Background: an optimization exercise with open tools, aiming at small area and a short achievable clock period. Do not read the settings as production practice.
Where RTL was checked, it was by simulation tests only, not by an equivalence proof against the original.
Not every run is shown, and edits may drop behaviour that the tests do not exercise.
No functional check of the RTL was part of runs 4 to 8.

`design/flow/run.sh`:
```
#!/bin/bash
# synth_recipe.tcl (not shown) runs the flow's synth.tcl, then flattens the netlist and writes it again
# the make line also repeats each setting of config.mk as NAME=value (left out here)
make -C /OpenROAD-flow-scripts/flow DESIGN_CONFIG=/design/flow/config.mk WORK_HOME=/design/flow/orfs CLKGATE_MAP_FILE= SYNTH_SCRIPT=/design/flow/synth_recipe.tcl finish
```
`design/flow/config.mk`:
```
export PLATFORM = sky130hd
export DESIGN_NAME = ConvEngine
export DESIGN_NICKNAME = ConvEngine
export VERILOG_FILES = /design/flow/design.v
export SDC_FILE = /design/flow/constraint.sdc
export NUM_CORES = 4
export LEC_CHECK = 0
export ABC_CLOCK_PERIOD_IN_PS = 2000
export CAP_MARGIN = 20
export CORE_MARGIN = 2
export CORE_UTILIZATION = 40
export SETUP_SLACK_MARGIN = 5
export SLEW_MARGIN = 20
```
`design/flow/constraint.sdc`:
```
create_clock -name core_clock -period 10.0 [get_ports {clk}]
set_input_delay 2.0000 -clock core_clock [delete_from_list [all_inputs] [get_ports {clk}]]
set_output_delay 2.0000 -clock core_clock [all_outputs]
set_load 0.01 [all_outputs]
```
`design/flow/design.v`:
```
module ConvEngine (
    input         clk,
    input         rst,
    input  [31:0] DMAport,
    input         acc_enable,
    input         acc_clear,
    output [31:0] result
);
  reg  [23:0] R0, R1, R2, R3, R4, R5;
  reg  [5:0]  z;               
  reg  [2:0]  lr;              
  reg  [31:0] acc_p, acc_g;    
  wire       wr  = DMAport[7];
  wire [2:0] sel = DMAport[2:0];
  wire [23:0] data = DMAport[31:8];
  wire       valid = wr & (sel < 3'd6);
  always @(posedge clk) begin
    if (wr) begin
      case (sel)
        3'd0: R0 <= data;
        3'd1: R1 <= data;
        3'd2: R2 <= data;
        3'd3: R3 <= data;
        3'd4: R4 <= data;
        3'd5: R5 <= data;
        default: ;
      endcase
    end
  end
  wire [2:0] lrn = valid ? ((sel == 3'd0 || sel == 3'd3) ? 3'b001 :
                            (sel == 3'd1 || sel == 3'd4) ? 3'b010 : 3'b100) : lr;
  wire [5:0] zn = z & ~({5'd0, valid} << sel);
  always @(posedge clk or posedge rst) begin
    if (rst) begin
      z <= 6'b111111;
      lr <= 3'b001;
    end else begin
      z <= zn;
      lr <= lrn;
    end
  end
  wire       wp = valid & (sel < 3'd3);      
  wire       wk = valid & (sel >= 3'd3);     
  wire [2:0] qp = {3{~wp}} & lrn & ~z[2:0];
  wire [2:0] qk = {3{~wk}} & lrn & ~z[5:3];
  wire [23:0] xp_n = ({24{wp}} & data) | ({24{qp[0]}} & R0) | ({24{qp[1]}} & R1) | ({24{qp[2]}} & R2);
  wire [23:0] xk_n = ({24{wk}} & data) | ({24{qk[0]}} & R3) | ({24{qk[1]}} & R4) | ({24{qk[2]}} & R5);
  wire [11:0] bo_n, bt_n, bn_n;
  genvar gm, gi;
  generate
    for (gm = 0; gm < 3; gm = gm + 1) begin : enc
      wire [7:0] k = xk_n[16 - 8 * gm +: 8];
      wire [8:0] kx = {k, 1'b0};
      for (gi = 0; gi < 4; gi = gi + 1) begin : dig
        assign bo_n[4 * gm + gi] = kx[2 * gi + 1] ^ kx[2 * gi];
        assign bt_n[4 * gm + gi] = (kx[2 * gi + 2] ^ kx[2 * gi + 1]) & ~(kx[2 * gi + 1] ^ kx[2 * gi]);
        assign bn_n[4 * gm + gi] = kx[2 * gi + 2];
      end
    end
  endgenerate
  wire [1:0] bc_n = xk_n[23] + xk_n[15] + xk_n[7];
  reg  [23:0] XP;
  reg  [11:0] bo, bt, bn;
  reg  [1:0]  bc;
  always @(posedge clk or posedge rst) begin
    if (rst) begin
      XP <= 24'd0;
      bo <= 12'd0;
      bt <= 12'd0;
      bn <= 12'd0;
      bc <= 2'd0;
    end else begin
      XP <= xp_n;
      bo <= bo_n;
      bt <= bt_n;
      bn <= bn_n;
      bc <= bc_n;
    end
  end
  wire [23:0] pix = XP;
  wire n1 = (((bo[0] & pix[16])) ^ bn[0]);
  wire n2 = (((bo[0] & pix[17]) | (bt[0] & pix[16])) ^ bn[0]);
  wire n3 = (((bo[0] & pix[18]) | (bt[0] & pix[17])) ^ bn[0]);
  wire n4 = (((bo[0] & pix[19]) | (bt[0] & pix[18])) ^ bn[0]);
  wire n5 = (((bo[0] & pix[20]) | (bt[0] & pix[19])) ^ bn[0]);
  wire n6 = (((bo[0] & pix[21]) | (bt[0] & pix[20])) ^ bn[0]);
  wire n7 = (((bo[0] & pix[22]) | (bt[0] & pix[21])) ^ bn[0]);
  wire n8 = (((bo[0] & pix[23]) | (bt[0] & pix[22])) ^ bn[0]);
  wire n9 = ~(((bo[0] & pix[23]) | (bt[0] & pix[23])) ^ bn[0]);
  wire n10 = (((bo[1] & pix[16])) ^ bn[1]);
  wire n11 = (((bo[1] & pix[17]) | (bt[1] & pix[16])) ^ bn[1]);
  wire n12 = (((bo[1] & pix[18]) | (bt[1] & pix[17])) ^ bn[1]);
  wire n13 = (((bo[1] & pix[19]) | (bt[1] & pix[18])) ^ bn[1]);
  wire n14 = (((bo[1] & pix[20]) | (bt[1] & pix[19])) ^ bn[1]);
  wire n15 = (((bo[1] & pix[21]) | (bt[1] & pix[20])) ^ bn[1]);
  wire n16 = (((bo[1] & pix[22]) | (bt[1] & pix[21])) ^ bn[1]);
  wire n17 = (((bo[1] & pix[23]) | (bt[1] & pix[22])) ^ bn[1]);
  wire n18 = ~(((bo[1] & pix[23]) | (bt[1] & pix[23])) ^ bn[1]);
  wire n19 = (((bo[2] & pix[16])) ^ bn[2]);
  wire n20 = (((bo[2] & pix[17]) | (bt[2] & pix[16])) ^ bn[2]);
  wire n21 = (((bo[2] & pix[18]) | (bt[2] & pix[17])) ^ bn[2]);
  wire n22 = (((bo[2] & pix[19]) | (bt[2] & pix[18])) ^ bn[2]);
  wire n23 = (((bo[2] & pix[20]) | (bt[2] & pix[19])) ^ bn[2]);
  wire n24 = (((bo[2] & pix[21]) | (bt[2] & pix[20])) ^ bn[2]);
  wire n25 = (((bo[2] & pix[22]) | (bt[2] & pix[21])) ^ bn[2]);
  wire n26 = (((bo[2] & pix[23]) | (bt[2] & pix[22])) ^ bn[2]);
  wire n27 = ~(((bo[2] & pix[23]) | (bt[2] & pix[23])) ^ bn[2]);
  wire n28 = (((bo[3] & pix[16])) ^ bn[3]);
  wire n29 = (((bo[3] & pix[17]) | (bt[3] & pix[16])) ^ bn[3]);
  wire n30 = (((bo[3] & pix[18]) | (bt[3] & pix[17])) ^ bn[3]);
  wire n31 = (((bo[3] & pix[19]) | (bt[3] & pix[18])) ^ bn[3]);
  wire n32 = (((bo[3] & pix[20]) | (bt[3] & pix[19])) ^ bn[3]);
  wire n33 = (((bo[3] & pix[21]) | (bt[3] & pix[20])) ^ bn[3]);
  wire n34 = (((bo[3] & pix[22]) | (bt[3] & pix[21])) ^ bn[3]);
  wire n35 = (((bo[3] & pix[23]) | (bt[3] & pix[22])) ^ bn[3]);
  wire n36 = ~(((bo[3] & pix[23]) | (bt[3] & pix[23])) ^ bn[3]);
  wire n37 = (((bo[4] & pix[8])) ^ bn[4]);
  wire n38 = (((bo[4] & pix[9]) | (bt[4] & pix[8])) ^ bn[4]);
  wire n39 = (((bo[4] & pix[10]) | (bt[4] & pix[9])) ^ bn[4]);
  wire n40 = (((bo[4] & pix[11]) | (bt[4] & pix[10])) ^ bn[4]);
  wire n41 = (((bo[4] & pix[12]) | (bt[4] & pix[11])) ^ bn[4]);
  wire n42 = (((bo[4] & pix[13]) | (bt[4] & pix[12])) ^ bn[4]);
  wire n43 = (((bo[4] & pix[14]) | (bt[4] & pix[13])) ^ bn[4]);
  wire n44 = (((bo[4] & pix[15]) | (bt[4] & pix[14])) ^ bn[4]);
  wire n45 = ~(((bo[4] & pix[15]) | (bt[4] & pix[15])) ^ bn[4]);
  wire n46 = (((bo[5] & pix[8])) ^ bn[5]);
  wire n47 = (((bo[5] & pix[9]) | (bt[5] & pix[8])) ^ bn[5]);
  wire n48 = (((bo[5] & pix[10]) | (bt[5] & pix[9])) ^ bn[5]);
  wire n49 = (((bo[5] & pix[11]) | (bt[5] & pix[10])) ^ bn[5]);
  wire n50 = (((bo[5] & pix[12]) | (bt[5] & pix[11])) ^ bn[5]);
  wire n51 = (((bo[5] & pix[13]) | (bt[5] & pix[12])) ^ bn[5]);
  wire n52 = (((bo[5] & pix[14]) | (bt[5] & pix[13])) ^ bn[5]);
  wire n53 = (((bo[5] & pix[15]) | (bt[5] & pix[14])) ^ bn[5]);
  wire n54 = ~(((bo[5] & pix[15]) | (bt[5] & pix[15])) ^ bn[5]);
  wire n55 = (((bo[6] & pix[8])) ^ bn[6]);
  wire n56 = (((bo[6] & pix[9]) | (bt[6] & pix[8])) ^ bn[6]);
  wire n57 = (((bo[6] & pix[10]) | (bt[6] & pix[9])) ^ bn[6]);
  wire n58 = (((bo[6] & pix[11]) | (bt[6] & pix[10])) ^ bn[6]);
  wire n59 = (((bo[6] & pix[12]) | (bt[6] & pix[11])) ^ bn[6]);
  wire n60 = (((bo[6] & pix[13]) | (bt[6] & pix[12])) ^ bn[6]);
  wire n61 = (((bo[6] & pix[14]) | (bt[6] & pix[13])) ^ bn[6]);
  wire n62 = (((bo[6] & pix[15]) | (bt[6] & pix[14])) ^ bn[6]);
  wire n63 = ~(((bo[6] & pix[15]) | (bt[6] & pix[15])) ^ bn[6]);
  wire n64 = (((bo[7] & pix[8])) ^ bn[7]);
  wire n65 = (((bo[7] & pix[9]) | (bt[7] & pix[8])) ^ bn[7]);
  wire n66 = (((bo[7] & pix[10]) | (bt[7] & pix[9])) ^ bn[7]);
  wire n67 = (((bo[7] & pix[11]) | (bt[7] & pix[10])) ^ bn[7]);
  wire n68 = (((bo[7] & pix[12]) | (bt[7] & pix[11])) ^ bn[7]);
  wire n69 = (((bo[7] & pix[13]) | (bt[7] & pix[12])) ^ bn[7]);
  wire n70 = (((bo[7] & pix[14]) | (bt[7] & pix[13])) ^ bn[7]);
  wire n71 = (((bo[7] & pix[15]) | (bt[7] & pix[14])) ^ bn[7]);
  wire n72 = ~(((bo[7] & pix[15]) | (bt[7] & pix[15])) ^ bn[7]);
  wire n73 = (((bo[8] & pix[0])) ^ bn[8]);
  wire n74 = (((bo[8] & pix[1]) | (bt[8] & pix[0])) ^ bn[8]);
  wire n75 = (((bo[8] & pix[2]) | (bt[8] & pix[1])) ^ bn[8]);
  wire n76 = (((bo[8] & pix[3]) | (bt[8] & pix[2])) ^ bn[8]);
  wire n77 = (((bo[8] & pix[4]) | (bt[8] & pix[3])) ^ bn[8]);
  wire n78 = (((bo[8] & pix[5]) | (bt[8] & pix[4])) ^ bn[8]);
  wire n79 = (((bo[8] & pix[6]) | (bt[8] & pix[5])) ^ bn[8]);
  wire n80 = (((bo[8] & pix[7]) | (bt[8] & pix[6])) ^ bn[8]);
  wire n81 = ~(((bo[8] & pix[7]) | (bt[8] & pix[7])) ^ bn[8]);
  wire n82 = (((bo[9] & pix[0])) ^ bn[9]);
  wire n83 = (((bo[9] & pix[1]) | (bt[9] & pix[0])) ^ bn[9]);
  wire n84 = (((bo[9] & pix[2]) | (bt[9] & pix[1])) ^ bn[9]);
  wire n85 = (((bo[9] & pix[3]) | (bt[9] & pix[2])) ^ bn[9]);
  wire n86 = (((bo[9] & pix[4]) | (bt[9] & pix[3])) ^ bn[9]);
  wire n87 = (((bo[9] & pix[5]) | (bt[9] & pix[4])) ^ bn[9]);
  wire n88 = (((bo[9] & pix[6]) | (bt[9] & pix[5])) ^ bn[9]);
  wire n89 = (((bo[9] & pix[7]) | (bt[9] & pix[6])) ^ bn[9]);
  wire n90 = ~(((bo[9] & pix[7]) | (bt[9] & pix[7])) ^ bn[9]);
  wire n91 = (((bo[10] & pix[0])) ^ bn[10]);
  wire n92 = (((bo[10] & pix[1]) | (bt[10] & pix[0])) ^ bn[10]);
  wire n93 = (((bo[10] & pix[2]) | (bt[10] & pix[1])) ^ bn[10]);
  wire n94 = (((bo[10] & pix[3]) | (bt[10] & pix[2])) ^ bn[10]);
  wire n95 = (((bo[10] & pix[4]) | (bt[10] & pix[3])) ^ bn[10]);
  wire n96 = (((bo[10] & pix[5]) | (bt[10] & pix[4])) ^ bn[10]);
  wire n97 = (((bo[10] & pix[6]) | (bt[10] & pix[5])) ^ bn[10]);
  wire n98 = (((bo[10] & pix[7]) | (bt[10] & pix[6])) ^ bn[10]);
  wire n99 = ~(((bo[10] & pix[7]) | (bt[10] & pix[7])) ^ bn[10]);
  wire n100 = (((bo[11] & pix[0])) ^ bn[11]);
  wire n101 = (((bo[11] & pix[1]) | (bt[11] & pix[0])) ^ bn[11]);
  wire n102 = (((bo[11] & pix[2]) | (bt[11] & pix[1])) ^ bn[11]);
  wire n103 = (((bo[11] & pix[3]) | (bt[11] & pix[2])) ^ bn[11]);
  wire n104 = (((bo[11] & pix[4]) | (bt[11] & pix[3])) ^ bn[11]);
  wire n105 = (((bo[11] & pix[5]) | (bt[11] & pix[4])) ^ bn[11]);
  wire n106 = (((bo[11] & pix[6]) | (bt[11] & pix[5])) ^ bn[11]);
  wire n107 = (((bo[11] & pix[7]) | (bt[11] & pix[6])) ^ bn[11]);
  wire n108 = ~(((bo[11] & pix[7]) | (bt[11] & pix[7])) ^ bn[11]);
  wire n109 = bn[2] ^ bn[6] ^ bn[10];
  wire n110 = (bn[2] & bn[6]) | (bn[2] & bn[10]) | (bn[6] & bn[10]);
  wire n111 = n5 ^ n12;
  wire n112 = n5 & n12;
  wire n113 = n6 ^ n13 ^ n20;
  wire n114 = (n6 & n13) | (n6 & n20) | (n13 & n20);
  wire n115 = bc[0] ^ n7 ^ n14;
  wire n116 = (bc[0] & n7) | (bc[0] & n14) | (n7 & n14);
  wire n117 = n21 ^ n28 ^ n43;
  wire n118 = (n21 & n28) | (n21 & n43) | (n28 & n43);
  wire n119 = n50 ^ n57;
  wire n120 = n50 & n57;
  wire n121 = bc[1] ^ n8 ^ n15;
  wire n122 = (bc[1] & n8) | (bc[1] & n15) | (n8 & n15);
  wire n123 = n22 ^ n29 ^ n44;
  wire n124 = (n22 & n29) | (n22 & n44) | (n29 & n44);
  wire n125 = n51 ^ n58 ^ n65;
  wire n126 = (n51 & n58) | (n51 & n65) | (n58 & n65);
  wire n127 = n80 ^ n87;
  wire n128 = n80 & n87;
  wire n129 = 1'b1 ^ n9 ^ n16;
  wire n130 = (1'b1 & n9) | (1'b1 & n16) | (n9 & n16);
  wire n131 = n23 ^ n30 ^ n45;
  wire n132 = (n23 & n30) | (n23 & n45) | (n30 & n45);
  wire n133 = n52 ^ n59 ^ n66;
  wire n134 = (n52 & n59) | (n52 & n66) | (n59 & n66);
  wire n135 = n81 ^ n88 ^ n95;
  wire n136 = (n81 & n88) | (n81 & n95) | (n88 & n95);
  wire n137 = n17 ^ n24 ^ n31;
  wire n138 = (n17 & n24) | (n17 & n31) | (n24 & n31);
  wire n139 = n53 ^ n60 ^ n67;
  wire n140 = (n53 & n60) | (n53 & n67) | (n60 & n67);
  wire n141 = n18 ^ n25 ^ n32;
  wire n142 = (n18 & n25) | (n18 & n32) | (n25 & n32);
  wire n143 = bn[1] ^ bn[5] ^ bn[9];
  wire n144 = (bn[1] & bn[5]) | (bn[1] & bn[9]) | (bn[5] & bn[9]);
  wire n145 = n3 ^ n10;
  wire n146 = n3 & n10;
  wire n147 = n4 ^ n11 ^ n40;
  wire n148 = (n4 & n11) | (n4 & n40) | (n11 & n40);
  wire n149 = n19 ^ n41 ^ n48;
  wire n150 = (n19 & n41) | (n19 & n48) | (n41 & n48);
  wire n151 = n55 ^ n77 ^ n84;
  wire n152 = (n55 & n77) | (n55 & n84) | (n77 & n84);
  wire n153 = n42 ^ n49 ^ n56;
  wire n154 = (n42 & n49) | (n42 & n56) | (n49 & n56);
  wire n155 = n78 ^ n85 ^ n92;
  wire n156 = (n78 & n85) | (n78 & n92) | (n85 & n92);
  wire n157 = n110 ^ n112;
  wire n158 = n110 & n112;
  wire n159 = n64 ^ n79 ^ n86;
  wire n160 = (n64 & n79) | (n64 & n86) | (n79 & n86);
  wire n161 = n93 ^ n100 ^ n119;
  wire n162 = (n93 & n100) | (n93 & n119) | (n100 & n119);
  wire n163 = n114 ^ n115 ^ n117;
  wire n164 = (n114 & n115) | (n114 & n117) | (n115 & n117);
  wire n165 = n94 ^ n101 ^ n120;
  wire n166 = (n94 & n101) | (n94 & n120) | (n101 & n120);
  wire n167 = n127 ^ n116 ^ n118;
  wire n168 = (n127 & n116) | (n127 & n118) | (n116 & n118);
  wire n169 = n121 ^ n123 ^ n125;
  wire n170 = (n121 & n123) | (n121 & n125) | (n123 & n125);
  wire n171 = n102 ^ n128 ^ n122;
  wire n172 = (n102 & n128) | (n102 & n122) | (n128 & n122);
  wire n173 = n124 ^ n126 ^ n129;
  wire n174 = (n124 & n126) | (n124 & n129) | (n126 & n129);
  wire n175 = n131 ^ n133 ^ n135;
  wire n176 = (n131 & n133) | (n131 & n135) | (n133 & n135);
  wire n177 = n89 ^ n96 ^ n103;
  wire n178 = (n89 & n96) | (n89 & n103) | (n96 & n103);
  wire n179 = n130 ^ n132 ^ n134;
  wire n180 = (n130 & n132) | (n130 & n134) | (n132 & n134);
  wire n181 = n136 ^ n137 ^ n139;
  wire n182 = (n136 & n137) | (n136 & n139) | (n137 & n139);
  wire n183 = n54 ^ n61 ^ n68;
  wire n184 = (n54 & n61) | (n54 & n68) | (n61 & n68);
  wire n185 = n90 ^ n97 ^ n104;
  wire n186 = (n90 & n97) | (n90 & n104) | (n97 & n104);
  wire n187 = n138 ^ n140 ^ n141;
  wire n188 = (n138 & n140) | (n138 & n141) | (n140 & n141);
  wire n189 = n26 ^ n33 ^ n62;
  wire n190 = (n26 & n33) | (n26 & n62) | (n33 & n62);
  wire n191 = n69 ^ n98 ^ n105;
  wire n192 = (n69 & n98) | (n69 & n105) | (n98 & n105);
  wire n193 = n27 ^ n34 ^ n63;
  wire n194 = (n27 & n34) | (n27 & n63) | (n34 & n63);
  wire n195 = bn[0] ^ bn[4] ^ bn[8];
  wire n196 = (bn[0] & bn[4]) | (bn[0] & bn[8]) | (bn[4] & bn[8]);
  wire n197 = n39 ^ n46 ^ n75;
  wire n198 = (n39 & n46) | (n39 & n75) | (n46 & n75);
  wire n199 = n47 ^ n76 ^ n83;
  wire n200 = (n47 & n76) | (n47 & n83) | (n76 & n83);
  wire n201 = n144 ^ n146;
  wire n202 = n144 & n146;
  wire n203 = n91 ^ n109 ^ n111;
  wire n204 = (n91 & n109) | (n91 & n111) | (n109 & n111);
  wire n205 = n148 ^ n149 ^ n151;
  wire n206 = (n148 & n149) | (n148 & n151) | (n149 & n151);
  wire n207 = n150 ^ n152 ^ n153;
  wire n208 = (n150 & n152) | (n150 & n153) | (n152 & n153);
  wire n209 = n155 ^ n113 ^ n157;
  wire n210 = (n155 & n113) | (n155 & n157) | (n113 & n157);
  wire n211 = n154 ^ n156 ^ n159;
  wire n212 = (n154 & n156) | (n154 & n159) | (n156 & n159);
  wire n213 = n158 ^ n161 ^ n163;
  wire n214 = (n158 & n161) | (n158 & n163) | (n161 & n163);
  wire n215 = n160 ^ n165 ^ n162;
  wire n216 = (n160 & n165) | (n160 & n162) | (n165 & n162);
  wire n217 = n167 ^ n164 ^ n169;
  wire n218 = (n167 & n164) | (n167 & n169) | (n164 & n169);
  wire n219 = n166 ^ n168 ^ n171;
  wire n220 = (n166 & n168) | (n166 & n171) | (n168 & n171);
  wire n221 = n170 ^ n173 ^ n175;
  wire n222 = (n170 & n173) | (n170 & n175) | (n173 & n175);
  wire n223 = n177 ^ n172 ^ n179;
  wire n224 = (n177 & n172) | (n177 & n179) | (n172 & n179);
  wire n225 = n174 ^ n176 ^ n181;
  wire n226 = (n174 & n176) | (n174 & n181) | (n176 & n181);
  wire n227 = n178 ^ n183 ^ n185;
  wire n228 = (n178 & n183) | (n178 & n185) | (n183 & n185);
  wire n229 = n180 ^ n182 ^ n187;
  wire n230 = (n180 & n182) | (n180 & n187) | (n182 & n187);
  wire n231 = n142 ^ n184 ^ n186;
  wire n232 = (n142 & n184) | (n142 & n186) | (n184 & n186);
  wire n233 = n189 ^ n191 ^ n188;
  wire n234 = (n189 & n191) | (n189 & n188) | (n191 & n188);
  wire n235 = n70 ^ n99 ^ n106;
  wire n236 = (n70 & n99) | (n70 & n106) | (n99 & n106);
  wire n237 = n190 ^ n192 ^ n193;
  wire n238 = (n190 & n192) | (n190 & n193) | (n192 & n193);
  wire n239 = n35 ^ n71 ^ n107;
  wire n240 = (n35 & n71) | (n35 & n107) | (n71 & n107);
  wire n241 = n1 ^ n37;
  wire n242 = n1 & n37;
  wire n243 = n2 ^ n38 ^ n74;
  wire n244 = (n2 & n38) | (n2 & n74) | (n38 & n74);
  wire n245 = n82 ^ n143 ^ n145;
  wire n246 = (n82 & n143) | (n82 & n145) | (n143 & n145);
  wire n247 = n198 ^ n199 ^ n147;
  wire n248 = (n198 & n199) | (n198 & n147) | (n199 & n147);
  wire n249 = n200 ^ n202 ^ n203;
  wire n250 = (n200 & n202) | (n200 & n203) | (n202 & n203);
  wire n251 = n204 ^ n206 ^ n207;
  wire n252 = (n204 & n206) | (n204 & n207) | (n206 & n207);
  wire n253 = n208 ^ n211 ^ n210;
  wire n254 = (n208 & n211) | (n208 & n210) | (n211 & n210);
  wire n255 = n212 ^ n215 ^ n214;
  wire n256 = (n212 & n215) | (n212 & n214) | (n215 & n214);
  wire n257 = n216 ^ n219 ^ n218;
  wire n258 = (n216 & n219) | (n216 & n218) | (n219 & n218);
  wire n259 = n220 ^ n223 ^ n222;
  wire n260 = (n220 & n223) | (n220 & n222) | (n223 & n222);
  wire n261 = n227 ^ n224 ^ n226;
  wire n262 = (n227 & n224) | (n227 & n226) | (n224 & n226);
  wire n263 = n231 ^ n228 ^ n233;
  wire n264 = (n231 & n228) | (n231 & n233) | (n228 & n233);
  wire n265 = n235 ^ n232 ^ n237;
  wire n266 = (n235 & n232) | (n235 & n237) | (n232 & n237);
  wire n267 = n194 ^ n236 ^ n239;
  wire n268 = (n194 & n236) | (n194 & n239) | (n236 & n239);
  wire n269 = n36 ^ n72 ^ n108;
  wire n270 = (n36 & n72) | (n36 & n108) | (n72 & n108);
  wire n271 = n73 ^ n195;
  wire n272 = n73 & n195;
  wire n273 = n196 ^ n242 ^ n243;
  wire n274 = (n196 & n242) | (n196 & n243) | (n242 & n243);
  wire n275 = n244 ^ n197 ^ n245;
  wire n276 = (n244 & n197) | (n244 & n245) | (n197 & n245);
  wire n277 = n201 ^ n246 ^ n247;
  wire n278 = (n201 & n246) | (n201 & n247) | (n246 & n247);
  wire n279 = n248 ^ n205 ^ n249;
  wire n280 = (n248 & n205) | (n248 & n249) | (n205 & n249);
  wire n281 = n209 ^ n250 ^ n251;
  wire n282 = (n209 & n250) | (n209 & n251) | (n250 & n251);
  wire n283 = n252 ^ n253 ^ n213;
  wire n284 = (n252 & n253) | (n252 & n213) | (n253 & n213);
  wire n285 = n254 ^ n217 ^ n255;
  wire n286 = (n254 & n217) | (n254 & n255) | (n217 & n255);
  wire n287 = n221 ^ n256 ^ n257;
  wire n288 = (n221 & n256) | (n221 & n257) | (n256 & n257);
  wire n289 = n225 ^ n258 ^ n259;
  wire n290 = (n225 & n258) | (n225 & n259) | (n258 & n259);
  wire n291 = n229 ^ n260 ^ n261;
  wire n292 = (n229 & n260) | (n229 & n261) | (n260 & n261);
  wire n293 = n230 ^ n262 ^ n263;
  wire n294 = (n230 & n262) | (n230 & n263) | (n262 & n263);
  wire n295 = n234 ^ n265 ^ n264;
  wire n296 = (n234 & n265) | (n234 & n264) | (n265 & n264);
  wire n297 = n238 ^ n267 ^ n266;
  wire n298 = (n238 & n267) | (n238 & n266) | (n267 & n266);
  wire n299 = n240 ^ n269 ^ n268;
  wire n300 = (n240 & n269) | (n240 & n268) | (n269 & n268);
  wire [18:0] t1a = {1'b0, 1'b0, 1'b1, n270, n299, n297, n295, n293, n291, n289, n287, n285, n283, n281, n279, n277, n275, n273, n271};
  wire [18:0] t1b = {1'b0, 1'b0, 1'b0, n300, n298, n296, n294, n292, n290, n288, n286, n284, n282, n280, n278, n276, n274, n272, n241};
  wire n301 = (n273 & n272) | ((n273 ^ n272) & (n271 & n241));
  wire n302 = (n273 ^ n272) & (n271 ^ n241);
  wire n303 = (n277 & n276) | ((n277 ^ n276) & (n275 & n274));
  wire n304 = (n277 ^ n276) & (n275 ^ n274);
  wire n305 = (n281 & n280) | ((n281 ^ n280) & (n279 & n278));
  wire n306 = (n281 ^ n280) & (n279 ^ n278);
  wire n307 = (n285 & n284) | ((n285 ^ n284) & (n283 & n282));
  wire n308 = (n285 ^ n284) & (n283 ^ n282);
  wire n309 = (n289 & n288) | ((n289 ^ n288) & (n287 & n286));
  wire n310 = (n289 ^ n288) & (n287 ^ n286);
  wire n311 = (n293 & n292) | ((n293 ^ n292) & (n291 & n290));
  wire n312 = (n293 ^ n292) & (n291 ^ n290);
  wire n313 = (n297 & n296) | ((n297 ^ n296) & (n295 & n294));
  wire n314 = (n297 ^ n296) & (n295 ^ n294);
  wire n315 = (n270 & n300) | ((n270 ^ n300) & (n299 & n298));
  wire n316 = (n270 ^ n300) & (n299 ^ n298);
  wire n317 = 1'b0 | (1'b0 & 1'b0);
  wire n318 = 1'b0 & 1'b1;
  wire n319 = (n275 & n274) | ((n275 ^ n274) & n301);
  wire n320 = (n275 ^ n274) & n302;
  wire n321 = n303 | (n304 & n301);
  wire n322 = n304 & n302;
  wire n323 = (n283 & n282) | ((n283 ^ n282) & n305);
  wire n324 = (n283 ^ n282) & n306;
  wire n325 = n307 | (n308 & n305);
  wire n326 = n308 & n306;
  wire n327 = (n291 & n290) | ((n291 ^ n290) & n309);
  wire n328 = (n291 ^ n290) & n310;
  wire n329 = n311 | (n312 & n309);
  wire n330 = n312 & n310;
  wire n331 = (n299 & n298) | ((n299 ^ n298) & n313);
  wire n332 = (n299 ^ n298) & n314;
  wire n333 = n315 | (n316 & n313);
  wire n334 = n316 & n314;
  wire n335 = (n279 & n278) | ((n279 ^ n278) & n321);
  wire n336 = (n279 ^ n278) & n322;
  wire n337 = n305 | (n306 & n321);
  wire n338 = n306 & n322;
  wire n339 = n323 | (n324 & n321);
  wire n340 = n324 & n322;
  wire n341 = n325 | (n326 & n321);
  wire n342 = n326 & n322;
  wire n343 = (n295 & n294) | ((n295 ^ n294) & n329);
  wire n344 = (n295 ^ n294) & n330;
  wire n345 = n313 | (n314 & n329);
  wire n346 = n314 & n330;
  wire n347 = n331 | (n332 & n329);
  wire n348 = n332 & n330;
  wire n349 = n333 | (n334 & n329);
  wire n350 = n334 & n330;
  wire n351 = (n287 & n286) | ((n287 ^ n286) & n341);
  wire n352 = (n287 ^ n286) & n342;
  wire n353 = n309 | (n310 & n341);
  wire n354 = n310 & n342;
  wire n355 = n327 | (n328 & n341);
  wire n356 = n328 & n342;
  wire n357 = n329 | (n330 & n341);
  wire n358 = n330 & n342;
  wire n359 = n343 | (n344 & n341);
  wire n360 = n344 & n342;
  wire n361 = n345 | (n346 & n341);
  wire n362 = n346 & n342;
  wire n363 = n347 | (n348 & n341);
  wire n364 = n348 & n342;
  wire n365 = n349 | (n350 & n341);
  wire n366 = n350 & n342;
  wire n367 = 1'b0 | (1'b1 & n365);
  wire n368 = 1'b1 & n366;
  wire n369 = n317 | (n318 & n365);
  wire n370 = n318 & n366;
  wire [17:0] dres = {(1'b0 ^ n367), (1'b1 ^ n365), ((n270 ^ n300) ^ n363), ((n299 ^ n298) ^ n361), ((n297 ^ n296) ^ n359), ((n295 ^ n294) ^ n357), ((n293 ^ n292) ^ n355), ((n291 ^ n290) ^ n353), ((n289 ^ n288) ^ n351), ((n287 ^ n286) ^ n341), ((n285 ^ n284) ^ n339), ((n283 ^ n282) ^ n337), ((n281 ^ n280) ^ n335), ((n279 ^ n278) ^ n321), ((n277 ^ n276) ^ n319), ((n275 ^ n274) ^ n301), ((n273 ^ n272) ^ (n271 & n241)), (n271 ^ n241)};
  wire n371 = acc_p[17] ^ acc_g[16];
  wire n372 = acc_p[17] & acc_g[16];
  wire n373 = acc_p[1] ^ acc_g[0];
  wire n374 = acc_p[1] & acc_g[0];
  wire n375 = acc_p[2] ^ acc_g[1] ^ X[2];
  wire n376 = (acc_p[2] & acc_g[1]) | (acc_p[2] & X[2]) | (acc_g[1] & X[2]);
  wire n377 = acc_p[3] ^ acc_g[2] ^ X[3];
  wire n378 = (acc_p[3] & acc_g[2]) | (acc_p[3] & X[3]) | (acc_g[2] & X[3]);
  wire n379 = acc_p[4] ^ acc_g[3] ^ X[4];
  wire n380 = (acc_p[4] & acc_g[3]) | (acc_p[4] & X[4]) | (acc_g[3] & X[4]);
  wire n381 = acc_p[5] ^ acc_g[4] ^ X[5];
  wire n382 = (acc_p[5] & acc_g[4]) | (acc_p[5] & X[5]) | (acc_g[4] & X[5]);
  wire n383 = acc_p[6] ^ acc_g[5] ^ X[6];
  wire n384 = (acc_p[6] & acc_g[5]) | (acc_p[6] & X[6]) | (acc_g[5] & X[6]);
  wire n385 = acc_p[7] ^ acc_g[6] ^ X[7];
  wire n386 = (acc_p[7] & acc_g[6]) | (acc_p[7] & X[7]) | (acc_g[6] & X[7]);
  wire n387 = acc_p[8] ^ acc_g[7] ^ X[8];
  wire n388 = (acc_p[8] & acc_g[7]) | (acc_p[8] & X[8]) | (acc_g[7] & X[8]);
  wire n389 = acc_p[9] ^ acc_g[8] ^ X[9];
  wire n390 = (acc_p[9] & acc_g[8]) | (acc_p[9] & X[9]) | (acc_g[8] & X[9]);
  wire n391 = acc_p[10] ^ acc_g[9] ^ X[10];
  wire n392 = (acc_p[10] & acc_g[9]) | (acc_p[10] & X[10]) | (acc_g[9] & X[10]);
  wire n393 = acc_p[11] ^ acc_g[10] ^ X[11];
  wire n394 = (acc_p[11] & acc_g[10]) | (acc_p[11] & X[11]) | (acc_g[10] & X[11]);
  wire n395 = acc_p[12] ^ acc_g[11] ^ X[12];
  wire n396 = (acc_p[12] & acc_g[11]) | (acc_p[12] & X[12]) | (acc_g[11] & X[12]);
  wire n397 = acc_p[13] ^ acc_g[12] ^ X[13];
  wire n398 = (acc_p[13] & acc_g[12]) | (acc_p[13] & X[13]) | (acc_g[12] & X[13]);
  wire n399 = acc_p[14] ^ acc_g[13] ^ X[14];
  wire n400 = (acc_p[14] & acc_g[13]) | (acc_p[14] & X[14]) | (acc_g[13] & X[14]);
  wire n401 = acc_p[15] ^ acc_g[14] ^ X[15];
  wire n402 = (acc_p[15] & acc_g[14]) | (acc_p[15] & X[15]) | (acc_g[14] & X[15]);
  wire n403 = acc_p[16] ^ acc_g[15] ^ X[16];
  wire n404 = (acc_p[16] & acc_g[15]) | (acc_p[16] & X[16]) | (acc_g[15] & X[16]);
  wire n405 = 1'b1 ^ X[17] ^ Y[17];
  wire n406 = (1'b1 & X[17]) | (1'b1 & Y[17]) | (X[17] & Y[17]);
  wire n407 = acc_p[18] ^ acc_g[17];
  wire n408 = acc_p[18] & acc_g[17];
  wire n409 = acc_p[19] ^ acc_g[18];
  wire n410 = acc_p[19] & acc_g[18];
  wire n411 = acc_p[20] ^ acc_g[19];
  wire n412 = acc_p[20] & acc_g[19];
  wire n413 = acc_p[21] ^ acc_g[20];
  wire n414 = acc_p[21] & acc_g[20];
  wire n415 = acc_p[22] ^ acc_g[21];
  wire n416 = acc_p[22] & acc_g[21];
  wire n417 = acc_p[23] ^ acc_g[22];
  wire n418 = acc_p[23] & acc_g[22];
  wire n419 = acc_p[24] ^ acc_g[23];
  wire n420 = acc_p[24] & acc_g[23];
  wire n421 = acc_p[25] ^ acc_g[24];
  wire n422 = acc_p[25] & acc_g[24];
  wire n423 = acc_p[26] ^ acc_g[25];
  wire n424 = acc_p[26] & acc_g[25];
  wire n425 = acc_p[27] ^ acc_g[26];
  wire n426 = acc_p[27] & acc_g[26];
  wire n427 = acc_p[28] ^ acc_g[27];
  wire n428 = acc_p[28] & acc_g[27];
  wire n429 = acc_p[29] ^ acc_g[28];
  wire n430 = acc_p[29] & acc_g[28];
  wire n431 = acc_p[30] ^ acc_g[29];
  wire n432 = acc_p[30] & acc_g[29];
  wire n433 = acc_p[31] ^ acc_g[30];
  wire n434 = acc_p[31] & acc_g[30];
  wire n435 = acc_p[0] ^ X[0];
  wire n436 = acc_p[0] & X[0];
  wire n437 = X[1] ^ Y[1] ^ n373;
  wire n438 = (X[1] & Y[1]) | (X[1] & n373) | (Y[1] & n373);
  wire n439 = Y[2] ^ n374 ^ n375;
  wire n440 = (Y[2] & n374) | (Y[2] & n375) | (n374 & n375);
  wire n441 = Y[3] ^ n376 ^ n377;
  wire n442 = (Y[3] & n376) | (Y[3] & n377) | (n376 & n377);
  wire n443 = Y[4] ^ n378 ^ n379;
  wire n444 = (Y[4] & n378) | (Y[4] & n379) | (n378 & n379);
  wire n445 = Y[5] ^ n380 ^ n381;
  wire n446 = (Y[5] & n380) | (Y[5] & n381) | (n380 & n381);
  wire n447 = Y[6] ^ n382 ^ n383;
  wire n448 = (Y[6] & n382) | (Y[6] & n383) | (n382 & n383);
  wire n449 = Y[7] ^ n384 ^ n385;
  wire n450 = (Y[7] & n384) | (Y[7] & n385) | (n384 & n385);
  wire n451 = Y[8] ^ n386 ^ n387;
  wire n452 = (Y[8] & n386) | (Y[8] & n387) | (n386 & n387);
  wire n453 = Y[9] ^ n388 ^ n389;
  wire n454 = (Y[9] & n388) | (Y[9] & n389) | (n388 & n389);
  wire n455 = Y[10] ^ n390 ^ n391;
  wire n456 = (Y[10] & n390) | (Y[10] & n391) | (n390 & n391);
  wire n457 = Y[11] ^ n392 ^ n393;
  wire n458 = (Y[11] & n392) | (Y[11] & n393) | (n392 & n393);
  wire n459 = Y[12] ^ n394 ^ n395;
  wire n460 = (Y[12] & n394) | (Y[12] & n395) | (n394 & n395);
  wire n461 = Y[13] ^ n396 ^ n397;
  wire n462 = (Y[13] & n396) | (Y[13] & n397) | (n396 & n397);
  wire n463 = Y[14] ^ n398 ^ n399;
  wire n464 = (Y[14] & n398) | (Y[14] & n399) | (n398 & n399);
  wire n465 = Y[15] ^ n400 ^ n401;
  wire n466 = (Y[15] & n400) | (Y[15] & n401) | (n400 & n401);
  wire n467 = Y[16] ^ n402 ^ n403;
  wire n468 = (Y[16] & n402) | (Y[16] & n403) | (n402 & n403);
  wire n469 = n371 ^ n404 ^ n405;
  wire n470 = (n371 & n404) | (n371 & n405) | (n404 & n405);
  wire n471 = n372 ^ n407 ^ n406;
  wire n472 = (n372 & n407) | (n372 & n406) | (n407 & n406);
  wire n473 = 1'b1 ^ n408 ^ n409;
  wire n474 = (1'b1 & n408) | (1'b1 & n409) | (n408 & n409);
  wire n475 = 1'b1 ^ n410 ^ n411;
  wire n476 = (1'b1 & n410) | (1'b1 & n411) | (n410 & n411);
  wire n477 = 1'b1 ^ n412 ^ n413;
  wire n478 = (1'b1 & n412) | (1'b1 & n413) | (n412 & n413);
  wire n479 = 1'b1 ^ n414 ^ n415;
  wire n480 = (1'b1 & n414) | (1'b1 & n415) | (n414 & n415);
  wire n481 = 1'b1 ^ n416 ^ n417;
  wire n482 = (1'b1 & n416) | (1'b1 & n417) | (n416 & n417);
  wire n483 = 1'b1 ^ n418 ^ n419;
  wire n484 = (1'b1 & n418) | (1'b1 & n419) | (n418 & n419);
  wire n485 = 1'b1 ^ n420 ^ n421;
  wire n486 = (1'b1 & n420) | (1'b1 & n421) | (n420 & n421);
  wire n487 = 1'b1 ^ n422 ^ n423;
  wire n488 = (1'b1 & n422) | (1'b1 & n423) | (n422 & n423);
  wire n489 = 1'b1 ^ n424 ^ n425;
  wire n490 = (1'b1 & n424) | (1'b1 & n425) | (n424 & n425);
  wire n491 = 1'b1 ^ n426 ^ n427;
  wire n492 = (1'b1 & n426) | (1'b1 & n427) | (n426 & n427);
  wire n493 = 1'b1 ^ n428 ^ n429;
  wire n494 = (1'b1 & n428) | (1'b1 & n429) | (n428 & n429);
  wire n495 = 1'b1 ^ n430 ^ n431;
  wire n496 = (1'b1 & n430) | (1'b1 & n431) | (n430 & n431);
  wire n497 = 1'b1 ^ n432 ^ n433;
  wire n498 = (1'b1 & n432) | (1'b1 & n433) | (n432 & n433);
  wire n499 = ((n437) & (n436)) | (((n437) ^ (n436)) & ((n435) & (Y[0])));
  wire n500 = ((n437) ^ (n436)) & ((n435) ^ (Y[0]));
  wire n501 = ((n441) & (n440)) | (((n441) ^ (n440)) & ((n439) & (n438)));
  wire n502 = ((n441) ^ (n440)) & ((n439) ^ (n438));
  wire n503 = ((n445) & (n444)) | (((n445) ^ (n444)) & ((n443) & (n442)));
  wire n504 = ((n445) ^ (n444)) & ((n443) ^ (n442));
  wire n505 = ((n449) & (n448)) | (((n449) ^ (n448)) & ((n447) & (n446)));
  wire n506 = ((n449) ^ (n448)) & ((n447) ^ (n446));
  wire n507 = ((n453) & (n452)) | (((n453) ^ (n452)) & ((n451) & (n450)));
  wire n508 = ((n453) ^ (n452)) & ((n451) ^ (n450));
  wire n509 = ((n457) & (n456)) | (((n457) ^ (n456)) & ((n455) & (n454)));
  wire n510 = ((n457) ^ (n456)) & ((n455) ^ (n454));
  wire n511 = ((n461) & (n460)) | (((n461) ^ (n460)) & ((n459) & (n458)));
  wire n512 = ((n461) ^ (n460)) & ((n459) ^ (n458));
  wire n513 = ((n465) & (n464)) | (((n465) ^ (n464)) & ((n463) & (n462)));
  wire n514 = ((n465) ^ (n464)) & ((n463) ^ (n462));
  wire n515 = ((n469) & (n468)) | (((n469) ^ (n468)) & ((n467) & (n466)));
  wire n516 = ((n469) ^ (n468)) & ((n467) ^ (n466));
  wire n517 = ((n473) & (n472)) | (((n473) ^ (n472)) & ((n471) & (n470)));
  wire n518 = ((n473) ^ (n472)) & ((n471) ^ (n470));
  wire n519 = ((n477) & (n476)) | (((n477) ^ (n476)) & ((n475) & (n474)));
  wire n520 = ((n477) ^ (n476)) & ((n475) ^ (n474));
  wire n521 = ((n481) & (n480)) | (((n481) ^ (n480)) & ((n479) & (n478)));
  wire n522 = ((n481) ^ (n480)) & ((n479) ^ (n478));
  wire n523 = ((n485) & (n484)) | (((n485) ^ (n484)) & ((n483) & (n482)));
  wire n524 = ((n485) ^ (n484)) & ((n483) ^ (n482));
  wire n525 = ((n489) & (n488)) | (((n489) ^ (n488)) & ((n487) & (n486)));
  wire n526 = ((n489) ^ (n488)) & ((n487) ^ (n486));
  wire n527 = ((n493) & (n492)) | (((n493) ^ (n492)) & ((n491) & (n490)));
  wire n528 = ((n493) ^ (n492)) & ((n491) ^ (n490));
  wire n529 = ((n497) & (n496)) | (((n497) ^ (n496)) & ((n495) & (n494)));
  wire n530 = ((n497) ^ (n496)) & ((n495) ^ (n494));
  wire n531 = ((n439) & (n438)) | (((n439) ^ (n438)) & n499);
  wire n532 = ((n439) ^ (n438)) & n500;
  wire n533 = n501 | (n502 & n499);
  wire n534 = n502 & n500;
  wire n535 = ((n447) & (n446)) | (((n447) ^ (n446)) & n503);
  wire n536 = ((n447) ^ (n446)) & n504;
  wire n537 = n505 | (n506 & n503);
  wire n538 = n506 & n504;
  wire n539 = ((n455) & (n454)) | (((n455) ^ (n454)) & n507);
  wire n540 = ((n455) ^ (n454)) & n508;
  wire n541 = n509 | (n510 & n507);
  wire n542 = n510 & n508;
  wire n543 = ((n463) & (n462)) | (((n463) ^ (n462)) & n511);
  wire n544 = ((n463) ^ (n462)) & n512;
  wire n545 = n513 | (n514 & n511);
  wire n546 = n514 & n512;
  wire n547 = ((n471) & (n470)) | (((n471) ^ (n470)) & n515);
  wire n548 = ((n471) ^ (n470)) & n516;
  wire n549 = n517 | (n518 & n515);
  wire n550 = n518 & n516;
  wire n551 = ((n479) & (n478)) | (((n479) ^ (n478)) & n519);
  wire n552 = ((n479) ^ (n478)) & n520;
  wire n553 = n521 | (n522 & n519);
  wire n554 = n522 & n520;
  wire n555 = ((n487) & (n486)) | (((n487) ^ (n486)) & n523);
  wire n556 = ((n487) ^ (n486)) & n524;
  wire n557 = n525 | (n526 & n523);
  wire n558 = n526 & n524;
  wire n559 = ((n495) & (n494)) | (((n495) ^ (n494)) & n527);
  wire n560 = ((n495) ^ (n494)) & n528;
  wire n561 = n529 | (n530 & n527);
  wire n562 = n530 & n528;
  wire n563 = ((n443) & (n442)) | (((n443) ^ (n442)) & n533);
  wire n564 = ((n443) ^ (n442)) & n534;
  wire n565 = n503 | (n504 & n533);
  wire n566 = n504 & n534;
  wire n567 = n535 | (n536 & n533);
  wire n568 = n536 & n534;
  wire n569 = n537 | (n538 & n533);
  wire n570 = n538 & n534;
  wire n571 = ((n459) & (n458)) | (((n459) ^ (n458)) & n541);
  wire n572 = ((n459) ^ (n458)) & n542;
  wire n573 = n511 | (n512 & n541);
  wire n574 = n512 & n542;
  wire n575 = n543 | (n544 & n541);
  wire n576 = n544 & n542;
  wire n577 = n545 | (n546 & n541);
  wire n578 = n546 & n542;
  wire n579 = ((n475) & (n474)) | (((n475) ^ (n474)) & n549);
  wire n580 = ((n475) ^ (n474)) & n550;
  wire n581 = n519 | (n520 & n549);
  wire n582 = n520 & n550;
  wire n583 = n551 | (n552 & n549);
  wire n584 = n552 & n550;
  wire n585 = n553 | (n554 & n549);
  wire n586 = n554 & n550;
  wire n587 = ((n491) & (n490)) | (((n491) ^ (n490)) & n557);
  wire n588 = ((n491) ^ (n490)) & n558;
  wire n589 = n527 | (n528 & n557);
  wire n590 = n528 & n558;
  wire n591 = n559 | (n560 & n557);
  wire n592 = n560 & n558;
  wire n593 = n561 | (n562 & n557);
  wire n594 = n562 & n558;
  wire n595 = ((n451) & (n450)) | (((n451) ^ (n450)) & n569);
  wire n596 = ((n451) ^ (n450)) & n570;
  wire n597 = n507 | (n508 & n569);
  wire n598 = n508 & n570;
  wire n599 = n539 | (n540 & n569);
  wire n600 = n540 & n570;
  wire n601 = n541 | (n542 & n569);
  wire n602 = n542 & n570;
  wire n603 = n571 | (n572 & n569);
  wire n604 = n572 & n570;
  wire n605 = n573 | (n574 & n569);
  wire n606 = n574 & n570;
  wire n607 = n575 | (n576 & n569);
  wire n608 = n576 & n570;
  wire n609 = n577 | (n578 & n569);
  wire n610 = n578 & n570;
  wire n611 = ((n483) & (n482)) | (((n483) ^ (n482)) & n585);
  wire n612 = ((n483) ^ (n482)) & n586;
  wire n613 = n523 | (n524 & n585);
  wire n614 = n524 & n586;
  wire n615 = n555 | (n556 & n585);
  wire n616 = n556 & n586;
  wire n617 = n557 | (n558 & n585);
  wire n618 = n558 & n586;
  wire n619 = n587 | (n588 & n585);
  wire n620 = n588 & n586;
  wire n621 = n589 | (n590 & n585);
  wire n622 = n590 & n586;
  wire n623 = n591 | (n592 & n585);
  wire n624 = n592 & n586;
  wire n625 = n593 | (n594 & n585);
  wire n626 = n594 & n586;
  wire n627 = ((n467) & (n466)) | (((n467) ^ (n466)) & n609);
  wire n628 = ((n467) ^ (n466)) & n610;
  wire n629 = n515 | (n516 & n609);
  wire n630 = n516 & n610;
  wire n631 = n547 | (n548 & n609);
  wire n632 = n548 & n610;
  wire n633 = n549 | (n550 & n609);
  wire n634 = n550 & n610;
  wire n635 = n579 | (n580 & n609);
  wire n636 = n580 & n610;
  wire n637 = n581 | (n582 & n609);
  wire n638 = n582 & n610;
  wire n639 = n583 | (n584 & n609);
  wire n640 = n584 & n610;
  wire n641 = n585 | (n586 & n609);
  wire n642 = n586 & n610;
  wire n643 = n611 | (n612 & n609);
  wire n644 = n612 & n610;
  wire n645 = n613 | (n614 & n609);
  wire n646 = n614 & n610;
  wire n647 = n615 | (n616 & n609);
  wire n648 = n616 & n610;
  wire n649 = n617 | (n618 & n609);
  wire n650 = n618 & n610;
  wire n651 = n619 | (n620 & n609);
  wire n652 = n620 & n610;
  wire n653 = n621 | (n622 & n609);
  wire n654 = n622 & n610;
  wire n655 = n623 | (n624 & n609);
  wire n656 = n624 & n610;
  wire n657 = n625 | (n626 & n609);
  wire n658 = n626 & n610;
  wire [31:0] early = {(((n497) ^ (n496)) ^ n655), (((n495) ^ (n494)) ^ n653), (((n493) ^ (n492)) ^ n651), (((n491) ^ (n490)) ^ n649), (((n489) ^ (n488)) ^ n647), (((n487) ^ (n486)) ^ n645), (((n485) ^ (n484)) ^ n643), (((n483) ^ (n482)) ^ n641), (((n481) ^ (n480)) ^ n639), (((n479) ^ (n478)) ^ n637), (((n477) ^ (n476)) ^ n635), (((n475) ^ (n474)) ^ n633), (((n473) ^ (n472)) ^ n631), (((n471) ^ (n470)) ^ n629), (((n469) ^ (n468)) ^ n627), (((n467) ^ (n466)) ^ n609), (((n465) ^ (n464)) ^ n607), (((n463) ^ (n462)) ^ n605), (((n461) ^ (n460)) ^ n603), (((n459) ^ (n458)) ^ n601), (((n457) ^ (n456)) ^ n599), (((n455) ^ (n454)) ^ n597), (((n453) ^ (n452)) ^ n595), (((n451) ^ (n450)) ^ n569), (((n449) ^ (n448)) ^ n567), (((n447) ^ (n446)) ^ n565), (((n445) ^ (n444)) ^ n563), (((n443) ^ (n442)) ^ n533), (((n441) ^ (n440)) ^ n531), (((n439) ^ (n438)) ^ n499), (((n437) ^ (n436)) ^ ((n435) & (Y[0]))), ((n435) ^ (Y[0]))};
  wire n659 = n271 ^ n241 ^ early[0];
  wire n660 = (n271 & n241) | (n271 & early[0]) | (n241 & early[0]);
  wire n661 = n273 ^ n272 ^ early[1];
  wire n662 = (n273 & n272) | (n273 & early[1]) | (n272 & early[1]);
  wire n663 = n275 ^ n274 ^ early[2];
  wire n664 = (n275 & n274) | (n275 & early[2]) | (n274 & early[2]);
  wire n665 = n277 ^ n276 ^ early[3];
  wire n666 = (n277 & n276) | (n277 & early[3]) | (n276 & early[3]);
  wire n667 = n279 ^ n278 ^ early[4];
  wire n668 = (n279 & n278) | (n279 & early[4]) | (n278 & early[4]);
  wire n669 = n281 ^ n280 ^ early[5];
  wire n670 = (n281 & n280) | (n281 & early[5]) | (n280 & early[5]);
  wire n671 = n283 ^ n282 ^ early[6];
  wire n672 = (n283 & n282) | (n283 & early[6]) | (n282 & early[6]);
  wire n673 = n285 ^ n284 ^ early[7];
  wire n674 = (n285 & n284) | (n285 & early[7]) | (n284 & early[7]);
  wire n675 = n287 ^ n286 ^ early[8];
  wire n676 = (n287 & n286) | (n287 & early[8]) | (n286 & early[8]);
  wire n677 = n289 ^ n288 ^ early[9];
  wire n678 = (n289 & n288) | (n289 & early[9]) | (n288 & early[9]);
  wire n679 = n291 ^ n290 ^ early[10];
  wire n680 = (n291 & n290) | (n291 & early[10]) | (n290 & early[10]);
  wire n681 = n293 ^ n292 ^ early[11];
  wire n682 = (n293 & n292) | (n293 & early[11]) | (n292 & early[11]);
  wire n683 = n295 ^ n294 ^ early[12];
  wire n684 = (n295 & n294) | (n295 & early[12]) | (n294 & early[12]);
  wire n685 = n297 ^ n296 ^ early[13];
  wire n686 = (n297 & n296) | (n297 & early[13]) | (n296 & early[13]);
  wire n687 = n299 ^ n298 ^ early[14];
  wire n688 = (n299 & n298) | (n299 & early[14]) | (n298 & early[14]);
  wire n689 = n270 ^ n300 ^ early[15];
  wire n690 = (n270 & n300) | (n270 & early[15]) | (n300 & early[15]);
  wire n691 = 1'b1 ^ early[16];
  wire n692 = 1'b1 & early[16];
  wire [31:0] t2p = {early[31], early[30], early[29], early[28], early[27], early[26], early[25], early[24], early[23], early[22], early[21], early[20], early[19], early[18], (n692 ^ early[17]), (n690 ^ n691), (n688 ^ n689), (n686 ^ n687), (n684 ^ n685), (n682 ^ n683), (n680 ^ n681), (n678 ^ n679), (n676 ^ n677), (n674 ^ n675), (n672 ^ n673), (n670 ^ n671), (n668 ^ n669), (n666 ^ n667), (n664 ^ n665), (n662 ^ n663), (n660 ^ n661), n659};
  wire [31:0] t2g = {1'b0, 1'b0, 1'b0, 1'b0, 1'b0, 1'b0, 1'b0, 1'b0, 1'b0, 1'b0, 1'b0, 1'b0, 1'b0, 1'b0, (n692 & early[17]), (n690 & n691), (n688 & n689), (n686 & n687), (n684 & n685), (n682 & n683), (n680 & n681), (n678 & n679), (n676 & n677), (n674 & n675), (n672 & n673), (n670 & n671), (n668 & n669), (n666 & n667), (n664 & n665), (n662 & n663), (n660 & n661), 1'b0};
  wire n693 = acc_g[1] | (acc_p[1] & acc_g[0]);
  wire n694 = acc_p[1] & acc_p[0];
  wire n695 = acc_g[3] | (acc_p[3] & acc_g[2]);
  wire n696 = acc_p[3] & acc_p[2];
  wire n697 = acc_g[5] | (acc_p[5] & acc_g[4]);
  wire n698 = acc_p[5] & acc_p[4];
  wire n699 = acc_g[7] | (acc_p[7] & acc_g[6]);
  wire n700 = acc_p[7] & acc_p[6];
  wire n701 = acc_g[9] | (acc_p[9] & acc_g[8]);
  wire n702 = acc_p[9] & acc_p[8];
  wire n703 = acc_g[11] | (acc_p[11] & acc_g[10]);
  wire n704 = acc_p[11] & acc_p[10];
  wire n705 = acc_g[13] | (acc_p[13] & acc_g[12]);
  wire n706 = acc_p[13] & acc_p[12];
  wire n707 = acc_g[15] | (acc_p[15] & acc_g[14]);
  wire n708 = acc_p[15] & acc_p[14];
  wire n709 = acc_g[17] | (acc_p[17] & acc_g[16]);
  wire n710 = acc_p[17] & acc_p[16];
  wire n711 = acc_g[19] | (acc_p[19] & acc_g[18]);
  wire n712 = acc_p[19] & acc_p[18];
  wire n713 = acc_g[21] | (acc_p[21] & acc_g[20]);
  wire n714 = acc_p[21] & acc_p[20];
  wire n715 = acc_g[23] | (acc_p[23] & acc_g[22]);
  wire n716 = acc_p[23] & acc_p[22];
  wire n717 = acc_g[25] | (acc_p[25] & acc_g[24]);
  wire n718 = acc_p[25] & acc_p[24];
  wire n719 = acc_g[27] | (acc_p[27] & acc_g[26]);
  wire n720 = acc_p[27] & acc_p[26];
  wire n721 = acc_g[29] | (acc_p[29] & acc_g[28]);
  wire n722 = acc_p[29] & acc_p[28];
  wire n723 = acc_g[31] | (acc_p[31] & acc_g[30]);
  wire n724 = acc_p[31] & acc_p[30];
  wire n725 = acc_g[2] | (acc_p[2] & n693);
  wire n726 = acc_p[2] & n694;
  wire n727 = n695 | (n696 & n693);
  wire n728 = n696 & n694;
  wire n729 = acc_g[6] | (acc_p[6] & n697);
  wire n730 = acc_p[6] & n698;
  wire n731 = n699 | (n700 & n697);
  wire n732 = n700 & n698;
  wire n733 = acc_g[10] | (acc_p[10] & n701);
  wire n734 = acc_p[10] & n702;
  wire n735 = n703 | (n704 & n701);
  wire n736 = n704 & n702;
  wire n737 = acc_g[14] | (acc_p[14] & n705);
  wire n738 = acc_p[14] & n706;
  wire n739 = n707 | (n708 & n705);
  wire n740 = n708 & n706;
  wire n741 = acc_g[18] | (acc_p[18] & n709);
  wire n742 = acc_p[18] & n710;
  wire n743 = n711 | (n712 & n709);
  wire n744 = n712 & n710;
  wire n745 = acc_g[22] | (acc_p[22] & n713);
  wire n746 = acc_p[22] & n714;
  wire n747 = n715 | (n716 & n713);
  wire n748 = n716 & n714;
  wire n749 = acc_g[26] | (acc_p[26] & n717);
  wire n750 = acc_p[26] & n718;
  wire n751 = n719 | (n720 & n717);
  wire n752 = n720 & n718;
  wire n753 = acc_g[30] | (acc_p[30] & n721);
  wire n754 = acc_p[30] & n722;
  wire n755 = n723 | (n724 & n721);
  wire n756 = n724 & n722;
  wire n757 = acc_g[4] | (acc_p[4] & n727);
  wire n758 = acc_p[4] & n728;
  wire n759 = n697 | (n698 & n727);
  wire n760 = n698 & n728;
  wire n761 = n729 | (n730 & n727);
  wire n762 = n730 & n728;
  wire n763 = n731 | (n732 & n727);
  wire n764 = n732 & n728;
  wire n765 = acc_g[12] | (acc_p[12] & n735);
  wire n766 = acc_p[12] & n736;
  wire n767 = n705 | (n706 & n735);
  wire n768 = n706 & n736;
  wire n769 = n737 | (n738 & n735);
  wire n770 = n738 & n736;
  wire n771 = n739 | (n740 & n735);
  wire n772 = n740 & n736;
  wire n773 = acc_g[20] | (acc_p[20] & n743);
  wire n774 = acc_p[20] & n744;
  wire n775 = n713 | (n714 & n743);
  wire n776 = n714 & n744;
  wire n777 = n745 | (n746 & n743);
  wire n778 = n746 & n744;
  wire n779 = n747 | (n748 & n743);
  wire n780 = n748 & n744;
  wire n781 = acc_g[28] | (acc_p[28] & n751);
  wire n782 = acc_p[28] & n752;
  wire n783 = n721 | (n722 & n751);
  wire n784 = n722 & n752;
  wire n785 = n753 | (n754 & n751);
  wire n786 = n754 & n752;
  wire n787 = n755 | (n756 & n751);
  wire n788 = n756 & n752;
  wire n789 = acc_g[8] | (acc_p[8] & n763);
  wire n790 = acc_p[8] & n764;
  wire n791 = n701 | (n702 & n763);
  wire n792 = n702 & n764;
  wire n793 = n733 | (n734 & n763);
  wire n794 = n734 & n764;
  wire n795 = n735 | (n736 & n763);
  wire n796 = n736 & n764;
  wire n797 = n765 | (n766 & n763);
  wire n798 = n766 & n764;
  wire n799 = n767 | (n768 & n763);
  wire n800 = n768 & n764;
  wire n801 = n769 | (n770 & n763);
  wire n802 = n770 & n764;
  wire n803 = n771 | (n772 & n763);
  wire n804 = n772 & n764;
  wire n805 = acc_g[24] | (acc_p[24] & n779);
  wire n806 = acc_p[24] & n780;
  wire n807 = n717 | (n718 & n779);
  wire n808 = n718 & n780;
  wire n809 = n749 | (n750 & n779);
  wire n810 = n750 & n780;
  wire n811 = n751 | (n752 & n779);
  wire n812 = n752 & n780;
  wire n813 = n781 | (n782 & n779);
  wire n814 = n782 & n780;
  wire n815 = n783 | (n784 & n779);
  wire n816 = n784 & n780;
  wire n817 = n785 | (n786 & n779);
  wire n818 = n786 & n780;
  wire n819 = n787 | (n788 & n779);
  wire n820 = n788 & n780;
  wire n821 = acc_g[16] | (acc_p[16] & n803);
  wire n822 = acc_p[16] & n804;
  wire n823 = n709 | (n710 & n803);
  wire n824 = n710 & n804;
  wire n825 = n741 | (n742 & n803);
  wire n826 = n742 & n804;
  wire n827 = n743 | (n744 & n803);
  wire n828 = n744 & n804;
  wire n829 = n773 | (n774 & n803);
  wire n830 = n774 & n804;
  wire n831 = n775 | (n776 & n803);
  wire n832 = n776 & n804;
  wire n833 = n777 | (n778 & n803);
  wire n834 = n778 & n804;
  wire n835 = n779 | (n780 & n803);
  wire n836 = n780 & n804;
  wire n837 = n805 | (n806 & n803);
  wire n838 = n806 & n804;
  wire n839 = n807 | (n808 & n803);
  wire n840 = n808 & n804;
  wire n841 = n809 | (n810 & n803);
  wire n842 = n810 & n804;
  wire n843 = n811 | (n812 & n803);
  wire n844 = n812 & n804;
  wire n845 = n813 | (n814 & n803);
  wire n846 = n814 & n804;
  wire n847 = n815 | (n816 & n803);
  wire n848 = n816 & n804;
  wire n849 = n817 | (n818 & n803);
  wire n850 = n818 & n804;
  wire n851 = n819 | (n820 & n803);
  wire n852 = n820 & n804;
  wire [31:0] result_sum = {(acc_p[31] ^ n849), (acc_p[30] ^ n847), (acc_p[29] ^ n845), (acc_p[28] ^ n843), (acc_p[27] ^ n841), (acc_p[26] ^ n839), (acc_p[25] ^ n837), (acc_p[24] ^ n835), (acc_p[23] ^ n833), (acc_p[22] ^ n831), (acc_p[21] ^ n829), (acc_p[20] ^ n827), (acc_p[19] ^ n825), (acc_p[18] ^ n823), (acc_p[17] ^ n821), (acc_p[16] ^ n803), (acc_p[15] ^ n801), (acc_p[14] ^ n799), (acc_p[13] ^ n797), (acc_p[12] ^ n795), (acc_p[11] ^ n793), (acc_p[10] ^ n791), (acc_p[9] ^ n789), (acc_p[8] ^ n763), (acc_p[7] ^ n761), (acc_p[6] ^ n759), (acc_p[5] ^ n757), (acc_p[4] ^ n727), (acc_p[3] ^ n725), (acc_p[2] ^ n693), (acc_p[1] ^ acc_g[0]), acc_p[0]};
  reg  [17:0] X, Y;
  wire [2:0] lc = ~(lr | lrn);                      
  wire       c_in_x = (lc[0] | (lc[1] & lrn[2]));   
  wire [17:0] pc = c_in_x ? X : Y;
  wire       a_low = (lr[0] | (lr[1] & lc[2]));     
  always @(posedge clk or posedge rst) begin
    if (rst) begin
      X <= 18'h20000;
      Y <= 18'h20000;
    end else if (lrn != lr) begin
      X <= a_low ? dres : pc;
      Y <= a_low ? pc : dres;
    end
  end
  always @(posedge clk or posedge rst) begin
    if (rst) begin
      acc_p <= 32'd0;
      acc_g <= 32'd0;
    end else if (acc_clear) begin
      acc_p <= 32'd0;
      acc_g <= 32'd0;
    end else if (acc_enable) begin
      acc_p <= t2p;
      acc_g <= t2g;
    end
  end
  assign result = result_sum;
endmodule
```
Fig. 1: run 1, M1 wires
Bar = 50 um. Supply wires on this layer in gray.
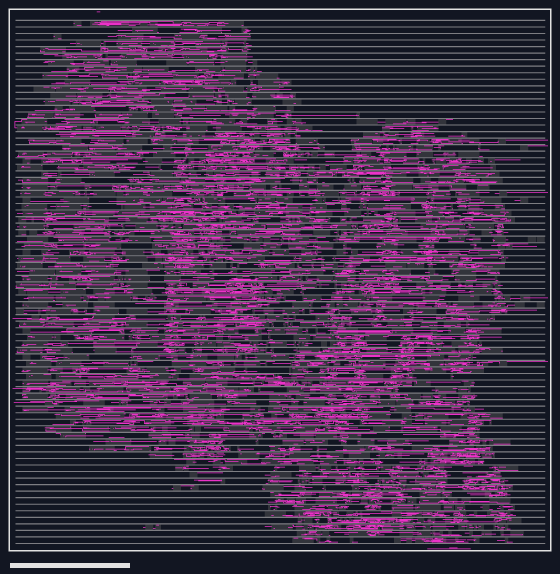
wire length on this layer	20.9 mm
nets with wire on the layer	1,958
main direction	horizontal
share of all routed wire	45%

Fig. 2: run 1, met2 routing
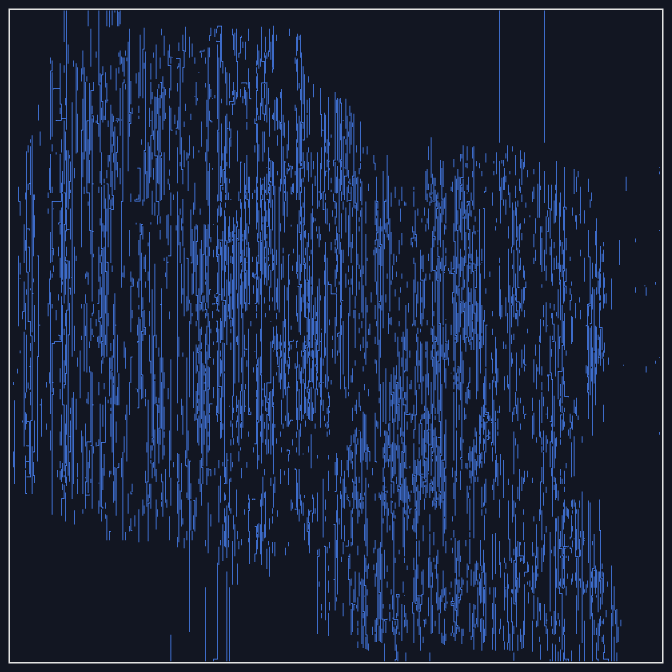
share of all routed wire	48%
longest straight run	87.5 um

==> summary.md, run 1 <==
Fraction of layout cells with a size suffix above 1: 0.1899. For the worst setup path, the data required time is 10.41 ns. The detail route stage leaves a number of antenna-violating nets equal to 0. The sequential element share of the synthesized area was 0.4230.

The critical path in this run is classified as flip-flop to flip-flop. Input and output buffers added on the ports amount to 63. In the final design database the tool counted 2,084 nets. The synthesized design spends more area on one cell type than any other, namely edfxtp_1.

Clock skew on the completed layout was measured at 0.01344 ns. The later pin in the worst-skew pair is clocked with a latency of 0.54 ns. The post-synthesis area per instance was 11.28 um^2.

The antenna diode instance count came out at 0. By instance count, the cell type seen most on the critical path is fa_1. The synthesized netlist occupies a cell area of 19,480 um^2. For the initial cell density of the core, the log shows 0.4062.

The tools report the accumulated negative setup slack as 0 ns. The number of flops mapped to enable cells by yosys came out at 144. On the worst path, the slowest cell contributes a delay of 0.57 ns. Portion of the clock cycle consumed by the worst path in the final layout: 0.5222.

The number of antenna violations at the first check in global routing came out at 0. Walking the worst path, the cells encountered are a22oi_2, xnor2_2, fa_2, inv_1, fa_1, inv_1, fa_1, fa_1, inv_1, fa_1, inv_2, ha_4, and3_4, nand3_2, or3_4, a21oi_4, nor2_2, xnor2_2, a221o_1. After layout, the minimum clock period comes to 5.222 ns. The total of endpoints with negative setup slack in the final report came out at 0. The finished cells cover 22,950 um^2.

Worst hold path class: flip-flop to flip-flop. The clock passes through at most 3 buffers. Measured in cells, the most critical reg-to-reg path has a length of 19. For the final number of max-transition violations, the log shows 0.

The tools report the number of cells in the design after placement as 2,317. The kind of capture point of the worst setup path is a flip-flop. For this block, the via count after detailed routing is 13,297.

Setup slack on the critical path of the routed design comes to 4.778 ns. The number of distinct library cells after synthesis is 76. In this run the number of H-tree levels came out at 2. The post-detailed-route via-to-cell ratio was 5.432.

The worst-case headroom to the max-slew limit is 0.3625, and the number of clock sinks is 300. The utilization after layout is 0.4787. At the pin with the least slew margin, the transition time is 0.9540 ns.

The logs give 50,470 um^2 for the die area and 74,560 um for the first-pass GRT wire length. Setup repair after global routing could not meet its margin everywhere. The wire length reported by the detailed router came out at 46,330 um. The floorplan has 80 rows.

In the routed design, unresolved DRC markers number 0. Area of the core: 47,950 um^2. The logs give 0.1866 for the total global-route track usage and 0 for the final number of hold-violating endpoints. The worst-case setup slack after placement was 4.446 ns. TritonCTS built the clock tree. For this run, the leading register cell type out of synthesis is dfrtp_1. Entering global routing, the biggest net connects 66 pins.

The tools report the total congestion overflow as 0. For the worst hold slack across all endpoints, the log shows 0.4628 ns. The final cell count without fillers came out at 2,448. The run finished with no timing, DRC or antenna violations. The via count of the first global-routing pass is 13,662. For the signal arrival time at the worst endpoint, the log shows 5.63 ns.

The CTS clock-pin slew for the worst setup and hold paths works out to 0.06 ns. STA classifies the critical path startpoint as a flip-flop. In the post-synthesis netlist, the biggest area contributors are edfxtp_1 22%, dfrtp_1 19%, fa_1 15%. Synthesis produced 1,726 cells. After detailed routing, the average wire length per cell comes to 18.93 um. The logs give 5 for the number of optimization iterations in the first detailed-route pass and 20,700 um^2 for the placed cell area.

The largest individual stage delay along the critical path comes from the cell fa_1. The detailed placer's ending HPWL is 32,520 um, and the synthesis-to-layout area growth is 17.85%. Buffers inserted during clock tree synthesis total 35. 68 I/O pins were placed. The area share of the largest cell type after synthesis is 0.2220. The tools report the count of synthesis-stage warnings from yosys as 1. Static timing analysis puts the maximum clock frequency at 0.1915 GHz. Measured along the x axis, the die boundary spans 224.7 um. The run gives 1,042 as the count of routing violations after the opening detailed-route iteration.

The chip height was 224.7 um.
Fig. 3: run 1, met3 routing
Bar = 50 um.
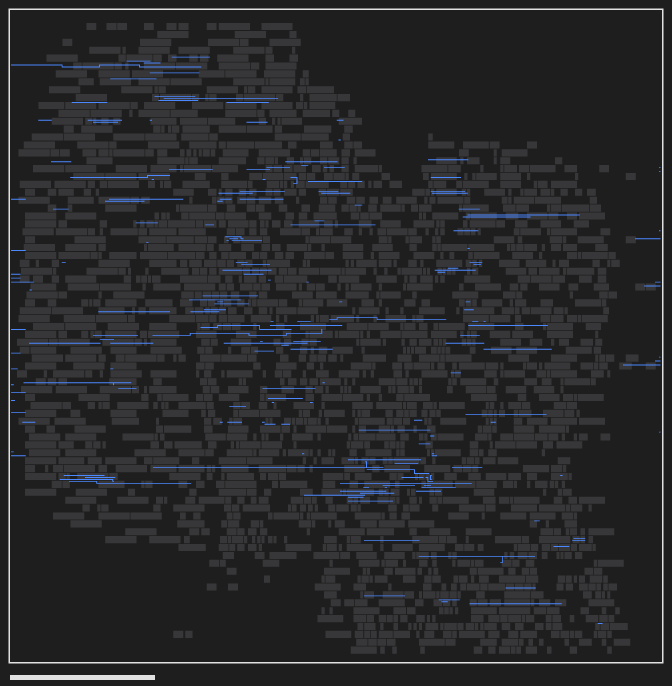
wire length on this layer	1,970 um
share of all routed wire	4.2%
longest straight run	79.1 um
nets with wire on the layer	131

Fig. 4: run 1, metal 4
Supply wires on this layer in gray.
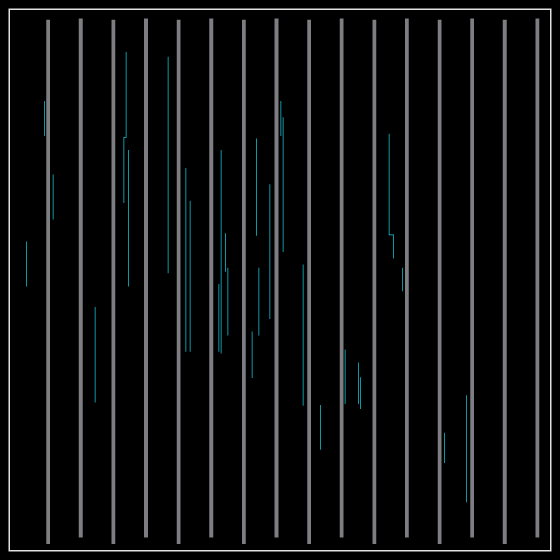
wire length on this layer	1,060 um
longest straight run	89.8 um
main direction	vertical
nets with wire on the layer	23
share of all routed wire	2.3%

run 1: critical path: cells and delay by family (launching register included):
family | cells | cell delay [ns]
compound gates | 3 | 0.76
buf+inv | 4 | 0.25
flops | 1 | 0.46
simple gates | 4 | 0.68
fa+ha+maj | 6 | 2.64
xor+xnor | 2 | 0.30
run 1: final cells by class:
class                   instances  area, um^2
clock buffers                  46       947.2
clock inverters                17       289.0
fillers                      4223       24990
inverters                     181       685.7
multi-input cells            1142       10750
flip-flops and latches        300        8299
well taps                     615       769.5
repair buffers                147        1217
run 1: repair_timing:
item / CTS / global route
pin swaps: 43 / 21
gates resized for setup: 182 / 56
hold buffers: 0 / 0
endpoints found under the setup margin: 42 / 44
buffers inserted: 62 / 5
gates cloned: 1 / 0
run 1: registers in the layout (all words and copies together) (netlist names):
signal and count:
R2 24, lr 3, R0 24, R1 24, bo 12, X 18, bc 2, XP 24
Y 18, R5 24, acc_g 17, z 6, bt 12, R3 24, R4 24, acc_p 32
bn 12
run 1: final timing paths:
path	from	to	slack (ns)
min in group asynchronous	rst	bt[9]	1.97
hold reg to reg	R0[6]	XP[6]	0.46
setup / recovery	XP[14]	X[15]	4.78
setup reg to reg	XP[14]	X[15]	4.78
max in group asynchronous	rst	acc_p[3]	6.66
hold / removal	R0[6]	XP[6]	0.46
run 1: kinds of logic after synthesis:
| family | share of synthesized area |
|---|---|
| adders and majority gates | 0.2107 |
| DFF | 0.4230 |
| AOI/OAI and AO/OA | 0.1393 |
| xor gates and xnor gates | 0.07465 |
| and+or+nand+nor | 0.07439 |
| buffers and inverters | 0.05615 |
| muxes | 0.02171 |
run 1: cells in the final DEF (no fill, tap or decap), drive strengths merged, types with 4 or more instances in the layout:
cell type      count
xor2              72
a22oi            148
a221o              5
nand3b             9
dfstp              9
clkbuf            46
bufinv             6
and2               5
clkinv             7
nand3             23
o22ai             21
nand4             10
nand2b             8
dfrtp            147
a221oi            15
fa               145
a211o              4
and3               5
nor2b             11
a22o              20
mux2i             40
and4               5
a21oi             59
nor3              14
o21ai             44
a21o              19
nor2             107
nand2             98
xnor2             94
o311ai             4
inv              183
ha                96
o211ai             4
clkdlybuf4s50     39
edfxtp           144
buf              102
or3                7
o31ai              5
run 1: layer usage:
layer | GRT usage | vias up | share of wire
met5 | 0 | - | 0
met4 | 0.05255 | 0 | 0.023
met3 | 0.02404 | 63 | 0.042
met2 | 0.3082 | 326 | 0.48
met1 | 0.2590 | 6717 | 0.45
li1 | - | 6191 | -
==> inputs of run 2 (changes only) <==
--- a/design/flow/config.mk
+++ b/design/flow/config.mk
@@ -6,8 +6,9 @@
 export NUM_CORES = 4
 export LEC_CHECK = 0
-export ABC_CLOCK_PERIOD_IN_PS = 2000
+export ABC_CLOCK_PERIOD_IN_PS = 2500
 export CAP_MARGIN = 20
 export CORE_MARGIN = 2
 export CORE_UTILIZATION = 40
-export SETUP_SLACK_MARGIN = 5
+export CTS_BUF_LIST = sky130_fd_sc_hd__clkbuf_8
+export SETUP_SLACK_MARGIN = 4.5
 export SLEW_MARGIN = 20
Fig. 5: run 2, M1 wires
Bar = 50 um. Supply wires on this layer in gray.
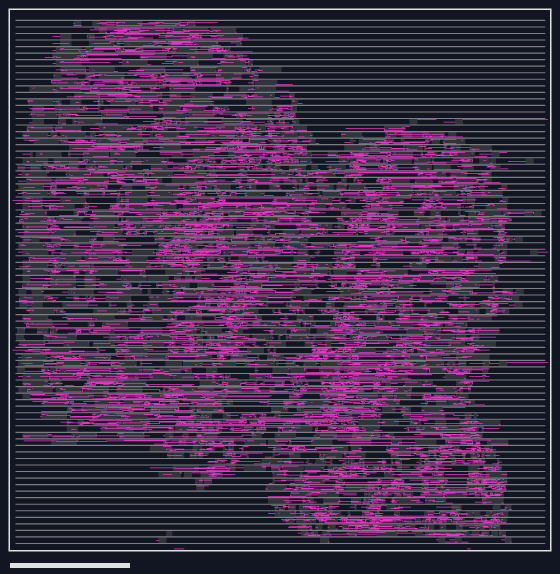
nets with wire on the layer	1,929
longest straight run	42.3 um
wire length on this layer	20.8 mm

Fig. 6: run 2, met2 routing
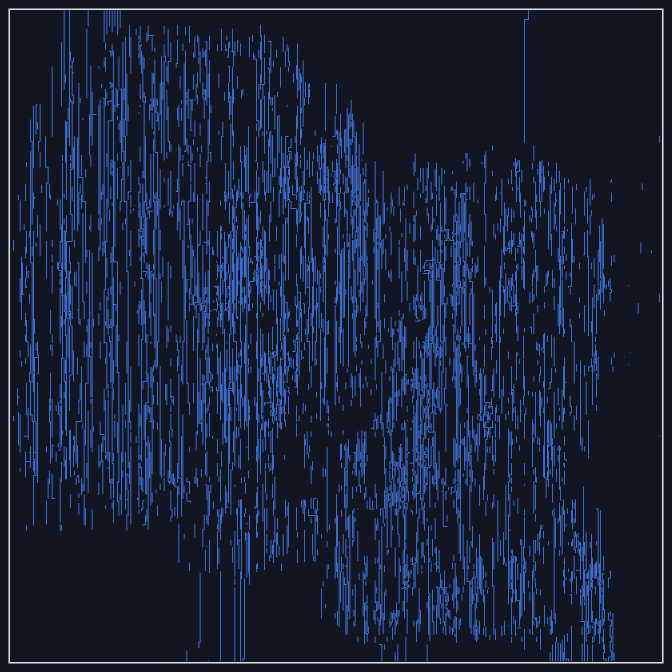
wire length on this layer	21.4 mm
share of all routed wire	47%
longest straight run	72.8 um

==> run 2 against run 1 <==
Net effect:
- non-clock buffer count shrank 37
- setup slack lost 0.15 ns
- final cell count shrank 0.20%
- still clean
- worst hold slack lost 0.015 ns
- utilization shrank 1.6 points
- global-route usage shrank 0.39 points
- sequential share of layout area grew 1.1 points
- register-to-register slack lost 0.08 ns
- first-iteration DRC count shrank 2.7%
- synthesized area is the same
==> summary.md, run 2 <==
The worst-case clock skew came out at 0.04082 ns. The fraction of layout cells with a size suffix above 1 is 0.1324. The top cell types in the final layout, fill and taps aside, are 189 x inv_1, 144 x edfxtp_1, 141 x fa_1, 134 x a22oi_1, 114 x dfrtp_1. The core region is 47,950 um^2. The share of flip-flops with an asynchronous set or reset came out at 0.5200. The critical path goes through ha_1, or2_2, o2111ai_2, o211ai_1, a41oi_2, buf_6, nor2b_1, a211o_1, ha_1, nor2_1, xnor2_1, clkdlybuf4s15_2. Max-cap violations in this run came to 0.

The pin slew with the least headroom to its limit is 0.9744 ns. Beginning of the worst register-to-register path: XP[20]. Setup slack closes at 4.628 ns.

From left edge to right edge, the die measures 224.7 um. For the count of synthesis-stage warnings from yosys, the log shows 1. The flop-to-flop setup slack is 4.70 ns. The floorplan step set the die height to 224.7 um. In the post-synthesis netlist, the biggest area contributors are edfxtp_1 22%, dfrtp_1 19%, fa_1 15%. The number of hold-repair buffers added at the cts stage was 0. The final number of max-transition violations came out at 0. Timing analysis after detailed placement gives a worst setup slack of 4.321 ns. Utilization after layout: 0.4632.

For the via count of the first global-routing pass, the log shows 13,298. The detail route stage leaves a number of antenna-violating nets equal to 0. In this run, distinct cell masters in the synthesized netlist total 76. The category of the worst setup path launch point was a flip-flop. After detailed routing, the average wire length per cell comes to 18.54 um.

The tools report the die area as 50,470 um^2. Of all nets on the critical path, the largest fanout is 3. The first routing iteration left 1,014 violations. Total congestion overflow: 0. Cell type contributing the most total cell area after synthesis: edfxtp_1. The largest individual stage delay along the critical path comes from the cell dfrtp_2. Timing would allow up to 0.1862 GHz.

The worst hold path belongs to the class flip-flop to flip-flop. The initial cell density of the core is 0.4062. The count of H-tree levels built during CTS was 2.

The logs give 3 for the number of buffers between clock root and the deepest sink and 5 for the number of optimization iterations in the first detailed-route pass. The wire length reported by the detailed router is 45,300 um. The tools report the sink of the worst hold path as XP[0]. The tree is rooted in a clkbuf_8.

The wire-length estimate of the detail-placed layout is 32,490 um. Using the TritonRoute via totals, the vias-per-cell ratio works out to 5.356. For this run, the slowest stage of the critical path takes 0.40 ns. The register with the most flip-flops in the layout has 32 of them. The sequential element share of the synthesized area is 0.4230, and the area share of the largest cell type after synthesis is 0.2220. The first global-routing pass estimated 72,800 um of wire. Clock buffer count from CTS: 51. The total of endpoints with negative setup slack in the final report was 0; the count of standard-cell rows was 80. The hold-critical path depth came out at 2. Adding up every negative setup slack in the final design gives 0 ns. The synthesized netlist cell count is 1,726.

For the data required time of the critical path, the log shows 8.00 ns. Yosys mapped a number of flops with a built-in enable equal to 144.

The final number of hold-violating endpoints came out at 0. Main flop type after synthesis: dfrtp_1.

The post-layout net count is 2,063. Clock-pin slew was measured on the worst setup and hold paths at 0.06 ns. Post-synthesis area per instance: 11.28 um^2. By instance count, the leading cell after synthesis is inv_1.

Endpoint of the worst register-to-register path: X[15]. For the worst flop-to-flop path, the logic depth is 19.

The final weighted congestion in routability-driven placement came out at 0.8839. Leaving out fill and tap cells, the most frequent cell in the layout is inv_1. Quantity of I/O buffers inserted on ports: 63.

For the number of clock sinks, the log shows 300. The number of antenna violations at the first check in global routing was 0. Across the whole layout, storage elements account for 8280 um^2. The synthesis-to-layout area growth came out at 14.02%. The tools report the antenna diode instance count as 0. For this design the top-level I/O count stands at 68. The most numerous cell type found on the critical path is ha_1. The flow ran to the end and the layout has no timing, DRC or antenna violations. Entering global routing, the biggest net connects 75 pins. The routed layout has 13,085 vias.

TritonCTS built the clock tree. The register with the most flip-flops in the final layout is acc_p. By count the netlist is led by 178 x inv_1, 148 x a22oi_1, 147 x dfrtp_1.

In the routed design, unresolved DRC markers number 0. The clock insertion delay at the later pin of the skew report is 0.66 ns, and the number of synthesized register bits is 300. The portion of the clock cycle consumed by the worst path in the final layout was 0.5372.

For the worst-case headroom to the max-slew limit, the log shows 0.3504. Setup repair after global routing could not meet its margin everywhere. The netlist area before placement was 19,480 um^2. For the total global-route track usage, the log shows 0.1826.

Summing all multi-input logic gate instances after layout gives 10,390 um^2. The path type of the worst setup path is flip-flop to output pin. The worst setup path is captured at an output pin.

Fill cells in the final layout number 4,359. The worst path needs 5.372 ns of the cycle, external delays included. The worst hold path begins at R0[0].

Across all hold checks on the routed design, the worst slack comes to 0.4478 ns. The tools report the signal arrival time at the worst endpoint as 3.37 ns.
-- run 2: changes by cell type in the layout (fill, tap and decap cells not counted), moves of 9 or more --
| cell | previous run | this run |
|---|---|---|
| a22oi_1 | 125 | 134 |
| a22oi_2 | 23 | 14 |
| buf_2 | 16 | 2 |
| buf_4 | 76 | 45 |
| buf_6 | 10 | 1 |
| clkbuf_16 | 35 | 0 |
| clkbuf_8 | 3 | 60 |
| dfrtp_1 | 99 | 114 |
| dfrtp_2 | 48 | 33 |
| dlygate4sd2_1 | 3 | 12 |
| inv_1 | 167 | 189 |
| xnor2_1 | 84 | 93 |
| xnor2_2 | 10 | 1 |
-- run 2: worst max path at each step --
stage | start | endpoint | slack, ns | depth (start not counted)
final | acc_p[5] | result[17] | 4.63 | 12
after CTS | XP[11] | X[15] | 4.51 | 18
after detailed placement | XP[9] | X[15] | 4.32 | 18
after floorplan | bn[4] | X[15] | 4.67 | 19
after global routing | acc_p[5] | result[17] | 4.42 | 12
after global placement | bn[6] | X[15] | 4.34 | 17
-- run 2: layout make-up --
class,instances,share of cell area
Tap cell,615,0.03465
Inverter,181,0.03076
Clock buffer,60,0.03719
Sequential cell,300,0.3729
Multi-Input combinational cell,1142,0.4680
Timing Repair Buffer,110,0.04338
Clock inverter,35,0.01313
-- run 2: layer usage --
layer | GRT usage | routed length (um) | share of wire | vias to the layer above
met5 | 0 | 0 | 0 | -
met3 | 0.02534 | 1881 | 0.042 | 77
met4 | 0.06259 | 1237 | 0.027 | 0
met2 | 0.2940 | 21380 | 0.47 | 343
met1 | 0.2543 | 20800 | 0.46 | 6520
li1 | - | - | - | 6145
-- run 2: logic make-up after synthesis --
kind of cell / Yosys count / synth area share
AO/OA/AOI/OAI: 379 / 0.1393
XOR/XNOR: 166 / 0.07465
adder cells (fa/ha/maj): 241 / 0.2107
buffers and inverters: 285 / 0.05615
flip-flops: 300 / 0.4230
multiplexers: 42 / 0.02171
AND/OR/NAND/NOR: 313 / 0.07439
-- run 2: repair_timing --
item                                    CTS  global route
gates resized for setup                  47            45
setup buffers                            27             1
endpoints found under the setup margin   28            18
pin swaps                                 7            10
cloned                                    1             0
-- run 2: worst max-delay path, delay by kind of cell, from the launching register on --
| family | cells | cell delay (ns) |
|---|---|---|
| AOI/OAI and AO/OA | 4 | 0.93 |
| and+or+nand+nor | 3 | 0.49 |
| DFF | 1 | 0.40 |
| buffers and inverters | 2 | 0.40 |
| adders and majority gates | 2 | 0.39 |
| xor gates and xnor gates | 1 | 0.13 |
-- run 2: through the flow --
step,std cells,cell area (um^2)
global route,2443,22210
finish,2443,22210
detailed placement,2319,20660
floorplan,1726,19480
CTS,2442,22050
global placement,2319,20660
==> inputs of run 3 (changes only) <==
==> design/flow/flow/run.sh (new file) <==
#!/bin/bash
# The standard layout, with plain buffers (not delay cells) on the ports.
set -euo pipefail
bash standard.sh "BUFFER_PORTS_ARGS=-buffer_cell sky130_fd_sc_hd__buf_2" finish > flow_make.log 2>&1
==> design/flow/standard.sh (new file) <==
#!/bin/bash
# synth_recipe.tcl (not shown) runs the flow's synth.tcl, then flattens the netlist and writes it again
# the make line also repeats each setting of config.mk as NAME=value (left out here)
make -C /OpenROAD-flow-scripts/flow DESIGN_CONFIG=/design/flow/config.mk WORK_HOME=/design/flow/orfs CLKGATE_MAP_FILE= SYNTH_SCRIPT=/design/flow/synth_recipe.tcl "${@:-finish}"
--- a/design/flow/config.mk
+++ b/design/flow/config.mk
@@ -6,9 +6,9 @@
 export NUM_CORES = 4
 export LEC_CHECK = 0
-export ABC_CLOCK_PERIOD_IN_PS = 2500
+export ABC_CLOCK_PERIOD_IN_PS = 2000
 export CAP_MARGIN = 20
 export CORE_MARGIN = 2
 export CORE_UTILIZATION = 40
 export CTS_BUF_LIST = sky130_fd_sc_hd__clkbuf_8
-export SETUP_SLACK_MARGIN = 4.5
+export SETUP_SLACK_MARGIN = 5
 export SLEW_MARGIN = 20
removed: design/flow/run.sh
Fig. 7: run 3, met2 routing
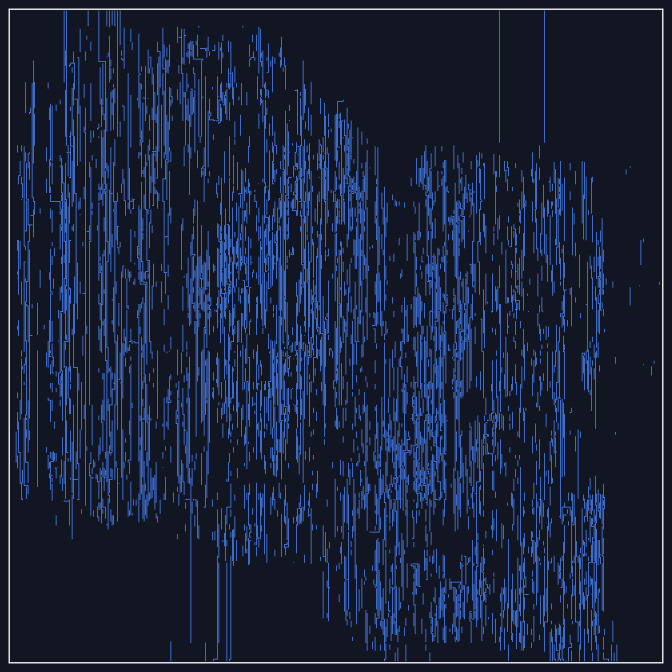
nets with wire on the layer	1,747
longest straight run	129 um
main direction	vertical

Fig. 8: run 3, the worst timing path
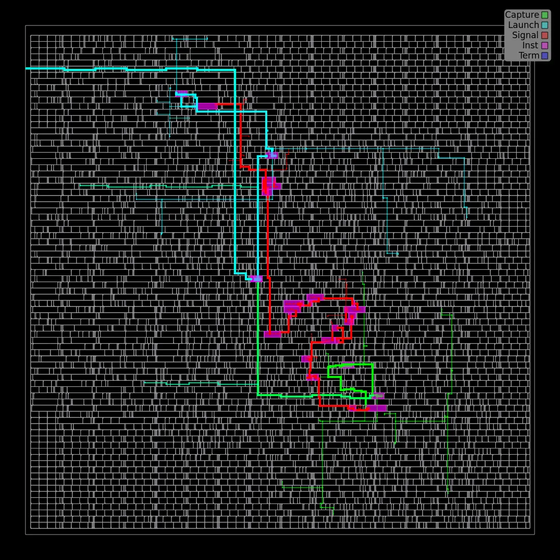
least setup slack across all paths after layout: 4.745 ns
Final Critical Period: 5.255 ns
TNS Setup: 0 ns
non-filler instance count after layout: 2,486

==> run 3 against run 2 <==
Net effect:
- still clean on timing, DRC and antenna
- cell area rose by 2.5%
- wire length grew 3.6%
- highest routed layer unchanged
- setup slack improved by 0.12 ns
- final cell count rose by 1.8%
- utilization rose by 1.2 points
- die area is the same
==> summary.md, run 3 <==
The first detailed-routing pass ran for 6 iterations. The achievable clock frequency came out at 0.1903 GHz. Via count of the first global-routing pass: 13,522. The setup check on the worst reg-to-reg path leaves a slack of 4.75 ns. The final layout contains routed wiring with a total length of 46,910 um. The worst-case headroom to the max-slew limit is 0.2807, and the portion of the clock cycle consumed by the worst path in the final layout is 0.5255. Row generation in the floorplan step produced 80 rows. Counting every instance in the synthesized netlist gives 1,726. The critical path contains buffers and inverters numbering 5 combined.

The clock buffer count from CTS was 52; the number of flops mapped to enable cells by yosys was 144. The hold-critical path depth is 2. OpenSTA, run right after detailed placement, puts the worst setup slack at 4.435 ns.

In the synthesized netlist the dominant register cell turns out to be dfrtp_1. The fraction of layout cells with a size suffix above 1 came out at 0.2336. In this run, the number of DRC markers left after iteration 0 of detailed routing was 1,105. The run gives 2,104 as the post-layout net count.

For the pin with the worst max-slew slack, the measured transition is 1.079 ns. The number of synthesized register bits was 300. The signal arrival time at the worst endpoint is 5.75 ns, and the width of the die is 224.7 um. The tools report the final number of max-transition violations as 0.

The slowest stage of the critical path belongs to the cell fa_1. The number of cell instances on the worst register-to-register path is 21. Register ranked first by flip-flop count: acc_p. The chip height was 224.7 um.

In this run the remaining antenna-violating nets after routing total 0. The utilization after layout is 0.4748. The clock insertion delay at the later pin of the skew report is 0.68 ns.

The clock drives 300 sinks. The critical path crosses 21 cells after its start point. The share of flip-flops with an asynchronous set or reset works out to 0.5200. STA classifies the critical path startpoint as a flip-flop.

Quantity of I/O buffers inserted on ports: 63. The largest net degree at the start of global routing was 75; the maximum fanout count along the critical path was 8. Post-synthesis area per instance: 11.28 um^2. By instance count, the cell type seen most on the critical path is fa_1. Counting along the longest clock path gives a buffer depth of 3. By startpoint and endpoint, the worst setup path is classified as flip-flop to flip-flop. The congestion estimate from routability-driven global placement came to 0.8804. The library cell used most frequently in the layout, excluding fill and tap cells, is inv_1. The finished cells cover 22,760 um^2. After clock tree synthesis, the clock-pin slew on the worst setup and hold paths is 0.07 ns. The via count came out at 13,354.

The worst-case clock skew was 0.06953 ns; the number of antenna violations at the first check in global routing was 0. The H-tree generated during clock tree synthesis spans 2 levels. The number of antenna diodes in the final layout is 0. The first global-routing pass estimated 74,190 um of wire. The tools report the netlist area before placement as 19,480 um^2. The library cells used most frequently in the layout, excluding fill and tap cells, are 184 x inv_1, 144 x edfxtp_1, 130 x fa_1, 116 x a22oi_1, 101 x dfrtp_1. In this run the count of I/O pins placed on the die edge is 68.

The total of endpoints with negative setup slack in the final report is 0. The run finished with no timing, DRC or antenna violations. After synthesis, the most frequently instantiated cells are 178 x inv_1, 148 x a22oi_1, 147 x dfrtp_1.

The biggest area contributor in the post-synthesis netlist is edfxtp_1. Max-cap violations in this run came to 0.

The kind of capture point of the worst setup path is a flip-flop. The signal on the critical path passes through a22oi_2, xnor2_2, fa_2, fa_1, inv_2, fa_1, inv_2, fa_1, inv_1, fa_1, inv_2, ha_4, buf_6, a21oi_2, o21ai_1, a21o_1, a21oi_4, a21boi_2, or3_1, nand2_2, o31ai_1. The total congestion overflow was 0; the flip-flop count of the largest register after layout was 32. Yosys mapped the design onto 76 distinct sky130hd cell types. The per-cell routed wire length is 18.87 um, and the initial cell density of the core is 0.4062. The run gives 0 as the final number of hold-violating endpoints.

The area share of the largest cell type after synthesis came out at 0.2220. The placed cell area is 20,390 um^2. Yosys instantiated no cell more often than inv_1. The cell chosen for the clock root is clkbuf_8. The count of synthesis-stage warnings from yosys was 1. In the post-synthesis netlist, the biggest area contributors are edfxtp_1 22%, dfrtp_1 19%, fa_1 15%.

Setup repair after global routing could not meet its margin everywhere. TritonCTS built the clock tree. Broken down by cell family, the worst path's largest delay share belongs to adder cells.

The total global-route track usage is 0.1863, and the data required time of the critical path is 10.50 ns. Using the TritonRoute via totals, the vias-per-cell ratio works out to 5.372. Relative to the synthesized area, the layout overhead comes to 16.88%. The sequential element share of the synthesized area was 0.4230. The tightest min-delay check is of the flip-flop to flip-flop type. The area of the core is 47,950 um^2, and the detailed placer's ending HPWL is 32,580 um. The largest single stage delay on the critical path is 0.57 ns. The die area is 50,470 um^2, and the post-route DRC violation count is 0.
## run 3: worst register-to-register path: stages (launching register included)
cell and delay, ns:
dfrtp_2 0.50, a22oi_2 0.19, xnor2_2 0.09, fa_2 0.41
fa_1 0.57, inv_2 0.04, fa_1 0.49, inv_2 0.04
fa_1 0.53, inv_1 0.05, fa_1 0.53, inv_2 0.07
ha_4 0.25, buf_6 0.11, a21oi_2 0.12, o21ai_1 0.08
a21o_1 0.22, a21oi_4 0.20, a21boi_2 0.10, or3_1 0.32
nand2_2 0.10, o31ai_1 0.07
## run 3: layout make-up
class | count | area (um^2)
repair buffers | 150 | 1030
clock buffers | 65 | 894.6
flip-flops and latches | 300 | 8297
inverters | 181 | 683.2
clock inverters | 33 | 249.0
fillers | 4257 | 25180
well taps | 615 | 769.5
multi-input cells | 1142 | 10840
## run 3: repair_timing
item | 4_1_cts | 5_1_grt
cloned | 1 | 0
resized for setup | 124 | 77
setup buffers | 50 | 20
setup endpoints to repair | 37 | 41
pin swaps | 53 | 50
hold buffers | 0 | 0
## run 3: per-layer routing
layer	global-route usage	part of all wire
met1	0.2536	0.45
met2	0.3052	0.48
met3	0.03044	0.042
met4	0.06003	0.027
met5	0	0
## run 3: metrics by stage
stage,instances,hold WS [ns]
after floorplan,1726,0.4384
after global routing,2486,0.4668
after detailed placement,2317,0.4552
after CTS,2466,0.4596
after global placement,2317,0.4445
final,2486,0.4562
## run 3: final timing paths
check                      startpoint   endpoint
max                            XP[20]      Y[13]
min                            R1[23]     XP[23]
max reg2reg                    XP[20]      Y[13]
min reg2reg                    R1[23]     XP[23]
max in group asynchronous         rst   acc_p[3]
min in group asynchronous         rst  acc_p[17]
## run 3: cells by family after synthesis
group           synth area share
compound gates            0.1393
simple gates             0.07439
flops                     0.4230
buf+inv                  0.05615
fa+ha+maj                 0.2107
xor+xnor                 0.07465
mux                      0.02171
==> inputs of run 4 (changes only) <==
--- a/design/flow/design.v
+++ b/design/flow/design.v
@@ -938,18 +938,28 @@
   wire n852 = n820 & n804;
   wire [31:0] result_sum = {(acc_p[31] ^ n849), (acc_p[30] ^ n847), (acc_p[29] ^ n845), (acc_p[28] ^ n843), (acc_p[27] ^ n841), (acc_p[26] ^ n839), (acc_p[25] ^ n837), (acc_p[24] ^ n835), (acc_p[23] ^ n833), (acc_p[22] ^ n831), (acc_p[21] ^ n829), (acc_p[20] ^ n827), (acc_p[19] ^ n825), (acc_p[18] ^ n823), (acc_p[17] ^ n821), (acc_p[16] ^ n803), (acc_p[15] ^ n801), (acc_p[14] ^ n799), (acc_p[13] ^ n797), (acc_p[12] ^ n795), (acc_p[11] ^ n793), (acc_p[10] ^ n791), (acc_p[9] ^ n789), (acc_p[8] ^ n763), (acc_p[7] ^ n761), (acc_p[6] ^ n759), (acc_p[5] ^ n757), (acc_p[4] ^ n727), (acc_p[3] ^ n725), (acc_p[2] ^ n693), (acc_p[1] ^ acc_g[0]), acc_p[0]};
-  reg  [17:0] X, Y;
-  wire [2:0] lc = ~(lr | lrn);                      
-  wire       c_in_x = (lc[0] | (lc[1] & lrn[2]));   
-  wire [17:0] pc = c_in_x ? X : Y;
-  wire       a_low = (lr[0] | (lr[1] & lc[2]));     
+  reg  [17:0] W, V;
+  reg  [2:0]  wrow;
+  reg         wv, vv;
+  wire        lchg = (lrn != lr);
+  wire        v_from_w = ~|(wrow & lrn);           
+  always @(posedge clk) begin
+    if (lchg) begin
+      W <= dres;
+      V <= v_from_w ? W : V;
+    end
+  end
   always @(posedge clk or posedge rst) begin
     if (rst) begin
-      X <= 18'h20000;
-      Y <= 18'h20000;
-    end else if (lrn != lr) begin
-      X <= a_low ? dres : pc;
-      Y <= a_low ? pc : dres;
+      wrow <= 3'b010;
+      wv <= 1'b0;
+      vv <= 1'b0;
+    end else if (lchg) begin
+      wrow <= lr;
+      wv <= 1'b1;
+      vv <= v_from_w ? wv : vv;
     end
   end
+  wire [17:0] X = {W[17] | ~wv, W[16:0] & {17{wv}}};
+  wire [17:0] Y = {V[17] | ~vv, V[16:0] & {17{vv}}};
   always @(posedge clk or posedge rst) begin
     if (rst) begin
--- a/design/flow/config.mk
+++ b/design/flow/config.mk
@@ -6,5 +6,5 @@
 export NUM_CORES = 4
 export LEC_CHECK = 0
-export ABC_CLOCK_PERIOD_IN_PS = 2000
+export ABC_CLOCK_PERIOD_IN_PS = 1000
 export CAP_MARGIN = 20
 export CORE_MARGIN = 2
Fig. 9: run 4, metal 4
Supply wires on this layer in gray.
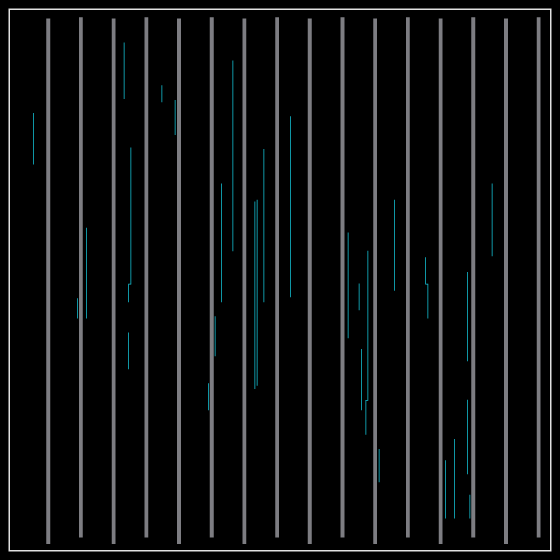
main direction	vertical
wire length on this layer	1,040 um
nets with wire on the layer	19
share of all routed wire	2.3%
longest straight run	78.9 um

Fig. 10: run 4, M1 wires
Bar = 50 um. Supply wires on this layer in gray.
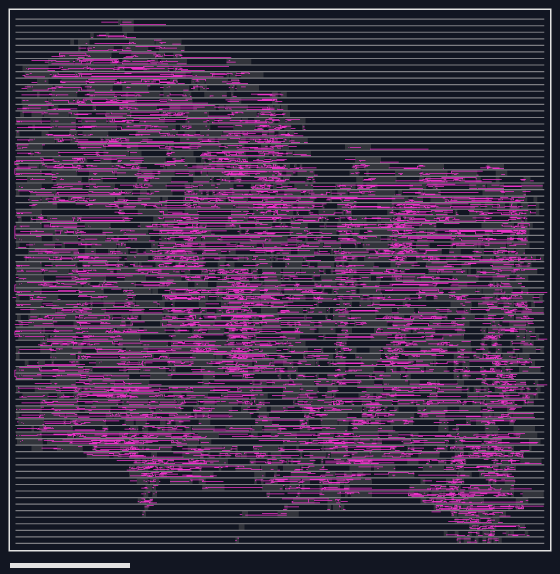
share of all routed wire	45%
wire length on this layer	19,900 um

==> run 4 against run 3 <==
Net effect:
- cell area is 2.5% lower
- synthesized cell count is 6.4% lower
- register-to-register slack worse by 0.10 ns
- critical path depth is 2 lower
- first-iteration DRC count is 26% lower
- global-route usage is 0.42 points lower
- sequential share of layout area is 2.4 points higher
- highest routed layer unchanged
==> summary.md, run 4 <==
The flow ran to the end and the layout has no timing, DRC or antenna violations. The total area inside the core boundary comes to 47,750 um^2. Leaving out fill and tap cells, the most frequent cells in the layout are 204 x inv_1, 180 x edfxtp_1, 138 x fa_1, 87 x ha_1, 82 x xnor2_1.

The total global-route track usage is 0.1821. The tree is rooted in a clkbuf_8. The tools report the data required time of the critical path as 10.37 ns. The fraction of layout cells with a size suffix above 1 was 0.2062.

In this run, synthesis produced a sequential element count of 305. The logs give 1,615 for the synthesized netlist cell count and 31,000 um for the detailed placer's ending HPWL. The signal arrival time at the worst endpoint was 5.73 ns. TritonCTS built the clock tree. The tools report the beginning of the worst register-to-register path as XP[11]. Clock latency on the worst-skew pair, taken at its later pin, is 0.63 ns. The width of the die works out to 224.1 um. Each instance of the synthesized netlist takes up on average 12.00 um^2. The register with the most flip-flops in the layout has 32 of them. More flip-flops sit in one register than any other, and that register is acc_p. The initial cell density of the core was 0.4059. For this block, the routed nets add up to 44,480 um of wire.

The maximum fanout count along the critical path is 4. The per-cell routed wire length was 18.80 um; the antenna diode instance count was 0. No sink is reached through more buffers than the 3 on the longest clock path. The tools report the first-pass GRT wire length as 71,880 um. inv_1 is the most common cell in the netlist. In this run, distinct cell masters in the synthesized netlist total 65.

The area share of the largest cell type after synthesis is 0.2789, and the synthesis-to-layout area growth is 14.48%. The kind of capture point of the worst setup path is a flip-flop. The number of hold-repair buffers added at the cts stage is 0. The critical path is of the flip-flop to flip-flop type. Row generation in the floorplan step produced 80 rows.

The category of the worst setup path launch point is a flip-flop. For the pin with the worst max-slew slack, the measured transition is 1.057 ns. The worst-case headroom to the max-slew limit is 0.2954, and the footprint of the multi-input gates is 10,220 um^2. The run gives 13,189 as the via count of the first global-routing pass. Leaving out fill and tap cells, the most frequent cell in the layout is inv_1.

The sequential element share of the synthesized area is 0.4408. Counting cells, the worst reg-to-reg path comes to 19. The number of antenna violations at the first check in global routing was 0; the total congestion overflow was 0. Ranked by instance count, the synthesized netlist is headed by 187 x inv_1, 180 x edfxtp_1, 145 x fa_1. The final weighted congestion in routability-driven placement is 0.8558, and the final number of max-transition violations is 0.

The flop-to-flop setup slack was 4.64 ns; the number of optimization iterations in the first detailed-route pass was 5. Setup repair after global routing could not meet its margin everywhere. After detailed routing, the number of remaining DRC violations is 0. In this run the worst setup path terminates at W[17].

The run gives 305 as the number of clock sinks. The number of flops mapped to enable cells by yosys works out to 180. The main flop type after synthesis was edfxtp_1.

The run gives 0 as the final number of hold-violating endpoints. The CTS clock-pin slew for the worst setup and hold paths is 0.06 ns, and the chip height is 224.1 um. Across the run, the number of max-cap violations was 0.

The detailed router finished its first iteration with 819 violations. The share of flip-flops with an asynchronous set or reset was 0.4098; the worst-case setup slack after placement was 4.322 ns. Across all setup checks in the final design, the least slack found is 4.642 ns. The total of endpoints with negative setup slack in the final report came out at 0. The die area was 50,230 um^2; the number of antenna-violating nets in the routed design was 0. The portion of the clock cycle consumed by the worst path in the final layout is 0.5358, and the largest net degree at the start of global routing is 76. The endpoint of the worst register-to-register path is W[17]. edfxtp_1 takes more of the synthesized area than any other cell.
## run 4: cell types whose count changed in the layout (fill, tap and decap cells not counted), moves of 20 or more
| cell | before | now |
|---|---|---|
| a221o_1 | 5 | 47 |
| and2_1 | 2 | 41 |
| edfxtp_1 | 144 | 180 |
| a21oi_1 | 49 | 20 |
| nand2_1 | 93 | 50 |
| inv_1 | 184 | 204 |
| a22o_1 | 20 | 50 |
| dfrtp_1 | 101 | 66 |
| nor2_1 | 99 | 73 |
| a22oi_1 | 116 | 67 |
| o22ai_1 | 21 | 1 |
## run 4: worst max-delay path, stage by stage, from the launching register on
cell and delay (ns):
dfrtp_2 0.40, buf_4 0.13, a22oi_2 0.15, xor2_1 0.21, fa_1 0.51, fa_1 0.53, inv_2 0.05, fa_2 0.38
fa_1 0.49, inv_1 0.05, fa_2 0.54, inv_2 0.06, ha_4 0.16, a21oi_4 0.15, nor3b_2 0.18, o211ai_1 0.18
a311o_1 0.40, a31oi_2 0.24, o21bai_2 0.13, a21o_1 0.17
## run 4: through the flow
step	utilization	hold WS (ns)	cell area (um^2)
2_1_floorplan	-	0.4174	19530
3_3_place_gp	0.4262	0.4224	20350
3_5_place_dp	0.4262	0.4302	20350
4_1_cts	0.4610	0.4400	22010
5_1_grt	0.4647	0.4608	22190
6_report	0.4647	0.4380	22190
## run 4: worst min path at each step
stage / from / endpoint / slack, ns / cells after the start
2_1_floorplan: W[8] / V[8] / 0.42 / 0
3_3_place_gp: W[11] / V[11] / 0.42 / 0
3_5_place_dp: W[11] / V[11] / 0.43 / 0
4_1_cts: W[11] / V[11] / 0.44 / 0
5_1_grt: W[3] / V[3] / 0.46 / 0
6_report: W[11] / V[11] / 0.44 / 0
## run 4: final cells by class
| type | count | area share |
|---|---|---|
| Multi-Input combinational cell | 1029 | 0.4606 |
| Sequential cell | 305 | 0.3881 |
| Clock buffer | 60 | 0.03722 |
| Clock inverter | 38 | 0.008909 |
| Tap cell | 615 | 0.03468 |
| Inverter | 187 | 0.03180 |
| Timing Repair Buffer | 132 | 0.03863 |
## run 4: layer usage
metal	wire (um)	vias up	track usage
met2	21760	272	0.3072
met3	1789	66	0.02846
met4	1035	0	0.05613
li1	-	5805	-
met5	0	-	0
met1	19890	6167	0.2420
## run 4: timing repair
| item | 4_1_cts | 5_1_grt |
|---|---|---|
| pin swaps | 52 | 30 |
| setup endpoints to repair | 35 | 41 |
| resized for setup | 101 | 33 |
| buffers inserted | 47 | 6 |
| cloned | 1 | 0 |
## run 4: kinds of logic after synthesis
logic type,count (synthesis),synth area share
AO/OA/AOI/OAI,306,0.1229
XOR/XNOR,164,0.07411
adder cells (fa/ha/maj),238,0.2098
buffers and inverters,281,0.05584
flip-flops,305,0.4408
multiplexers,51,0.02685
AND/OR/NAND/NOR,270,0.06972
==> inputs of run 5 (changes only) <==
==> design/flow/run.sh (new file) <==
#!/bin/bash
# synth_recipe.tcl (not shown) runs the flow's synth.tcl, then flattens the netlist and writes it again
# the make line also repeats each setting of config.mk as NAME=value (left out here)
make -C /OpenROAD-flow-scripts/flow DESIGN_CONFIG=/design/flow/config.mk WORK_HOME=/design/flow/orfs CLKGATE_MAP_FILE= SYNTH_SCRIPT=/design/flow/synth_recipe.tcl finish
--- a/design/flow/config.mk
+++ b/design/flow/config.mk
@@ -6,9 +6,9 @@
 export NUM_CORES = 4
 export LEC_CHECK = 0
-export ABC_CLOCK_PERIOD_IN_PS = 1000
+export ABC_CLOCK_PERIOD_IN_PS = 2500
 export CAP_MARGIN = 20
 export CORE_MARGIN = 2
 export CORE_UTILIZATION = 40
 export CTS_BUF_LIST = sky130_fd_sc_hd__clkbuf_8
-export SETUP_SLACK_MARGIN = 5
+export SETUP_SLACK_MARGIN = 4.5
 export SLEW_MARGIN = 20
removed: design/flow/flow/run.sh
removed: design/flow/standard.sh
Fig. 11: run 5, metal 4
Supply wires on this layer in gray.
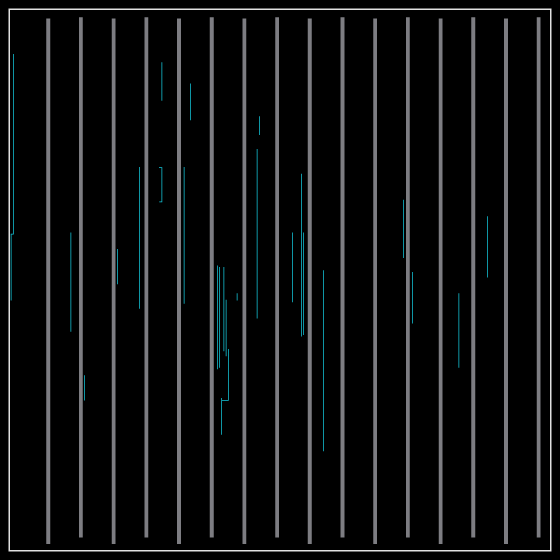
longest straight run	74.8 um
nets with wire on the layer	16
share of all routed wire	2.1%

Fig. 12: run 5, met2 routing
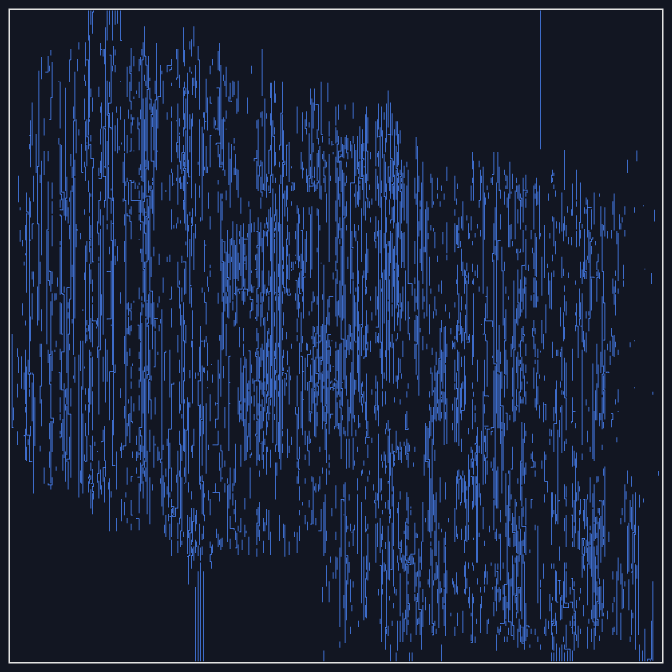
nets with wire on the layer	1,616
wire length on this layer	21.2 mm
share of all routed wire	48%
main direction	vertical
longest straight run	94.2 um

==> run 5 against run 4 <==
Net effect:
- setup slack lost 0.035 ns
- die area is the same
- wire length shrank 0.94%
- cell area grew 0.41%
- synthesized area is the same
- maximum frequency shrank 0.64%
- clock-buffer cell count grew 7
- sequential share of layout area shrank 0.19 points
- global-route usage shrank 0.10 points
- largest cell class unchanged
==> summary.md, run 5 <==
The run finished with no timing, DRC or antenna violations. The worst-case headroom to the max-slew limit is 0.3047, and the footprint of the multi-input gates is 10,060 um^2. The synthesized design spends more area on one cell type than any other, namely edfxtp_1.

TritonCTS built the clock tree. Summed over all nets, the half-perimeter wirelength after detailed placement is 30,580 um. For this design, the CTS-stage hold fixing added 0 buffers.

The sink of the worst hold path is V[4]. The quantity of I/O buffers inserted on ports is 63, and the synthesized-area fraction occupied by ao, oa, aoi and oai cells is 0.1229. Grouping stages by cell kind, the critical path spends the most delay in compound AO/OA/AOI/OAI gates. In this run the count of I/O pins placed on the die edge is 68. Post-synthesis share of cell area spent on full adders, half adders and majority gates: 0.2098. The maximum fanout count along the critical path is 3, and the synthesis-to-layout area growth is 14.94%. The worst hold path begins at W[4]. In the routed layout, each cell is associated on average with a via count of 5.224.

The final number of hold-violating endpoints is 0. Across the whole layout, storage elements account for 8606 um^2. The CTS clock-pin slew for the worst setup and hold paths came out at 0.06 ns. In this run the critical register-to-register path is launched from bo[1]. The count of routing violations after the opening detailed-route iteration was 878; the multiplexer share of the synthesized area was 0.02685.

Entering global routing, the biggest net connects 76 pins. Yosys mapped a number of flops with a built-in enable equal to 180. The layout has 4,376 filler cells.

The first global-routing pass estimated 71,360 um of wire. The netlist area before placement was 19,380 um^2. The sequential element share of the synthesized area was 0.4408; the number of cell instances on the worst register-to-register path was 19. In this run the cell area measured after placement is 20,550 um^2. The setup check on the worst reg-to-reg path leaves a slack of 4.64 ns. The number of cells in the design after placement was 2,212; the post-layout net count was 1,965.

The die is 224.1 um tall. The tools report the total of endpoints with negative setup slack in the final report as 0.

The tool flagged a number of max-cap violations equal to 0. The later pin in the worst-skew pair is clocked with a latency of 0.64 ns. The main flop type after synthesis was edfxtp_1.

The synthesized netlist cell count came out at 1,615. The most common cell after layout, fill and taps aside was inv_1. The endpoint of the worst register-to-register path was W[17]. Share of flip-flops with an asynchronous set or reset: 0.4098.

By area the synthesized netlist is led by edfxtp_1 28%, dfrtp_1 15%, fa_1 15%. After routing, the total negative slack on setup checks comes to 0 ns. At the pin with the least slew margin, the transition time is 1.043 ns.

After the flow finishes, the layout carries non-filler instances totaling 2,350. Worst hold path class: flip-flop to flip-flop. The total congestion overflow was 0; the wire length reported by the detailed router was 44,060 um. The floorplan step defined a core boundary enclosing 47,750 um^2. The register with the most flip-flops in the layout has 32 of them.

The utilization after layout came out at 0.4666. The hold-critical path depth is 0. With fillers left out, the area of the finished cells amounts to 22,280 um^2.

The die covers 50,230 um^2. The tools report the cell chosen for the clock root as clkbuf_8. The number of clock sinks is 305. Fraction of layout cells with a size suffix above 1: 0.1499. From left edge to right edge, the die measures 224.1 um.

Based on the critical path, the design can be clocked at up to 0.1854 GHz. The slowest stage of the critical path belongs to the cell clkdlybuf4s50_1.

Area share of the largest cell type after synthesis: 0.2789. The critical path in this run is classified as flip-flop to output pin. The register with the most flip-flops in the final layout is acc_p. The post-route DRC violation count is 0. The post-synthesis simple-gate area fraction is 0.06972. The total global-route track usage is 0.1811. Walking the worst path, the cells encountered are ha_1, a311o_1, a311o_1, buf_4, and2_1, a211o_1, ha_1, clkdlybuf4s50_1. The category of the worst setup path launch point was a flip-flop.

The library cells used most frequently in the layout, excluding fill and tap cells, are 197 x inv_1, 180 x edfxtp_1, 141 x fa_1, 90 x xnor2_1, 90 x ha_1. The number of synthesized register bits is 305, and the data required time of the critical path is 8.00 ns. TritonCTS created 51 clock buffers. The detail route stage leaves a number of antenna-violating nets equal to 0.

XOR/XNOR share of the synthesized area: 0.07411. The final weighted congestion in routability-driven placement is 0.8643. The via count is 12,276, and the number of antenna violations at the first check in global routing is 0. Most numerous cell in the Yosys netlist: inv_1. The worst setup path is captured at an output pin.

The count of H-tree levels built during CTS was 2. The smallest clock period supported by the final layout is computed as 5.393 ns. Setup repair after global routing could not meet its margin everywhere. For the count of standard-cell rows, the log shows 80. Between clock sinks in the finished design, the worst skew comes to 0.02907 ns.

The longest clock path from root to sink contains 3 buffers. The post-synthesis area per instance came out at 12.00 um^2. Counting instances in the post-synthesis netlist gives the leading cell types as 187 x inv_1, 180 x edfxtp_1, 145 x fa_1. For this run, the slowest stage of the critical path takes 0.53 ns.
run 5: cell counts after synthesis:
No cell type changed its count.
run 5: cell families after synthesis:
| group | count (synthesis) |
|---|---|
| xor+xnor | 164 |
| simple gates | 270 |
| flops | 305 |
| fa+ha+maj | 238 |
| buf+inv | 281 |
| compound gates | 306 |
| mux | 51 |
run 5: metal layers:
metal / routed length (um) / part of all wire / GRT usage
met1: 20020 / 0.45 / 0.2527
met2: 21250 / 0.48 / 0.2938
met3: 1879 / 0.043 / 0.02715
met4: 904 / 0.021 / 0.05269
met5: 0 / 0 / 0
run 5: per-stage QoR:
stage	setup slack (ns)	hold WS [ns]
2_1_floorplan	4.509	0.4174
3_3_place_gp	4.038	0.4218
3_5_place_dp	3.968	0.4254
4_1_cts	4.372	0.4406
5_1_grt	4.446	0.4436
6_report	4.607	0.4403
run 5: layout make-up:
type                            count  area share
Multi-Input combinational cell   1030      0.4515
Sequential cell                   305      0.3863
Timing Repair Buffer              116     0.04504
Clock buffer                       67     0.04139
Tap cell                          615     0.03454
Inverter                          187     0.03162
Clock inverter                     29    0.009491
Antenna cell                        1   0.0001123
run 5: worst max-delay path by stage:
| stage | end | slack, ns | startpoint | depth (start not counted) |
|---|---|---|---|---|
| floorplan | W[17] | 4.51 | bn[1] | 19 |
| global placement | W[17] | 4.04 | bn[1] | 18 |
| detailed placement | W[17] | 3.97 | bn[1] | 18 |
| CTS | result[27] | 4.37 | acc_p[3] | 11 |
| global route | result[17] | 4.45 | acc_p[3] | 11 |
| finish | result[8] | 4.61 | acc_p[3] | 8 |
run 5: what timing repair did:
item,4_1_cts,5_1_grt
setup endpoints to repair,25,13
cloned,1,0
setup buffers,35,5
pin swaps,14,16
resized for setup,94,34
==> inputs of run 6 (changes only) <==
--- a/design/flow/design.v
+++ b/design/flow/design.v
@@ -1,2 +1,170 @@
+module PrefixAdd32 (
+    input  [31:0] p,
+    input  [31:0] g,
+    output [31:0] sum
+);
+  wire m1 = g[1] | (p[1] & g[0]);
+  wire m2 = p[1] & p[0];
+  wire m3 = g[3] | (p[3] & g[2]);
+  wire m4 = p[3] & p[2];
+  wire m5 = g[5] | (p[5] & g[4]);
+  wire m6 = p[5] & p[4];
+  wire m7 = g[7] | (p[7] & g[6]);
+  wire m8 = p[7] & p[6];
+  wire m9 = g[9] | (p[9] & g[8]);
+  wire m10 = p[9] & p[8];
+  wire m11 = g[11] | (p[11] & g[10]);
+  wire m12 = p[11] & p[10];
+  wire m13 = g[13] | (p[13] & g[12]);
+  wire m14 = p[13] & p[12];
+  wire m15 = g[15] | (p[15] & g[14]);
+  wire m16 = p[15] & p[14];
+  wire m17 = g[17] | (p[17] & g[16]);
+  wire m18 = p[17] & p[16];
+  wire m19 = g[19] | (p[19] & g[18]);
+  wire m20 = p[19] & p[18];
+  wire m21 = g[21] | (p[21] & g[20]);
+  wire m22 = p[21] & p[20];
+  wire m23 = g[23] | (p[23] & g[22]);
+  wire m24 = p[23] & p[22];
+  wire m25 = g[25] | (p[25] & g[24]);
+  wire m26 = p[25] & p[24];
+  wire m27 = g[27] | (p[27] & g[26]);
+  wire m28 = p[27] & p[26];
+  wire m29 = g[29] | (p[29] & g[28]);
+  wire m30 = p[29] & p[28];
+  wire m31 = g[31] | (p[31] & g[30]);
+  wire m32 = p[31] & p[30];
+  wire m33 = g[2] | (p[2] & m1);
+  wire m34 = p[2] & m2;
+  wire m35 = m3 | (m4 & m1);
+  wire m36 = m4 & m2;
+  wire m37 = g[6] | (p[6] & m5);
+  wire m38 = p[6] & m6;
+  wire m39 = m7 | (m8 & m5);
+  wire m40 = m8 & m6;
+  wire m41 = g[10] | (p[10] & m9);
+  wire m42 = p[10] & m10;
+  wire m43 = m11 | (m12 & m9);
+  wire m44 = m12 & m10;
+  wire m45 = g[14] | (p[14] & m13);
+  wire m46 = p[14] & m14;
+  wire m47 = m15 | (m16 & m13);
+  wire m48 = m16 & m14;
+  wire m49 = g[18] | (p[18] & m17);
+  wire m50 = p[18] & m18;
+  wire m51 = m19 | (m20 & m17);
+  wire m52 = m20 & m18;
+  wire m53 = g[22] | (p[22] & m21);
+  wire m54 = p[22] & m22;
+  wire m55 = m23 | (m24 & m21);
+  wire m56 = m24 & m22;
+  wire m57 = g[26] | (p[26] & m25);
+  wire m58 = p[26] & m26;
+  wire m59 = m27 | (m28 & m25);
+  wire m60 = m28 & m26;
+  wire m61 = g[30] | (p[30] & m29);
+  wire m62 = p[30] & m30;
+  wire m63 = m31 | (m32 & m29);
+  wire m64 = m32 & m30;
+  wire m65 = g[4] | (p[4] & m35);
+  wire m66 = p[4] & m36;
+  wire m67 = m5 | (m6 & m35);
+  wire m68 = m6 & m36;
+  wire m69 = m37 | (m38 & m35);
+  wire m70 = m38 & m36;
+  wire m71 = m39 | (m40 & m35);
+  wire m72 = m40 & m36;
+  wire m73 = g[12] | (p[12] & m43);
+  wire m74 = p[12] & m44;
+  wire m75 = m13 | (m14 & m43);
+  wire m76 = m14 & m44;
+  wire m77 = m45 | (m46 & m43);
+  wire m78 = m46 & m44;
+  wire m79 = m47 | (m48 & m43);
+  wire m80 = m48 & m44;
+  wire m81 = g[20] | (p[20] & m51);
+  wire m82 = p[20] & m52;
+  wire m83 = m21 | (m22 & m51);
+  wire m84 = m22 & m52;
+  wire m85 = m53 | (m54 & m51);
+  wire m86 = m54 & m52;
+  wire m87 = m55 | (m56 & m51);
+  wire m88 = m56 & m52;
+  wire m89 = g[28] | (p[28] & m59);
+  wire m90 = p[28] & m60;
+  wire m91 = m29 | (m30 & m59);
+  wire m92 = m30 & m60;
+  wire m93 = m61 | (m62 & m59);
+  wire m94 = m62 & m60;
+  wire m95 = m63 | (m64 & m59);
+  wire m96 = m64 & m60;
+  wire m97 = g[8] | (p[8] & m71);
+  wire m98 = p[8] & m72;
+  wire m99 = m9 | (m10 & m71);
+  wire m100 = m10 & m72;
+  wire m101 = m41 | (m42 & m71);
+  wire m102 = m42 & m72;
+  wire m103 = m43 | (m44 & m71);
+  wire m104 = m44 & m72;
+  wire m105 = m73 | (m74 & m71);
+  wire m106 = m74 & m72;
+  wire m107 = m75 | (m76 & m71);
+  wire m108 = m76 & m72;
+  wire m109 = m77 | (m78 & m71);
+  wire m110 = m78 & m72;
+  wire m111 = m79 | (m80 & m71);
+  wire m112 = m80 & m72;
+  wire m113 = g[24] | (p[24] & m87);
+  wire m114 = p[24] & m88;
+  wire m115 = m25 | (m26 & m87);
+  wire m116 = m26 & m88;
+  wire m117 = m57 | (m58 & m87);
+  wire m118 = m58 & m88;
+  wire m119 = m59 | (m60 & m87);
+  wire m120 = m60 & m88;
+  wire m121 = m89 | (m90 & m87);
+  wire m122 = m90 & m88;
+  wire m123 = m91 | (m92 & m87);
+  wire m124 = m92 & m88;
+  wire m125 = m93 | (m94 & m87);
+  wire m126 = m94 & m88;
+  wire m127 = m95 | (m96 & m87);
+  wire m128 = m96 & m88;
+  wire m129 = g[16] | (p[16] & m111);
+  wire m130 = p[16] & m112;
+  wire m131 = m17 | (m18 & m111);
+  wire m132 = m18 & m112;
+  wire m133 = m49 | (m50 & m111);
+  wire m134 = m50 & m112;
+  wire m135 = m51 | (m52 & m111);
+  wire m136 = m52 & m112;
+  wire m137 = m81 | (m82 & m111);
+  wire m138 = m82 & m112;
+  wire m139 = m83 | (m84 & m111);
+  wire m140 = m84 & m112;
+  wire m141 = m85 | (m86 & m111);
+  wire m142 = m86 & m112;
+  wire m143 = m87 | (m88 & m111);
+  wire m144 = m88 & m112;
+  wire m145 = m113 | (m114 & m111);
+  wire m146 = m114 & m112;
+  wire m147 = m115 | (m116 & m111);
+  wire m148 = m116 & m112;
+  wire m149 = m117 | (m118 & m111);
+  wire m150 = m118 & m112;
+  wire m151 = m119 | (m120 & m111);
+  wire m152 = m120 & m112;
+  wire m153 = m121 | (m122 & m111);
+  wire m154 = m122 & m112;
+  wire m155 = m123 | (m124 & m111);
+  wire m156 = m124 & m112;
+  wire m157 = m125 | (m126 & m111);
+  wire m158 = m126 & m112;
+  wire m159 = m127 | (m128 & m111);
+  wire m160 = m128 & m112;
+  wire [31:0] s_int = {(p[31] ^ m157), (p[30] ^ m155), (p[29] ^ m153), (p[28] ^ m151), (p[27] ^ m149), (p[26] ^ m147), (p[25] ^ m145), (p[24] ^ m143), (p[23] ^ m141), (p[22] ^ m139), (p[21] ^ m137), (p[20] ^ m135), (p[19] ^ m133), (p[18] ^ m131), (p[17] ^ m129), (p[16] ^ m111), (p[15] ^ m109), (p[14] ^ m107), (p[13] ^ m105), (p[12] ^ m103), (p[11] ^ m101), (p[10] ^ m99), (p[9] ^ m97), (p[8] ^ m71), (p[7] ^ m69), (p[6] ^ m67), (p[5] ^ m65), (p[4] ^ m35), (p[3] ^ m33), (p[2] ^ m1), (p[1] ^ g[0]), p[0]};
+  assign sum = s_int;
+endmodule
 module ConvEngine (
     input         clk,
@@ -777,165 +945,4 @@
   wire [31:0] t2p = {early[31], early[30], early[29], early[28], early[27], early[26], early[25], early[24], early[23], early[22], early[21], early[20], early[19], early[18], (n692 ^ early[17]), (n690 ^ n691), (n688 ^ n689), (n686 ^ n687), (n684 ^ n685), (n682 ^ n683), (n680 ^ n681), (n678 ^ n679), (n676 ^ n677), (n674 ^ n675), (n672 ^ n673), (n670 ^ n671), (n668 ^ n669), (n666 ^ n667), (n664 ^ n665), (n662 ^ n663), (n660 ^ n661), n659};
   wire [31:0] t2g = {1'b0, 1'b0, 1'b0, 1'b0, 1'b0, 1'b0, 1'b0, 1'b0, 1'b0, 1'b0, 1'b0, 1'b0, 1'b0, 1'b0, (n692 & early[17]), (n690 & n691), (n688 & n689), (n686 & n687), (n684 & n685), (n682 & n683), (n680 & n681), (n678 & n679), (n676 & n677), (n674 & n675), (n672 & n673), (n670 & n671), (n668 & n669), (n666 & n667), (n664 & n665), (n662 & n663), (n660 & n661), 1'b0};
-  wire n693 = acc_g[1] | (acc_p[1] & acc_g[0]);
-  wire n694 = acc_p[1] & acc_p[0];
-  wire n695 = acc_g[3] | (acc_p[3] & acc_g[2]);
-  wire n696 = acc_p[3] & acc_p[2];
-  wire n697 = acc_g[5] | (acc_p[5] & acc_g[4]);
-  wire n698 = acc_p[5] & acc_p[4];
-  wire n699 = acc_g[7] | (acc_p[7] & acc_g[6]);
-  wire n700 = acc_p[7] & acc_p[6];
-  wire n701 = acc_g[9] | (acc_p[9] & acc_g[8]);
-  wire n702 = acc_p[9] & acc_p[8];
-  wire n703 = acc_g[11] | (acc_p[11] & acc_g[10]);
-  wire n704 = acc_p[11] & acc_p[10];
-  wire n705 = acc_g[13] | (acc_p[13] & acc_g[12]);
-  wire n706 = acc_p[13] & acc_p[12];
-  wire n707 = acc_g[15] | (acc_p[15] & acc_g[14]);
-  wire n708 = acc_p[15] & acc_p[14];
-  wire n709 = acc_g[17] | (acc_p[17] & acc_g[16]);
-  wire n710 = acc_p[17] & acc_p[16];
-  wire n711 = acc_g[19] | (acc_p[19] & acc_g[18]);
-  wire n712 = acc_p[19] & acc_p[18];
-  wire n713 = acc_g[21] | (acc_p[21] & acc_g[20]);
-  wire n714 = acc_p[21] & acc_p[20];
-  wire n715 = acc_g[23] | (acc_p[23] & acc_g[22]);
-  wire n716 = acc_p[23] & acc_p[22];
-  wire n717 = acc_g[25] | (acc_p[25] & acc_g[24]);
-  wire n718 = acc_p[25] & acc_p[24];
-  wire n719 = acc_g[27] | (acc_p[27] & acc_g[26]);
-  wire n720 = acc_p[27] & acc_p[26];
-  wire n721 = acc_g[29] | (acc_p[29] & acc_g[28]);
-  wire n722 = acc_p[29] & acc_p[28];
-  wire n723 = acc_g[31] | (acc_p[31] & acc_g[30]);
-  wire n724 = acc_p[31] & acc_p[30];
-  wire n725 = acc_g[2] | (acc_p[2] & n693);
-  wire n726 = acc_p[2] & n694;
-  wire n727 = n695 | (n696 & n693);
-  wire n728 = n696 & n694;
-  wire n729 = acc_g[6] | (acc_p[6] & n697);
-  wire n730 = acc_p[6] & n698;
-  wire n731 = n699 | (n700 & n697);
-  wire n732 = n700 & n698;
-  wire n733 = acc_g[10] | (acc_p[10] & n701);
-  wire n734 = acc_p[10] & n702;
-  wire n735 = n703 | (n704 & n701);
-  wire n736 = n704 & n702;
-  wire n737 = acc_g[14] | (acc_p[14] & n705);
-  wire n738 = acc_p[14] & n706;
-  wire n739 = n707 | (n708 & n705);
-  wire n740 = n708 & n706;
-  wire n741 = acc_g[18] | (acc_p[18] & n709);
-  wire n742 = acc_p[18] & n710;
-  wire n743 = n711 | (n712 & n709);
-  wire n744 = n712 & n710;
-  wire n745 = acc_g[22] | (acc_p[22] & n713);
-  wire n746 = acc_p[22] & n714;
-  wire n747 = n715 | (n716 & n713);
-  wire n748 = n716 & n714;
-  wire n749 = acc_g[26] | (acc_p[26] & n717);
-  wire n750 = acc_p[26] & n718;
-  wire n751 = n719 | (n720 & n717);
-  wire n752 = n720 & n718;
-  wire n753 = acc_g[30] | (acc_p[30] & n721);
-  wire n754 = acc_p[30] & n722;
-  wire n755 = n723 | (n724 & n721);
-  wire n756 = n724 & n722;
-  wire n757 = acc_g[4] | (acc_p[4] & n727);
-  wire n758 = acc_p[4] & n728;
-  wire n759 = n697 | (n698 & n727);
-  wire n760 = n698 & n728;
-  wire n761 = n729 | (n730 & n727);
-  wire n762 = n730 & n728;
-  wire n763 = n731 | (n732 & n727);
-  wire n764 = n732 & n728;
-  wire n765 = acc_g[12] | (acc_p[12] & n735);
-  wire n766 = acc_p[12] & n736;
-  wire n767 = n705 | (n706 & n735);
-  wire n768 = n706 & n736;
-  wire n769 = n737 | (n738 & n735);
-  wire n770 = n738 & n736;
-  wire n771 = n739 | (n740 & n735);
-  wire n772 = n740 & n736;
-  wire n773 = acc_g[20] | (acc_p[20] & n743);
-  wire n774 = acc_p[20] & n744;
-  wire n775 = n713 | (n714 & n743);
-  wire n776 = n714 & n744;
-  wire n777 = n745 | (n746 & n743);
-  wire n778 = n746 & n744;
-  wire n779 = n747 | (n748 & n743);
-  wire n780 = n748 & n744;
-  wire n781 = acc_g[28] | (acc_p[28] & n751);
-  wire n782 = acc_p[28] & n752;
-  wire n783 = n721 | (n722 & n751);
-  wire n784 = n722 & n752;
-  wire n785 = n753 | (n754 & n751);
-  wire n786 = n754 & n752;
-  wire n787 = n755 | (n756 & n751);
-  wire n788 = n756 & n752;
-  wire n789 = acc_g[8] | (acc_p[8] & n763);
-  wire n790 = acc_p[8] & n764;
-  wire n791 = n701 | (n702 & n763);
-  wire n792 = n702 & n764;
-  wire n793 = n733 | (n734 & n763);
-  wire n794 = n734 & n764;
-  wire n795 = n735 | (n736 & n763);
-  wire n796 = n736 & n764;
-  wire n797 = n765 | (n766 & n763);
-  wire n798 = n766 & n764;
-  wire n799 = n767 | (n768 & n763);
-  wire n800 = n768 & n764;
-  wire n801 = n769 | (n770 & n763);
-  wire n802 = n770 & n764;
-  wire n803 = n771 | (n772 & n763);
-  wire n804 = n772 & n764;
-  wire n805 = acc_g[24] | (acc_p[24] & n779);
-  wire n806 = acc_p[24] & n780;
-  wire n807 = n717 | (n718 & n779);
-  wire n808 = n718 & n780;
-  wire n809 = n749 | (n750 & n779);
-  wire n810 = n750 & n780;
-  wire n811 = n751 | (n752 & n779);
-  wire n812 = n752 & n780;
-  wire n813 = n781 | (n782 & n779);
-  wire n814 = n782 & n780;
-  wire n815 = n783 | (n784 & n779);
-  wire n816 = n784 & n780;
-  wire n817 = n785 | (n786 & n779);
-  wire n818 = n786 & n780;
-  wire n819 = n787 | (n788 & n779);
-  wire n820 = n788 & n780;
-  wire n821 = acc_g[16] | (acc_p[16] & n803);
-  wire n822 = acc_p[16] & n804;
-  wire n823 = n709 | (n710 & n803);
-  wire n824 = n710 & n804;
-  wire n825 = n741 | (n742 & n803);
-  wire n826 = n742 & n804;
-  wire n827 = n743 | (n744 & n803);
-  wire n828 = n744 & n804;
-  wire n829 = n773 | (n774 & n803);
-  wire n830 = n774 & n804;
-  wire n831 = n775 | (n776 & n803);
-  wire n832 = n776 & n804;
-  wire n833 = n777 | (n778 & n803);
-  wire n834 = n778 & n804;
-  wire n835 = n779 | (n780 & n803);
-  wire n836 = n780 & n804;
-  wire n837 = n805 | (n806 & n803);
-  wire n838 = n806 & n804;
-  wire n839 = n807 | (n808 & n803);
-  wire n840 = n808 & n804;
-  wire n841 = n809 | (n810 & n803);
-  wire n842 = n810 & n804;
-  wire n843 = n811 | (n812 & n803);
-  wire n844 = n812 & n804;
-  wire n845 = n813 | (n814 & n803);
-  wire n846 = n814 & n804;
-  wire n847 = n815 | (n816 & n803);
-  wire n848 = n816 & n804;
-  wire n849 = n817 | (n818 & n803);
-  wire n850 = n818 & n804;
-  wire n851 = n819 | (n820 & n803);
-  wire n852 = n820 & n804;
-  wire [31:0] result_sum = {(acc_p[31] ^ n849), (acc_p[30] ^ n847), (acc_p[29] ^ n845), (acc_p[28] ^ n843), (acc_p[27] ^ n841), (acc_p[26] ^ n839), (acc_p[25] ^ n837), (acc_p[24] ^ n835), (acc_p[23] ^ n833), (acc_p[22] ^ n831), (acc_p[21] ^ n829), (acc_p[20] ^ n827), (acc_p[19] ^ n825), (acc_p[18] ^ n823), (acc_p[17] ^ n821), (acc_p[16] ^ n803), (acc_p[15] ^ n801), (acc_p[14] ^ n799), (acc_p[13] ^ n797), (acc_p[12] ^ n795), (acc_p[11] ^ n793), (acc_p[10] ^ n791), (acc_p[9] ^ n789), (acc_p[8] ^ n763), (acc_p[7] ^ n761), (acc_p[6] ^ n759), (acc_p[5] ^ n757), (acc_p[4] ^ n727), (acc_p[3] ^ n725), (acc_p[2] ^ n693), (acc_p[1] ^ acc_g[0]), acc_p[0]};
   reg  [17:0] W, V;
   reg  [2:0]  wrow;
@@ -974,4 +981,4 @@
     end
   end
-  assign result = result_sum;
+  PrefixAdd32 result_adder (.p(acc_p), .g(acc_g), .sum(result));
 endmodule
--- a/design/flow/config.mk
+++ b/design/flow/config.mk
@@ -6,5 +6,4 @@
 export NUM_CORES = 4
 export LEC_CHECK = 0
-export ABC_CLOCK_PERIOD_IN_PS = 2500
 export CAP_MARGIN = 20
 export CORE_MARGIN = 2
@@ -13,2 +12,4 @@
 export SETUP_SLACK_MARGIN = 4.5
 export SLEW_MARGIN = 20
+export SYNTH_HIERARCHICAL = 1
+export SYNTH_MINIMUM_KEEP_SIZE = 0
Fig. 13: run 6, metal 4
Supply wires on this layer in gray.
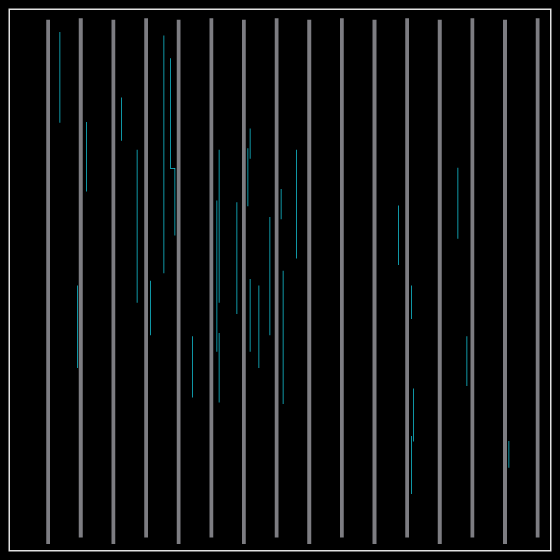
longest straight run	98.6 um
share of all routed wire	2.3%
nets with wire on the layer	19

Fig. 14: run 6, the worst timing path
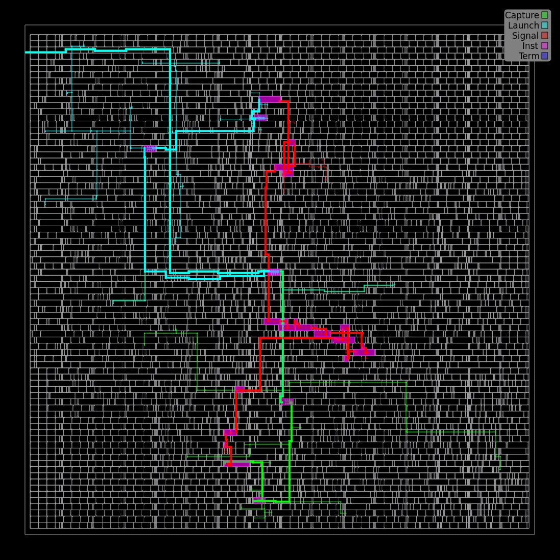
least setup slack across all paths after layout: 4.686 ns
final cell utilization of the core: 0.4643
Final Critical Period: 5.314 ns
non-filler instance count after layout: 2,403

==> run 6 against run 5 <==
Net effect:
- still clean on timing, DRC and antenna
- via count up 2.2%
- critical endpoint is now W[15]
- largest cell class unchanged
- highest routed layer unchanged
==> summary.md, run 6 <==
The fraction of layout cells with a size suffix above 1 came out at 0.1326. Leaving out fill and tap cells, the most frequent cells in the layout are 208 x inv_1, 180 x edfxtp_1, 141 x fa_1, 106 x nand2_1, 90 x xnor2_1. The tightest min-delay check is of the flip-flop to flip-flop type. The area share of the largest cell type after synthesis was 0.2778; the post-layout net count was 2,006. Counting the buffers created by CTS gives 53.

Across the run, the number of max-cap violations was 0. Clock-pin slew was measured on the worst setup and hold paths at 0.06 ns. Clock insertion delay at the later pin of the skew report: 0.65 ns. The number of flops mapped to enable cells by yosys came out at 180. Of all nets on the critical path, the largest fanout is 9. Measured in cells, the most critical reg-to-reg path has a length of 19. Routability-driven placement finished with a final weighted congestion of 0.8586.

The most numerous cell in the Yosys netlist was inv_1. The tools report the final number of hold-violating endpoints as 0. The cell chosen for the clock root is clkbuf_8. The critical path's largest stage delay is 0.54 ns. TritonCTS built the clock tree. The count of nets left with antenna violations once routing finished came out at 0.

Relative to the synthesized area, the layout overhead comes to 14.15%. Along the worst hold path, the cell count comes to 0. In this run, the number of DRC markers left after iteration 0 of detailed routing was 915.

For the worst-case headroom to the max-slew limit, the log shows 0.3572. In this design, the largest share of critical-path delay is due to adder cells. Traced cell by cell, the critical path runs through a22oi_2, xnor2_1, fa_2, fa_1, inv_1, fa_1, inv_1, fa_1, inv_1, fa_1, inv_2, ha_4, nand3_1, or3b_4, o221ai_4, o211a_1, o21a_1, o21a_1, nor2_1. The share of flip-flops with an asynchronous set or reset works out to 0.4098. The slowest stage of the critical path belongs to the cell fa_1. The logs give 0 ns for the accumulated negative setup slack and 12,552 for the via count. The wire length reported by the detailed router is 43,040 um. The signal arrival time at the worst endpoint is 5.72 ns.

The pin slew with the least headroom to its limit was 0.9642 ns. Yosys mapped the design onto 75 distinct sky130hd cell types. The count of standard-cell rows was 80. The critical path runs through a total of 19 cells. The die is 224.6 um tall.

The worst-case clock skew was 0.06127 ns; the post-route DRC violation count was 0. Number of antenna violations at the first check in global routing: 1. The flip-flop count of the largest register after layout is 32, and the per-cell routed wire length is 17.91 um.

By area the synthesized netlist is led by edfxtp_1 28%, dfrtp_1 15%, fa_1 15%. The tree built by TritonCTS fans out to 305 sinks. The kind of capture point of the worst setup path is a flip-flop. By startpoint and endpoint, the worst setup path is classified as flip-flop to flip-flop. The run gives 7 as the count of synthesis-stage warnings from yosys. The register ranked first by flip-flop count is acc_p. The quantity of I/O buffers inserted on ports came out at 63.

The main flop type after synthesis was edfxtp_1. The most numerous cell type found on the critical path is fa_1. The post-synthesis area per instance was 11.66 um^2. The flow ran to the end and the layout has no timing, DRC or antenna violations. Setup repair after global routing left no endpoint under its margin. 68 I/O pins were placed. The number of synthesized register bits was 305.
[run 6: changes by cell type in the layout (fill, tap and decap cells not counted), sizes merged, moves of 22 or more]
cell           previous run  this run
nand2                    50       106
a221o                    47         7
a22o                     50        12
a222oi                    0        37
buf                      57        33
clkdlybuf4s50            39        61
conb                      0        22
[run 6: path summary, 6_finish.rpt]
check	start	to	slack, ns
setup / recovery	bo[0]	W[15]	4.69
hold / removal	W[3]	V[3]	0.44
setup reg to reg	bo[0]	W[15]	4.69
hold reg to reg	W[3]	V[3]	0.44
max in group asynchronous	rst	XP[11]	6.70
min in group asynchronous	rst	acc_p[15]	1.79
[run 6: logic make-up after synthesis]
group | share of synthesized area
AOI/OAI and AO/OA | 0.1247
buffers and inverters | 0.05658
xor gates and xnor gates | 0.07381
DFF | 0.4390
and+or+nand+nor | 0.07915
adders and majority gates | 0.2019
other | 0.0001927
muxes | 0.02469
[run 6: final cells by class]
type                    instances  area [um^2]
multi-input cells            1096        10140
flip-flops and latches        305         8596
clock buffers                  66        908.4
well taps                     615        769.5
clock inverters                33        214.0
fillers                      4409        25630
inverters                     193        726.9
diodes                          1        2.502
repair buffers                 94        855.8
[run 6: per-stage QoR]
stage               instance area [um^2]  utilization  std cells  worst slack, ns  hold WS, ns
CTS                                21910       0.4580       2388            4.499       0.4354
global placement                   20710       0.4328       2284            4.114       0.4218
global route                       22210       0.4643       2403            4.496       0.4451
detailed placement                 20710       0.4328       2284            4.045       0.4293
floorplan                          19540            -       1690            4.580       0.4174
finish                             22210       0.4643       2403            4.686       0.4358
[run 6: what timing repair did]
item                                    4_1_cts  5_1_grt
hold buffers                                  0        0
cloned                                        0        0
buffers inserted                              5       14
gates resized for setup                      22       60
pin swaps                                     4       15
endpoints found under the setup margin        6       13
[run 6: layer usage]
layer	wire length [um]	track usage
met4	1008	0.05341
met1	19160	0.2353
met3	1746	0.02495
met2	21120	0.2917
met5	0	0
[run 6: Yosys stat by module, one instance, submodules excluded]
module / copies in the design / cells inside / flip-flops and latches
ConvEngine: 1 / 1552 / 305
PrefixAdd32: 1 / 117 / 0
--- run 7 (changed files replaced; the others as in run 6) ---
==> design/flow/design.v <==
module PrefixAdd32 (
    input  [31:0] p,
    input  [31:0] g,
    output [31:0] sum
);
  wire [31:0] s_int;
  wire m1 = g[1] | (p[1] & g[0]);
  wire m2 = p[1] & p[0];
  wire m3 = g[3] | (p[3] & g[2]);
  wire m4 = p[3] & p[2];
  wire m5 = g[5] | (p[5] & g[4]);
  wire m6 = p[5] & p[4];
  wire m7 = g[7] | (p[7] & g[6]);
  wire m8 = p[7] & p[6];
  wire m9 = g[9] | (p[9] & g[8]);
  wire m10 = p[9] & p[8];
  wire m11 = g[11] | (p[11] & g[10]);
  wire m12 = p[11] & p[10];
  wire m13 = g[13] | (p[13] & g[12]);
  wire m14 = p[13] & p[12];
  wire m15 = g[15] | (p[15] & g[14]);
  wire m16 = p[15] & p[14];
  wire m17 = g[17] | (p[17] & g[16]);
  wire m18 = p[17] & p[16];
  wire m19 = g[19] | (p[19] & g[18]);
  wire m20 = p[19] & p[18];
  wire m21 = g[21] | (p[21] & g[20]);
  wire m22 = p[21] & p[20];
  wire m23 = g[23] | (p[23] & g[22]);
  wire m24 = p[23] & p[22];
  wire m25 = g[25] | (p[25] & g[24]);
  wire m26 = p[25] & p[24];
  wire m27 = g[27] | (p[27] & g[26]);
  wire m28 = p[27] & p[26];
  wire m29 = g[29] | (p[29] & g[28]);
  wire m30 = p[29] & p[28];
  wire m31 = g[31] | (p[31] & g[30]);
  wire m32 = p[31] & p[30];
  wire m33 = g[2] | (p[2] & m1);
  wire m34 = p[2] & m2;
  wire m35 = m3 | (m4 & m1);
  wire m36 = m4 & m2;
  wire m37 = g[6] | (p[6] & m5);
  wire m38 = p[6] & m6;
  wire m39 = m7 | (m8 & m5);
  wire m40 = m8 & m6;
  wire m41 = g[10] | (p[10] & m9);
  wire m42 = p[10] & m10;
  wire m43 = m11 | (m12 & m9);
  wire m44 = m12 & m10;
  wire m45 = g[14] | (p[14] & m13);
  wire m46 = p[14] & m14;
  wire m47 = m15 | (m16 & m13);
  wire m48 = m16 & m14;
  wire m49 = g[18] | (p[18] & m17);
  wire m50 = p[18] & m18;
  wire m51 = m19 | (m20 & m17);
  wire m52 = m20 & m18;
  wire m53 = g[22] | (p[22] & m21);
  wire m54 = p[22] & m22;
  wire m55 = m23 | (m24 & m21);
  wire m56 = m24 & m22;
  wire m57 = g[26] | (p[26] & m25);
  wire m58 = p[26] & m26;
  wire m59 = m27 | (m28 & m25);
  wire m60 = m28 & m26;
  wire m61 = g[30] | (p[30] & m29);
  wire m62 = p[30] & m30;
  wire m63 = m31 | (m32 & m29);
  wire m64 = m32 & m30;
  wire m65 = g[4] | (p[4] & m35);
  wire m66 = p[4] & m36;
  wire m67 = m5 | (m6 & m35);
  wire m68 = m6 & m36;
  wire m69 = m37 | (m38 & m35);
  wire m70 = m38 & m36;
  wire m71 = m39 | (m40 & m35);
  wire m72 = m40 & m36;
  wire m73 = g[12] | (p[12] & m43);
  wire m74 = p[12] & m44;
  wire m75 = m13 | (m14 & m43);
  wire m76 = m14 & m44;
  wire m77 = m45 | (m46 & m43);
  wire m78 = m46 & m44;
  wire m79 = m47 | (m48 & m43);
  wire m80 = m48 & m44;
  wire m81 = g[20] | (p[20] & m51);
  wire m82 = p[20] & m52;
  wire m83 = m21 | (m22 & m51);
  wire m84 = m22 & m52;
  wire m85 = m53 | (m54 & m51);
  wire m86 = m54 & m52;
  wire m87 = m55 | (m56 & m51);
  wire m88 = m56 & m52;
  wire m89 = g[28] | (p[28] & m59);
  wire m90 = p[28] & m60;
  wire m91 = m29 | (m30 & m59);
  wire m92 = m30 & m60;
  wire m93 = m61 | (m62 & m59);
  wire m94 = m62 & m60;
  wire m95 = m63 | (m64 & m59);
  wire m96 = m64 & m60;
  wire m97 = g[8] | (p[8] & m71);
  wire m98 = p[8] & m72;
  wire m99 = m9 | (m10 & m71);
  wire m100 = m10 & m72;
  wire m101 = m41 | (m42 & m71);
  wire m102 = m42 & m72;
  wire m103 = m43 | (m44 & m71);
  wire m104 = m44 & m72;
  wire m105 = m73 | (m74 & m71);
  wire m106 = m74 & m72;
  wire m107 = m75 | (m76 & m71);
  wire m108 = m76 & m72;
  wire m109 = m77 | (m78 & m71);
  wire m110 = m78 & m72;
  wire m111 = m79 | (m80 & m71);
  wire m112 = m80 & m72;
  wire m113 = g[24] | (p[24] & m87);
  wire m114 = p[24] & m88;
  wire m115 = m25 | (m26 & m87);
  wire m116 = m26 & m88;
  wire m117 = m57 | (m58 & m87);
  wire m118 = m58 & m88;
  wire m119 = m59 | (m60 & m87);
  wire m120 = m60 & m88;
  wire m121 = m89 | (m90 & m87);
  wire m122 = m90 & m88;
  wire m123 = m91 | (m92 & m87);
  wire m124 = m92 & m88;
  wire m125 = m93 | (m94 & m87);
  wire m126 = m94 & m88;
  wire m127 = m95 | (m96 & m87);
  wire m128 = m96 & m88;
  wire m129 = g[16] | (p[16] & m111);
  wire m130 = p[16] & m112;
  wire m131 = m17 | (m18 & m111);
  wire m132 = m18 & m112;
  wire m133 = m49 | (m50 & m111);
  wire m134 = m50 & m112;
  wire m135 = m51 | (m52 & m111);
  wire m136 = m52 & m112;
  wire m137 = m81 | (m82 & m111);
  wire m138 = m82 & m112;
  wire m139 = m83 | (m84 & m111);
  wire m140 = m84 & m112;
  wire m141 = m85 | (m86 & m111);
  wire m142 = m86 & m112;
  wire m143 = m87 | (m88 & m111);
  wire m144 = m88 & m112;
  wire m145 = m113 | (m114 & m111);
  wire m146 = m114 & m112;
  wire m147 = m115 | (m116 & m111);
  wire m148 = m116 & m112;
  wire m149 = m117 | (m118 & m111);
  wire m150 = m118 & m112;
  wire m151 = m119 | (m120 & m111);
  wire m152 = m120 & m112;
  wire m153 = m121 | (m122 & m111);
  wire m154 = m122 & m112;
  wire m155 = m123 | (m124 & m111);
  wire m156 = m124 & m112;
  wire m157 = m125 | (m126 & m111);
  wire m158 = m126 & m112;
  wire m159 = m127 | (m128 & m111);
  wire m160 = m128 & m112;
  assign s_int = {(p[31] ^ m157), (p[30] ^ m155), (p[29] ^ m153), (p[28] ^ m151), (p[27] ^ m149), (p[26] ^ m147), (p[25] ^ m145), (p[24] ^ m143), (p[23] ^ m141), (p[22] ^ m139), (p[21] ^ m137), (p[20] ^ m135), (p[19] ^ m133), (p[18] ^ m131), (p[17] ^ m129), (p[16] ^ m111), (p[15] ^ m109), (p[14] ^ m107), (p[13] ^ m105), (p[12] ^ m103), (p[11] ^ m101), (p[10] ^ m99), (p[9] ^ m97), (p[8] ^ m71), (p[7] ^ m69), (p[6] ^ m67), (p[5] ^ m65), (p[4] ^ m35), (p[3] ^ m33), (p[2] ^ m1), (p[1] ^ g[0]), p[0]};
  assign sum = s_int;
endmodule
module ConvEngine (
    input         clk,
    input         rst,
    input  [31:0] DMAport,
    input         acc_enable,
    input         acc_clear,
    output [31:0] result
);
  reg  [23:0] R0, R1, R2, R3, R4, R5;
  reg  [5:0]  z;               
  reg  [2:0]  lr;              
  reg  [31:0] acc_p, acc_g;    
  reg  [17:0] Ws, Wc, V;       
  reg  [2:0]  wrow;            
  reg         wv, vv;          
  wire [18:0] t1a, t1b;        
  wire [31:0] early;           
  wire [31:0] t2p, t2g;        
  wire [17:0] wres;            
  wire       wr  = DMAport[7];
  wire [2:0] sel = DMAport[2:0];
  wire [23:0] data = DMAport[31:8];
  wire       valid = wr & (sel < 3'd6);
  always @(posedge clk) begin
    if (wr) begin
      case (sel)
        3'd0: R0 <= data;
        3'd1: R1 <= data;
        3'd2: R2 <= data;
        3'd3: R3 <= data;
        3'd4: R4 <= data;
        3'd5: R5 <= data;
        default: ;
      endcase
    end
  end
  wire [2:0] lrn = valid ? ((sel == 3'd0 || sel == 3'd3) ? 3'b001 :
                            (sel == 3'd1 || sel == 3'd4) ? 3'b010 : 3'b100) : lr;
  wire [5:0] zn = z & ~({5'd0, valid} << sel);
  always @(posedge clk or posedge rst) begin
    if (rst) begin
      z <= 6'b111111;
      lr <= 3'b001;
    end else begin
      z <= zn;
      lr <= lrn;
    end
  end
  wire       wp = valid & (sel < 3'd3);      
  wire       wk = valid & (sel >= 3'd3);     
  wire [2:0] qp = {3{~wp}} & lrn & ~z[2:0];
  wire [2:0] qk = {3{~wk}} & lrn & ~z[5:3];
  wire [23:0] xp_n = ({24{wp}} & data) | ({24{qp[0]}} & R0) | ({24{qp[1]}} & R1) | ({24{qp[2]}} & R2);
  wire [23:0] xk_n = ({24{wk}} & data) | ({24{qk[0]}} & R3) | ({24{qk[1]}} & R4) | ({24{qk[2]}} & R5);
  wire [11:0] bo_n, bt_n, bn_n;
  genvar gm, gi;
  generate
    for (gm = 0; gm < 3; gm = gm + 1) begin : enc
      wire [7:0] k = xk_n[16 - 8 * gm +: 8];
      wire [8:0] kx = {k, 1'b0};
      for (gi = 0; gi < 4; gi = gi + 1) begin : dig
        assign bo_n[4 * gm + gi] = kx[2 * gi + 1] ^ kx[2 * gi];
        assign bt_n[4 * gm + gi] = (kx[2 * gi + 2] ^ kx[2 * gi + 1]) & ~(kx[2 * gi + 1] ^ kx[2 * gi]);
        assign bn_n[4 * gm + gi] = kx[2 * gi + 2];
      end
    end
  endgenerate
  wire [1:0] bc_n = xk_n[23] + xk_n[15] + xk_n[7];
  reg  [23:0] XP;
  reg  [11:0] bo, bt, bn;
  reg  [1:0]  bc;
  always @(posedge clk or posedge rst) begin
    if (rst) begin
      XP <= 24'd0;
      bo <= 12'd0;
      bt <= 12'd0;
      bn <= 12'd0;
      bc <= 2'd0;
    end else begin
      XP <= xp_n;
      bo <= bo_n;
      bt <= bt_n;
      bn <= bn_n;
      bc <= bc_n;
    end
  end
  wire [23:0] pix = XP;
  wire        lchg = (lrn != lr);
  wire        v_from_w = ~|(wrow & lrn);           
  always @(posedge clk) begin
    if (lchg) begin
      Ws <= t1a[17:0];
      Wc <= t1b[17:0];
      V <= v_from_w ? wres : V;
    end
  end
  always @(posedge clk or posedge rst) begin
    if (rst) begin
      wrow <= 3'b010;
      wv <= 1'b0;
      vv <= 1'b0;
    end else if (lchg) begin
      wrow <= lr;
      wv <= 1'b1;
      vv <= v_from_w ? wv : vv;
    end
  end
  wire [17:0] Xs = {Ws[17] | ~wv, Ws[16:0] & {17{wv}}};
  wire [17:0] Xc = Wc & {18{wv}};
  wire [17:0] Y = {V[17] | ~vv, V[16:0] & {17{vv}}};
  always @(posedge clk or posedge rst) begin
    if (rst) begin
      acc_p <= 32'd0;
      acc_g <= 32'd0;
    end else if (acc_clear) begin
      acc_p <= 32'd0;
      acc_g <= 32'd0;
    end else if (acc_enable) begin
      acc_p <= t2p;
      acc_g <= t2g;
    end
  end
  PrefixAdd32 result_adder (.p(acc_p), .g(acc_g), .sum(result));
  wire n1 = (((bo[0] & pix[16])) ^ bn[0]);
  wire n2 = (((bo[0] & pix[17]) | (bt[0] & pix[16])) ^ bn[0]);
  wire n3 = (((bo[0] & pix[18]) | (bt[0] & pix[17])) ^ bn[0]);
  wire n4 = (((bo[0] & pix[19]) | (bt[0] & pix[18])) ^ bn[0]);
  wire n5 = (((bo[0] & pix[20]) | (bt[0] & pix[19])) ^ bn[0]);
  wire n6 = (((bo[0] & pix[21]) | (bt[0] & pix[20])) ^ bn[0]);
  wire n7 = (((bo[0] & pix[22]) | (bt[0] & pix[21])) ^ bn[0]);
  wire n8 = (((bo[0] & pix[23]) | (bt[0] & pix[22])) ^ bn[0]);
  wire n9 = ~(((bo[0] & pix[23]) | (bt[0] & pix[23])) ^ bn[0]);
  wire n10 = (((bo[1] & pix[16])) ^ bn[1]);
  wire n11 = (((bo[1] & pix[17]) | (bt[1] & pix[16])) ^ bn[1]);
  wire n12 = (((bo[1] & pix[18]) | (bt[1] & pix[17])) ^ bn[1]);
  wire n13 = (((bo[1] & pix[19]) | (bt[1] & pix[18])) ^ bn[1]);
  wire n14 = (((bo[1] & pix[20]) | (bt[1] & pix[19])) ^ bn[1]);
  wire n15 = (((bo[1] & pix[21]) | (bt[1] & pix[20])) ^ bn[1]);
  wire n16 = (((bo[1] & pix[22]) | (bt[1] & pix[21])) ^ bn[1]);
  wire n17 = (((bo[1] & pix[23]) | (bt[1] & pix[22])) ^ bn[1]);
  wire n18 = ~(((bo[1] & pix[23]) | (bt[1] & pix[23])) ^ bn[1]);
  wire n19 = (((bo[2] & pix[16])) ^ bn[2]);
  wire n20 = (((bo[2] & pix[17]) | (bt[2] & pix[16])) ^ bn[2]);
  wire n21 = (((bo[2] & pix[18]) | (bt[2] & pix[17])) ^ bn[2]);
  wire n22 = (((bo[2] & pix[19]) | (bt[2] & pix[18])) ^ bn[2]);
  wire n23 = (((bo[2] & pix[20]) | (bt[2] & pix[19])) ^ bn[2]);
  wire n24 = (((bo[2] & pix[21]) | (bt[2] & pix[20])) ^ bn[2]);
  wire n25 = (((bo[2] & pix[22]) | (bt[2] & pix[21])) ^ bn[2]);
  wire n26 = (((bo[2] & pix[23]) | (bt[2] & pix[22])) ^ bn[2]);
  wire n27 = ~(((bo[2] & pix[23]) | (bt[2] & pix[23])) ^ bn[2]);
  wire n28 = (((bo[3] & pix[16])) ^ bn[3]);
  wire n29 = (((bo[3] & pix[17]) | (bt[3] & pix[16])) ^ bn[3]);
  wire n30 = (((bo[3] & pix[18]) | (bt[3] & pix[17])) ^ bn[3]);
  wire n31 = (((bo[3] & pix[19]) | (bt[3] & pix[18])) ^ bn[3]);
  wire n32 = (((bo[3] & pix[20]) | (bt[3] & pix[19])) ^ bn[3]);
  wire n33 = (((bo[3] & pix[21]) | (bt[3] & pix[20])) ^ bn[3]);
  wire n34 = (((bo[3] & pix[22]) | (bt[3] & pix[21])) ^ bn[3]);
  wire n35 = (((bo[3] & pix[23]) | (bt[3] & pix[22])) ^ bn[3]);
  wire n36 = ~(((bo[3] & pix[23]) | (bt[3] & pix[23])) ^ bn[3]);
  wire n37 = (((bo[4] & pix[8])) ^ bn[4]);
  wire n38 = (((bo[4] & pix[9]) | (bt[4] & pix[8])) ^ bn[4]);
  wire n39 = (((bo[4] & pix[10]) | (bt[4] & pix[9])) ^ bn[4]);
  wire n40 = (((bo[4] & pix[11]) | (bt[4] & pix[10])) ^ bn[4]);
  wire n41 = (((bo[4] & pix[12]) | (bt[4] & pix[11])) ^ bn[4]);
  wire n42 = (((bo[4] & pix[13]) | (bt[4] & pix[12])) ^ bn[4]);
  wire n43 = (((bo[4] & pix[14]) | (bt[4] & pix[13])) ^ bn[4]);
  wire n44 = (((bo[4] & pix[15]) | (bt[4] & pix[14])) ^ bn[4]);
  wire n45 = ~(((bo[4] & pix[15]) | (bt[4] & pix[15])) ^ bn[4]);
  wire n46 = (((bo[5] & pix[8])) ^ bn[5]);
  wire n47 = (((bo[5] & pix[9]) | (bt[5] & pix[8])) ^ bn[5]);
  wire n48 = (((bo[5] & pix[10]) | (bt[5] & pix[9])) ^ bn[5]);
  wire n49 = (((bo[5] & pix[11]) | (bt[5] & pix[10])) ^ bn[5]);
  wire n50 = (((bo[5] & pix[12]) | (bt[5] & pix[11])) ^ bn[5]);
  wire n51 = (((bo[5] & pix[13]) | (bt[5] & pix[12])) ^ bn[5]);
  wire n52 = (((bo[5] & pix[14]) | (bt[5] & pix[13])) ^ bn[5]);
  wire n53 = (((bo[5] & pix[15]) | (bt[5] & pix[14])) ^ bn[5]);
  wire n54 = ~(((bo[5] & pix[15]) | (bt[5] & pix[15])) ^ bn[5]);
  wire n55 = (((bo[6] & pix[8])) ^ bn[6]);
  wire n56 = (((bo[6] & pix[9]) | (bt[6] & pix[8])) ^ bn[6]);
  wire n57 = (((bo[6] & pix[10]) | (bt[6] & pix[9])) ^ bn[6]);
  wire n58 = (((bo[6] & pix[11]) | (bt[6] & pix[10])) ^ bn[6]);
  wire n59 = (((bo[6] & pix[12]) | (bt[6] & pix[11])) ^ bn[6]);
  wire n60 = (((bo[6] & pix[13]) | (bt[6] & pix[12])) ^ bn[6]);
  wire n61 = (((bo[6] & pix[14]) | (bt[6] & pix[13])) ^ bn[6]);
  wire n62 = (((bo[6] & pix[15]) | (bt[6] & pix[14])) ^ bn[6]);
  wire n63 = ~(((bo[6] & pix[15]) | (bt[6] & pix[15])) ^ bn[6]);
  wire n64 = (((bo[7] & pix[8])) ^ bn[7]);
  wire n65 = (((bo[7] & pix[9]) | (bt[7] & pix[8])) ^ bn[7]);
  wire n66 = (((bo[7] & pix[10]) | (bt[7] & pix[9])) ^ bn[7]);
  wire n67 = (((bo[7] & pix[11]) | (bt[7] & pix[10])) ^ bn[7]);
  wire n68 = (((bo[7] & pix[12]) | (bt[7] & pix[11])) ^ bn[7]);
  wire n69 = (((bo[7] & pix[13]) | (bt[7] & pix[12])) ^ bn[7]);
  wire n70 = (((bo[7] & pix[14]) | (bt[7] & pix[13])) ^ bn[7]);
  wire n71 = (((bo[7] & pix[15]) | (bt[7] & pix[14])) ^ bn[7]);
  wire n72 = ~(((bo[7] & pix[15]) | (bt[7] & pix[15])) ^ bn[7]);
  wire n73 = (((bo[8] & pix[0])) ^ bn[8]);
  wire n74 = (((bo[8] & pix[1]) | (bt[8] & pix[0])) ^ bn[8]);
  wire n75 = (((bo[8] & pix[2]) | (bt[8] & pix[1])) ^ bn[8]);
  wire n76 = (((bo[8] & pix[3]) | (bt[8] & pix[2])) ^ bn[8]);
  wire n77 = (((bo[8] & pix[4]) | (bt[8] & pix[3])) ^ bn[8]);
  wire n78 = (((bo[8] & pix[5]) | (bt[8] & pix[4])) ^ bn[8]);
  wire n79 = (((bo[8] & pix[6]) | (bt[8] & pix[5])) ^ bn[8]);
  wire n80 = (((bo[8] & pix[7]) | (bt[8] & pix[6])) ^ bn[8]);
  wire n81 = ~(((bo[8] & pix[7]) | (bt[8] & pix[7])) ^ bn[8]);
  wire n82 = (((bo[9] & pix[0])) ^ bn[9]);
  wire n83 = (((bo[9] & pix[1]) | (bt[9] & pix[0])) ^ bn[9]);
  wire n84 = (((bo[9] & pix[2]) | (bt[9] & pix[1])) ^ bn[9]);
  wire n85 = (((bo[9] & pix[3]) | (bt[9] & pix[2])) ^ bn[9]);
  wire n86 = (((bo[9] & pix[4]) | (bt[9] & pix[3])) ^ bn[9]);
  wire n87 = (((bo[9] & pix[5]) | (bt[9] & pix[4])) ^ bn[9]);
  wire n88 = (((bo[9] & pix[6]) | (bt[9] & pix[5])) ^ bn[9]);
  wire n89 = (((bo[9] & pix[7]) | (bt[9] & pix[6])) ^ bn[9]);
  wire n90 = ~(((bo[9] & pix[7]) | (bt[9] & pix[7])) ^ bn[9]);
  wire n91 = (((bo[10] & pix[0])) ^ bn[10]);
  wire n92 = (((bo[10] & pix[1]) | (bt[10] & pix[0])) ^ bn[10]);
  wire n93 = (((bo[10] & pix[2]) | (bt[10] & pix[1])) ^ bn[10]);
  wire n94 = (((bo[10] & pix[3]) | (bt[10] & pix[2])) ^ bn[10]);
  wire n95 = (((bo[10] & pix[4]) | (bt[10] & pix[3])) ^ bn[10]);
  wire n96 = (((bo[10] & pix[5]) | (bt[10] & pix[4])) ^ bn[10]);
  wire n97 = (((bo[10] & pix[6]) | (bt[10] & pix[5])) ^ bn[10]);
  wire n98 = (((bo[10] & pix[7]) | (bt[10] & pix[6])) ^ bn[10]);
  wire n99 = ~(((bo[10] & pix[7]) | (bt[10] & pix[7])) ^ bn[10]);
  wire n100 = (((bo[11] & pix[0])) ^ bn[11]);
  wire n101 = (((bo[11] & pix[1]) | (bt[11] & pix[0])) ^ bn[11]);
  wire n102 = (((bo[11] & pix[2]) | (bt[11] & pix[1])) ^ bn[11]);
  wire n103 = (((bo[11] & pix[3]) | (bt[11] & pix[2])) ^ bn[11]);
  wire n104 = (((bo[11] & pix[4]) | (bt[11] & pix[3])) ^ bn[11]);
  wire n105 = (((bo[11] & pix[5]) | (bt[11] & pix[4])) ^ bn[11]);
  wire n106 = (((bo[11] & pix[6]) | (bt[11] & pix[5])) ^ bn[11]);
  wire n107 = (((bo[11] & pix[7]) | (bt[11] & pix[6])) ^ bn[11]);
  wire n108 = ~(((bo[11] & pix[7]) | (bt[11] & pix[7])) ^ bn[11]);
  wire n109 = bn[2] ^ bn[6] ^ bn[10];
  wire n110 = (bn[2] & bn[6]) | (bn[2] & bn[10]) | (bn[6] & bn[10]);
  wire n111 = n5 ^ n12;
  wire n112 = n5 & n12;
  wire n113 = n6 ^ n13 ^ n20;
  wire n114 = (n6 & n13) | (n6 & n20) | (n13 & n20);
  wire n115 = bc[0] ^ n7 ^ n14;
  wire n116 = (bc[0] & n7) | (bc[0] & n14) | (n7 & n14);
  wire n117 = n21 ^ n28 ^ n43;
  wire n118 = (n21 & n28) | (n21 & n43) | (n28 & n43);
  wire n119 = n50 ^ n57;
  wire n120 = n50 & n57;
  wire n121 = bc[1] ^ n8 ^ n15;
  wire n122 = (bc[1] & n8) | (bc[1] & n15) | (n8 & n15);
  wire n123 = n22 ^ n29 ^ n44;
  wire n124 = (n22 & n29) | (n22 & n44) | (n29 & n44);
  wire n125 = n51 ^ n58 ^ n65;
  wire n126 = (n51 & n58) | (n51 & n65) | (n58 & n65);
  wire n127 = n80 ^ n87;
  wire n128 = n80 & n87;
  wire n129 = 1'b1 ^ n9 ^ n16;
  wire n130 = (1'b1 & n9) | (1'b1 & n16) | (n9 & n16);
  wire n131 = n23 ^ n30 ^ n45;
  wire n132 = (n23 & n30) | (n23 & n45) | (n30 & n45);
  wire n133 = n52 ^ n59 ^ n66;
  wire n134 = (n52 & n59) | (n52 & n66) | (n59 & n66);
  wire n135 = n81 ^ n88 ^ n95;
  wire n136 = (n81 & n88) | (n81 & n95) | (n88 & n95);
  wire n137 = n17 ^ n24 ^ n31;
  wire n138 = (n17 & n24) | (n17 & n31) | (n24 & n31);
  wire n139 = n53 ^ n60 ^ n67;
  wire n140 = (n53 & n60) | (n53 & n67) | (n60 & n67);
  wire n141 = n18 ^ n25 ^ n32;
  wire n142 = (n18 & n25) | (n18 & n32) | (n25 & n32);
  wire n143 = bn[1] ^ bn[5] ^ bn[9];
  wire n144 = (bn[1] & bn[5]) | (bn[1] & bn[9]) | (bn[5] & bn[9]);
  wire n145 = n3 ^ n10;
  wire n146 = n3 & n10;
  wire n147 = n4 ^ n11 ^ n40;
  wire n148 = (n4 & n11) | (n4 & n40) | (n11 & n40);
  wire n149 = n19 ^ n41 ^ n48;
  wire n150 = (n19 & n41) | (n19 & n48) | (n41 & n48);
  wire n151 = n55 ^ n77 ^ n84;
  wire n152 = (n55 & n77) | (n55 & n84) | (n77 & n84);
  wire n153 = n42 ^ n49 ^ n56;
  wire n154 = (n42 & n49) | (n42 & n56) | (n49 & n56);
  wire n155 = n78 ^ n85 ^ n92;
  wire n156 = (n78 & n85) | (n78 & n92) | (n85 & n92);
  wire n157 = n110 ^ n112;
  wire n158 = n110 & n112;
  wire n159 = n64 ^ n79 ^ n86;
  wire n160 = (n64 & n79) | (n64 & n86) | (n79 & n86);
  wire n161 = n93 ^ n100 ^ n119;
  wire n162 = (n93 & n100) | (n93 & n119) | (n100 & n119);
  wire n163 = n114 ^ n115 ^ n117;
  wire n164 = (n114 & n115) | (n114 & n117) | (n115 & n117);
  wire n165 = n94 ^ n101 ^ n120;
  wire n166 = (n94 & n101) | (n94 & n120) | (n101 & n120);
  wire n167 = n127 ^ n116 ^ n118;
  wire n168 = (n127 & n116) | (n127 & n118) | (n116 & n118);
  wire n169 = n121 ^ n123 ^ n125;
  wire n170 = (n121 & n123) | (n121 & n125) | (n123 & n125);
  wire n171 = n102 ^ n128 ^ n122;
  wire n172 = (n102 & n128) | (n102 & n122) | (n128 & n122);
  wire n173 = n124 ^ n126 ^ n129;
  wire n174 = (n124 & n126) | (n124 & n129) | (n126 & n129);
  wire n175 = n131 ^ n133 ^ n135;
  wire n176 = (n131 & n133) | (n131 & n135) | (n133 & n135);
  wire n177 = n89 ^ n96 ^ n103;
  wire n178 = (n89 & n96) | (n89 & n103) | (n96 & n103);
  wire n179 = n130 ^ n132 ^ n134;
  wire n180 = (n130 & n132) | (n130 & n134) | (n132 & n134);
  wire n181 = n136 ^ n137 ^ n139;
  wire n182 = (n136 & n137) | (n136 & n139) | (n137 & n139);
  wire n183 = n54 ^ n61 ^ n68;
  wire n184 = (n54 & n61) | (n54 & n68) | (n61 & n68);
  wire n185 = n90 ^ n97 ^ n104;
  wire n186 = (n90 & n97) | (n90 & n104) | (n97 & n104);
  wire n187 = n138 ^ n140 ^ n141;
  wire n188 = (n138 & n140) | (n138 & n141) | (n140 & n141);
  wire n189 = n26 ^ n33 ^ n62;
  wire n190 = (n26 & n33) | (n26 & n62) | (n33 & n62);
  wire n191 = n69 ^ n98 ^ n105;
  wire n192 = (n69 & n98) | (n69 & n105) | (n98 & n105);
  wire n193 = n27 ^ n34 ^ n63;
  wire n194 = (n27 & n34) | (n27 & n63) | (n34 & n63);
  wire n195 = bn[0] ^ bn[4] ^ bn[8];
  wire n196 = (bn[0] & bn[4]) | (bn[0] & bn[8]) | (bn[4] & bn[8]);
  wire n197 = n39 ^ n46 ^ n75;
  wire n198 = (n39 & n46) | (n39 & n75) | (n46 & n75);
  wire n199 = n47 ^ n76 ^ n83;
  wire n200 = (n47 & n76) | (n47 & n83) | (n76 & n83);
  wire n201 = n144 ^ n146;
  wire n202 = n144 & n146;
  wire n203 = n91 ^ n109 ^ n111;
  wire n204 = (n91 & n109) | (n91 & n111) | (n109 & n111);
  wire n205 = n148 ^ n149 ^ n151;
  wire n206 = (n148 & n149) | (n148 & n151) | (n149 & n151);
  wire n207 = n150 ^ n152 ^ n153;
  wire n208 = (n150 & n152) | (n150 & n153) | (n152 & n153);
  wire n209 = n155 ^ n113 ^ n157;
  wire n210 = (n155 & n113) | (n155 & n157) | (n113 & n157);
  wire n211 = n154 ^ n156 ^ n159;
  wire n212 = (n154 & n156) | (n154 & n159) | (n156 & n159);
  wire n213 = n158 ^ n161 ^ n163;
  wire n214 = (n158 & n161) | (n158 & n163) | (n161 & n163);
  wire n215 = n160 ^ n165 ^ n162;
  wire n216 = (n160 & n165) | (n160 & n162) | (n165 & n162);
  wire n217 = n167 ^ n164 ^ n169;
  wire n218 = (n167 & n164) | (n167 & n169) | (n164 & n169);
  wire n219 = n166 ^ n168 ^ n171;
  wire n220 = (n166 & n168) | (n166 & n171) | (n168 & n171);
  wire n221 = n170 ^ n173 ^ n175;
  wire n222 = (n170 & n173) | (n170 & n175) | (n173 & n175);
  wire n223 = n177 ^ n172 ^ n179;
  wire n224 = (n177 & n172) | (n177 & n179) | (n172 & n179);
  wire n225 = n174 ^ n176 ^ n181;
  wire n226 = (n174 & n176) | (n174 & n181) | (n176 & n181);
  wire n227 = n178 ^ n183 ^ n185;
  wire n228 = (n178 & n183) | (n178 & n185) | (n183 & n185);
  wire n229 = n180 ^ n182 ^ n187;
  wire n230 = (n180 & n182) | (n180 & n187) | (n182 & n187);
  wire n231 = n142 ^ n184 ^ n186;
  wire n232 = (n142 & n184) | (n142 & n186) | (n184 & n186);
  wire n233 = n189 ^ n191 ^ n188;
  wire n234 = (n189 & n191) | (n189 & n188) | (n191 & n188);
  wire n235 = n70 ^ n99 ^ n106;
  wire n236 = (n70 & n99) | (n70 & n106) | (n99 & n106);
  wire n237 = n190 ^ n192 ^ n193;
  wire n238 = (n190 & n192) | (n190 & n193) | (n192 & n193);
  wire n239 = n35 ^ n71 ^ n107;
  wire n240 = (n35 & n71) | (n35 & n107) | (n71 & n107);
  wire n241 = n1 ^ n37;
  wire n242 = n1 & n37;
  wire n243 = n2 ^ n38 ^ n74;
  wire n244 = (n2 & n38) | (n2 & n74) | (n38 & n74);
  wire n245 = n82 ^ n143 ^ n145;
  wire n246 = (n82 & n143) | (n82 & n145) | (n143 & n145);
  wire n247 = n198 ^ n199 ^ n147;
  wire n248 = (n198 & n199) | (n198 & n147) | (n199 & n147);
  wire n249 = n200 ^ n202 ^ n203;
  wire n250 = (n200 & n202) | (n200 & n203) | (n202 & n203);
  wire n251 = n204 ^ n206 ^ n207;
  wire n252 = (n204 & n206) | (n204 & n207) | (n206 & n207);
  wire n253 = n208 ^ n211 ^ n210;
  wire n254 = (n208 & n211) | (n208 & n210) | (n211 & n210);
  wire n255 = n212 ^ n215 ^ n214;
  wire n256 = (n212 & n215) | (n212 & n214) | (n215 & n214);
  wire n257 = n216 ^ n219 ^ n218;
  wire n258 = (n216 & n219) | (n216 & n218) | (n219 & n218);
  wire n259 = n220 ^ n223 ^ n222;
  wire n260 = (n220 & n223) | (n220 & n222) | (n223 & n222);
  wire n261 = n227 ^ n224 ^ n226;
  wire n262 = (n227 & n224) | (n227 & n226) | (n224 & n226);
  wire n263 = n231 ^ n228 ^ n233;
  wire n264 = (n231 & n228) | (n231 & n233) | (n228 & n233);
  wire n265 = n235 ^ n232 ^ n237;
  wire n266 = (n235 & n232) | (n235 & n237) | (n232 & n237);
  wire n267 = n194 ^ n236 ^ n239;
  wire n268 = (n194 & n236) | (n194 & n239) | (n236 & n239);
  wire n269 = n36 ^ n72 ^ n108;
  wire n270 = (n36 & n72) | (n36 & n108) | (n72 & n108);
  wire n271 = n73 ^ n195;
  wire n272 = n73 & n195;
  wire n273 = n196 ^ n242 ^ n243;
  wire n274 = (n196 & n242) | (n196 & n243) | (n242 & n243);
  wire n275 = n244 ^ n197 ^ n245;
  wire n276 = (n244 & n197) | (n244 & n245) | (n197 & n245);
  wire n277 = n201 ^ n246 ^ n247;
  wire n278 = (n201 & n246) | (n201 & n247) | (n246 & n247);
  wire n279 = n248 ^ n205 ^ n249;
  wire n280 = (n248 & n205) | (n248 & n249) | (n205 & n249);
  wire n281 = n209 ^ n250 ^ n251;
  wire n282 = (n209 & n250) | (n209 & n251) | (n250 & n251);
  wire n283 = n252 ^ n253 ^ n213;
  wire n284 = (n252 & n253) | (n252 & n213) | (n253 & n213);
  wire n285 = n254 ^ n217 ^ n255;
  wire n286 = (n254 & n217) | (n254 & n255) | (n217 & n255);
  wire n287 = n221 ^ n256 ^ n257;
  wire n288 = (n221 & n256) | (n221 & n257) | (n256 & n257);
  wire n289 = n225 ^ n258 ^ n259;
  wire n290 = (n225 & n258) | (n225 & n259) | (n258 & n259);
  wire n291 = n229 ^ n260 ^ n261;
  wire n292 = (n229 & n260) | (n229 & n261) | (n260 & n261);
  wire n293 = n230 ^ n262 ^ n263;
  wire n294 = (n230 & n262) | (n230 & n263) | (n262 & n263);
  wire n295 = n234 ^ n265 ^ n264;
  wire n296 = (n234 & n265) | (n234 & n264) | (n265 & n264);
  wire n297 = n238 ^ n267 ^ n266;
  wire n298 = (n238 & n267) | (n238 & n266) | (n267 & n266);
  wire n299 = n240 ^ n269 ^ n268;
  wire n300 = (n240 & n269) | (n240 & n268) | (n269 & n268);
  assign t1a = {1'b0, 1'b0, 1'b1, n270, n299, n297, n295, n293, n291, n289, n287, n285, n283, n281, n279, n277, n275, n273, n271};
  assign t1b = {1'b0, 1'b0, 1'b0, n300, n298, n296, n294, n292, n290, n288, n286, n284, n282, n280, n278, n276, n274, n272, n241};
  wire n301 = (Ws[1] & Wc[1]) | ((Ws[1] ^ Wc[1]) & (Ws[0] & Wc[0]));
  wire n302 = (Ws[1] ^ Wc[1]) & (Ws[0] ^ Wc[0]);
  wire n303 = (Ws[3] & Wc[3]) | ((Ws[3] ^ Wc[3]) & (Ws[2] & Wc[2]));
  wire n304 = (Ws[3] ^ Wc[3]) & (Ws[2] ^ Wc[2]);
  wire n305 = (Ws[5] & Wc[5]) | ((Ws[5] ^ Wc[5]) & (Ws[4] & Wc[4]));
  wire n306 = (Ws[5] ^ Wc[5]) & (Ws[4] ^ Wc[4]);
  wire n307 = (Ws[7] & Wc[7]) | ((Ws[7] ^ Wc[7]) & (Ws[6] & Wc[6]));
  wire n308 = (Ws[7] ^ Wc[7]) & (Ws[6] ^ Wc[6]);
  wire n309 = (Ws[9] & Wc[9]) | ((Ws[9] ^ Wc[9]) & (Ws[8] & Wc[8]));
  wire n310 = (Ws[9] ^ Wc[9]) & (Ws[8] ^ Wc[8]);
  wire n311 = (Ws[11] & Wc[11]) | ((Ws[11] ^ Wc[11]) & (Ws[10] & Wc[10]));
  wire n312 = (Ws[11] ^ Wc[11]) & (Ws[10] ^ Wc[10]);
  wire n313 = (Ws[13] & Wc[13]) | ((Ws[13] ^ Wc[13]) & (Ws[12] & Wc[12]));
  wire n314 = (Ws[13] ^ Wc[13]) & (Ws[12] ^ Wc[12]);
  wire n315 = (Ws[15] & Wc[15]) | ((Ws[15] ^ Wc[15]) & (Ws[14] & Wc[14]));
  wire n316 = (Ws[15] ^ Wc[15]) & (Ws[14] ^ Wc[14]);
  wire n317 = (Ws[17] & Wc[17]) | ((Ws[17] ^ Wc[17]) & (Ws[16] & Wc[16]));
  wire n318 = (Ws[17] ^ Wc[17]) & (Ws[16] ^ Wc[16]);
  wire n319 = (Ws[2] & Wc[2]) | ((Ws[2] ^ Wc[2]) & n301);
  wire n320 = (Ws[2] ^ Wc[2]) & n302;
  wire n321 = n303 | (n304 & n301);
  wire n322 = n304 & n302;
  wire n323 = (Ws[6] & Wc[6]) | ((Ws[6] ^ Wc[6]) & n305);
  wire n324 = (Ws[6] ^ Wc[6]) & n306;
  wire n325 = n307 | (n308 & n305);
  wire n326 = n308 & n306;
  wire n327 = (Ws[10] & Wc[10]) | ((Ws[10] ^ Wc[10]) & n309);
  wire n328 = (Ws[10] ^ Wc[10]) & n310;
  wire n329 = n311 | (n312 & n309);
  wire n330 = n312 & n310;
  wire n331 = (Ws[14] & Wc[14]) | ((Ws[14] ^ Wc[14]) & n313);
  wire n332 = (Ws[14] ^ Wc[14]) & n314;
  wire n333 = n315 | (n316 & n313);
  wire n334 = n316 & n314;
  wire n335 = (Ws[4] & Wc[4]) | ((Ws[4] ^ Wc[4]) & n321);
  wire n336 = (Ws[4] ^ Wc[4]) & n322;
  wire n337 = n305 | (n306 & n321);
  wire n338 = n306 & n322;
  wire n339 = n323 | (n324 & n321);
  wire n340 = n324 & n322;
  wire n341 = n325 | (n326 & n321);
  wire n342 = n326 & n322;
  wire n343 = (Ws[12] & Wc[12]) | ((Ws[12] ^ Wc[12]) & n329);
  wire n344 = (Ws[12] ^ Wc[12]) & n330;
  wire n345 = n313 | (n314 & n329);
  wire n346 = n314 & n330;
  wire n347 = n331 | (n332 & n329);
  wire n348 = n332 & n330;
  wire n349 = n333 | (n334 & n329);
  wire n350 = n334 & n330;
  wire n351 = (Ws[8] & Wc[8]) | ((Ws[8] ^ Wc[8]) & n341);
  wire n352 = (Ws[8] ^ Wc[8]) & n342;
  wire n353 = n309 | (n310 & n341);
  wire n354 = n310 & n342;
  wire n355 = n327 | (n328 & n341);
  wire n356 = n328 & n342;
  wire n357 = n329 | (n330 & n341);
  wire n358 = n330 & n342;
  wire n359 = n343 | (n344 & n341);
  wire n360 = n344 & n342;
  wire n361 = n345 | (n346 & n341);
  wire n362 = n346 & n342;
  wire n363 = n347 | (n348 & n341);
  wire n364 = n348 & n342;
  wire n365 = n349 | (n350 & n341);
  wire n366 = n350 & n342;
  wire n367 = (Ws[16] & Wc[16]) | ((Ws[16] ^ Wc[16]) & n365);
  wire n368 = (Ws[16] ^ Wc[16]) & n366;
  wire n369 = n317 | (n318 & n365);
  wire n370 = n318 & n366;
  assign wres = {((Ws[17] ^ Wc[17]) ^ n367), ((Ws[16] ^ Wc[16]) ^ n365), ((Ws[15] ^ Wc[15]) ^ n363), ((Ws[14] ^ Wc[14]) ^ n361), ((Ws[13] ^ Wc[13]) ^ n359), ((Ws[12] ^ Wc[12]) ^ n357), ((Ws[11] ^ Wc[11]) ^ n355), ((Ws[10] ^ Wc[10]) ^ n353), ((Ws[9] ^ Wc[9]) ^ n351), ((Ws[8] ^ Wc[8]) ^ n341), ((Ws[7] ^ Wc[7]) ^ n339), ((Ws[6] ^ Wc[6]) ^ n337), ((Ws[5] ^ Wc[5]) ^ n335), ((Ws[4] ^ Wc[4]) ^ n321), ((Ws[3] ^ Wc[3]) ^ n319), ((Ws[2] ^ Wc[2]) ^ n301), ((Ws[1] ^ Wc[1]) ^ (Ws[0] & Wc[0])), (Ws[0] ^ Wc[0])};
  wire n371 = acc_p[1] ^ acc_g[0];
  wire n372 = acc_p[1] & acc_g[0];
  wire n373 = acc_p[2] ^ acc_g[1] ^ Xs[2];
  wire n374 = (acc_p[2] & acc_g[1]) | (acc_p[2] & Xs[2]) | (acc_g[1] & Xs[2]);
  wire n375 = acc_p[3] ^ acc_g[2] ^ Xs[3];
  wire n376 = (acc_p[3] & acc_g[2]) | (acc_p[3] & Xs[3]) | (acc_g[2] & Xs[3]);
  wire n377 = acc_p[4] ^ acc_g[3] ^ Xs[4];
  wire n378 = (acc_p[4] & acc_g[3]) | (acc_p[4] & Xs[4]) | (acc_g[3] & Xs[4]);
  wire n379 = acc_p[5] ^ acc_g[4] ^ Xs[5];
  wire n380 = (acc_p[5] & acc_g[4]) | (acc_p[5] & Xs[5]) | (acc_g[4] & Xs[5]);
  wire n381 = acc_p[6] ^ acc_g[5] ^ Xs[6];
  wire n382 = (acc_p[6] & acc_g[5]) | (acc_p[6] & Xs[6]) | (acc_g[5] & Xs[6]);
  wire n383 = acc_p[7] ^ acc_g[6] ^ Xs[7];
  wire n384 = (acc_p[7] & acc_g[6]) | (acc_p[7] & Xs[7]) | (acc_g[6] & Xs[7]);
  wire n385 = acc_p[8] ^ acc_g[7] ^ Xs[8];
  wire n386 = (acc_p[8] & acc_g[7]) | (acc_p[8] & Xs[8]) | (acc_g[7] & Xs[8]);
  wire n387 = acc_p[9] ^ acc_g[8] ^ Xs[9];
  wire n388 = (acc_p[9] & acc_g[8]) | (acc_p[9] & Xs[9]) | (acc_g[8] & Xs[9]);
  wire n389 = acc_p[10] ^ acc_g[9] ^ Xs[10];
  wire n390 = (acc_p[10] & acc_g[9]) | (acc_p[10] & Xs[10]) | (acc_g[9] & Xs[10]);
  wire n391 = acc_p[11] ^ acc_g[10] ^ Xs[11];
  wire n392 = (acc_p[11] & acc_g[10]) | (acc_p[11] & Xs[11]) | (acc_g[10] & Xs[11]);
  wire n393 = acc_p[12] ^ acc_g[11] ^ Xs[12];
  wire n394 = (acc_p[12] & acc_g[11]) | (acc_p[12] & Xs[12]) | (acc_g[11] & Xs[12]);
  wire n395 = acc_p[13] ^ acc_g[12] ^ Xs[13];
  wire n396 = (acc_p[13] & acc_g[12]) | (acc_p[13] & Xs[13]) | (acc_g[12] & Xs[13]);
  wire n397 = acc_p[14] ^ acc_g[13] ^ Xs[14];
  wire n398 = (acc_p[14] & acc_g[13]) | (acc_p[14] & Xs[14]) | (acc_g[13] & Xs[14]);
  wire n399 = acc_p[15] ^ acc_g[14] ^ Xs[15];
  wire n400 = (acc_p[15] & acc_g[14]) | (acc_p[15] & Xs[15]) | (acc_g[14] & Xs[15]);
  wire n401 = acc_p[16] ^ acc_g[15] ^ Xs[16];
  wire n402 = (acc_p[16] & acc_g[15]) | (acc_p[16] & Xs[16]) | (acc_g[15] & Xs[16]);
  wire n403 = acc_p[17] ^ acc_g[16] ^ 1'b1;
  wire n404 = (acc_p[17] & acc_g[16]) | (acc_p[17] & 1'b1) | (acc_g[16] & 1'b1);
  wire n405 = Xs[17] ^ Xc[17];
  wire n406 = Xs[17] & Xc[17];
  wire n407 = acc_p[0] ^ Xs[0];
  wire n408 = acc_p[0] & Xs[0];
  wire n409 = Xs[1] ^ Xc[1] ^ Y[1];
  wire n410 = (Xs[1] & Xc[1]) | (Xs[1] & Y[1]) | (Xc[1] & Y[1]);
  wire n411 = Xc[2] ^ Y[2] ^ n372;
  wire n412 = (Xc[2] & Y[2]) | (Xc[2] & n372) | (Y[2] & n372);
  wire n413 = Xc[3] ^ Y[3] ^ n374;
  wire n414 = (Xc[3] & Y[3]) | (Xc[3] & n374) | (Y[3] & n374);
  wire n415 = Xc[4] ^ Y[4] ^ n376;
  wire n416 = (Xc[4] & Y[4]) | (Xc[4] & n376) | (Y[4] & n376);
  wire n417 = Xc[5] ^ Y[5] ^ n378;
  wire n418 = (Xc[5] & Y[5]) | (Xc[5] & n378) | (Y[5] & n378);
  wire n419 = Xc[6] ^ Y[6] ^ n380;
  wire n420 = (Xc[6] & Y[6]) | (Xc[6] & n380) | (Y[6] & n380);
  wire n421 = Xc[7] ^ Y[7] ^ n382;
  wire n422 = (Xc[7] & Y[7]) | (Xc[7] & n382) | (Y[7] & n382);
  wire n423 = Xc[8] ^ Y[8] ^ n384;
  wire n424 = (Xc[8] & Y[8]) | (Xc[8] & n384) | (Y[8] & n384);
  wire n425 = Xc[9] ^ Y[9] ^ n386;
  wire n426 = (Xc[9] & Y[9]) | (Xc[9] & n386) | (Y[9] & n386);
  wire n427 = Xc[10] ^ Y[10] ^ n388;
  wire n428 = (Xc[10] & Y[10]) | (Xc[10] & n388) | (Y[10] & n388);
  wire n429 = Xc[11] ^ Y[11] ^ n390;
  wire n430 = (Xc[11] & Y[11]) | (Xc[11] & n390) | (Y[11] & n390);
  wire n431 = Xc[12] ^ Y[12] ^ n392;
  wire n432 = (Xc[12] & Y[12]) | (Xc[12] & n392) | (Y[12] & n392);
  wire n433 = Xc[13] ^ Y[13] ^ n394;
  wire n434 = (Xc[13] & Y[13]) | (Xc[13] & n394) | (Y[13] & n394);
  wire n435 = Xc[14] ^ Y[14] ^ n396;
  wire n436 = (Xc[14] & Y[14]) | (Xc[14] & n396) | (Y[14] & n396);
  wire n437 = Xc[15] ^ Y[15] ^ n398;
  wire n438 = (Xc[15] & Y[15]) | (Xc[15] & n398) | (Y[15] & n398);
  wire n439 = Xc[16] ^ Y[16] ^ n400;
  wire n440 = (Xc[16] & Y[16]) | (Xc[16] & n400) | (Y[16] & n400);
  wire n441 = Y[17] ^ n403 ^ n405;
  wire n442 = (Y[17] & n403) | (Y[17] & n405) | (n403 & n405);
  wire n443 = acc_p[18] ^ acc_g[17] ^ n404;
  wire n444 = (acc_p[18] & acc_g[17]) | (acc_p[18] & n404) | (acc_g[17] & n404);
  wire n445 = acc_p[19] ^ acc_g[18];
  wire n446 = acc_p[19] & acc_g[18];
  wire n447 = acc_p[20] ^ acc_g[19];
  wire n448 = acc_p[20] & acc_g[19];
  wire n449 = acc_p[21] ^ acc_g[20];
  wire n450 = acc_p[21] & acc_g[20];
  wire n451 = acc_p[22] ^ acc_g[21];
  wire n452 = acc_p[22] & acc_g[21];
  wire n453 = acc_p[23] ^ acc_g[22];
  wire n454 = acc_p[23] & acc_g[22];
  wire n455 = acc_p[24] ^ acc_g[23];
  wire n456 = acc_p[24] & acc_g[23];
  wire n457 = acc_p[25] ^ acc_g[24];
  wire n458 = acc_p[25] & acc_g[24];
  wire n459 = acc_p[26] ^ acc_g[25];
  wire n460 = acc_p[26] & acc_g[25];
  wire n461 = acc_p[27] ^ acc_g[26];
  wire n462 = acc_p[27] & acc_g[26];
  wire n463 = acc_p[28] ^ acc_g[27];
  wire n464 = acc_p[28] & acc_g[27];
  wire n465 = acc_p[29] ^ acc_g[28];
  wire n466 = acc_p[29] & acc_g[28];
  wire n467 = acc_p[30] ^ acc_g[29];
  wire n468 = acc_p[30] & acc_g[29];
  wire n469 = acc_p[31] ^ acc_g[30];
  wire n470 = acc_p[31] & acc_g[30];
  wire n471 = Xc[0] ^ Y[0];
  wire n472 = Xc[0] & Y[0];
  wire n473 = n371 ^ n408 ^ n409;
  wire n474 = (n371 & n408) | (n371 & n409) | (n408 & n409);
  wire n475 = n410 ^ n411 ^ n373;
  wire n476 = (n410 & n411) | (n410 & n373) | (n411 & n373);
  wire n477 = n412 ^ n375 ^ n413;
  wire n478 = (n412 & n375) | (n412 & n413) | (n375 & n413);
  wire n479 = n377 ^ n414 ^ n415;
  wire n480 = (n377 & n414) | (n377 & n415) | (n414 & n415);
  wire n481 = n379 ^ n416 ^ n417;
  wire n482 = (n379 & n416) | (n379 & n417) | (n416 & n417);
  wire n483 = n381 ^ n418 ^ n419;
  wire n484 = (n381 & n418) | (n381 & n419) | (n418 & n419);
  wire n485 = n383 ^ n420 ^ n421;
  wire n486 = (n383 & n420) | (n383 & n421) | (n420 & n421);
  wire n487 = n385 ^ n422 ^ n423;
  wire n488 = (n385 & n422) | (n385 & n423) | (n422 & n423);
  wire n489 = n387 ^ n424 ^ n425;
  wire n490 = (n387 & n424) | (n387 & n425) | (n424 & n425);
  wire n491 = n389 ^ n426 ^ n427;
  wire n492 = (n389 & n426) | (n389 & n427) | (n426 & n427);
  wire n493 = n391 ^ n428 ^ n429;
  wire n494 = (n391 & n428) | (n391 & n429) | (n428 & n429);
  wire n495 = n393 ^ n430 ^ n431;
  wire n496 = (n393 & n430) | (n393 & n431) | (n430 & n431);
  wire n497 = n395 ^ n432 ^ n433;
  wire n498 = (n395 & n432) | (n395 & n433) | (n432 & n433);
  wire n499 = n397 ^ n434 ^ n435;
  wire n500 = (n397 & n434) | (n397 & n435) | (n434 & n435);
  wire n501 = n399 ^ n436 ^ n437;
  wire n502 = (n399 & n436) | (n399 & n437) | (n436 & n437);
  wire n503 = n401 ^ n438 ^ n439;
  wire n504 = (n401 & n438) | (n401 & n439) | (n438 & n439);
  wire n505 = n402 ^ n441 ^ n440;
  wire n506 = (n402 & n441) | (n402 & n440) | (n441 & n440);
  wire n507 = n406 ^ n443 ^ n442;
  wire n508 = (n406 & n443) | (n406 & n442) | (n443 & n442);
  wire n509 = 1'b1 ^ n445 ^ n444;
  wire n510 = (1'b1 & n445) | (1'b1 & n444) | (n445 & n444);
  wire n511 = 1'b1 ^ n446 ^ n447;
  wire n512 = (1'b1 & n446) | (1'b1 & n447) | (n446 & n447);
  wire n513 = 1'b1 ^ n448 ^ n449;
  wire n514 = (1'b1 & n448) | (1'b1 & n449) | (n448 & n449);
  wire n515 = 1'b1 ^ n450 ^ n451;
  wire n516 = (1'b1 & n450) | (1'b1 & n451) | (n450 & n451);
  wire n517 = 1'b1 ^ n452 ^ n453;
  wire n518 = (1'b1 & n452) | (1'b1 & n453) | (n452 & n453);
  wire n519 = 1'b1 ^ n454 ^ n455;
  wire n520 = (1'b1 & n454) | (1'b1 & n455) | (n454 & n455);
  wire n521 = 1'b1 ^ n456 ^ n457;
  wire n522 = (1'b1 & n456) | (1'b1 & n457) | (n456 & n457);
  wire n523 = 1'b1 ^ n458 ^ n459;
  wire n524 = (1'b1 & n458) | (1'b1 & n459) | (n458 & n459);
  wire n525 = 1'b1 ^ n460 ^ n461;
  wire n526 = (1'b1 & n460) | (1'b1 & n461) | (n460 & n461);
  wire n527 = 1'b1 ^ n462 ^ n463;
  wire n528 = (1'b1 & n462) | (1'b1 & n463) | (n462 & n463);
  wire n529 = 1'b1 ^ n464 ^ n465;
  wire n530 = (1'b1 & n464) | (1'b1 & n465) | (n464 & n465);
  wire n531 = 1'b1 ^ n466 ^ n467;
  wire n532 = (1'b1 & n466) | (1'b1 & n467) | (n466 & n467);
  wire n533 = 1'b1 ^ n468 ^ n469;
  wire n534 = (1'b1 & n468) | (1'b1 & n469) | (n468 & n469);
  wire [31:0] early_p = {((n533) ^ (n532)), ((n531) ^ (n530)), ((n529) ^ (n528)), ((n527) ^ (n526)), ((n525) ^ (n524)), ((n523) ^ (n522)), ((n521) ^ (n520)), ((n519) ^ (n518)), ((n517) ^ (n516)), ((n515) ^ (n514)), ((n513) ^ (n512)), ((n511) ^ (n510)), ((n509) ^ (n508)), ((n507) ^ (n506)), ((n505) ^ (n504)), ((n503) ^ (n502)), ((n501) ^ (n500)), ((n499) ^ (n498)), ((n497) ^ (n496)), ((n495) ^ (n494)), ((n493) ^ (n492)), ((n491) ^ (n490)), ((n489) ^ (n488)), ((n487) ^ (n486)), ((n485) ^ (n484)), ((n483) ^ (n482)), ((n481) ^ (n480)), ((n479) ^ (n478)), ((n477) ^ (n476)), ((n475) ^ (n474)), ((n473) ^ (n472)), ((n471) ^ (n407))};
  wire [31:0] early_g = {((n533) & (n532)), ((n531) & (n530)), ((n529) & (n528)), ((n527) & (n526)), ((n525) & (n524)), ((n523) & (n522)), ((n521) & (n520)), ((n519) & (n518)), ((n517) & (n516)), ((n515) & (n514)), ((n513) & (n512)), ((n511) & (n510)), ((n509) & (n508)), ((n507) & (n506)), ((n505) & (n504)), ((n503) & (n502)), ((n501) & (n500)), ((n499) & (n498)), ((n497) & (n496)), ((n495) & (n494)), ((n493) & (n492)), ((n491) & (n490)), ((n489) & (n488)), ((n487) & (n486)), ((n485) & (n484)), ((n483) & (n482)), ((n481) & (n480)), ((n479) & (n478)), ((n477) & (n476)), ((n475) & (n474)), ((n473) & (n472)), ((n471) & (n407))};
  PrefixAdd32 early_adder (.p(early_p), .g(early_g), .sum(early));
  wire n535 = n271 ^ n241 ^ early[0];
  wire n536 = (n271 & n241) | (n271 & early[0]) | (n241 & early[0]);
  wire n537 = n273 ^ n272 ^ early[1];
  wire n538 = (n273 & n272) | (n273 & early[1]) | (n272 & early[1]);
  wire n539 = n275 ^ n274 ^ early[2];
  wire n540 = (n275 & n274) | (n275 & early[2]) | (n274 & early[2]);
  wire n541 = n277 ^ n276 ^ early[3];
  wire n542 = (n277 & n276) | (n277 & early[3]) | (n276 & early[3]);
  wire n543 = n279 ^ n278 ^ early[4];
  wire n544 = (n279 & n278) | (n279 & early[4]) | (n278 & early[4]);
  wire n545 = n281 ^ n280 ^ early[5];
  wire n546 = (n281 & n280) | (n281 & early[5]) | (n280 & early[5]);
  wire n547 = n283 ^ n282 ^ early[6];
  wire n548 = (n283 & n282) | (n283 & early[6]) | (n282 & early[6]);
  wire n549 = n285 ^ n284 ^ early[7];
  wire n550 = (n285 & n284) | (n285 & early[7]) | (n284 & early[7]);
  wire n551 = n287 ^ n286 ^ early[8];
  wire n552 = (n287 & n286) | (n287 & early[8]) | (n286 & early[8]);
  wire n553 = n289 ^ n288 ^ early[9];
  wire n554 = (n289 & n288) | (n289 & early[9]) | (n288 & early[9]);
  wire n555 = n291 ^ n290 ^ early[10];
  wire n556 = (n291 & n290) | (n291 & early[10]) | (n290 & early[10]);
  wire n557 = n293 ^ n292 ^ early[11];
  wire n558 = (n293 & n292) | (n293 & early[11]) | (n292 & early[11]);
  wire n559 = n295 ^ n294 ^ early[12];
  wire n560 = (n295 & n294) | (n295 & early[12]) | (n294 & early[12]);
  wire n561 = n297 ^ n296 ^ early[13];
  wire n562 = (n297 & n296) | (n297 & early[13]) | (n296 & early[13]);
  wire n563 = n299 ^ n298 ^ early[14];
  wire n564 = (n299 & n298) | (n299 & early[14]) | (n298 & early[14]);
  wire n565 = n270 ^ n300 ^ early[15];
  wire n566 = (n270 & n300) | (n270 & early[15]) | (n300 & early[15]);
  wire n567 = 1'b1 ^ early[16];
  wire n568 = 1'b1 & early[16];
  assign t2p = {early[31], early[30], early[29], early[28], early[27], early[26], early[25], early[24], early[23], early[22], early[21], early[20], early[19], early[18], (n568 ^ early[17]), (n566 ^ n567), (n564 ^ n565), (n562 ^ n563), (n560 ^ n561), (n558 ^ n559), (n556 ^ n557), (n554 ^ n555), (n552 ^ n553), (n550 ^ n551), (n548 ^ n549), (n546 ^ n547), (n544 ^ n545), (n542 ^ n543), (n540 ^ n541), (n538 ^ n539), (n536 ^ n537), n535};
  assign t2g = {1'b0, 1'b0, 1'b0, 1'b0, 1'b0, 1'b0, 1'b0, 1'b0, 1'b0, 1'b0, 1'b0, 1'b0, 1'b0, 1'b0, (n568 & early[17]), (n566 & n567), (n564 & n565), (n562 & n563), (n560 & n561), (n558 & n559), (n556 & n557), (n554 & n555), (n552 & n553), (n550 & n551), (n548 & n549), (n546 & n547), (n544 & n545), (n542 & n543), (n540 & n541), (n538 & n539), (n536 & n537), 1'b0};
endmodule
Fig. 15: run 7, the worst timing path
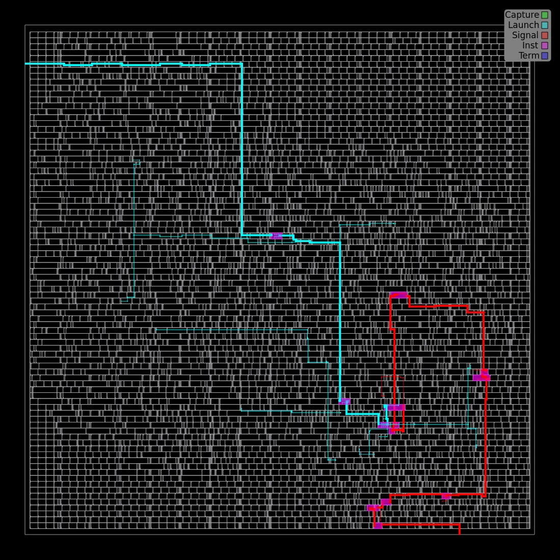
least setup slack across all paths after layout: 4.728 ns
final cell utilization of the core: 0.4512
non-filler instance count after layout: 2,613
Final Critical Period: 5.272 ns

Fig. 16: run 7, met3 routing
Bar = 50 um.
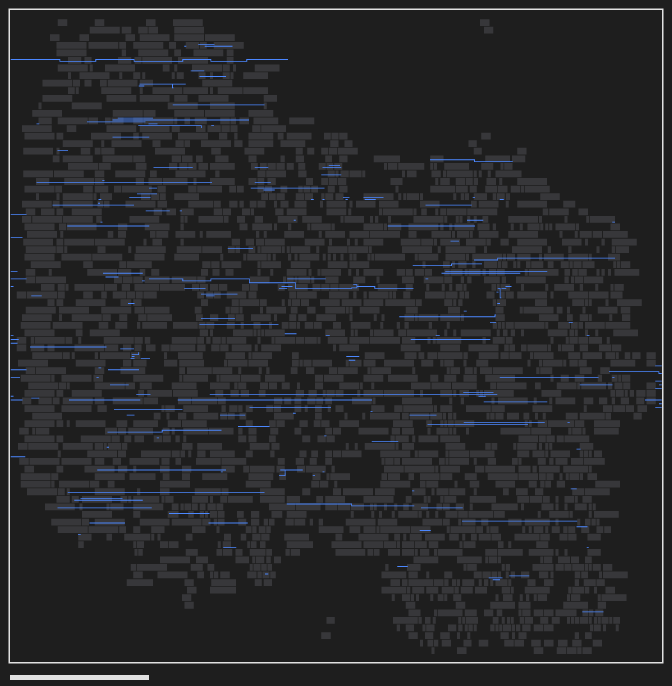
GRT met3 Usage: 0.03028
via count of the routed design: 13,698
total detailed-routing wirelength: 50,010 um

==> run 7 against run 6 <==
Net effect:
- clock skew down 0.036 ns
- setup slack better by 0.042 ns
- utilization down 1.3 points
- register-to-register slack better by 0.09 ns
- cell area up 6.7%
- critical path type is now flip-flop to output pin
- still clean
- largest cell class unchanged
==> summary.md, run 7 <==
The largest net degree at the start of global routing came out at 68. Yosys mapped a number of flops with a built-in enable equal to 194. The chip height was 234.4 um; the count of standard-cell rows was 84.

The tools report the category of the worst setup path launch point as a flip-flop. TritonCTS created 55 clock buffers. The number of buffers between clock root and the deepest sink was 3; the total congestion overflow was 0.

The number of distinct library cells after synthesis came out at 82. TritonCTS built the clock tree. Summed over all failing endpoints, the final setup total negative slack is 0 ns.

The Yosys step of the flow raised 7 warnings. edfxtp_1 takes more of the synthesized area than any other cell. In this run, synthesis produced a sequential element count of 319. The achievable clock frequency is 0.1897 GHz. By count the netlist is led by 248 x inv_1, 194 x edfxtp_1, 156 x fa_1. The number of clock sinks is 319, and the signal arrival time at the worst endpoint is 3.27 ns.

By instance count, the leading cell after synthesis is inv_1. Hold timing on the final database bottoms out at a slack of 0.4624 ns. After clock tree synthesis, the clock-pin slew on the worst setup and hold paths is 0.06 ns. The logs give 0 for the antenna diode instance count and 0 for the final number of hold-violating endpoints. The run gives 8.00 ns as the data required time of the critical path. In this run the critical register-to-register path is launched from wv.

Register ranked first by flip-flop count: acc_p. In the final routed layout, each cell accounts on average for 19.14 um. The area share of the largest cell type after synthesis is 0.2744. In the layout the commonest cells are 272 x inv_1, 194 x edfxtp_1, 156 x fa_1, 132 x a22oi_1, 111 x dfrtp_1.

Of all nets on the critical path, the largest fanout is 5. For the number of antenna-violating nets in the routed design, the log shows 0. Synthesized netlist cell count: 1,822.

The path type of the worst setup path is flip-flop to output pin. The flow ran to the end and the layout has no timing, DRC or antenna violations. The pin slew with the least headroom to its limit is 1.002 ns. CTS placed an instance of clkbuf_8 at the clock tree root. The total global-route track usage came out at 0.1886. In the post-synthesis netlist, the biggest area contributors are edfxtp_1 27%, fa_1 15%, dfrtp_1 14%.

Prior to clock tree synthesis, the placed netlist has a worst setup slack of 4.558 ns. Setup repair after global routing could not meet its margin everywhere. In this run the critical register-to-register path is captured at acc_p[9].
-- run 7: modules after synthesis, one instance, submodules excluded --
module       cells  times used  flops+latches  area (um^2)
ConvEngine    1588           1            319        19520
PrefixAdd32    117           2              0        853.3
-- run 7: timing repair --
item                                    in CTS  in global routing
buffers inserted                             2                  4
endpoints found under the setup margin       7                 23
gates resized for setup                      4                 16
pin swaps                                    2                  3
-- run 7: layer usage --
metal	routed length, um	track usage	vias to the layer above	part of all wire
met1	21310	0.2394	6929	0.43
met5	0	0	-	0
li1	-	-	6390	-
met3	2087	0.03028	97	0.042
met4	1814	0.07626	0	0.036
met2	24790	0.3215	282	0.50
-- run 7: area by class of cell --
cell class / instances / area, um^2
Tap cell: 688 / 860.8
Timing Repair Buffer: 85 / 797.0
Fill cell: 4886 / 28840
Multi-Input combinational cell: 1168 / 11040
Sequential cell: 319 / 8971
Clock buffer: 57 / 784.5
Inverter: 250 / 944.7
Clock inverter: 46 / 311.5
-- run 7: cells by family (layout without fill, tap and decap cells) --
group / Yosys count / in the layout / share of synthesized area
AO/OA/AOI/OAI: 364 / 364 / 0.1379
buffers and inverters: 356 / 438 / 0.06525
flip-flops: 319 / 319 / 0.4223
AND/OR/NAND/NOR: 293 / 293 / 0.07008
adder cells (fa/ha/maj): 246 / 246 / 0.2002
XOR/XNOR: 181 / 181 / 0.07468
multiplexers: 62 / 62 / 0.02947
other: 1 / 22 / 0.0001767
-- run 7: through the flow --
step | area (um^2) | utilization
5_1_grt | 23710 | 0.4512
3_5_place_dp | 22490 | 0.4280
2_1_floorplan | 21310 | -
4_1_cts | 23630 | 0.4496
3_3_place_gp | 22480 | 0.4278
6_report | 23710 | 0.4512
-- run 7: critical path, cell delays in order, from the launching register on --
cell	delay [ns]
dfrtp_2	0.43
o211ai_1	0.11
buf_4	0.17
a211oi_4	0.30
o2111ai_1	0.19
o211ai_4	0.19
nand3_2	0.17
o211ai_2	0.23
a21oi_1	0.10
xnor2_1	0.15
clkdlybuf4s50_1	0.59
-- run 7: how the worst min path moves through the flow --
stage / startpoint / end / slack [ns] / cells past startpoint
3_5_place_dp: R1[17] / XP[17] / 0.46 / 2
3_3_place_gp: R1[19] / XP[19] / 0.47 / 2
4_1_cts: R1[17] / XP[17] / 0.47 / 2
6_report: R1[17] / XP[17] / 0.46 / 2
2_1_floorplan: R1[0] / XP[0] / 0.44 / 2
5_1_grt: R1[17] / XP[17] / 0.48 / 2
==> inputs of run 8 (changes only) <==
--- a/design/flow/design.v
+++ b/design/flow/design.v
@@ -828,42 +828,200 @@
   wire n533 = 1'b1 ^ n468 ^ n469;
   wire n534 = (1'b1 & n468) | (1'b1 & n469) | (n468 & n469);
-  wire [31:0] early_p = {((n533) ^ (n532)), ((n531) ^ (n530)), ((n529) ^ (n528)), ((n527) ^ (n526)), ((n525) ^ (n524)), ((n523) ^ (n522)), ((n521) ^ (n520)), ((n519) ^ (n518)), ((n517) ^ (n516)), ((n515) ^ (n514)), ((n513) ^ (n512)), ((n511) ^ (n510)), ((n509) ^ (n508)), ((n507) ^ (n506)), ((n505) ^ (n504)), ((n503) ^ (n502)), ((n501) ^ (n500)), ((n499) ^ (n498)), ((n497) ^ (n496)), ((n495) ^ (n494)), ((n493) ^ (n492)), ((n491) ^ (n490)), ((n489) ^ (n488)), ((n487) ^ (n486)), ((n485) ^ (n484)), ((n483) ^ (n482)), ((n481) ^ (n480)), ((n479) ^ (n478)), ((n477) ^ (n476)), ((n475) ^ (n474)), ((n473) ^ (n472)), ((n471) ^ (n407))};
-  wire [31:0] early_g = {((n533) & (n532)), ((n531) & (n530)), ((n529) & (n528)), ((n527) & (n526)), ((n525) & (n524)), ((n523) & (n522)), ((n521) & (n520)), ((n519) & (n518)), ((n517) & (n516)), ((n515) & (n514)), ((n513) & (n512)), ((n511) & (n510)), ((n509) & (n508)), ((n507) & (n506)), ((n505) & (n504)), ((n503) & (n502)), ((n501) & (n500)), ((n499) & (n498)), ((n497) & (n496)), ((n495) & (n494)), ((n493) & (n492)), ((n491) & (n490)), ((n489) & (n488)), ((n487) & (n486)), ((n485) & (n484)), ((n483) & (n482)), ((n481) & (n480)), ((n479) & (n478)), ((n477) & (n476)), ((n475) & (n474)), ((n473) & (n472)), ((n471) & (n407))};
-  PrefixAdd32 early_adder (.p(early_p), .g(early_g), .sum(early));
-  wire n535 = n271 ^ n241 ^ early[0];
-  wire n536 = (n271 & n241) | (n271 & early[0]) | (n241 & early[0]);
-  wire n537 = n273 ^ n272 ^ early[1];
-  wire n538 = (n273 & n272) | (n273 & early[1]) | (n272 & early[1]);
-  wire n539 = n275 ^ n274 ^ early[2];
-  wire n540 = (n275 & n274) | (n275 & early[2]) | (n274 & early[2]);
-  wire n541 = n277 ^ n276 ^ early[3];
-  wire n542 = (n277 & n276) | (n277 & early[3]) | (n276 & early[3]);
-  wire n543 = n279 ^ n278 ^ early[4];
-  wire n544 = (n279 & n278) | (n279 & early[4]) | (n278 & early[4]);
-  wire n545 = n281 ^ n280 ^ early[5];
-  wire n546 = (n281 & n280) | (n281 & early[5]) | (n280 & early[5]);
-  wire n547 = n283 ^ n282 ^ early[6];
-  wire n548 = (n283 & n282) | (n283 & early[6]) | (n282 & early[6]);
-  wire n549 = n285 ^ n284 ^ early[7];
-  wire n550 = (n285 & n284) | (n285 & early[7]) | (n284 & early[7]);
-  wire n551 = n287 ^ n286 ^ early[8];
-  wire n552 = (n287 & n286) | (n287 & early[8]) | (n286 & early[8]);
-  wire n553 = n289 ^ n288 ^ early[9];
-  wire n554 = (n289 & n288) | (n289 & early[9]) | (n288 & early[9]);
-  wire n555 = n291 ^ n290 ^ early[10];
-  wire n556 = (n291 & n290) | (n291 & early[10]) | (n290 & early[10]);
-  wire n557 = n293 ^ n292 ^ early[11];
-  wire n558 = (n293 & n292) | (n293 & early[11]) | (n292 & early[11]);
-  wire n559 = n295 ^ n294 ^ early[12];
-  wire n560 = (n295 & n294) | (n295 & early[12]) | (n294 & early[12]);
-  wire n561 = n297 ^ n296 ^ early[13];
-  wire n562 = (n297 & n296) | (n297 & early[13]) | (n296 & early[13]);
-  wire n563 = n299 ^ n298 ^ early[14];
-  wire n564 = (n299 & n298) | (n299 & early[14]) | (n298 & early[14]);
-  wire n565 = n270 ^ n300 ^ early[15];
-  wire n566 = (n270 & n300) | (n270 & early[15]) | (n300 & early[15]);
-  wire n567 = 1'b1 ^ early[16];
-  wire n568 = 1'b1 & early[16];
-  assign t2p = {early[31], early[30], early[29], early[28], early[27], early[26], early[25], early[24], early[23], early[22], early[21], early[20], early[19], early[18], (n568 ^ early[17]), (n566 ^ n567), (n564 ^ n565), (n562 ^ n563), (n560 ^ n561), (n558 ^ n559), (n556 ^ n557), (n554 ^ n555), (n552 ^ n553), (n550 ^ n551), (n548 ^ n549), (n546 ^ n547), (n544 ^ n545), (n542 ^ n543), (n540 ^ n541), (n538 ^ n539), (n536 ^ n537), n535};
-  assign t2g = {1'b0, 1'b0, 1'b0, 1'b0, 1'b0, 1'b0, 1'b0, 1'b0, 1'b0, 1'b0, 1'b0, 1'b0, 1'b0, 1'b0, (n568 & early[17]), (n566 & n567), (n564 & n565), (n562 & n563), (n560 & n561), (n558 & n559), (n556 & n557), (n554 & n555), (n552 & n553), (n550 & n551), (n548 & n549), (n546 & n547), (n544 & n545), (n542 & n543), (n540 & n541), (n538 & n539), (n536 & n537), 1'b0};
+  wire n535 = ((n473) & (n472)) | (((n473) ^ (n472)) & ((n471) & (n407)));
+  wire n536 = ((n473) ^ (n472)) & ((n471) ^ (n407));
+  wire n537 = ((n477) & (n476)) | (((n477) ^ (n476)) & ((n475) & (n474)));
+  wire n538 = ((n477) ^ (n476)) & ((n475) ^ (n474));
+  wire n539 = ((n481) & (n480)) | (((n481) ^ (n480)) & ((n479) & (n478)));
+  wire n540 = ((n481) ^ (n480)) & ((n479) ^ (n478));
+  wire n541 = ((n485) & (n484)) | (((n485) ^ (n484)) & ((n483) & (n482)));
+  wire n542 = ((n485) ^ (n484)) & ((n483) ^ (n482));
+  wire n543 = ((n489) & (n488)) | (((n489) ^ (n488)) & ((n487) & (n486)));
+  wire n544 = ((n489) ^ (n488)) & ((n487) ^ (n486));
+  wire n545 = ((n493) & (n492)) | (((n493) ^ (n492)) & ((n491) & (n490)));
+  wire n546 = ((n493) ^ (n492)) & ((n491) ^ (n490));
+  wire n547 = ((n497) & (n496)) | (((n497) ^ (n496)) & ((n495) & (n494)));
+  wire n548 = ((n497) ^ (n496)) & ((n495) ^ (n494));
+  wire n549 = ((n501) & (n500)) | (((n501) ^ (n500)) & ((n499) & (n498)));
+  wire n550 = ((n501) ^ (n500)) & ((n499) ^ (n498));
+  wire n551 = ((n505) & (n504)) | (((n505) ^ (n504)) & ((n503) & (n502)));
+  wire n552 = ((n505) ^ (n504)) & ((n503) ^ (n502));
+  wire n553 = ((n509) & (n508)) | (((n509) ^ (n508)) & ((n507) & (n506)));
+  wire n554 = ((n509) ^ (n508)) & ((n507) ^ (n506));
+  wire n555 = ((n513) & (n512)) | (((n513) ^ (n512)) & ((n511) & (n510)));
+  wire n556 = ((n513) ^ (n512)) & ((n511) ^ (n510));
+  wire n557 = ((n517) & (n516)) | (((n517) ^ (n516)) & ((n515) & (n514)));
+  wire n558 = ((n517) ^ (n516)) & ((n515) ^ (n514));
+  wire n559 = ((n521) & (n520)) | (((n521) ^ (n520)) & ((n519) & (n518)));
+  wire n560 = ((n521) ^ (n520)) & ((n519) ^ (n518));
+  wire n561 = ((n525) & (n524)) | (((n525) ^ (n524)) & ((n523) & (n522)));
+  wire n562 = ((n525) ^ (n524)) & ((n523) ^ (n522));
+  wire n563 = ((n529) & (n528)) | (((n529) ^ (n528)) & ((n527) & (n526)));
+  wire n564 = ((n529) ^ (n528)) & ((n527) ^ (n526));
+  wire n565 = ((n533) & (n532)) | (((n533) ^ (n532)) & ((n531) & (n530)));
+  wire n566 = ((n533) ^ (n532)) & ((n531) ^ (n530));
+  wire n567 = ((n475) & (n474)) | (((n475) ^ (n474)) & n535);
+  wire n568 = ((n475) ^ (n474)) & n536;
+  wire n569 = n537 | (n538 & n535);
+  wire n570 = n538 & n536;
+  wire n571 = ((n483) & (n482)) | (((n483) ^ (n482)) & n539);
+  wire n572 = ((n483) ^ (n482)) & n540;
+  wire n573 = n541 | (n542 & n539);
+  wire n574 = n542 & n540;
+  wire n575 = ((n491) & (n490)) | (((n491) ^ (n490)) & n543);
+  wire n576 = ((n491) ^ (n490)) & n544;
+  wire n577 = n545 | (n546 & n543);
+  wire n578 = n546 & n544;
+  wire n579 = ((n499) & (n498)) | (((n499) ^ (n498)) & n547);
+  wire n580 = ((n499) ^ (n498)) & n548;
+  wire n581 = n549 | (n550 & n547);
+  wire n582 = n550 & n548;
+  wire n583 = ((n507) & (n506)) | (((n507) ^ (n506)) & n551);
+  wire n584 = ((n507) ^ (n506)) & n552;
+  wire n585 = n553 | (n554 & n551);
+  wire n586 = n554 & n552;
+  wire n587 = ((n515) & (n514)) | (((n515) ^ (n514)) & n555);
+  wire n588 = ((n515) ^ (n514)) & n556;
+  wire n589 = n557 | (n558 & n555);
+  wire n590 = n558 & n556;
+  wire n591 = ((n523) & (n522)) | (((n523) ^ (n522)) & n559);
+  wire n592 = ((n523) ^ (n522)) & n560;
+  wire n593 = n561 | (n562 & n559);
+  wire n594 = n562 & n560;
+  wire n595 = ((n531) & (n530)) | (((n531) ^ (n530)) & n563);
+  wire n596 = ((n531) ^ (n530)) & n564;
+  wire n597 = n565 | (n566 & n563);
+  wire n598 = n566 & n564;
+  wire n599 = ((n479) & (n478)) | (((n479) ^ (n478)) & n569);
+  wire n600 = ((n479) ^ (n478)) & n570;
+  wire n601 = n539 | (n540 & n569);
+  wire n602 = n540 & n570;
+  wire n603 = n571 | (n572 & n569);
+  wire n604 = n572 & n570;
+  wire n605 = n573 | (n574 & n569);
+  wire n606 = n574 & n570;
+  wire n607 = ((n495) & (n494)) | (((n495) ^ (n494)) & n577);
+  wire n608 = ((n495) ^ (n494)) & n578;
+  wire n609 = n547 | (n548 & n577);
+  wire n610 = n548 & n578;
+  wire n611 = n579 | (n580 & n577);
+  wire n612 = n580 & n578;
+  wire n613 = n581 | (n582 & n577);
+  wire n614 = n582 & n578;
+  wire n615 = ((n511) & (n510)) | (((n511) ^ (n510)) & n585);
+  wire n616 = ((n511) ^ (n510)) & n586;
+  wire n617 = n555 | (n556 & n585);
+  wire n618 = n556 & n586;
+  wire n619 = n587 | (n588 & n585);
+  wire n620 = n588 & n586;
+  wire n621 = n589 | (n590 & n585);
+  wire n622 = n590 & n586;
+  wire n623 = ((n527) & (n526)) | (((n527) ^ (n526)) & n593);
+  wire n624 = ((n527) ^ (n526)) & n594;
+  wire n625 = n563 | (n564 & n593);
+  wire n626 = n564 & n594;
+  wire n627 = n595 | (n596 & n593);
+  wire n628 = n596 & n594;
+  wire n629 = n597 | (n598 & n593);
+  wire n630 = n598 & n594;
+  wire n631 = ((n487) & (n486)) | (((n487) ^ (n486)) & n605);
+  wire n632 = ((n487) ^ (n486)) & n606;
+  wire n633 = n543 | (n544 & n605);
+  wire n634 = n544 & n606;
+  wire n635 = n575 | (n576 & n605);
+  wire n636 = n576 & n606;
+  wire n637 = n577 | (n578 & n605);
+  wire n638 = n578 & n606;
+  wire n639 = n607 | (n608 & n605);
+  wire n640 = n608 & n606;
+  wire n641 = n609 | (n610 & n605);
+  wire n642 = n610 & n606;
+  wire n643 = n611 | (n612 & n605);
+  wire n644 = n612 & n606;
+  wire n645 = n613 | (n614 & n605);
+  wire n646 = n614 & n606;
+  wire n647 = ((n519) & (n518)) | (((n519) ^ (n518)) & n621);
+  wire n648 = ((n519) ^ (n518)) & n622;
+  wire n649 = n559 | (n560 & n621);
+  wire n650 = n560 & n622;
+  wire n651 = n591 | (n592 & n621);
+  wire n652 = n592 & n622;
+  wire n653 = n593 | (n594 & n621);
+  wire n654 = n594 & n622;
+  wire n655 = n623 | (n624 & n621);
+  wire n656 = n624 & n622;
+  wire n657 = n625 | (n626 & n621);
+  wire n658 = n626 & n622;
+  wire n659 = n627 | (n628 & n621);
+  wire n660 = n628 & n622;
+  wire n661 = n629 | (n630 & n621);
+  wire n662 = n630 & n622;
+  wire n663 = ((n503) & (n502)) | (((n503) ^ (n502)) & n645);
+  wire n664 = ((n503) ^ (n502)) & n646;
+  wire n665 = n551 | (n552 & n645);
+  wire n666 = n552 & n646;
+  wire n667 = n583 | (n584 & n645);
+  wire n668 = n584 & n646;
+  wire n669 = n585 | (n586 & n645);
+  wire n670 = n586 & n646;
+  wire n671 = n615 | (n616 & n645);
+  wire n672 = n616 & n646;
+  wire n673 = n617 | (n618 & n645);
+  wire n674 = n618 & n646;
+  wire n675 = n619 | (n620 & n645);
+  wire n676 = n620 & n646;
+  wire n677 = n621 | (n622 & n645);
+  wire n678 = n622 & n646;
+  wire n679 = n647 | (n648 & n645);
+  wire n680 = n648 & n646;
+  wire n681 = n649 | (n650 & n645);
+  wire n682 = n650 & n646;
+  wire n683 = n651 | (n652 & n645);
+  wire n684 = n652 & n646;
+  wire n685 = n653 | (n654 & n645);
+  wire n686 = n654 & n646;
+  wire n687 = n655 | (n656 & n645);
+  wire n688 = n656 & n646;
+  wire n689 = n657 | (n658 & n645);
+  wire n690 = n658 & n646;
+  wire n691 = n659 | (n660 & n645);
+  wire n692 = n660 & n646;
+  wire n693 = n661 | (n662 & n645);
+  wire n694 = n662 & n646;
+  assign early = {(((n533) ^ (n532)) ^ n691), (((n531) ^ (n530)) ^ n689), (((n529) ^ (n528)) ^ n687), (((n527) ^ (n526)) ^ n685), (((n525) ^ (n524)) ^ n683), (((n523) ^ (n522)) ^ n681), (((n521) ^ (n520)) ^ n679), (((n519) ^ (n518)) ^ n677), (((n517) ^ (n516)) ^ n675), (((n515) ^ (n514)) ^ n673), (((n513) ^ (n512)) ^ n671), (((n511) ^ (n510)) ^ n669), (((n509) ^ (n508)) ^ n667), (((n507) ^ (n506)) ^ n665), (((n505) ^ (n504)) ^ n663), (((n503) ^ (n502)) ^ n645), (((n501) ^ (n500)) ^ n643), (((n499) ^ (n498)) ^ n641), (((n497) ^ (n496)) ^ n639), (((n495) ^ (n494)) ^ n637), (((n493) ^ (n492)) ^ n635), (((n491) ^ (n490)) ^ n633), (((n489) ^ (n488)) ^ n631), (((n487) ^ (n486)) ^ n605), (((n485) ^ (n484)) ^ n603), (((n483) ^ (n482)) ^ n601), (((n481) ^ (n480)) ^ n599), (((n479) ^ (n478)) ^ n569), (((n477) ^ (n476)) ^ n567), (((n475) ^ (n474)) ^ n535), (((n473) ^ (n472)) ^ ((n471) & (n407))), ((n471) ^ (n407))};
+  wire n695 = n271 ^ n241 ^ early[0];
+  wire n696 = (n271 & n241) | (n271 & early[0]) | (n241 & early[0]);
+  wire n697 = n273 ^ n272 ^ early[1];
+  wire n698 = (n273 & n272) | (n273 & early[1]) | (n272 & early[1]);
+  wire n699 = n275 ^ n274 ^ early[2];
+  wire n700 = (n275 & n274) | (n275 & early[2]) | (n274 & early[2]);
+  wire n701 = n277 ^ n276 ^ early[3];
+  wire n702 = (n277 & n276) | (n277 & early[3]) | (n276 & early[3]);
+  wire n703 = n279 ^ n278 ^ early[4];
+  wire n704 = (n279 & n278) | (n279 & early[4]) | (n278 & early[4]);
+  wire n705 = n281 ^ n280 ^ early[5];
+  wire n706 = (n281 & n280) | (n281 & early[5]) | (n280 & early[5]);
+  wire n707 = n283 ^ n282 ^ early[6];
+  wire n708 = (n283 & n282) | (n283 & early[6]) | (n282 & early[6]);
+  wire n709 = n285 ^ n284 ^ early[7];
+  wire n710 = (n285 & n284) | (n285 & early[7]) | (n284 & early[7]);
+  wire n711 = n287 ^ n286 ^ early[8];
+  wire n712 = (n287 & n286) | (n287 & early[8]) | (n286 & early[8]);
+  wire n713 = n289 ^ n288 ^ early[9];
+  wire n714 = (n289 & n288) | (n289 & early[9]) | (n288 & early[9]);
+  wire n715 = n291 ^ n290 ^ early[10];
+  wire n716 = (n291 & n290) | (n291 & early[10]) | (n290 & early[10]);
+  wire n717 = n293 ^ n292 ^ early[11];
+  wire n718 = (n293 & n292) | (n293 & early[11]) | (n292 & early[11]);
+  wire n719 = n295 ^ n294 ^ early[12];
+  wire n720 = (n295 & n294) | (n295 & early[12]) | (n294 & early[12]);
+  wire n721 = n297 ^ n296 ^ early[13];
+  wire n722 = (n297 & n296) | (n297 & early[13]) | (n296 & early[13]);
+  wire n723 = n299 ^ n298 ^ early[14];
+  wire n724 = (n299 & n298) | (n299 & early[14]) | (n298 & early[14]);
+  wire n725 = n270 ^ n300 ^ early[15];
+  wire n726 = (n270 & n300) | (n270 & early[15]) | (n300 & early[15]);
+  wire n727 = 1'b1 ^ early[16];
+  wire n728 = 1'b1 & early[16];
+  assign t2p = {early[31], early[30], early[29], early[28], early[27], early[26], early[25], early[24], early[23], early[22], early[21], early[20], early[19], early[18], (n728 ^ early[17]), (n726 ^ n727), (n724 ^ n725), (n722 ^ n723), (n720 ^ n721), (n718 ^ n719), (n716 ^ n717), (n714 ^ n715), (n712 ^ n713), (n710 ^ n711), (n708 ^ n709), (n706 ^ n707), (n704 ^ n705), (n702 ^ n703), (n700 ^ n701), (n698 ^ n699), (n696 ^ n697), n695};
+  assign t2g = {1'b0, 1'b0, 1'b0, 1'b0, 1'b0, 1'b0, 1'b0, 1'b0, 1'b0, 1'b0, 1'b0, 1'b0, 1'b0, 1'b0, (n728 & early[17]), (n726 & n727), (n724 & n725), (n722 & n723), (n720 & n721), (n718 & n719), (n716 & n717), (n714 & n715), (n712 & n713), (n710 & n711), (n708 & n709), (n706 & n707), (n704 & n705), (n702 & n703), (n700 & n701), (n698 & n699), (n696 & n697), 1'b0};
 endmodule
Fig. 17: run 8, routing view
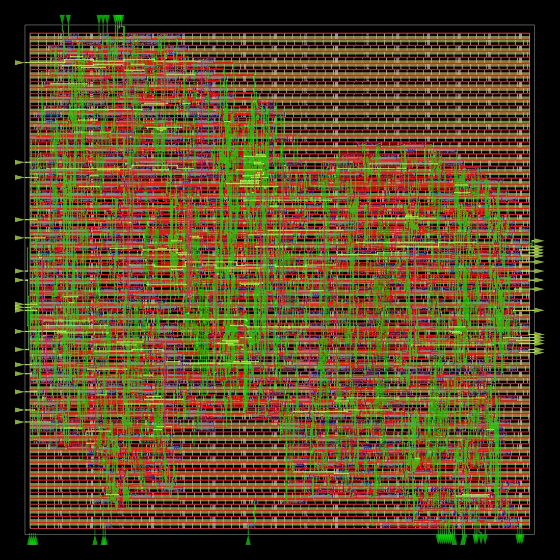
wire length on met1: 20,420 um
post-detailed-route wirelength per cell: 18.35 um
met3 routed WL: 1838 um
via count of the routed design: 12,883
top layer in use: met4

Fig. 18: run 8, M1 wires
Bar = 50 um. Supply wires on this layer in gray.
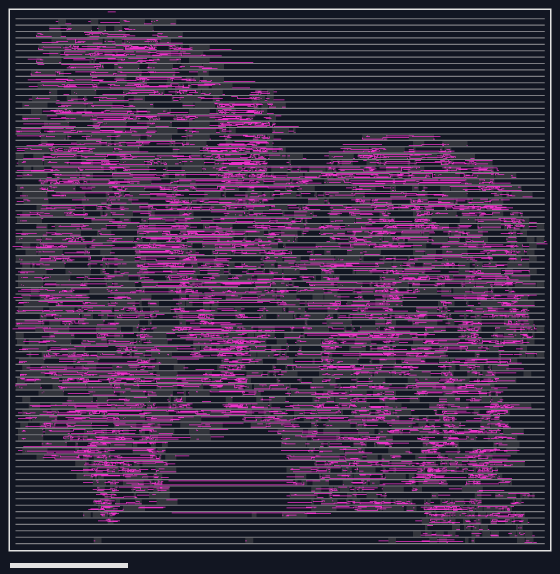
wire length on this layer	20.4 mm
longest straight run	63.5 um
main direction	horizontal
nets with wire on the layer	1,963
share of all routed wire	44%

==> run 8 against run 7 <==
Net effect:
- synthesized cell count shrank 3.5%
- clock-buffer cell count grew 11
- sequential cell count is the same
- first-iteration DRC count grew 13%
==> summary.md, run 8 <==
Kind of capture point of the worst setup path: an output pin. Flop-to-flop setup slack: 4.80 ns. For the number of antenna-violating nets in the routed design, the log shows 0. Measured in cells, the most critical reg-to-reg path has a length of 17. The fraction of layout cells with a size suffix above 1 came out at 0.08141.

The Yosys step of the flow raised 7 warnings. The run gives 0 as the total congestion overflow. The flow ran to the end and the layout has no timing, DRC or antenna violations.

The number of antenna violations at the first check in global routing was 0. The first detailed-routing pass took 6 iterations. The portion of the clock cycle consumed by the worst path in the final layout was 0.5280. The repair_antennas step left the layout with diodes totalling 0.

Post-route DRC violation count: 0. The detailed router finished its first iteration with 969 violations. For this block, the routed nets add up to 46,590 um of wire.

The register with the most flip-flops in the layout has 32 of them. TritonCTS built the clock tree. The category of the worst setup path launch point was a flip-flop.

The most common cell after layout, fill and taps aside is inv_1. Total buffers and inverters traversed by the critical path: 1. In this run the tool buffered the top-level ports with 63 buffer cells. The initialized floorplan defines 82 standard-cell rows. The tools report the detailed placer's ending HPWL as 33,830 um. For the number of cells in the design after placement, the log shows 2,435.

Library cell contributing the largest single delay on the critical path: clkdlybuf4s50_1. Entering global routing, the biggest net connects 65 pins. In the synthesized netlist, the cells that appear most often are 244 x inv_1, 194 x edfxtp_1, 161 x fa_1. The hold-critical path depth was 2. The run gives 20,330 um^2 as the netlist area before placement. The worst hold path class is flip-flop to flip-flop. The run gives 3 as the number of buffers between clock root and the deepest sink. The tools report the worst-case clock skew as 0.02593 ns. The synthesized design contains 319 register bits. The data required time of the critical path came out at 8.00 ns. In this run the standard cell core region covers 50,170 um^2.

Most numerous cell in the Yosys netlist: inv_1. The final number of max-transition violations was 0. The number of distinct library cells after synthesis was 70; the critical path's largest stage delay was 0.55 ns. The worst register-to-register path begins at vv.

Adding up every negative setup slack in the final design gives 0 ns. The H-tree generated during clock tree synthesis spans 2 levels. The tree built by TritonCTS fans out to 319 sinks. The run gives 0.4408 as the sequential element share of the synthesized area. The tools report the worst min-delay path startpoint as R0[8].

Among all flip-flop cells after synthesis, the most frequent one is edfxtp_1. The chip height was 229.5 um; the footprint of the multi-input gates was 10,260 um^2. The number of flops mapped to enable cells by yosys is 194, and the final cell count without fillers is 2,539.

The via count of the first global-routing pass was 13,617; the CTS clock-pin slew for the worst setup and hold paths was 0.06 ns. Timing analysis after detailed placement gives a worst setup slack of 4.208 ns.

The first global-routing pass estimated 74,660 um of wire. Cell type contributing the most total cell area after synthesis: edfxtp_1.

The run gives 4,617 as the fill cell total of the finished layout. The path with the worst hold slack has its endpoint at XP[8]. The area share of the largest cell type after synthesis was 0.2865. A synthesized cell averages 11.57 um^2. For the pin with the worst max-slew slack, the measured transition is 1.017 ns. The share of flip-flops with an asynchronous set or reset was 0.3918. The setup slack after layout is 4.720 ns. Setup repair after global routing could not meet its margin everywhere.

The tools report the endpoint of the worst register-to-register path as acc_p[15]. The maximum fanout count along the critical path is 6. The tools report the initial cell density of the core as 0.4053.
==> run 8: cell types whose count changed in the layout (fill, tap and decap cells not counted), moves of 11 or more <==
cell	previous run	this run
clkbuf_8	57	68
nand2_1	93	150
clkinv_1	11	0
and3_1	14	3
mux2i_1	58	38
xnor2_1	96	82
a32o_1	29	0
a22oi_1	132	85
and3b_1	13	0
a222oi_1	0	40
a22o_1	1	12
and2_1	25	12
==> run 8: worst max path at each step <==
stage,slack [ns],end,depth (start not counted),startpoint
2_1_floorplan,4.53,vv,8,DMAport[2]
3_3_place_gp,4.26,acc_p[15],18,wv
3_5_place_dp,4.21,acc_p[15],18,wv
4_1_cts,4.50,result[27],9,acc_g[1]
5_1_grt,4.48,result[31],9,acc_p[9]
6_report,4.72,result[27],9,acc_p[11]
==> run 8: repair_timing <==
| item | 4_1_cts | 5_1_grt |
|---|---|---|
| hold buffers | 0 | 0 |
| pin swaps | 0 | 2 |
| buffers inserted | 0 | 2 |
| endpoints found under the hold margin | 0 | 0 |
| endpoints found under the setup margin | 9 | 18 |
| resized for setup | 2 | 8 |
==> run 8: cell families (layout without fill, tap and decap cells) <==
logic type               Yosys count  in the layout  synth area share
buffers and inverters            339            427           0.06344
AND/OR/NAND/NOR                  331            331           0.07372
flip-flops                       319            319            0.4408
AO/OA/AOI/OAI                    314            314            0.1189
adder cells (fa/ha/maj)          244            244            0.2096
XOR/XNOR                         167            167           0.07193
multiplexers                      43             43           0.02147
other                              1             22         0.0001844
==> run 8: metal layers <==
metal	vias up	global-route usage
li1	6109	-
met4	0	0.05662
met5	-	0
met2	288	0.3048
met1	6419	0.2379
met3	67	0.02415
==> run 8: final cells by class <==
class                      instances  share of cell area
tap                              672             0.03674
timing repair buffer              81             0.03302
multi-input combinational       1121              0.4485
sequential                       319              0.3919
clock inverter                    34            0.008802
clock buffer                      68             0.04089
inverter                         244             0.04013
==> run 8: worst reg2reg max path: stages, from the launching register on <==
cell,delay [ns]
dfrtp_1,0.84
nand2_1,0.17
fa_1,0.52
fa_1,0.55
inv_1,0.04
ha_1,0.32
and2_1,0.18
a221oi_2,0.33
nand3_1,0.16
a21boi_2,0.25
o21ai_1,0.15
a211oi_1,0.26
o21bai_1,0.12
xor2_1,0.19
fa_1,0.46
ha_1,0.32
mux2i_1,0.13
nor2_1,0.05
==> run 8: modules after synthesis, one instance, submodules excluded <==
module | cells inside | cell area (um^2) | flops+latches
ConvEngine | 1641 | 19480 | 319
PrefixAdd32 | 117 | 853.3 | 0
==> run 8: stage by stage <==
step	utilization	hold WS [ns]
final	0.4562	0.4459
after global routing	0.4562	0.4622
after CTS	0.4554	0.4500
after detailed placement	0.4327	0.4322
after global placement	0.4327	0.4292
after floorplan	-	0.4219
==> inputs of run 9 (changes only) <==
--- a/design/flow/design.v
+++ b/design/flow/design.v
@@ -182,5 +182,4 @@
   reg  [17:0] Ws, Wc, V;       
   reg  [2:0]  wrow;            
-  reg         wv, vv;          
   wire [18:0] t1a, t1b;        
   wire [31:0] early;           
@@ -257,25 +256,20 @@
   wire        lchg = (lrn != lr);
   wire        v_from_w = ~|(wrow & lrn);           
-  always @(posedge clk) begin
-    if (lchg) begin
-      Ws <= t1a[17:0];
-      Wc <= t1b[17:0];
-      V <= v_from_w ? wres : V;
-    end
-  end
   always @(posedge clk or posedge rst) begin
     if (rst) begin
+      Ws <= 18'h20000;
+      Wc <= 18'd0;
+      V <= 18'h20000;
       wrow <= 3'b010;
-      wv <= 1'b0;
-      vv <= 1'b0;
     end else if (lchg) begin
+      Ws <= t1a[17:0];
+      Wc <= t1b[17:0];
+      V <= v_from_w ? wres : V;
       wrow <= lr;
-      wv <= 1'b1;
-      vv <= v_from_w ? wv : vv;
     end
   end
-  wire [17:0] Xs = {Ws[17] | ~wv, Ws[16:0] & {17{wv}}};
-  wire [17:0] Xc = Wc & {18{wv}};
-  wire [17:0] Y = {V[17] | ~vv, V[16:0] & {17{vv}}};
+  wire [17:0] Xs = Ws;
+  wire [17:0] Xc = Wc;
+  wire [17:0] Y = V;
   always @(posedge clk or posedge rst) begin
     if (rst) begin
--- a/design/flow/config.mk
+++ b/design/flow/config.mk
@@ -10,5 +10,5 @@
 export CORE_UTILIZATION = 40
 export CTS_BUF_LIST = sky130_fd_sc_hd__clkbuf_8
-export SETUP_SLACK_MARGIN = 4.5
+export SETUP_SLACK_MARGIN = 5
 export SLEW_MARGIN = 20
 export SYNTH_HIERARCHICAL = 1
Fig. 19: run 9, routing view
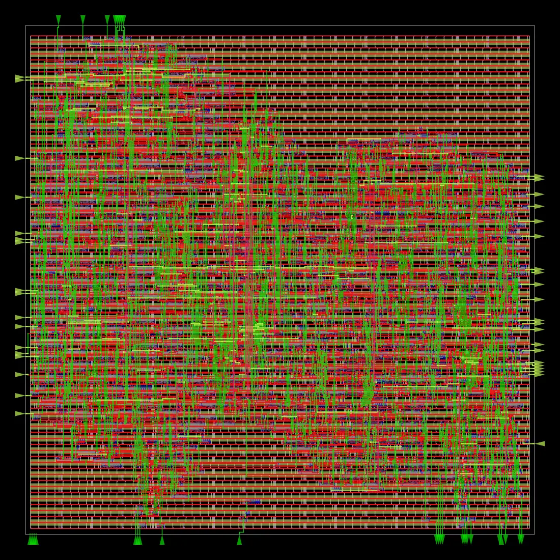
via count of the routed design: 13,317
total detailed-routing wirelength: 45,760 um
wire length on met1: 20,510 um
post-detailed-route wirelength per cell: 17.54 um

Fig. 20: run 9, the worst timing path
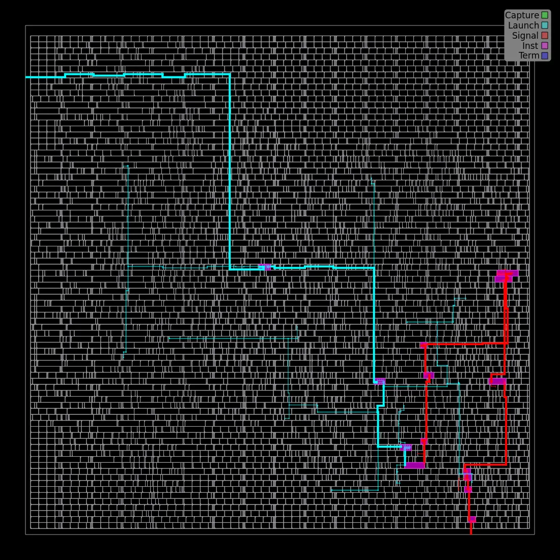
Final Critical Period: 4.931 ns
final cell utilization of the core: 0.4616

==> run 9 against run 8 <==
Net effect:
- still clean
- utilization increased by 0.55 points
- critical path depth increased by 1
- sequential share of layout area decreased by 1.6 points
- synthesized area increased by 0.88%
- clock-buffer cell count decreased by 6
- first-iteration DRC count increased by 1.8%
==> summary.md, run 9 <==
STA classifies the critical path startpoint as a flip-flop. Yosys attributes the largest share of cell area to edfxtp_1 21%, dfrtp_1 20%, fa_1 16%. The netlist area before placement is 20,510 um^2. The number of hold buffers added after CTS was 0. The top cell types in the final layout, fill and taps aside, are 271 x inv_1, 159 x fa_1, 153 x dfrtp_1, 144 x edfxtp_1, 110 x nand2_1. In this run, distinct cell masters in the synthesized netlist total 86. Entering global routing, the biggest net connects 176 pins. The first global-routing pass estimated 74,640 um of wire. The total global-route track usage was 0.1767. The initial cell density of the core was 0.4072. The cell sitting at the root of the clock tree is a clkbuf_8. The signal arrival time at the worst endpoint was 2.93 ns. The run gives 0 as the number of antenna-violating nets in the routed design. The worst setup path is of the flip-flop to output pin kind. The tool flagged a number of max-cap violations equal to 0. The quantity of I/O buffers inserted on ports is 63.

The flop-to-flop setup slack is 5.22 ns. The portion of the clock cycle consumed by the worst path in the final layout came out at 0.4931. The floorplan step defined a die boundary enclosing 53,110 um^2. The number of antenna violations at the first check in global routing is 0, and the post-synthesis area per instance is 11.31 um^2. Setup slack after layout: 5.069 ns. The final number of max-transition violations was 0; the synthesis-to-layout area growth was 13.36%. The number of flops mapped to enable cells by yosys is 144. Number of buffers between clock root and the deepest sink: 3. The worst hold path class is flip-flop to flip-flop.

The fraction of layout cells with a size suffix above 1 was 0.1224. The I/O pin count is 68, and the total of endpoints with negative setup slack in the final report is 0. At the end of routability-driven placement, the weighted congestion stood at 0.8837. The share of flip-flops with an asynchronous set or reset came out at 0.5486.

The run gives 986 as the count of routing violations after the opening detailed-route iteration. Walking the worst path, the cells encountered are o211ai_1, a211oi_2, buf_4, o2111ai_4, o211ai_4, a31oi_4, nor2b_2, a31o_1, xor2_1, dlygate4sd2_1. The synthesized netlist cell count came out at 1,814. The H-tree was split into 2 levels. The most numerous cell in the Yosys netlist is inv_1. Via count of the first global-routing pass: 13,790. The worst register-to-register path begins at acc_p[7].

The core region is 50,380 um^2. The worst-case setup slack after placement is 4.642 ns. After clock tree synthesis, the clock-pin slew on the worst setup and hold paths is 0.06 ns. The register ranked first by flip-flop count is acc_p.

The run gives 55 as the clock buffer count from CTS. TritonCTS built the clock tree. The area share of the largest cell type after synthesis came out at 0.2108.

The floorplan has 82 rows. In this run the vertical extent of the chip is 230.5 um. The number of cell instances on the worst register-to-register path is 20. The flip-flop count of the largest register after layout came out at 32. The pin slew with the least headroom to its limit works out to 0.9809 ns. Source of the critical timing path: acc_g[1]. For this run, the top clock speed supported by timing is 0.2028 GHz.

The run gives 6 as the number of optimization iterations in the first detailed-route pass. In the synthesized netlist the dominant register cell turns out to be dfrtp_1. Following the worst setup path forward leads to its endpoint at result[27]. Fill cells in the final layout number 4,570. The library cell used most frequently in the layout, excluding fill and tap cells, is inv_1. Among all stages on the critical path, the largest delay is contributed by dfrtp_1. The clock reaches the later pin of the worst-skew pair after 0.67 ns.

The accumulated negative setup slack is 0 ns. The total buffers and inverters traversed by the critical path is 2, and the critical path's largest stage delay is 0.38 ns. On the critical path the largest part of the delay comes from compound AO/OA/AOI/OAI gates. The critical path crosses 10 cells after its start point.

The worst setup path is captured at an output pin. The width of the die is 230.5 um. Counting flops and latches in the post-synthesis netlist gives 319.

The post-route DRC violation count is 0. By count the netlist is led by 259 x inv_1, 165 x dfrtp_1, 161 x fa_1. The run finished with no timing, DRC or antenna violations. Clock skew on the completed layout was measured at 0.03625 ns. For the detailed placer's ending HPWL, the log shows 33,110 um. For the worst-case headroom to the max-slew limit, the log shows 0.3461. The final number of hold-violating endpoints was 0.

Using the TritonRoute via totals, the vias-per-cell ratio works out to 5.104.
## run 9: cell count changes after synthesis, sizes merged, moves of 10 or more
cell,change
edfxtp,-50
dfrtp,+48
nand2,-39
nor2,+37
a21oi,+30
a222oi,-15
inv,+15
xor2,-13
a22oi,+12
a21boi,-10
## run 9: worst min-delay path by stage
stage	depth (start not counted)	start	slack (ns)	to
floorplan	2	R0[0]	0.42	XP[0]
global placement	2	R0[14]	0.43	XP[14]
detailed placement	2	R0[5]	0.43	XP[5]
CTS	2	R0[6]	0.42	XP[6]
global route	2	R0[6]	0.45	XP[6]
finish	2	R0[6]	0.42	XP[6]
## run 9: per-module statistics from Yosys, one instance, submodules excluded
module       area (um^2)  times used  cells
ConvEngine         19660           1   1697
PrefixAdd32        853.3           1    117
## run 9: timing repair
action | 4_1_cts | 5_1_grt
setup buffers | 13 | 7
resized for setup | 36 | 37
hold endpoints to repair | 0 | 0
pin swaps | 5 | 19
setup endpoints to repair | 23 | 26
## run 9: stage by stage
step | instances | area, um^2 | utilization | hold WS (ns)
2_1_floorplan | 1835 | 20610 | - | 0.4219
3_5_place_dp | 2488 | 21870 | 0.4341 | 0.4308
6_report | 2609 | 23250 | 0.4616 | 0.4232
4_1_cts | 2602 | 23100 | 0.4586 | 0.4164
5_1_grt | 2609 | 23250 | 0.4616 | 0.4497
3_3_place_gp | 2488 | 21870 | 0.4341 | 0.4280
## run 9: cell families (layout without fill, tap and decap cells)
| group | Yosys count | count (layout) | share of synthesized area |
|---|---|---|---|
| other cells | 1 | 22 | 0.0001828 |
| xor+xnor | 161 | 161 | 0.06874 |
| compound gates | 348 | 348 | 0.1306 |
| flops | 319 | 319 | 0.4249 |
| buf+inv | 359 | 461 | 0.06728 |
| fa+ha+maj | 245 | 245 | 0.2084 |
| simple gates | 329 | 329 | 0.07387 |
| mux | 52 | 52 | 0.02611 |
## run 9: worst register-to-register path: cells and delay by family (launching register included)
kind	cells	cell delay, ns
AO/OA/AOI/OAI	4	0.73
buffers and inverters	3	0.23
XOR/XNOR	1	0.16
flip-flops	1	0.40
multiplexers	1	0.13
adder cells (fa/ha/maj)	6	2.56
AND/OR/NAND/NOR	5	0.44
## run 9: per-layer routing
layer	wire length [um]	global-route usage	share of wire	vias to the layer above
li1	-	-	-	6315
met1	20510	0.2375	0.45	6642
met2	22210	0.2926	0.49	286
met3	1787	0.02495	0.039	74
met4	1245	0.06371	0.027	0
met5	0	0	0	-
## run 9: layout make-up
class                           count  area, um^2  share of cell area
Multi-Input combinational cell   1157       10730              0.4613
Sequential cell                   319        8731              0.3754
Inverter                          259       975.9             0.04197
Timing Repair Buffer              101       900.9             0.03874
Clock buffer                       62       853.3             0.03669
Tap cell                          672       840.8             0.03616
Clock inverter                     39       225.2            0.009685
==> inputs of run 10 (changes only) <==
==> design/flow/flow/run.sh (new file) <==
#!/bin/bash
# The standard layout, with plain buffers (not delay cells) on the ports and repair aiming at
# 5.5 ns of setup slack.
set -euo pipefail
bash standard.sh "BUFFER_PORTS_ARGS=-buffer_cell sky130_fd_sc_hd__buf_2" SETUP_SLACK_MARGIN=5.5 finish > flow_make.log 2>&1
==> design/flow/standard.sh (new file) <==
#!/bin/bash
# synth_recipe.tcl (not shown) runs the flow's synth.tcl, then flattens the netlist and writes it again
# the make line also repeats each setting of config.mk as NAME=value (left out here)
make -C /OpenROAD-flow-scripts/flow DESIGN_CONFIG=/design/flow/config.mk WORK_HOME=/design/flow/orfs CLKGATE_MAP_FILE= SYNTH_SCRIPT=/design/flow/synth_recipe.tcl "${@:-finish}"
--- a/design/flow/config.mk
+++ b/design/flow/config.mk
@@ -9,5 +9,4 @@
 export CORE_MARGIN = 2
 export CORE_UTILIZATION = 40
-export CTS_BUF_LIST = sky130_fd_sc_hd__clkbuf_8
 export SETUP_SLACK_MARGIN = 5
 export SLEW_MARGIN = 20
removed: design/flow/run.sh
Fig. 21: run 10, routing view
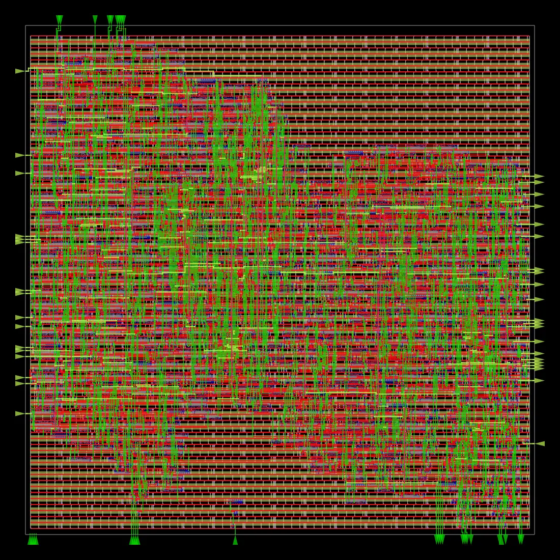
via count of the routed design: 13,893
total detailed-routing wirelength: 49,370 um
global-route total usage across every layer: 0.1855

Fig. 22: run 10, M1 wires
Bar = 50 um. Supply wires on this layer in gray.
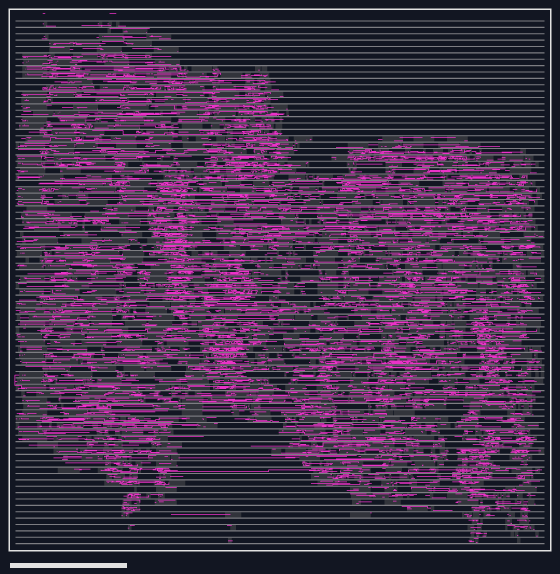
met1 Track Usage GR: 0.2470

==> run 10 against run 9 <==
Net effect:
- via count up 4.3%
- worst hold slack better by 0.017 ns
- global-route usage up 0.88 points
- synthesized area unchanged
- register-to-register slack better by 0.09 ns
- critical path type is now flip-flop to flip-flop
- largest cell class unchanged
==> summary.md, run 10 <==
Fraction of layout cells with a size suffix above 1: 0.2979. The worst setup path is captured at a flip-flop. The post-detailed-route via-to-cell ratio was 5.153; the per-cell routed wire length was 18.31 um. The floorplan step defined a die boundary enclosing 53,110 um^2. The path class of the tightest hold or removal check is flip-flop to flip-flop. For this run, the top clock speed supported by timing is 0.2134 GHz.

In this run, the number of DRC markers left after iteration 0 of detailed routing was 976. The synthesized netlist cell count is 1,814, and the netlist area before placement is 20,510 um^2. Yosys printed 7 warnings. Setup repair after global routing could not meet its margin everywhere.

STA puts the critical path data required time at 10.42 ns. In this run the standard cell core region covers 50,380 um^2. Most numerous cell in the Yosys netlist: inv_1. The pin slew with the least headroom to its limit is 1.066 ns. After detailed routing, the number of remaining DRC violations is 0. The most used flip-flop cell after synthesis is dfrtp_1. At the end of routability-driven placement, the weighted congestion stood at 0.8787.

The worst setup path is launched from a flip-flop. The area share of the largest cell type after synthesis was 0.2108. The cell type contributing the most total cell area after synthesis was edfxtp_1. The run finished with no timing, DRC or antenna violations. The register with the most flip-flops in the layout has 32 of them. Once detail routing completed, the nets flagged for antenna violations numbered 0. The logs give 2,279 for the post-layout net count and 0 for the total congestion overflow.

The most common cell after layout, fill and taps aside was inv_1. The count of standard-cell rows came out at 82. Sequential element share of the synthesized area: 0.4249. The H-tree was split into 2 levels. The tools report the total of endpoints with negative setup slack in the final report as 0. Counting the buffers created by CTS gives 37. The post-route minimum period works out to 4.686 ns. The CTS clock-pin slew for the worst setup and hold paths is 0.06 ns. Via count of the first global-routing pass: 14,149.

The tree is rooted in a clkbuf_16. In this run, synthesis inferred 144 flip-flops with an integrated enable.

The clock drives 319 sinks. From bottom edge to top edge, the die measures 230.5 um. The die is 230.5 um wide. The wire-length estimate of the detail-placed layout is 33,180 um.

The number of distinct library cells after synthesis was 86. The run gives 176 as the largest net degree at the start of global routing. The final number of max-transition violations came out at 0. Register ranked first by flip-flop count: acc_p. The signal arrival time at the worst endpoint came out at 5.10 ns.

The filler cells instantiated in the layout total 4,433. For the antenna diode instance count, the log shows 0. The number of antenna violations at the first check in global routing came out at 0. The path type of the worst setup path was flip-flop to flip-flop. The worst-case headroom to the max-slew limit came out at 0.2892.

The initial cell density of the core was 0.4072; the clock insertion delay at the later pin of the skew report was 0.56 ns. The number of hold-repair buffers added at the cts stage was 0; the accumulated negative setup slack was 0 ns. Max-capacitance violation count: 0. The synthesis-to-layout area growth is 21.12%. After synthesis, the most frequently instantiated cells are 259 x inv_1, 165 x dfrtp_1, 161 x fa_1.

Ranked by total cell area, the synthesized netlist is headed by edfxtp_1 21%, dfrtp_1 20%, fa_1 16%. Buffers placed on the I/O ports in this run total 63. The clock passes through at most 3 buffers. The first detailed-routing pass took 6 iterations.

The number of synthesized register bits was 319. In the layout the commonest cells are 222 x inv_1, 144 x edfxtp_1, 137 x buf_4, 129 x fa_1, 107 x nand2_1. The share of flip-flops with an asynchronous set or reset works out to 0.5486.

The portion of the clock cycle consumed by the worst path in the final layout is 0.4686. The maximum fanout count along the critical path came out at 6. TritonCTS built the clock tree. The clock arrives with 0.01817 ns of skew. After synthesis, the mean cell area works out to 11.31 um^2.

For the final number of hold-violating endpoints, the log shows 0.
## run 10: cell counts after synthesis
Identical to the previous run, type by type.
## run 10: layout make-up
class	instances	area, um^2	area share
timing repair buffer	224	1664	0.06698
tap	672	840.8	0.03384
clock buffer	49	1052	0.04235
sequential	319	8803	0.3543
clock inverter	16	106.4	0.004280
multi-input combinational	1157	11400	0.4590
inverter	259	975.9	0.03928
## run 10: final timing paths
kind	end	cells past startpoint	slack (ns)	start
worst min-delay path	XP[12]	2	0.44	R0[12]
worst max register to register	acc_p[8]	16	5.31	XP[20]
worst max-delay path	acc_p[8]	16	5.31	XP[20]
max in group asynchronous	acc_p[3]	3	7.42	rst
min in group asynchronous	lr[1]	3	1.67	rst
worst min register to register	XP[12]	2	0.44	R0[12]
## run 10: timing repair
action	in CTS	in global routing
pin swaps	108	112
cloned	0	0
buffers inserted	100	45
gates resized for setup	178	116
endpoints found under the setup margin	48	61
## run 10: cell families after synthesis
| kind of cell | Yosys count | synth area share |
|---|---|---|
| compound gates | 348 | 0.1306 |
| xor+xnor | 161 | 0.06874 |
| fa+ha+maj | 245 | 0.2084 |
| buf+inv | 359 | 0.06728 |
| flops | 319 | 0.4249 |
| mux | 52 | 0.02611 |
| other cells | 1 | 0.0001828 |
| simple gates | 329 | 0.07387 |
## run 10: metal layers
layer,track usage,share of wire
met1,0.2470,0.45
met2,0.3194,0.50
met3,0.02384,0.038
met5,0,0
met4,0.05020,0.020
## run 10: modules after synthesis (local to each module, per instance)
| module | flops+latches | copies in the design |
|---|---|---|
| PrefixAdd32 | 0 | 1 |
| ConvEngine | 319 | 1 |
## run 10: per-stage QoR
| step | utilization | hold slack (ns) | cell area (um^2) | std cells | setup WS (ns) |
|---|---|---|---|---|---|
| 2_1_floorplan | - | 0.4219 | 20670 | 1835 | 5.414 |
| 3_3_place_gp | 0.4287 | 0.4303 | 21600 | 2486 | 4.866 |
| 3_5_place_dp | 0.4287 | 0.4343 | 21600 | 2486 | 4.810 |
| 4_1_cts | 0.4783 | 0.4405 | 24090 | 2651 | 5.263 |
| 5_1_grt | 0.4932 | 0.4656 | 24850 | 2696 | 5.180 |
| 6_report | 0.4932 | 0.4401 | 24850 | 2696 | 5.314 |
## run 10: worst max-delay path, stage by stage (launching register included)
cell and delay (ns):
dfrtp_2 0.47, buf_4 0.16, a22oi_2 0.16, xnor2_2 0.12
fa_2 0.60, inv_2 0.05, fa_2 0.56, inv_2 0.04
fa_2 0.33, fa_1 0.48, inv_1 0.05, fa_2 0.55
inv_2 0.05, fa_2 0.52, ha_1 0.23, mux2i_1 0.14
nor2_1 0.05
==> inputs of run 11 (changes only) <==
==> design/flow/flow/run.sh (replaced) <==
#!/bin/bash
# The standard layout, with plain buffers (not delay cells) on the ports and repair aiming at
# 6.0 ns of setup slack.
set -euo pipefail
bash standard.sh "BUFFER_PORTS_ARGS=-buffer_cell sky130_fd_sc_hd__buf_2" SETUP_SLACK_MARGIN=6.0 finish > flow_make.log 2>&1
Fig. 23: run 11, M1 wires
Bar = 50 um. Supply wires on this layer in gray.
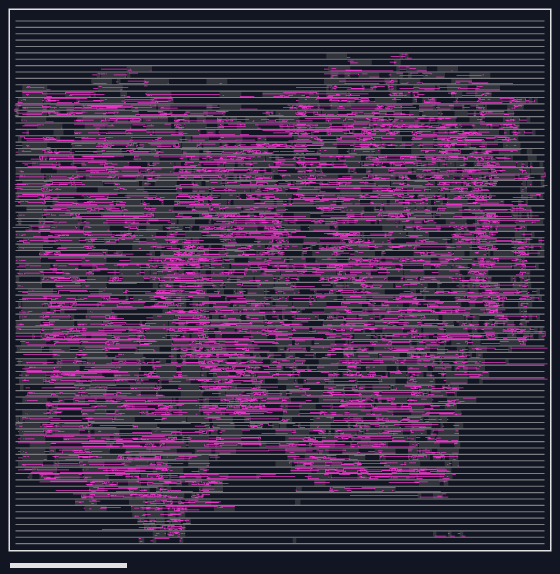
main direction	horizontal
nets with wire on the layer	2,098
longest straight run	45.5 um
share of all routed wire	44%
wire length on this layer	21.9 mm

Fig. 24: run 11, met3 routing
Bar = 50 um.
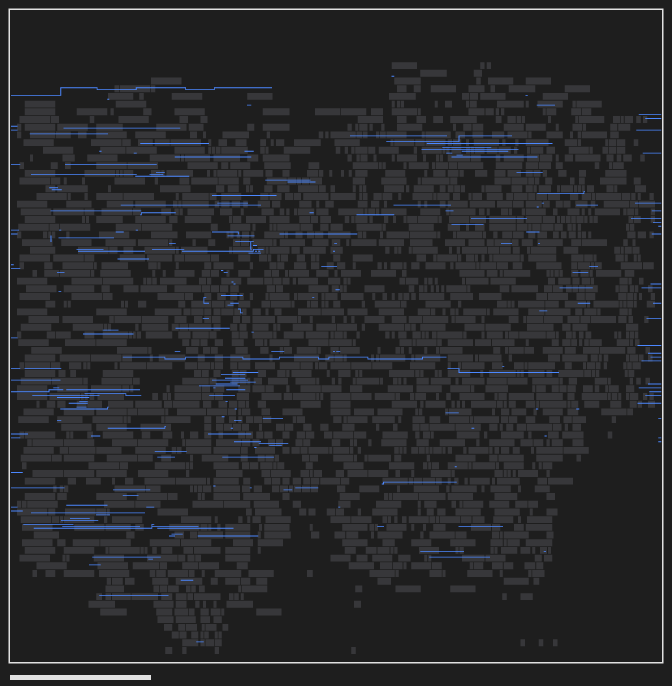
via count of the routed design: 13,859
GRT met3 Usage: 0.02853
total detailed-routing wirelength: 49,770 um

==> run 11 against run 10 <==
Net effect:
- non-clock buffer count decreased by 30
- maximum frequency rose by 0.10%
- sequential cell count unchanged
- via count down 0.24%
- global-route usage up 0.35 points
- final cell count shrank 1.1%
- sequential share of layout area shrank 0.37 points
- register-to-register slack better by 0.04 ns
- setup slack better by 0.0047 ns
- die area did not move
- critical path type is now flip-flop to output pin
- critical endpoint is now result[31]
==> summary.md, run 11 <==
The Yosys step of the flow raised 7 warnings. After technology mapping, the gate count stands at 1,814. Path type of the worst setup path: flip-flop to output pin.

The congestion estimate from routability-driven global placement came to 0.8810. For the worst setup path, the data required time is 8.00 ns. Including well taps, the total number of placed cells is 2,487. After detailed routing, the number of remaining DRC violations is 0. The H-tree was split into 2 levels.

At the pin with the least slew margin, the transition time is 0.9867 ns. The tools report the area of the core as 50,380 um^2. The synthesized netlist contains 86 unique library cells.

The share of flip-flops with an asynchronous set or reset is 0.5486. The total global-route track usage was 0.1890. After synthesis the cells add up to 20,510 um^2.

Pin placement for this block handled 68 I/O pins. The most numerous cell in the Yosys netlist is inv_1. The worst hold path belongs to the class flip-flop to flip-flop.

The logs give 0.3406 for the worst-case headroom to the max-slew limit and 0 for the max-capacitance violation count. For flop-to-flop paths, the worst setup slack is 5.35 ns. The post-layout net count came out at 2,249.

Across the routed clock network, the largest skew measured is 0.02159 ns. The number of optimization iterations in the first detailed-route pass is 6, and the final number of max-transition violations is 0. Setup repair after global routing could not meet its margin everywhere. For the sequential element share of the synthesized area, the log shows 0.4249. Entering global routing, the biggest net connects 75 pins. Setup violations remaining at the end of the flow were counted as 0.

The startpoint identified for the worst hold timing path is R0[8]. The number of cell instances on the worst register-to-register path works out to 15. The portion of the clock cycle consumed by the worst path in the final layout was 0.4681. TritonCTS built the clock tree. The finished cells cover 25,120 um^2. The worst hold slack across all endpoints came out at 0.4414 ns.

Along the worst path, the maximum fanout reaches 4. The run gives 14,323 as the via count of the first global-routing pass.

The fraction of layout cells with a size suffix above 1 is 0.3008. Summed over all layers, the global routing overflow is 0. In the final routed layout, each cell accounts on average for 18.66 um. The startpoint identified for the worst register-to-register timing path is XP[20]. The post-synthesis area per instance is 11.31 um^2, and the initial cell density of the core is 0.4072.

The register with the most flip-flops in the layout has 32 of them. The tools report the sink of the worst hold path as XP[8]. Once detailed placement completed, the half-perimeter wirelength came to 33,100 um. The antenna diode instance count is 0. In the final timing run, aggregate negative setup slack is 0 ns. Count of standard-cell rows: 82. Clock-pin slew was measured on the worst setup and hold paths at 0.06 ns. The post-route minimum period was 4.681 ns. In the layout the commonest cells are 220 x inv_1, 144 x edfxtp_1, 125 x fa_1, 105 x nand2_1, 103 x nor2_1. The number of flops mapped to enable cells by yosys works out to 144. Measured along the x axis, the die boundary spans 230.5 um. The floorplan step defined a die boundary enclosing 53,110 um^2.

The run gives 0 as the final number of hold-violating endpoints. The main flop type after synthesis was dfrtp_1. Using the TritonRoute via totals, the vias-per-cell ratio works out to 5.196. In the post-synthesis netlist, the biggest area contributors are edfxtp_1 21%, dfrtp_1 20%, fa_1 16%. The first global-routing pass estimated 79,090 um of wire. The number of antenna violations at the first check in global routing was 0. STA classifies the critical path startpoint as a flip-flop. The count of nets left with antenna violations once routing finished came out at 0. The register ranked first by flip-flop count was acc_p. The number of buffers between clock root and the deepest sink is 3. Counting instances, the worst hold path has a depth of 2. Static timing analysis puts the maximum clock frequency at 0.2136 GHz. Area share of the largest cell type after synthesis: 0.2108. The endpoint identified for the worst register-to-register timing path is acc_p[7]. Once placement finished, the instance area stood at 21,920 um^2. The clock net in this run drives a total of 319 sinks.

The count of routing violations after the opening detailed-route iteration came out at 955. Cell type contributing the most total cell area after synthesis: edfxtp_1. The flow ran to the end and the layout has no timing, DRC or antenna violations. Most common cell after layout, fill and taps aside: inv_1. The tree is rooted in a clkbuf_16. Synthesis-to-layout area growth: 22.45%.

The die is 230.5 um tall. The signal arrival time at the worst endpoint is 2.68 ns. The count of cells in the finished layout, fillers not included, comes to 2,667. By count the netlist is led by 259 x inv_1, 165 x dfrtp_1, 161 x fa_1.

STA classifies the critical path endpoint as an output pin. The clock insertion delay at the later pin of the skew report was 0.55 ns; the quantity of I/O buffers inserted on ports was 63. TritonCTS created 36 clock buffers.

The synthesized design contains 319 register bits.
[run 11: kinds of logic (layout without fill, tap and decap cells)]
group	after synthesis	count (layout)	share of synthesized area
AOI/OAI and AO/OA	348	348	0.1306
adders and majority gates	245	245	0.2084
xor gates and xnor gates	161	161	0.06874
other	1	22	0.0001828
buffers and inverters	359	518	0.06728
DFF	319	319	0.4249
muxes	52	52	0.02611
and+or+nand+nor	329	330	0.07387
[run 11: per-layer routing]
metal / wire, um / track usage
met1: 21930 / 0.2539
met2: 24050 / 0.3127
met4: 1571 / 0.06593
met3: 2211 / 0.02853
met5: 0 / 0
[run 11: critical path, cell delays in order, from the launching register on]
cell       delay [ns]
dfrtp_2          0.39
buf_12           0.12
nand4_1          0.10
buf_6            0.15
a211oi_4         0.15
buf_6            0.17
o2111ai_4        0.12
o211ai_4         0.18
nand3_2          0.15
o211ai_2         0.21
a31oi_1          0.13
xnor2_1          0.13
buf_2            0.14
[run 11: cell type report]
class | count | area, um^2
clock inverters | 15 | 126.4
well taps | 672 | 840.8
fillers | 4437 | 25260
repair buffers | 194 | 1572
flip-flops and latches | 319 | 8806
inverters | 259 | 975.9
multi-input cells | 1158 | 11780
clock buffers | 50 | 1015
[run 11: worst max-delay path by stage]
stage | start | end | depth (start not counted)
detailed placement | DMAport[1] | V[16] | 11
global route | XP[20] | acc_p[7] | 15
floorplan | DMAport[0] | bc[0] | 10
CTS | acc_p[3] | result[31] | 11
finish | acc_p[9] | result[31] | 12
global placement | DMAport[1] | V[6] | 11
[run 11: per-module statistics from Yosys, one instance, submodules excluded]
| module | flops+latches | copies in the design |
|---|---|---|
| ConvEngine | 319 | 1 |
| PrefixAdd32 | 0 | 1 |
[run 11: stage by stage]
stage | utilization | worst slack [ns]
after CTS | 0.4845 | 5.315
final | 0.4986 | 5.319
after global routing | 0.4986 | 5.160
after detailed placement | 0.4352 | 4.622
after floorplan | - | 5.415
after global placement | 0.4349 | 4.684
[run 11: timing repair]
action	4_1_cts	5_1_grt
pin swaps	108	115
endpoints found under the setup margin	126	158
setup buffers	89	22
resized for setup	206	100
hold buffers	0	0
cloned	1	3

==> screenshots <==
Metal 4.
Supply wires on this layer in gray.
panel A
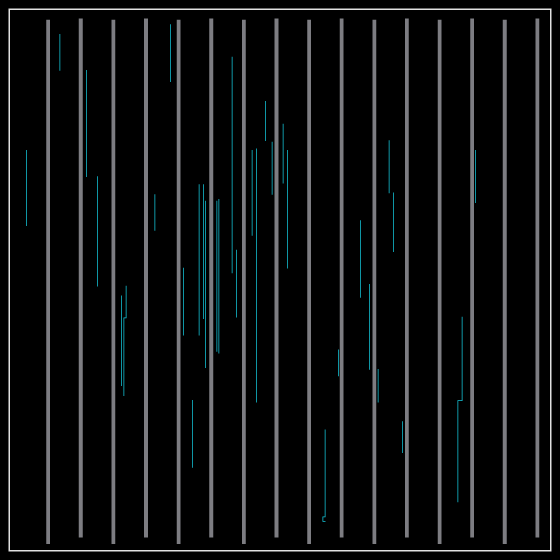
panel B
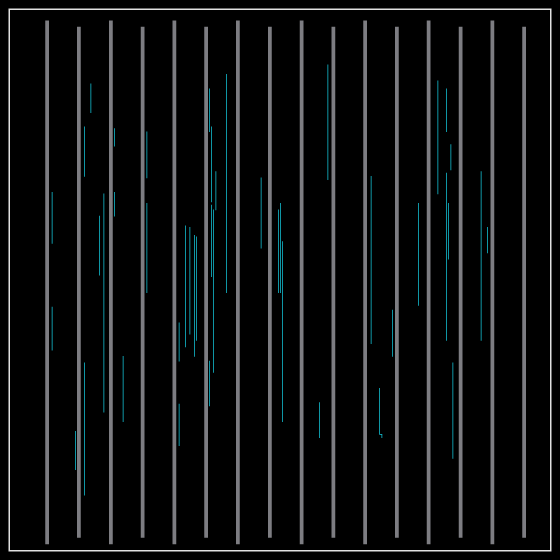
panel C
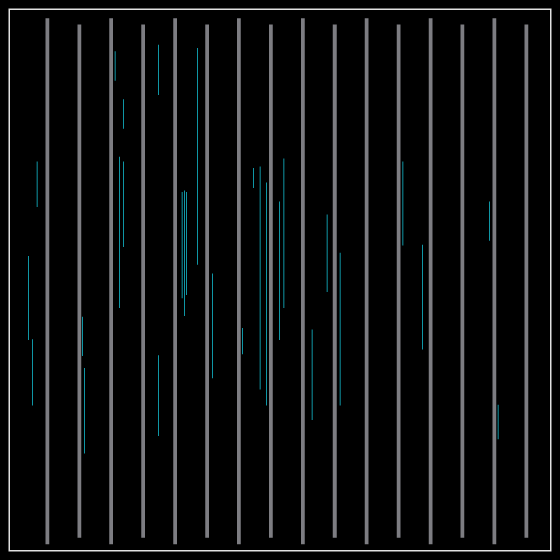
panel D
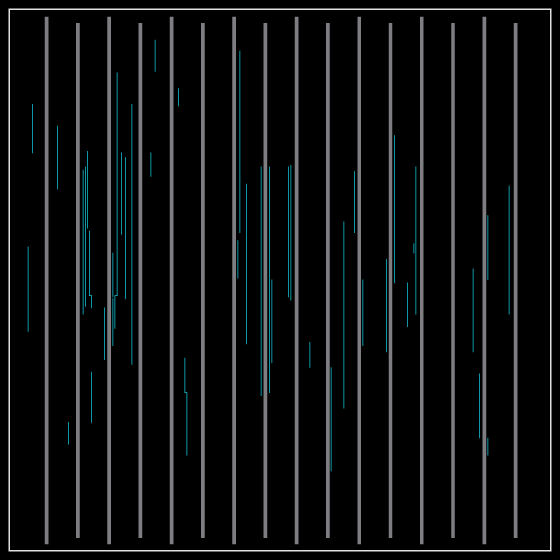
For run 8, see panel C.
For run 11, see panel B.
For run 3, see panel A.
For run 7, see panel D.

Key to panel C:
main direction	vertical
nets with wire on the layer	16
longest straight run	94.5 um


==> notes/layouts.md <==
Pictures saved along the way, in no particular order.

Routing view.
image #1
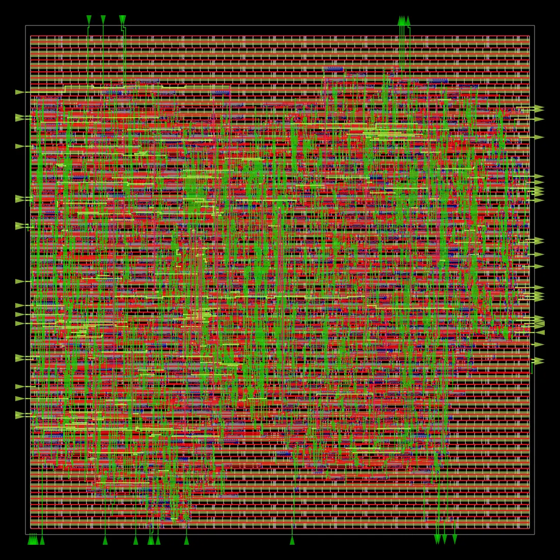
image #2
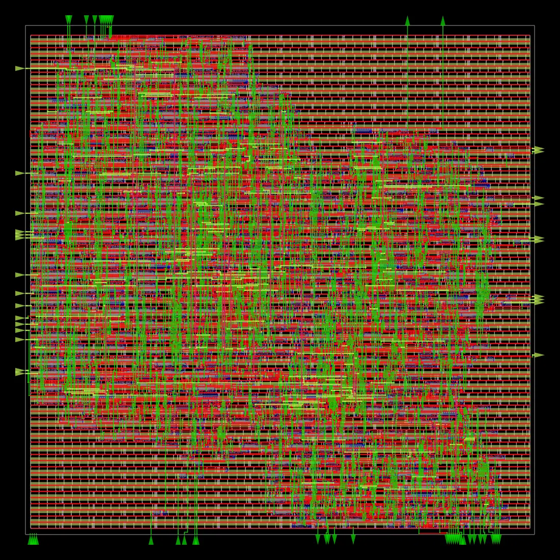
| from | picture |
|---|---|
| run 11 | image #1 |
| run 1 | image #2 |

-- what the ideal ports hide --
The flow's constraints put no driver on any port. The routed layouts listed below were extracted and timed again, unchanged, in two steps.
Step 1 sets driving cells, clkbuf_16 on the clock port and buf_2 on the other inputs (assumed; they add their load-dependent delay and slew).
Step 2, shift: input delay + t, output delay - t, t = (earliest + latest rising clock arrival at the registers) / 2. This alone moves slack from input paths to output paths.
Slacks: ideal ports / drivers / drivers and shift; pairs: ideal ports / drivers.
run | t (ns) | setup WS [ns] | hold slack, ns | worst register clock-pin slew, ns | pins driven straight from the clock port
run 1 | 0.589 | 4.778 / 4.761 / 4.542 | 0.463 / 0.463 / 0.463 | 0.06 / 0.06 | 1
run 2 | 0.697 | 4.628 / 4.574 / 4.467 | 0.448 / 0.448 / 0.448 | 0.07 / 0.07 | 1
run 3 | 0.700 | 4.745 / 4.744 / 4.745 | 0.456 / 0.456 / 0.456 | 0.08 / 0.08 | 1
run 4 | 0.675 | 4.642 / 4.611 / 4.642 | 0.438 / 0.438 / 0.438 | 0.07 / 0.07 | 1
run 5 | 0.678 | 4.607 / 4.555 / 4.558 | 0.440 / 0.440 / 0.440 | 0.07 / 0.07 | 1
run 6 | 0.678 | 4.686 / 4.670 / 4.383 | 0.436 / 0.436 / 0.436 | 0.06 / 0.06 | 1
run 7 | 0.688 | 4.728 / 4.677 / 4.611 | 0.462 / 0.462 / 0.462 | 0.07 / 0.07 | 1
run 8 | 0.692 | 4.720 / 4.668 / 4.644 | 0.446 / 0.446 / 0.446 | 0.07 / 0.07 | 1
run 9 | 0.702 | 5.069 / 5.016 / 4.674 | 0.423 / 0.423 / 0.423 | 0.06 / 0.06 | 1
run 10 | 0.613 | 5.314 / 5.265 / 5.209 | 0.440 / 0.440 / 0.440 | 0.06 / 0.06 | 1
run 11 | 0.597 | 5.319 / 5.267 / 5.353 | 0.441 / 0.441 / 0.441 | 0.06 / 0.06 | 1
After both steps every run listed still meets setup and hold. The setup slack of run 9, which loses most, moves by -0.053 ns with the drivers and by -0.395 ns with both steps.
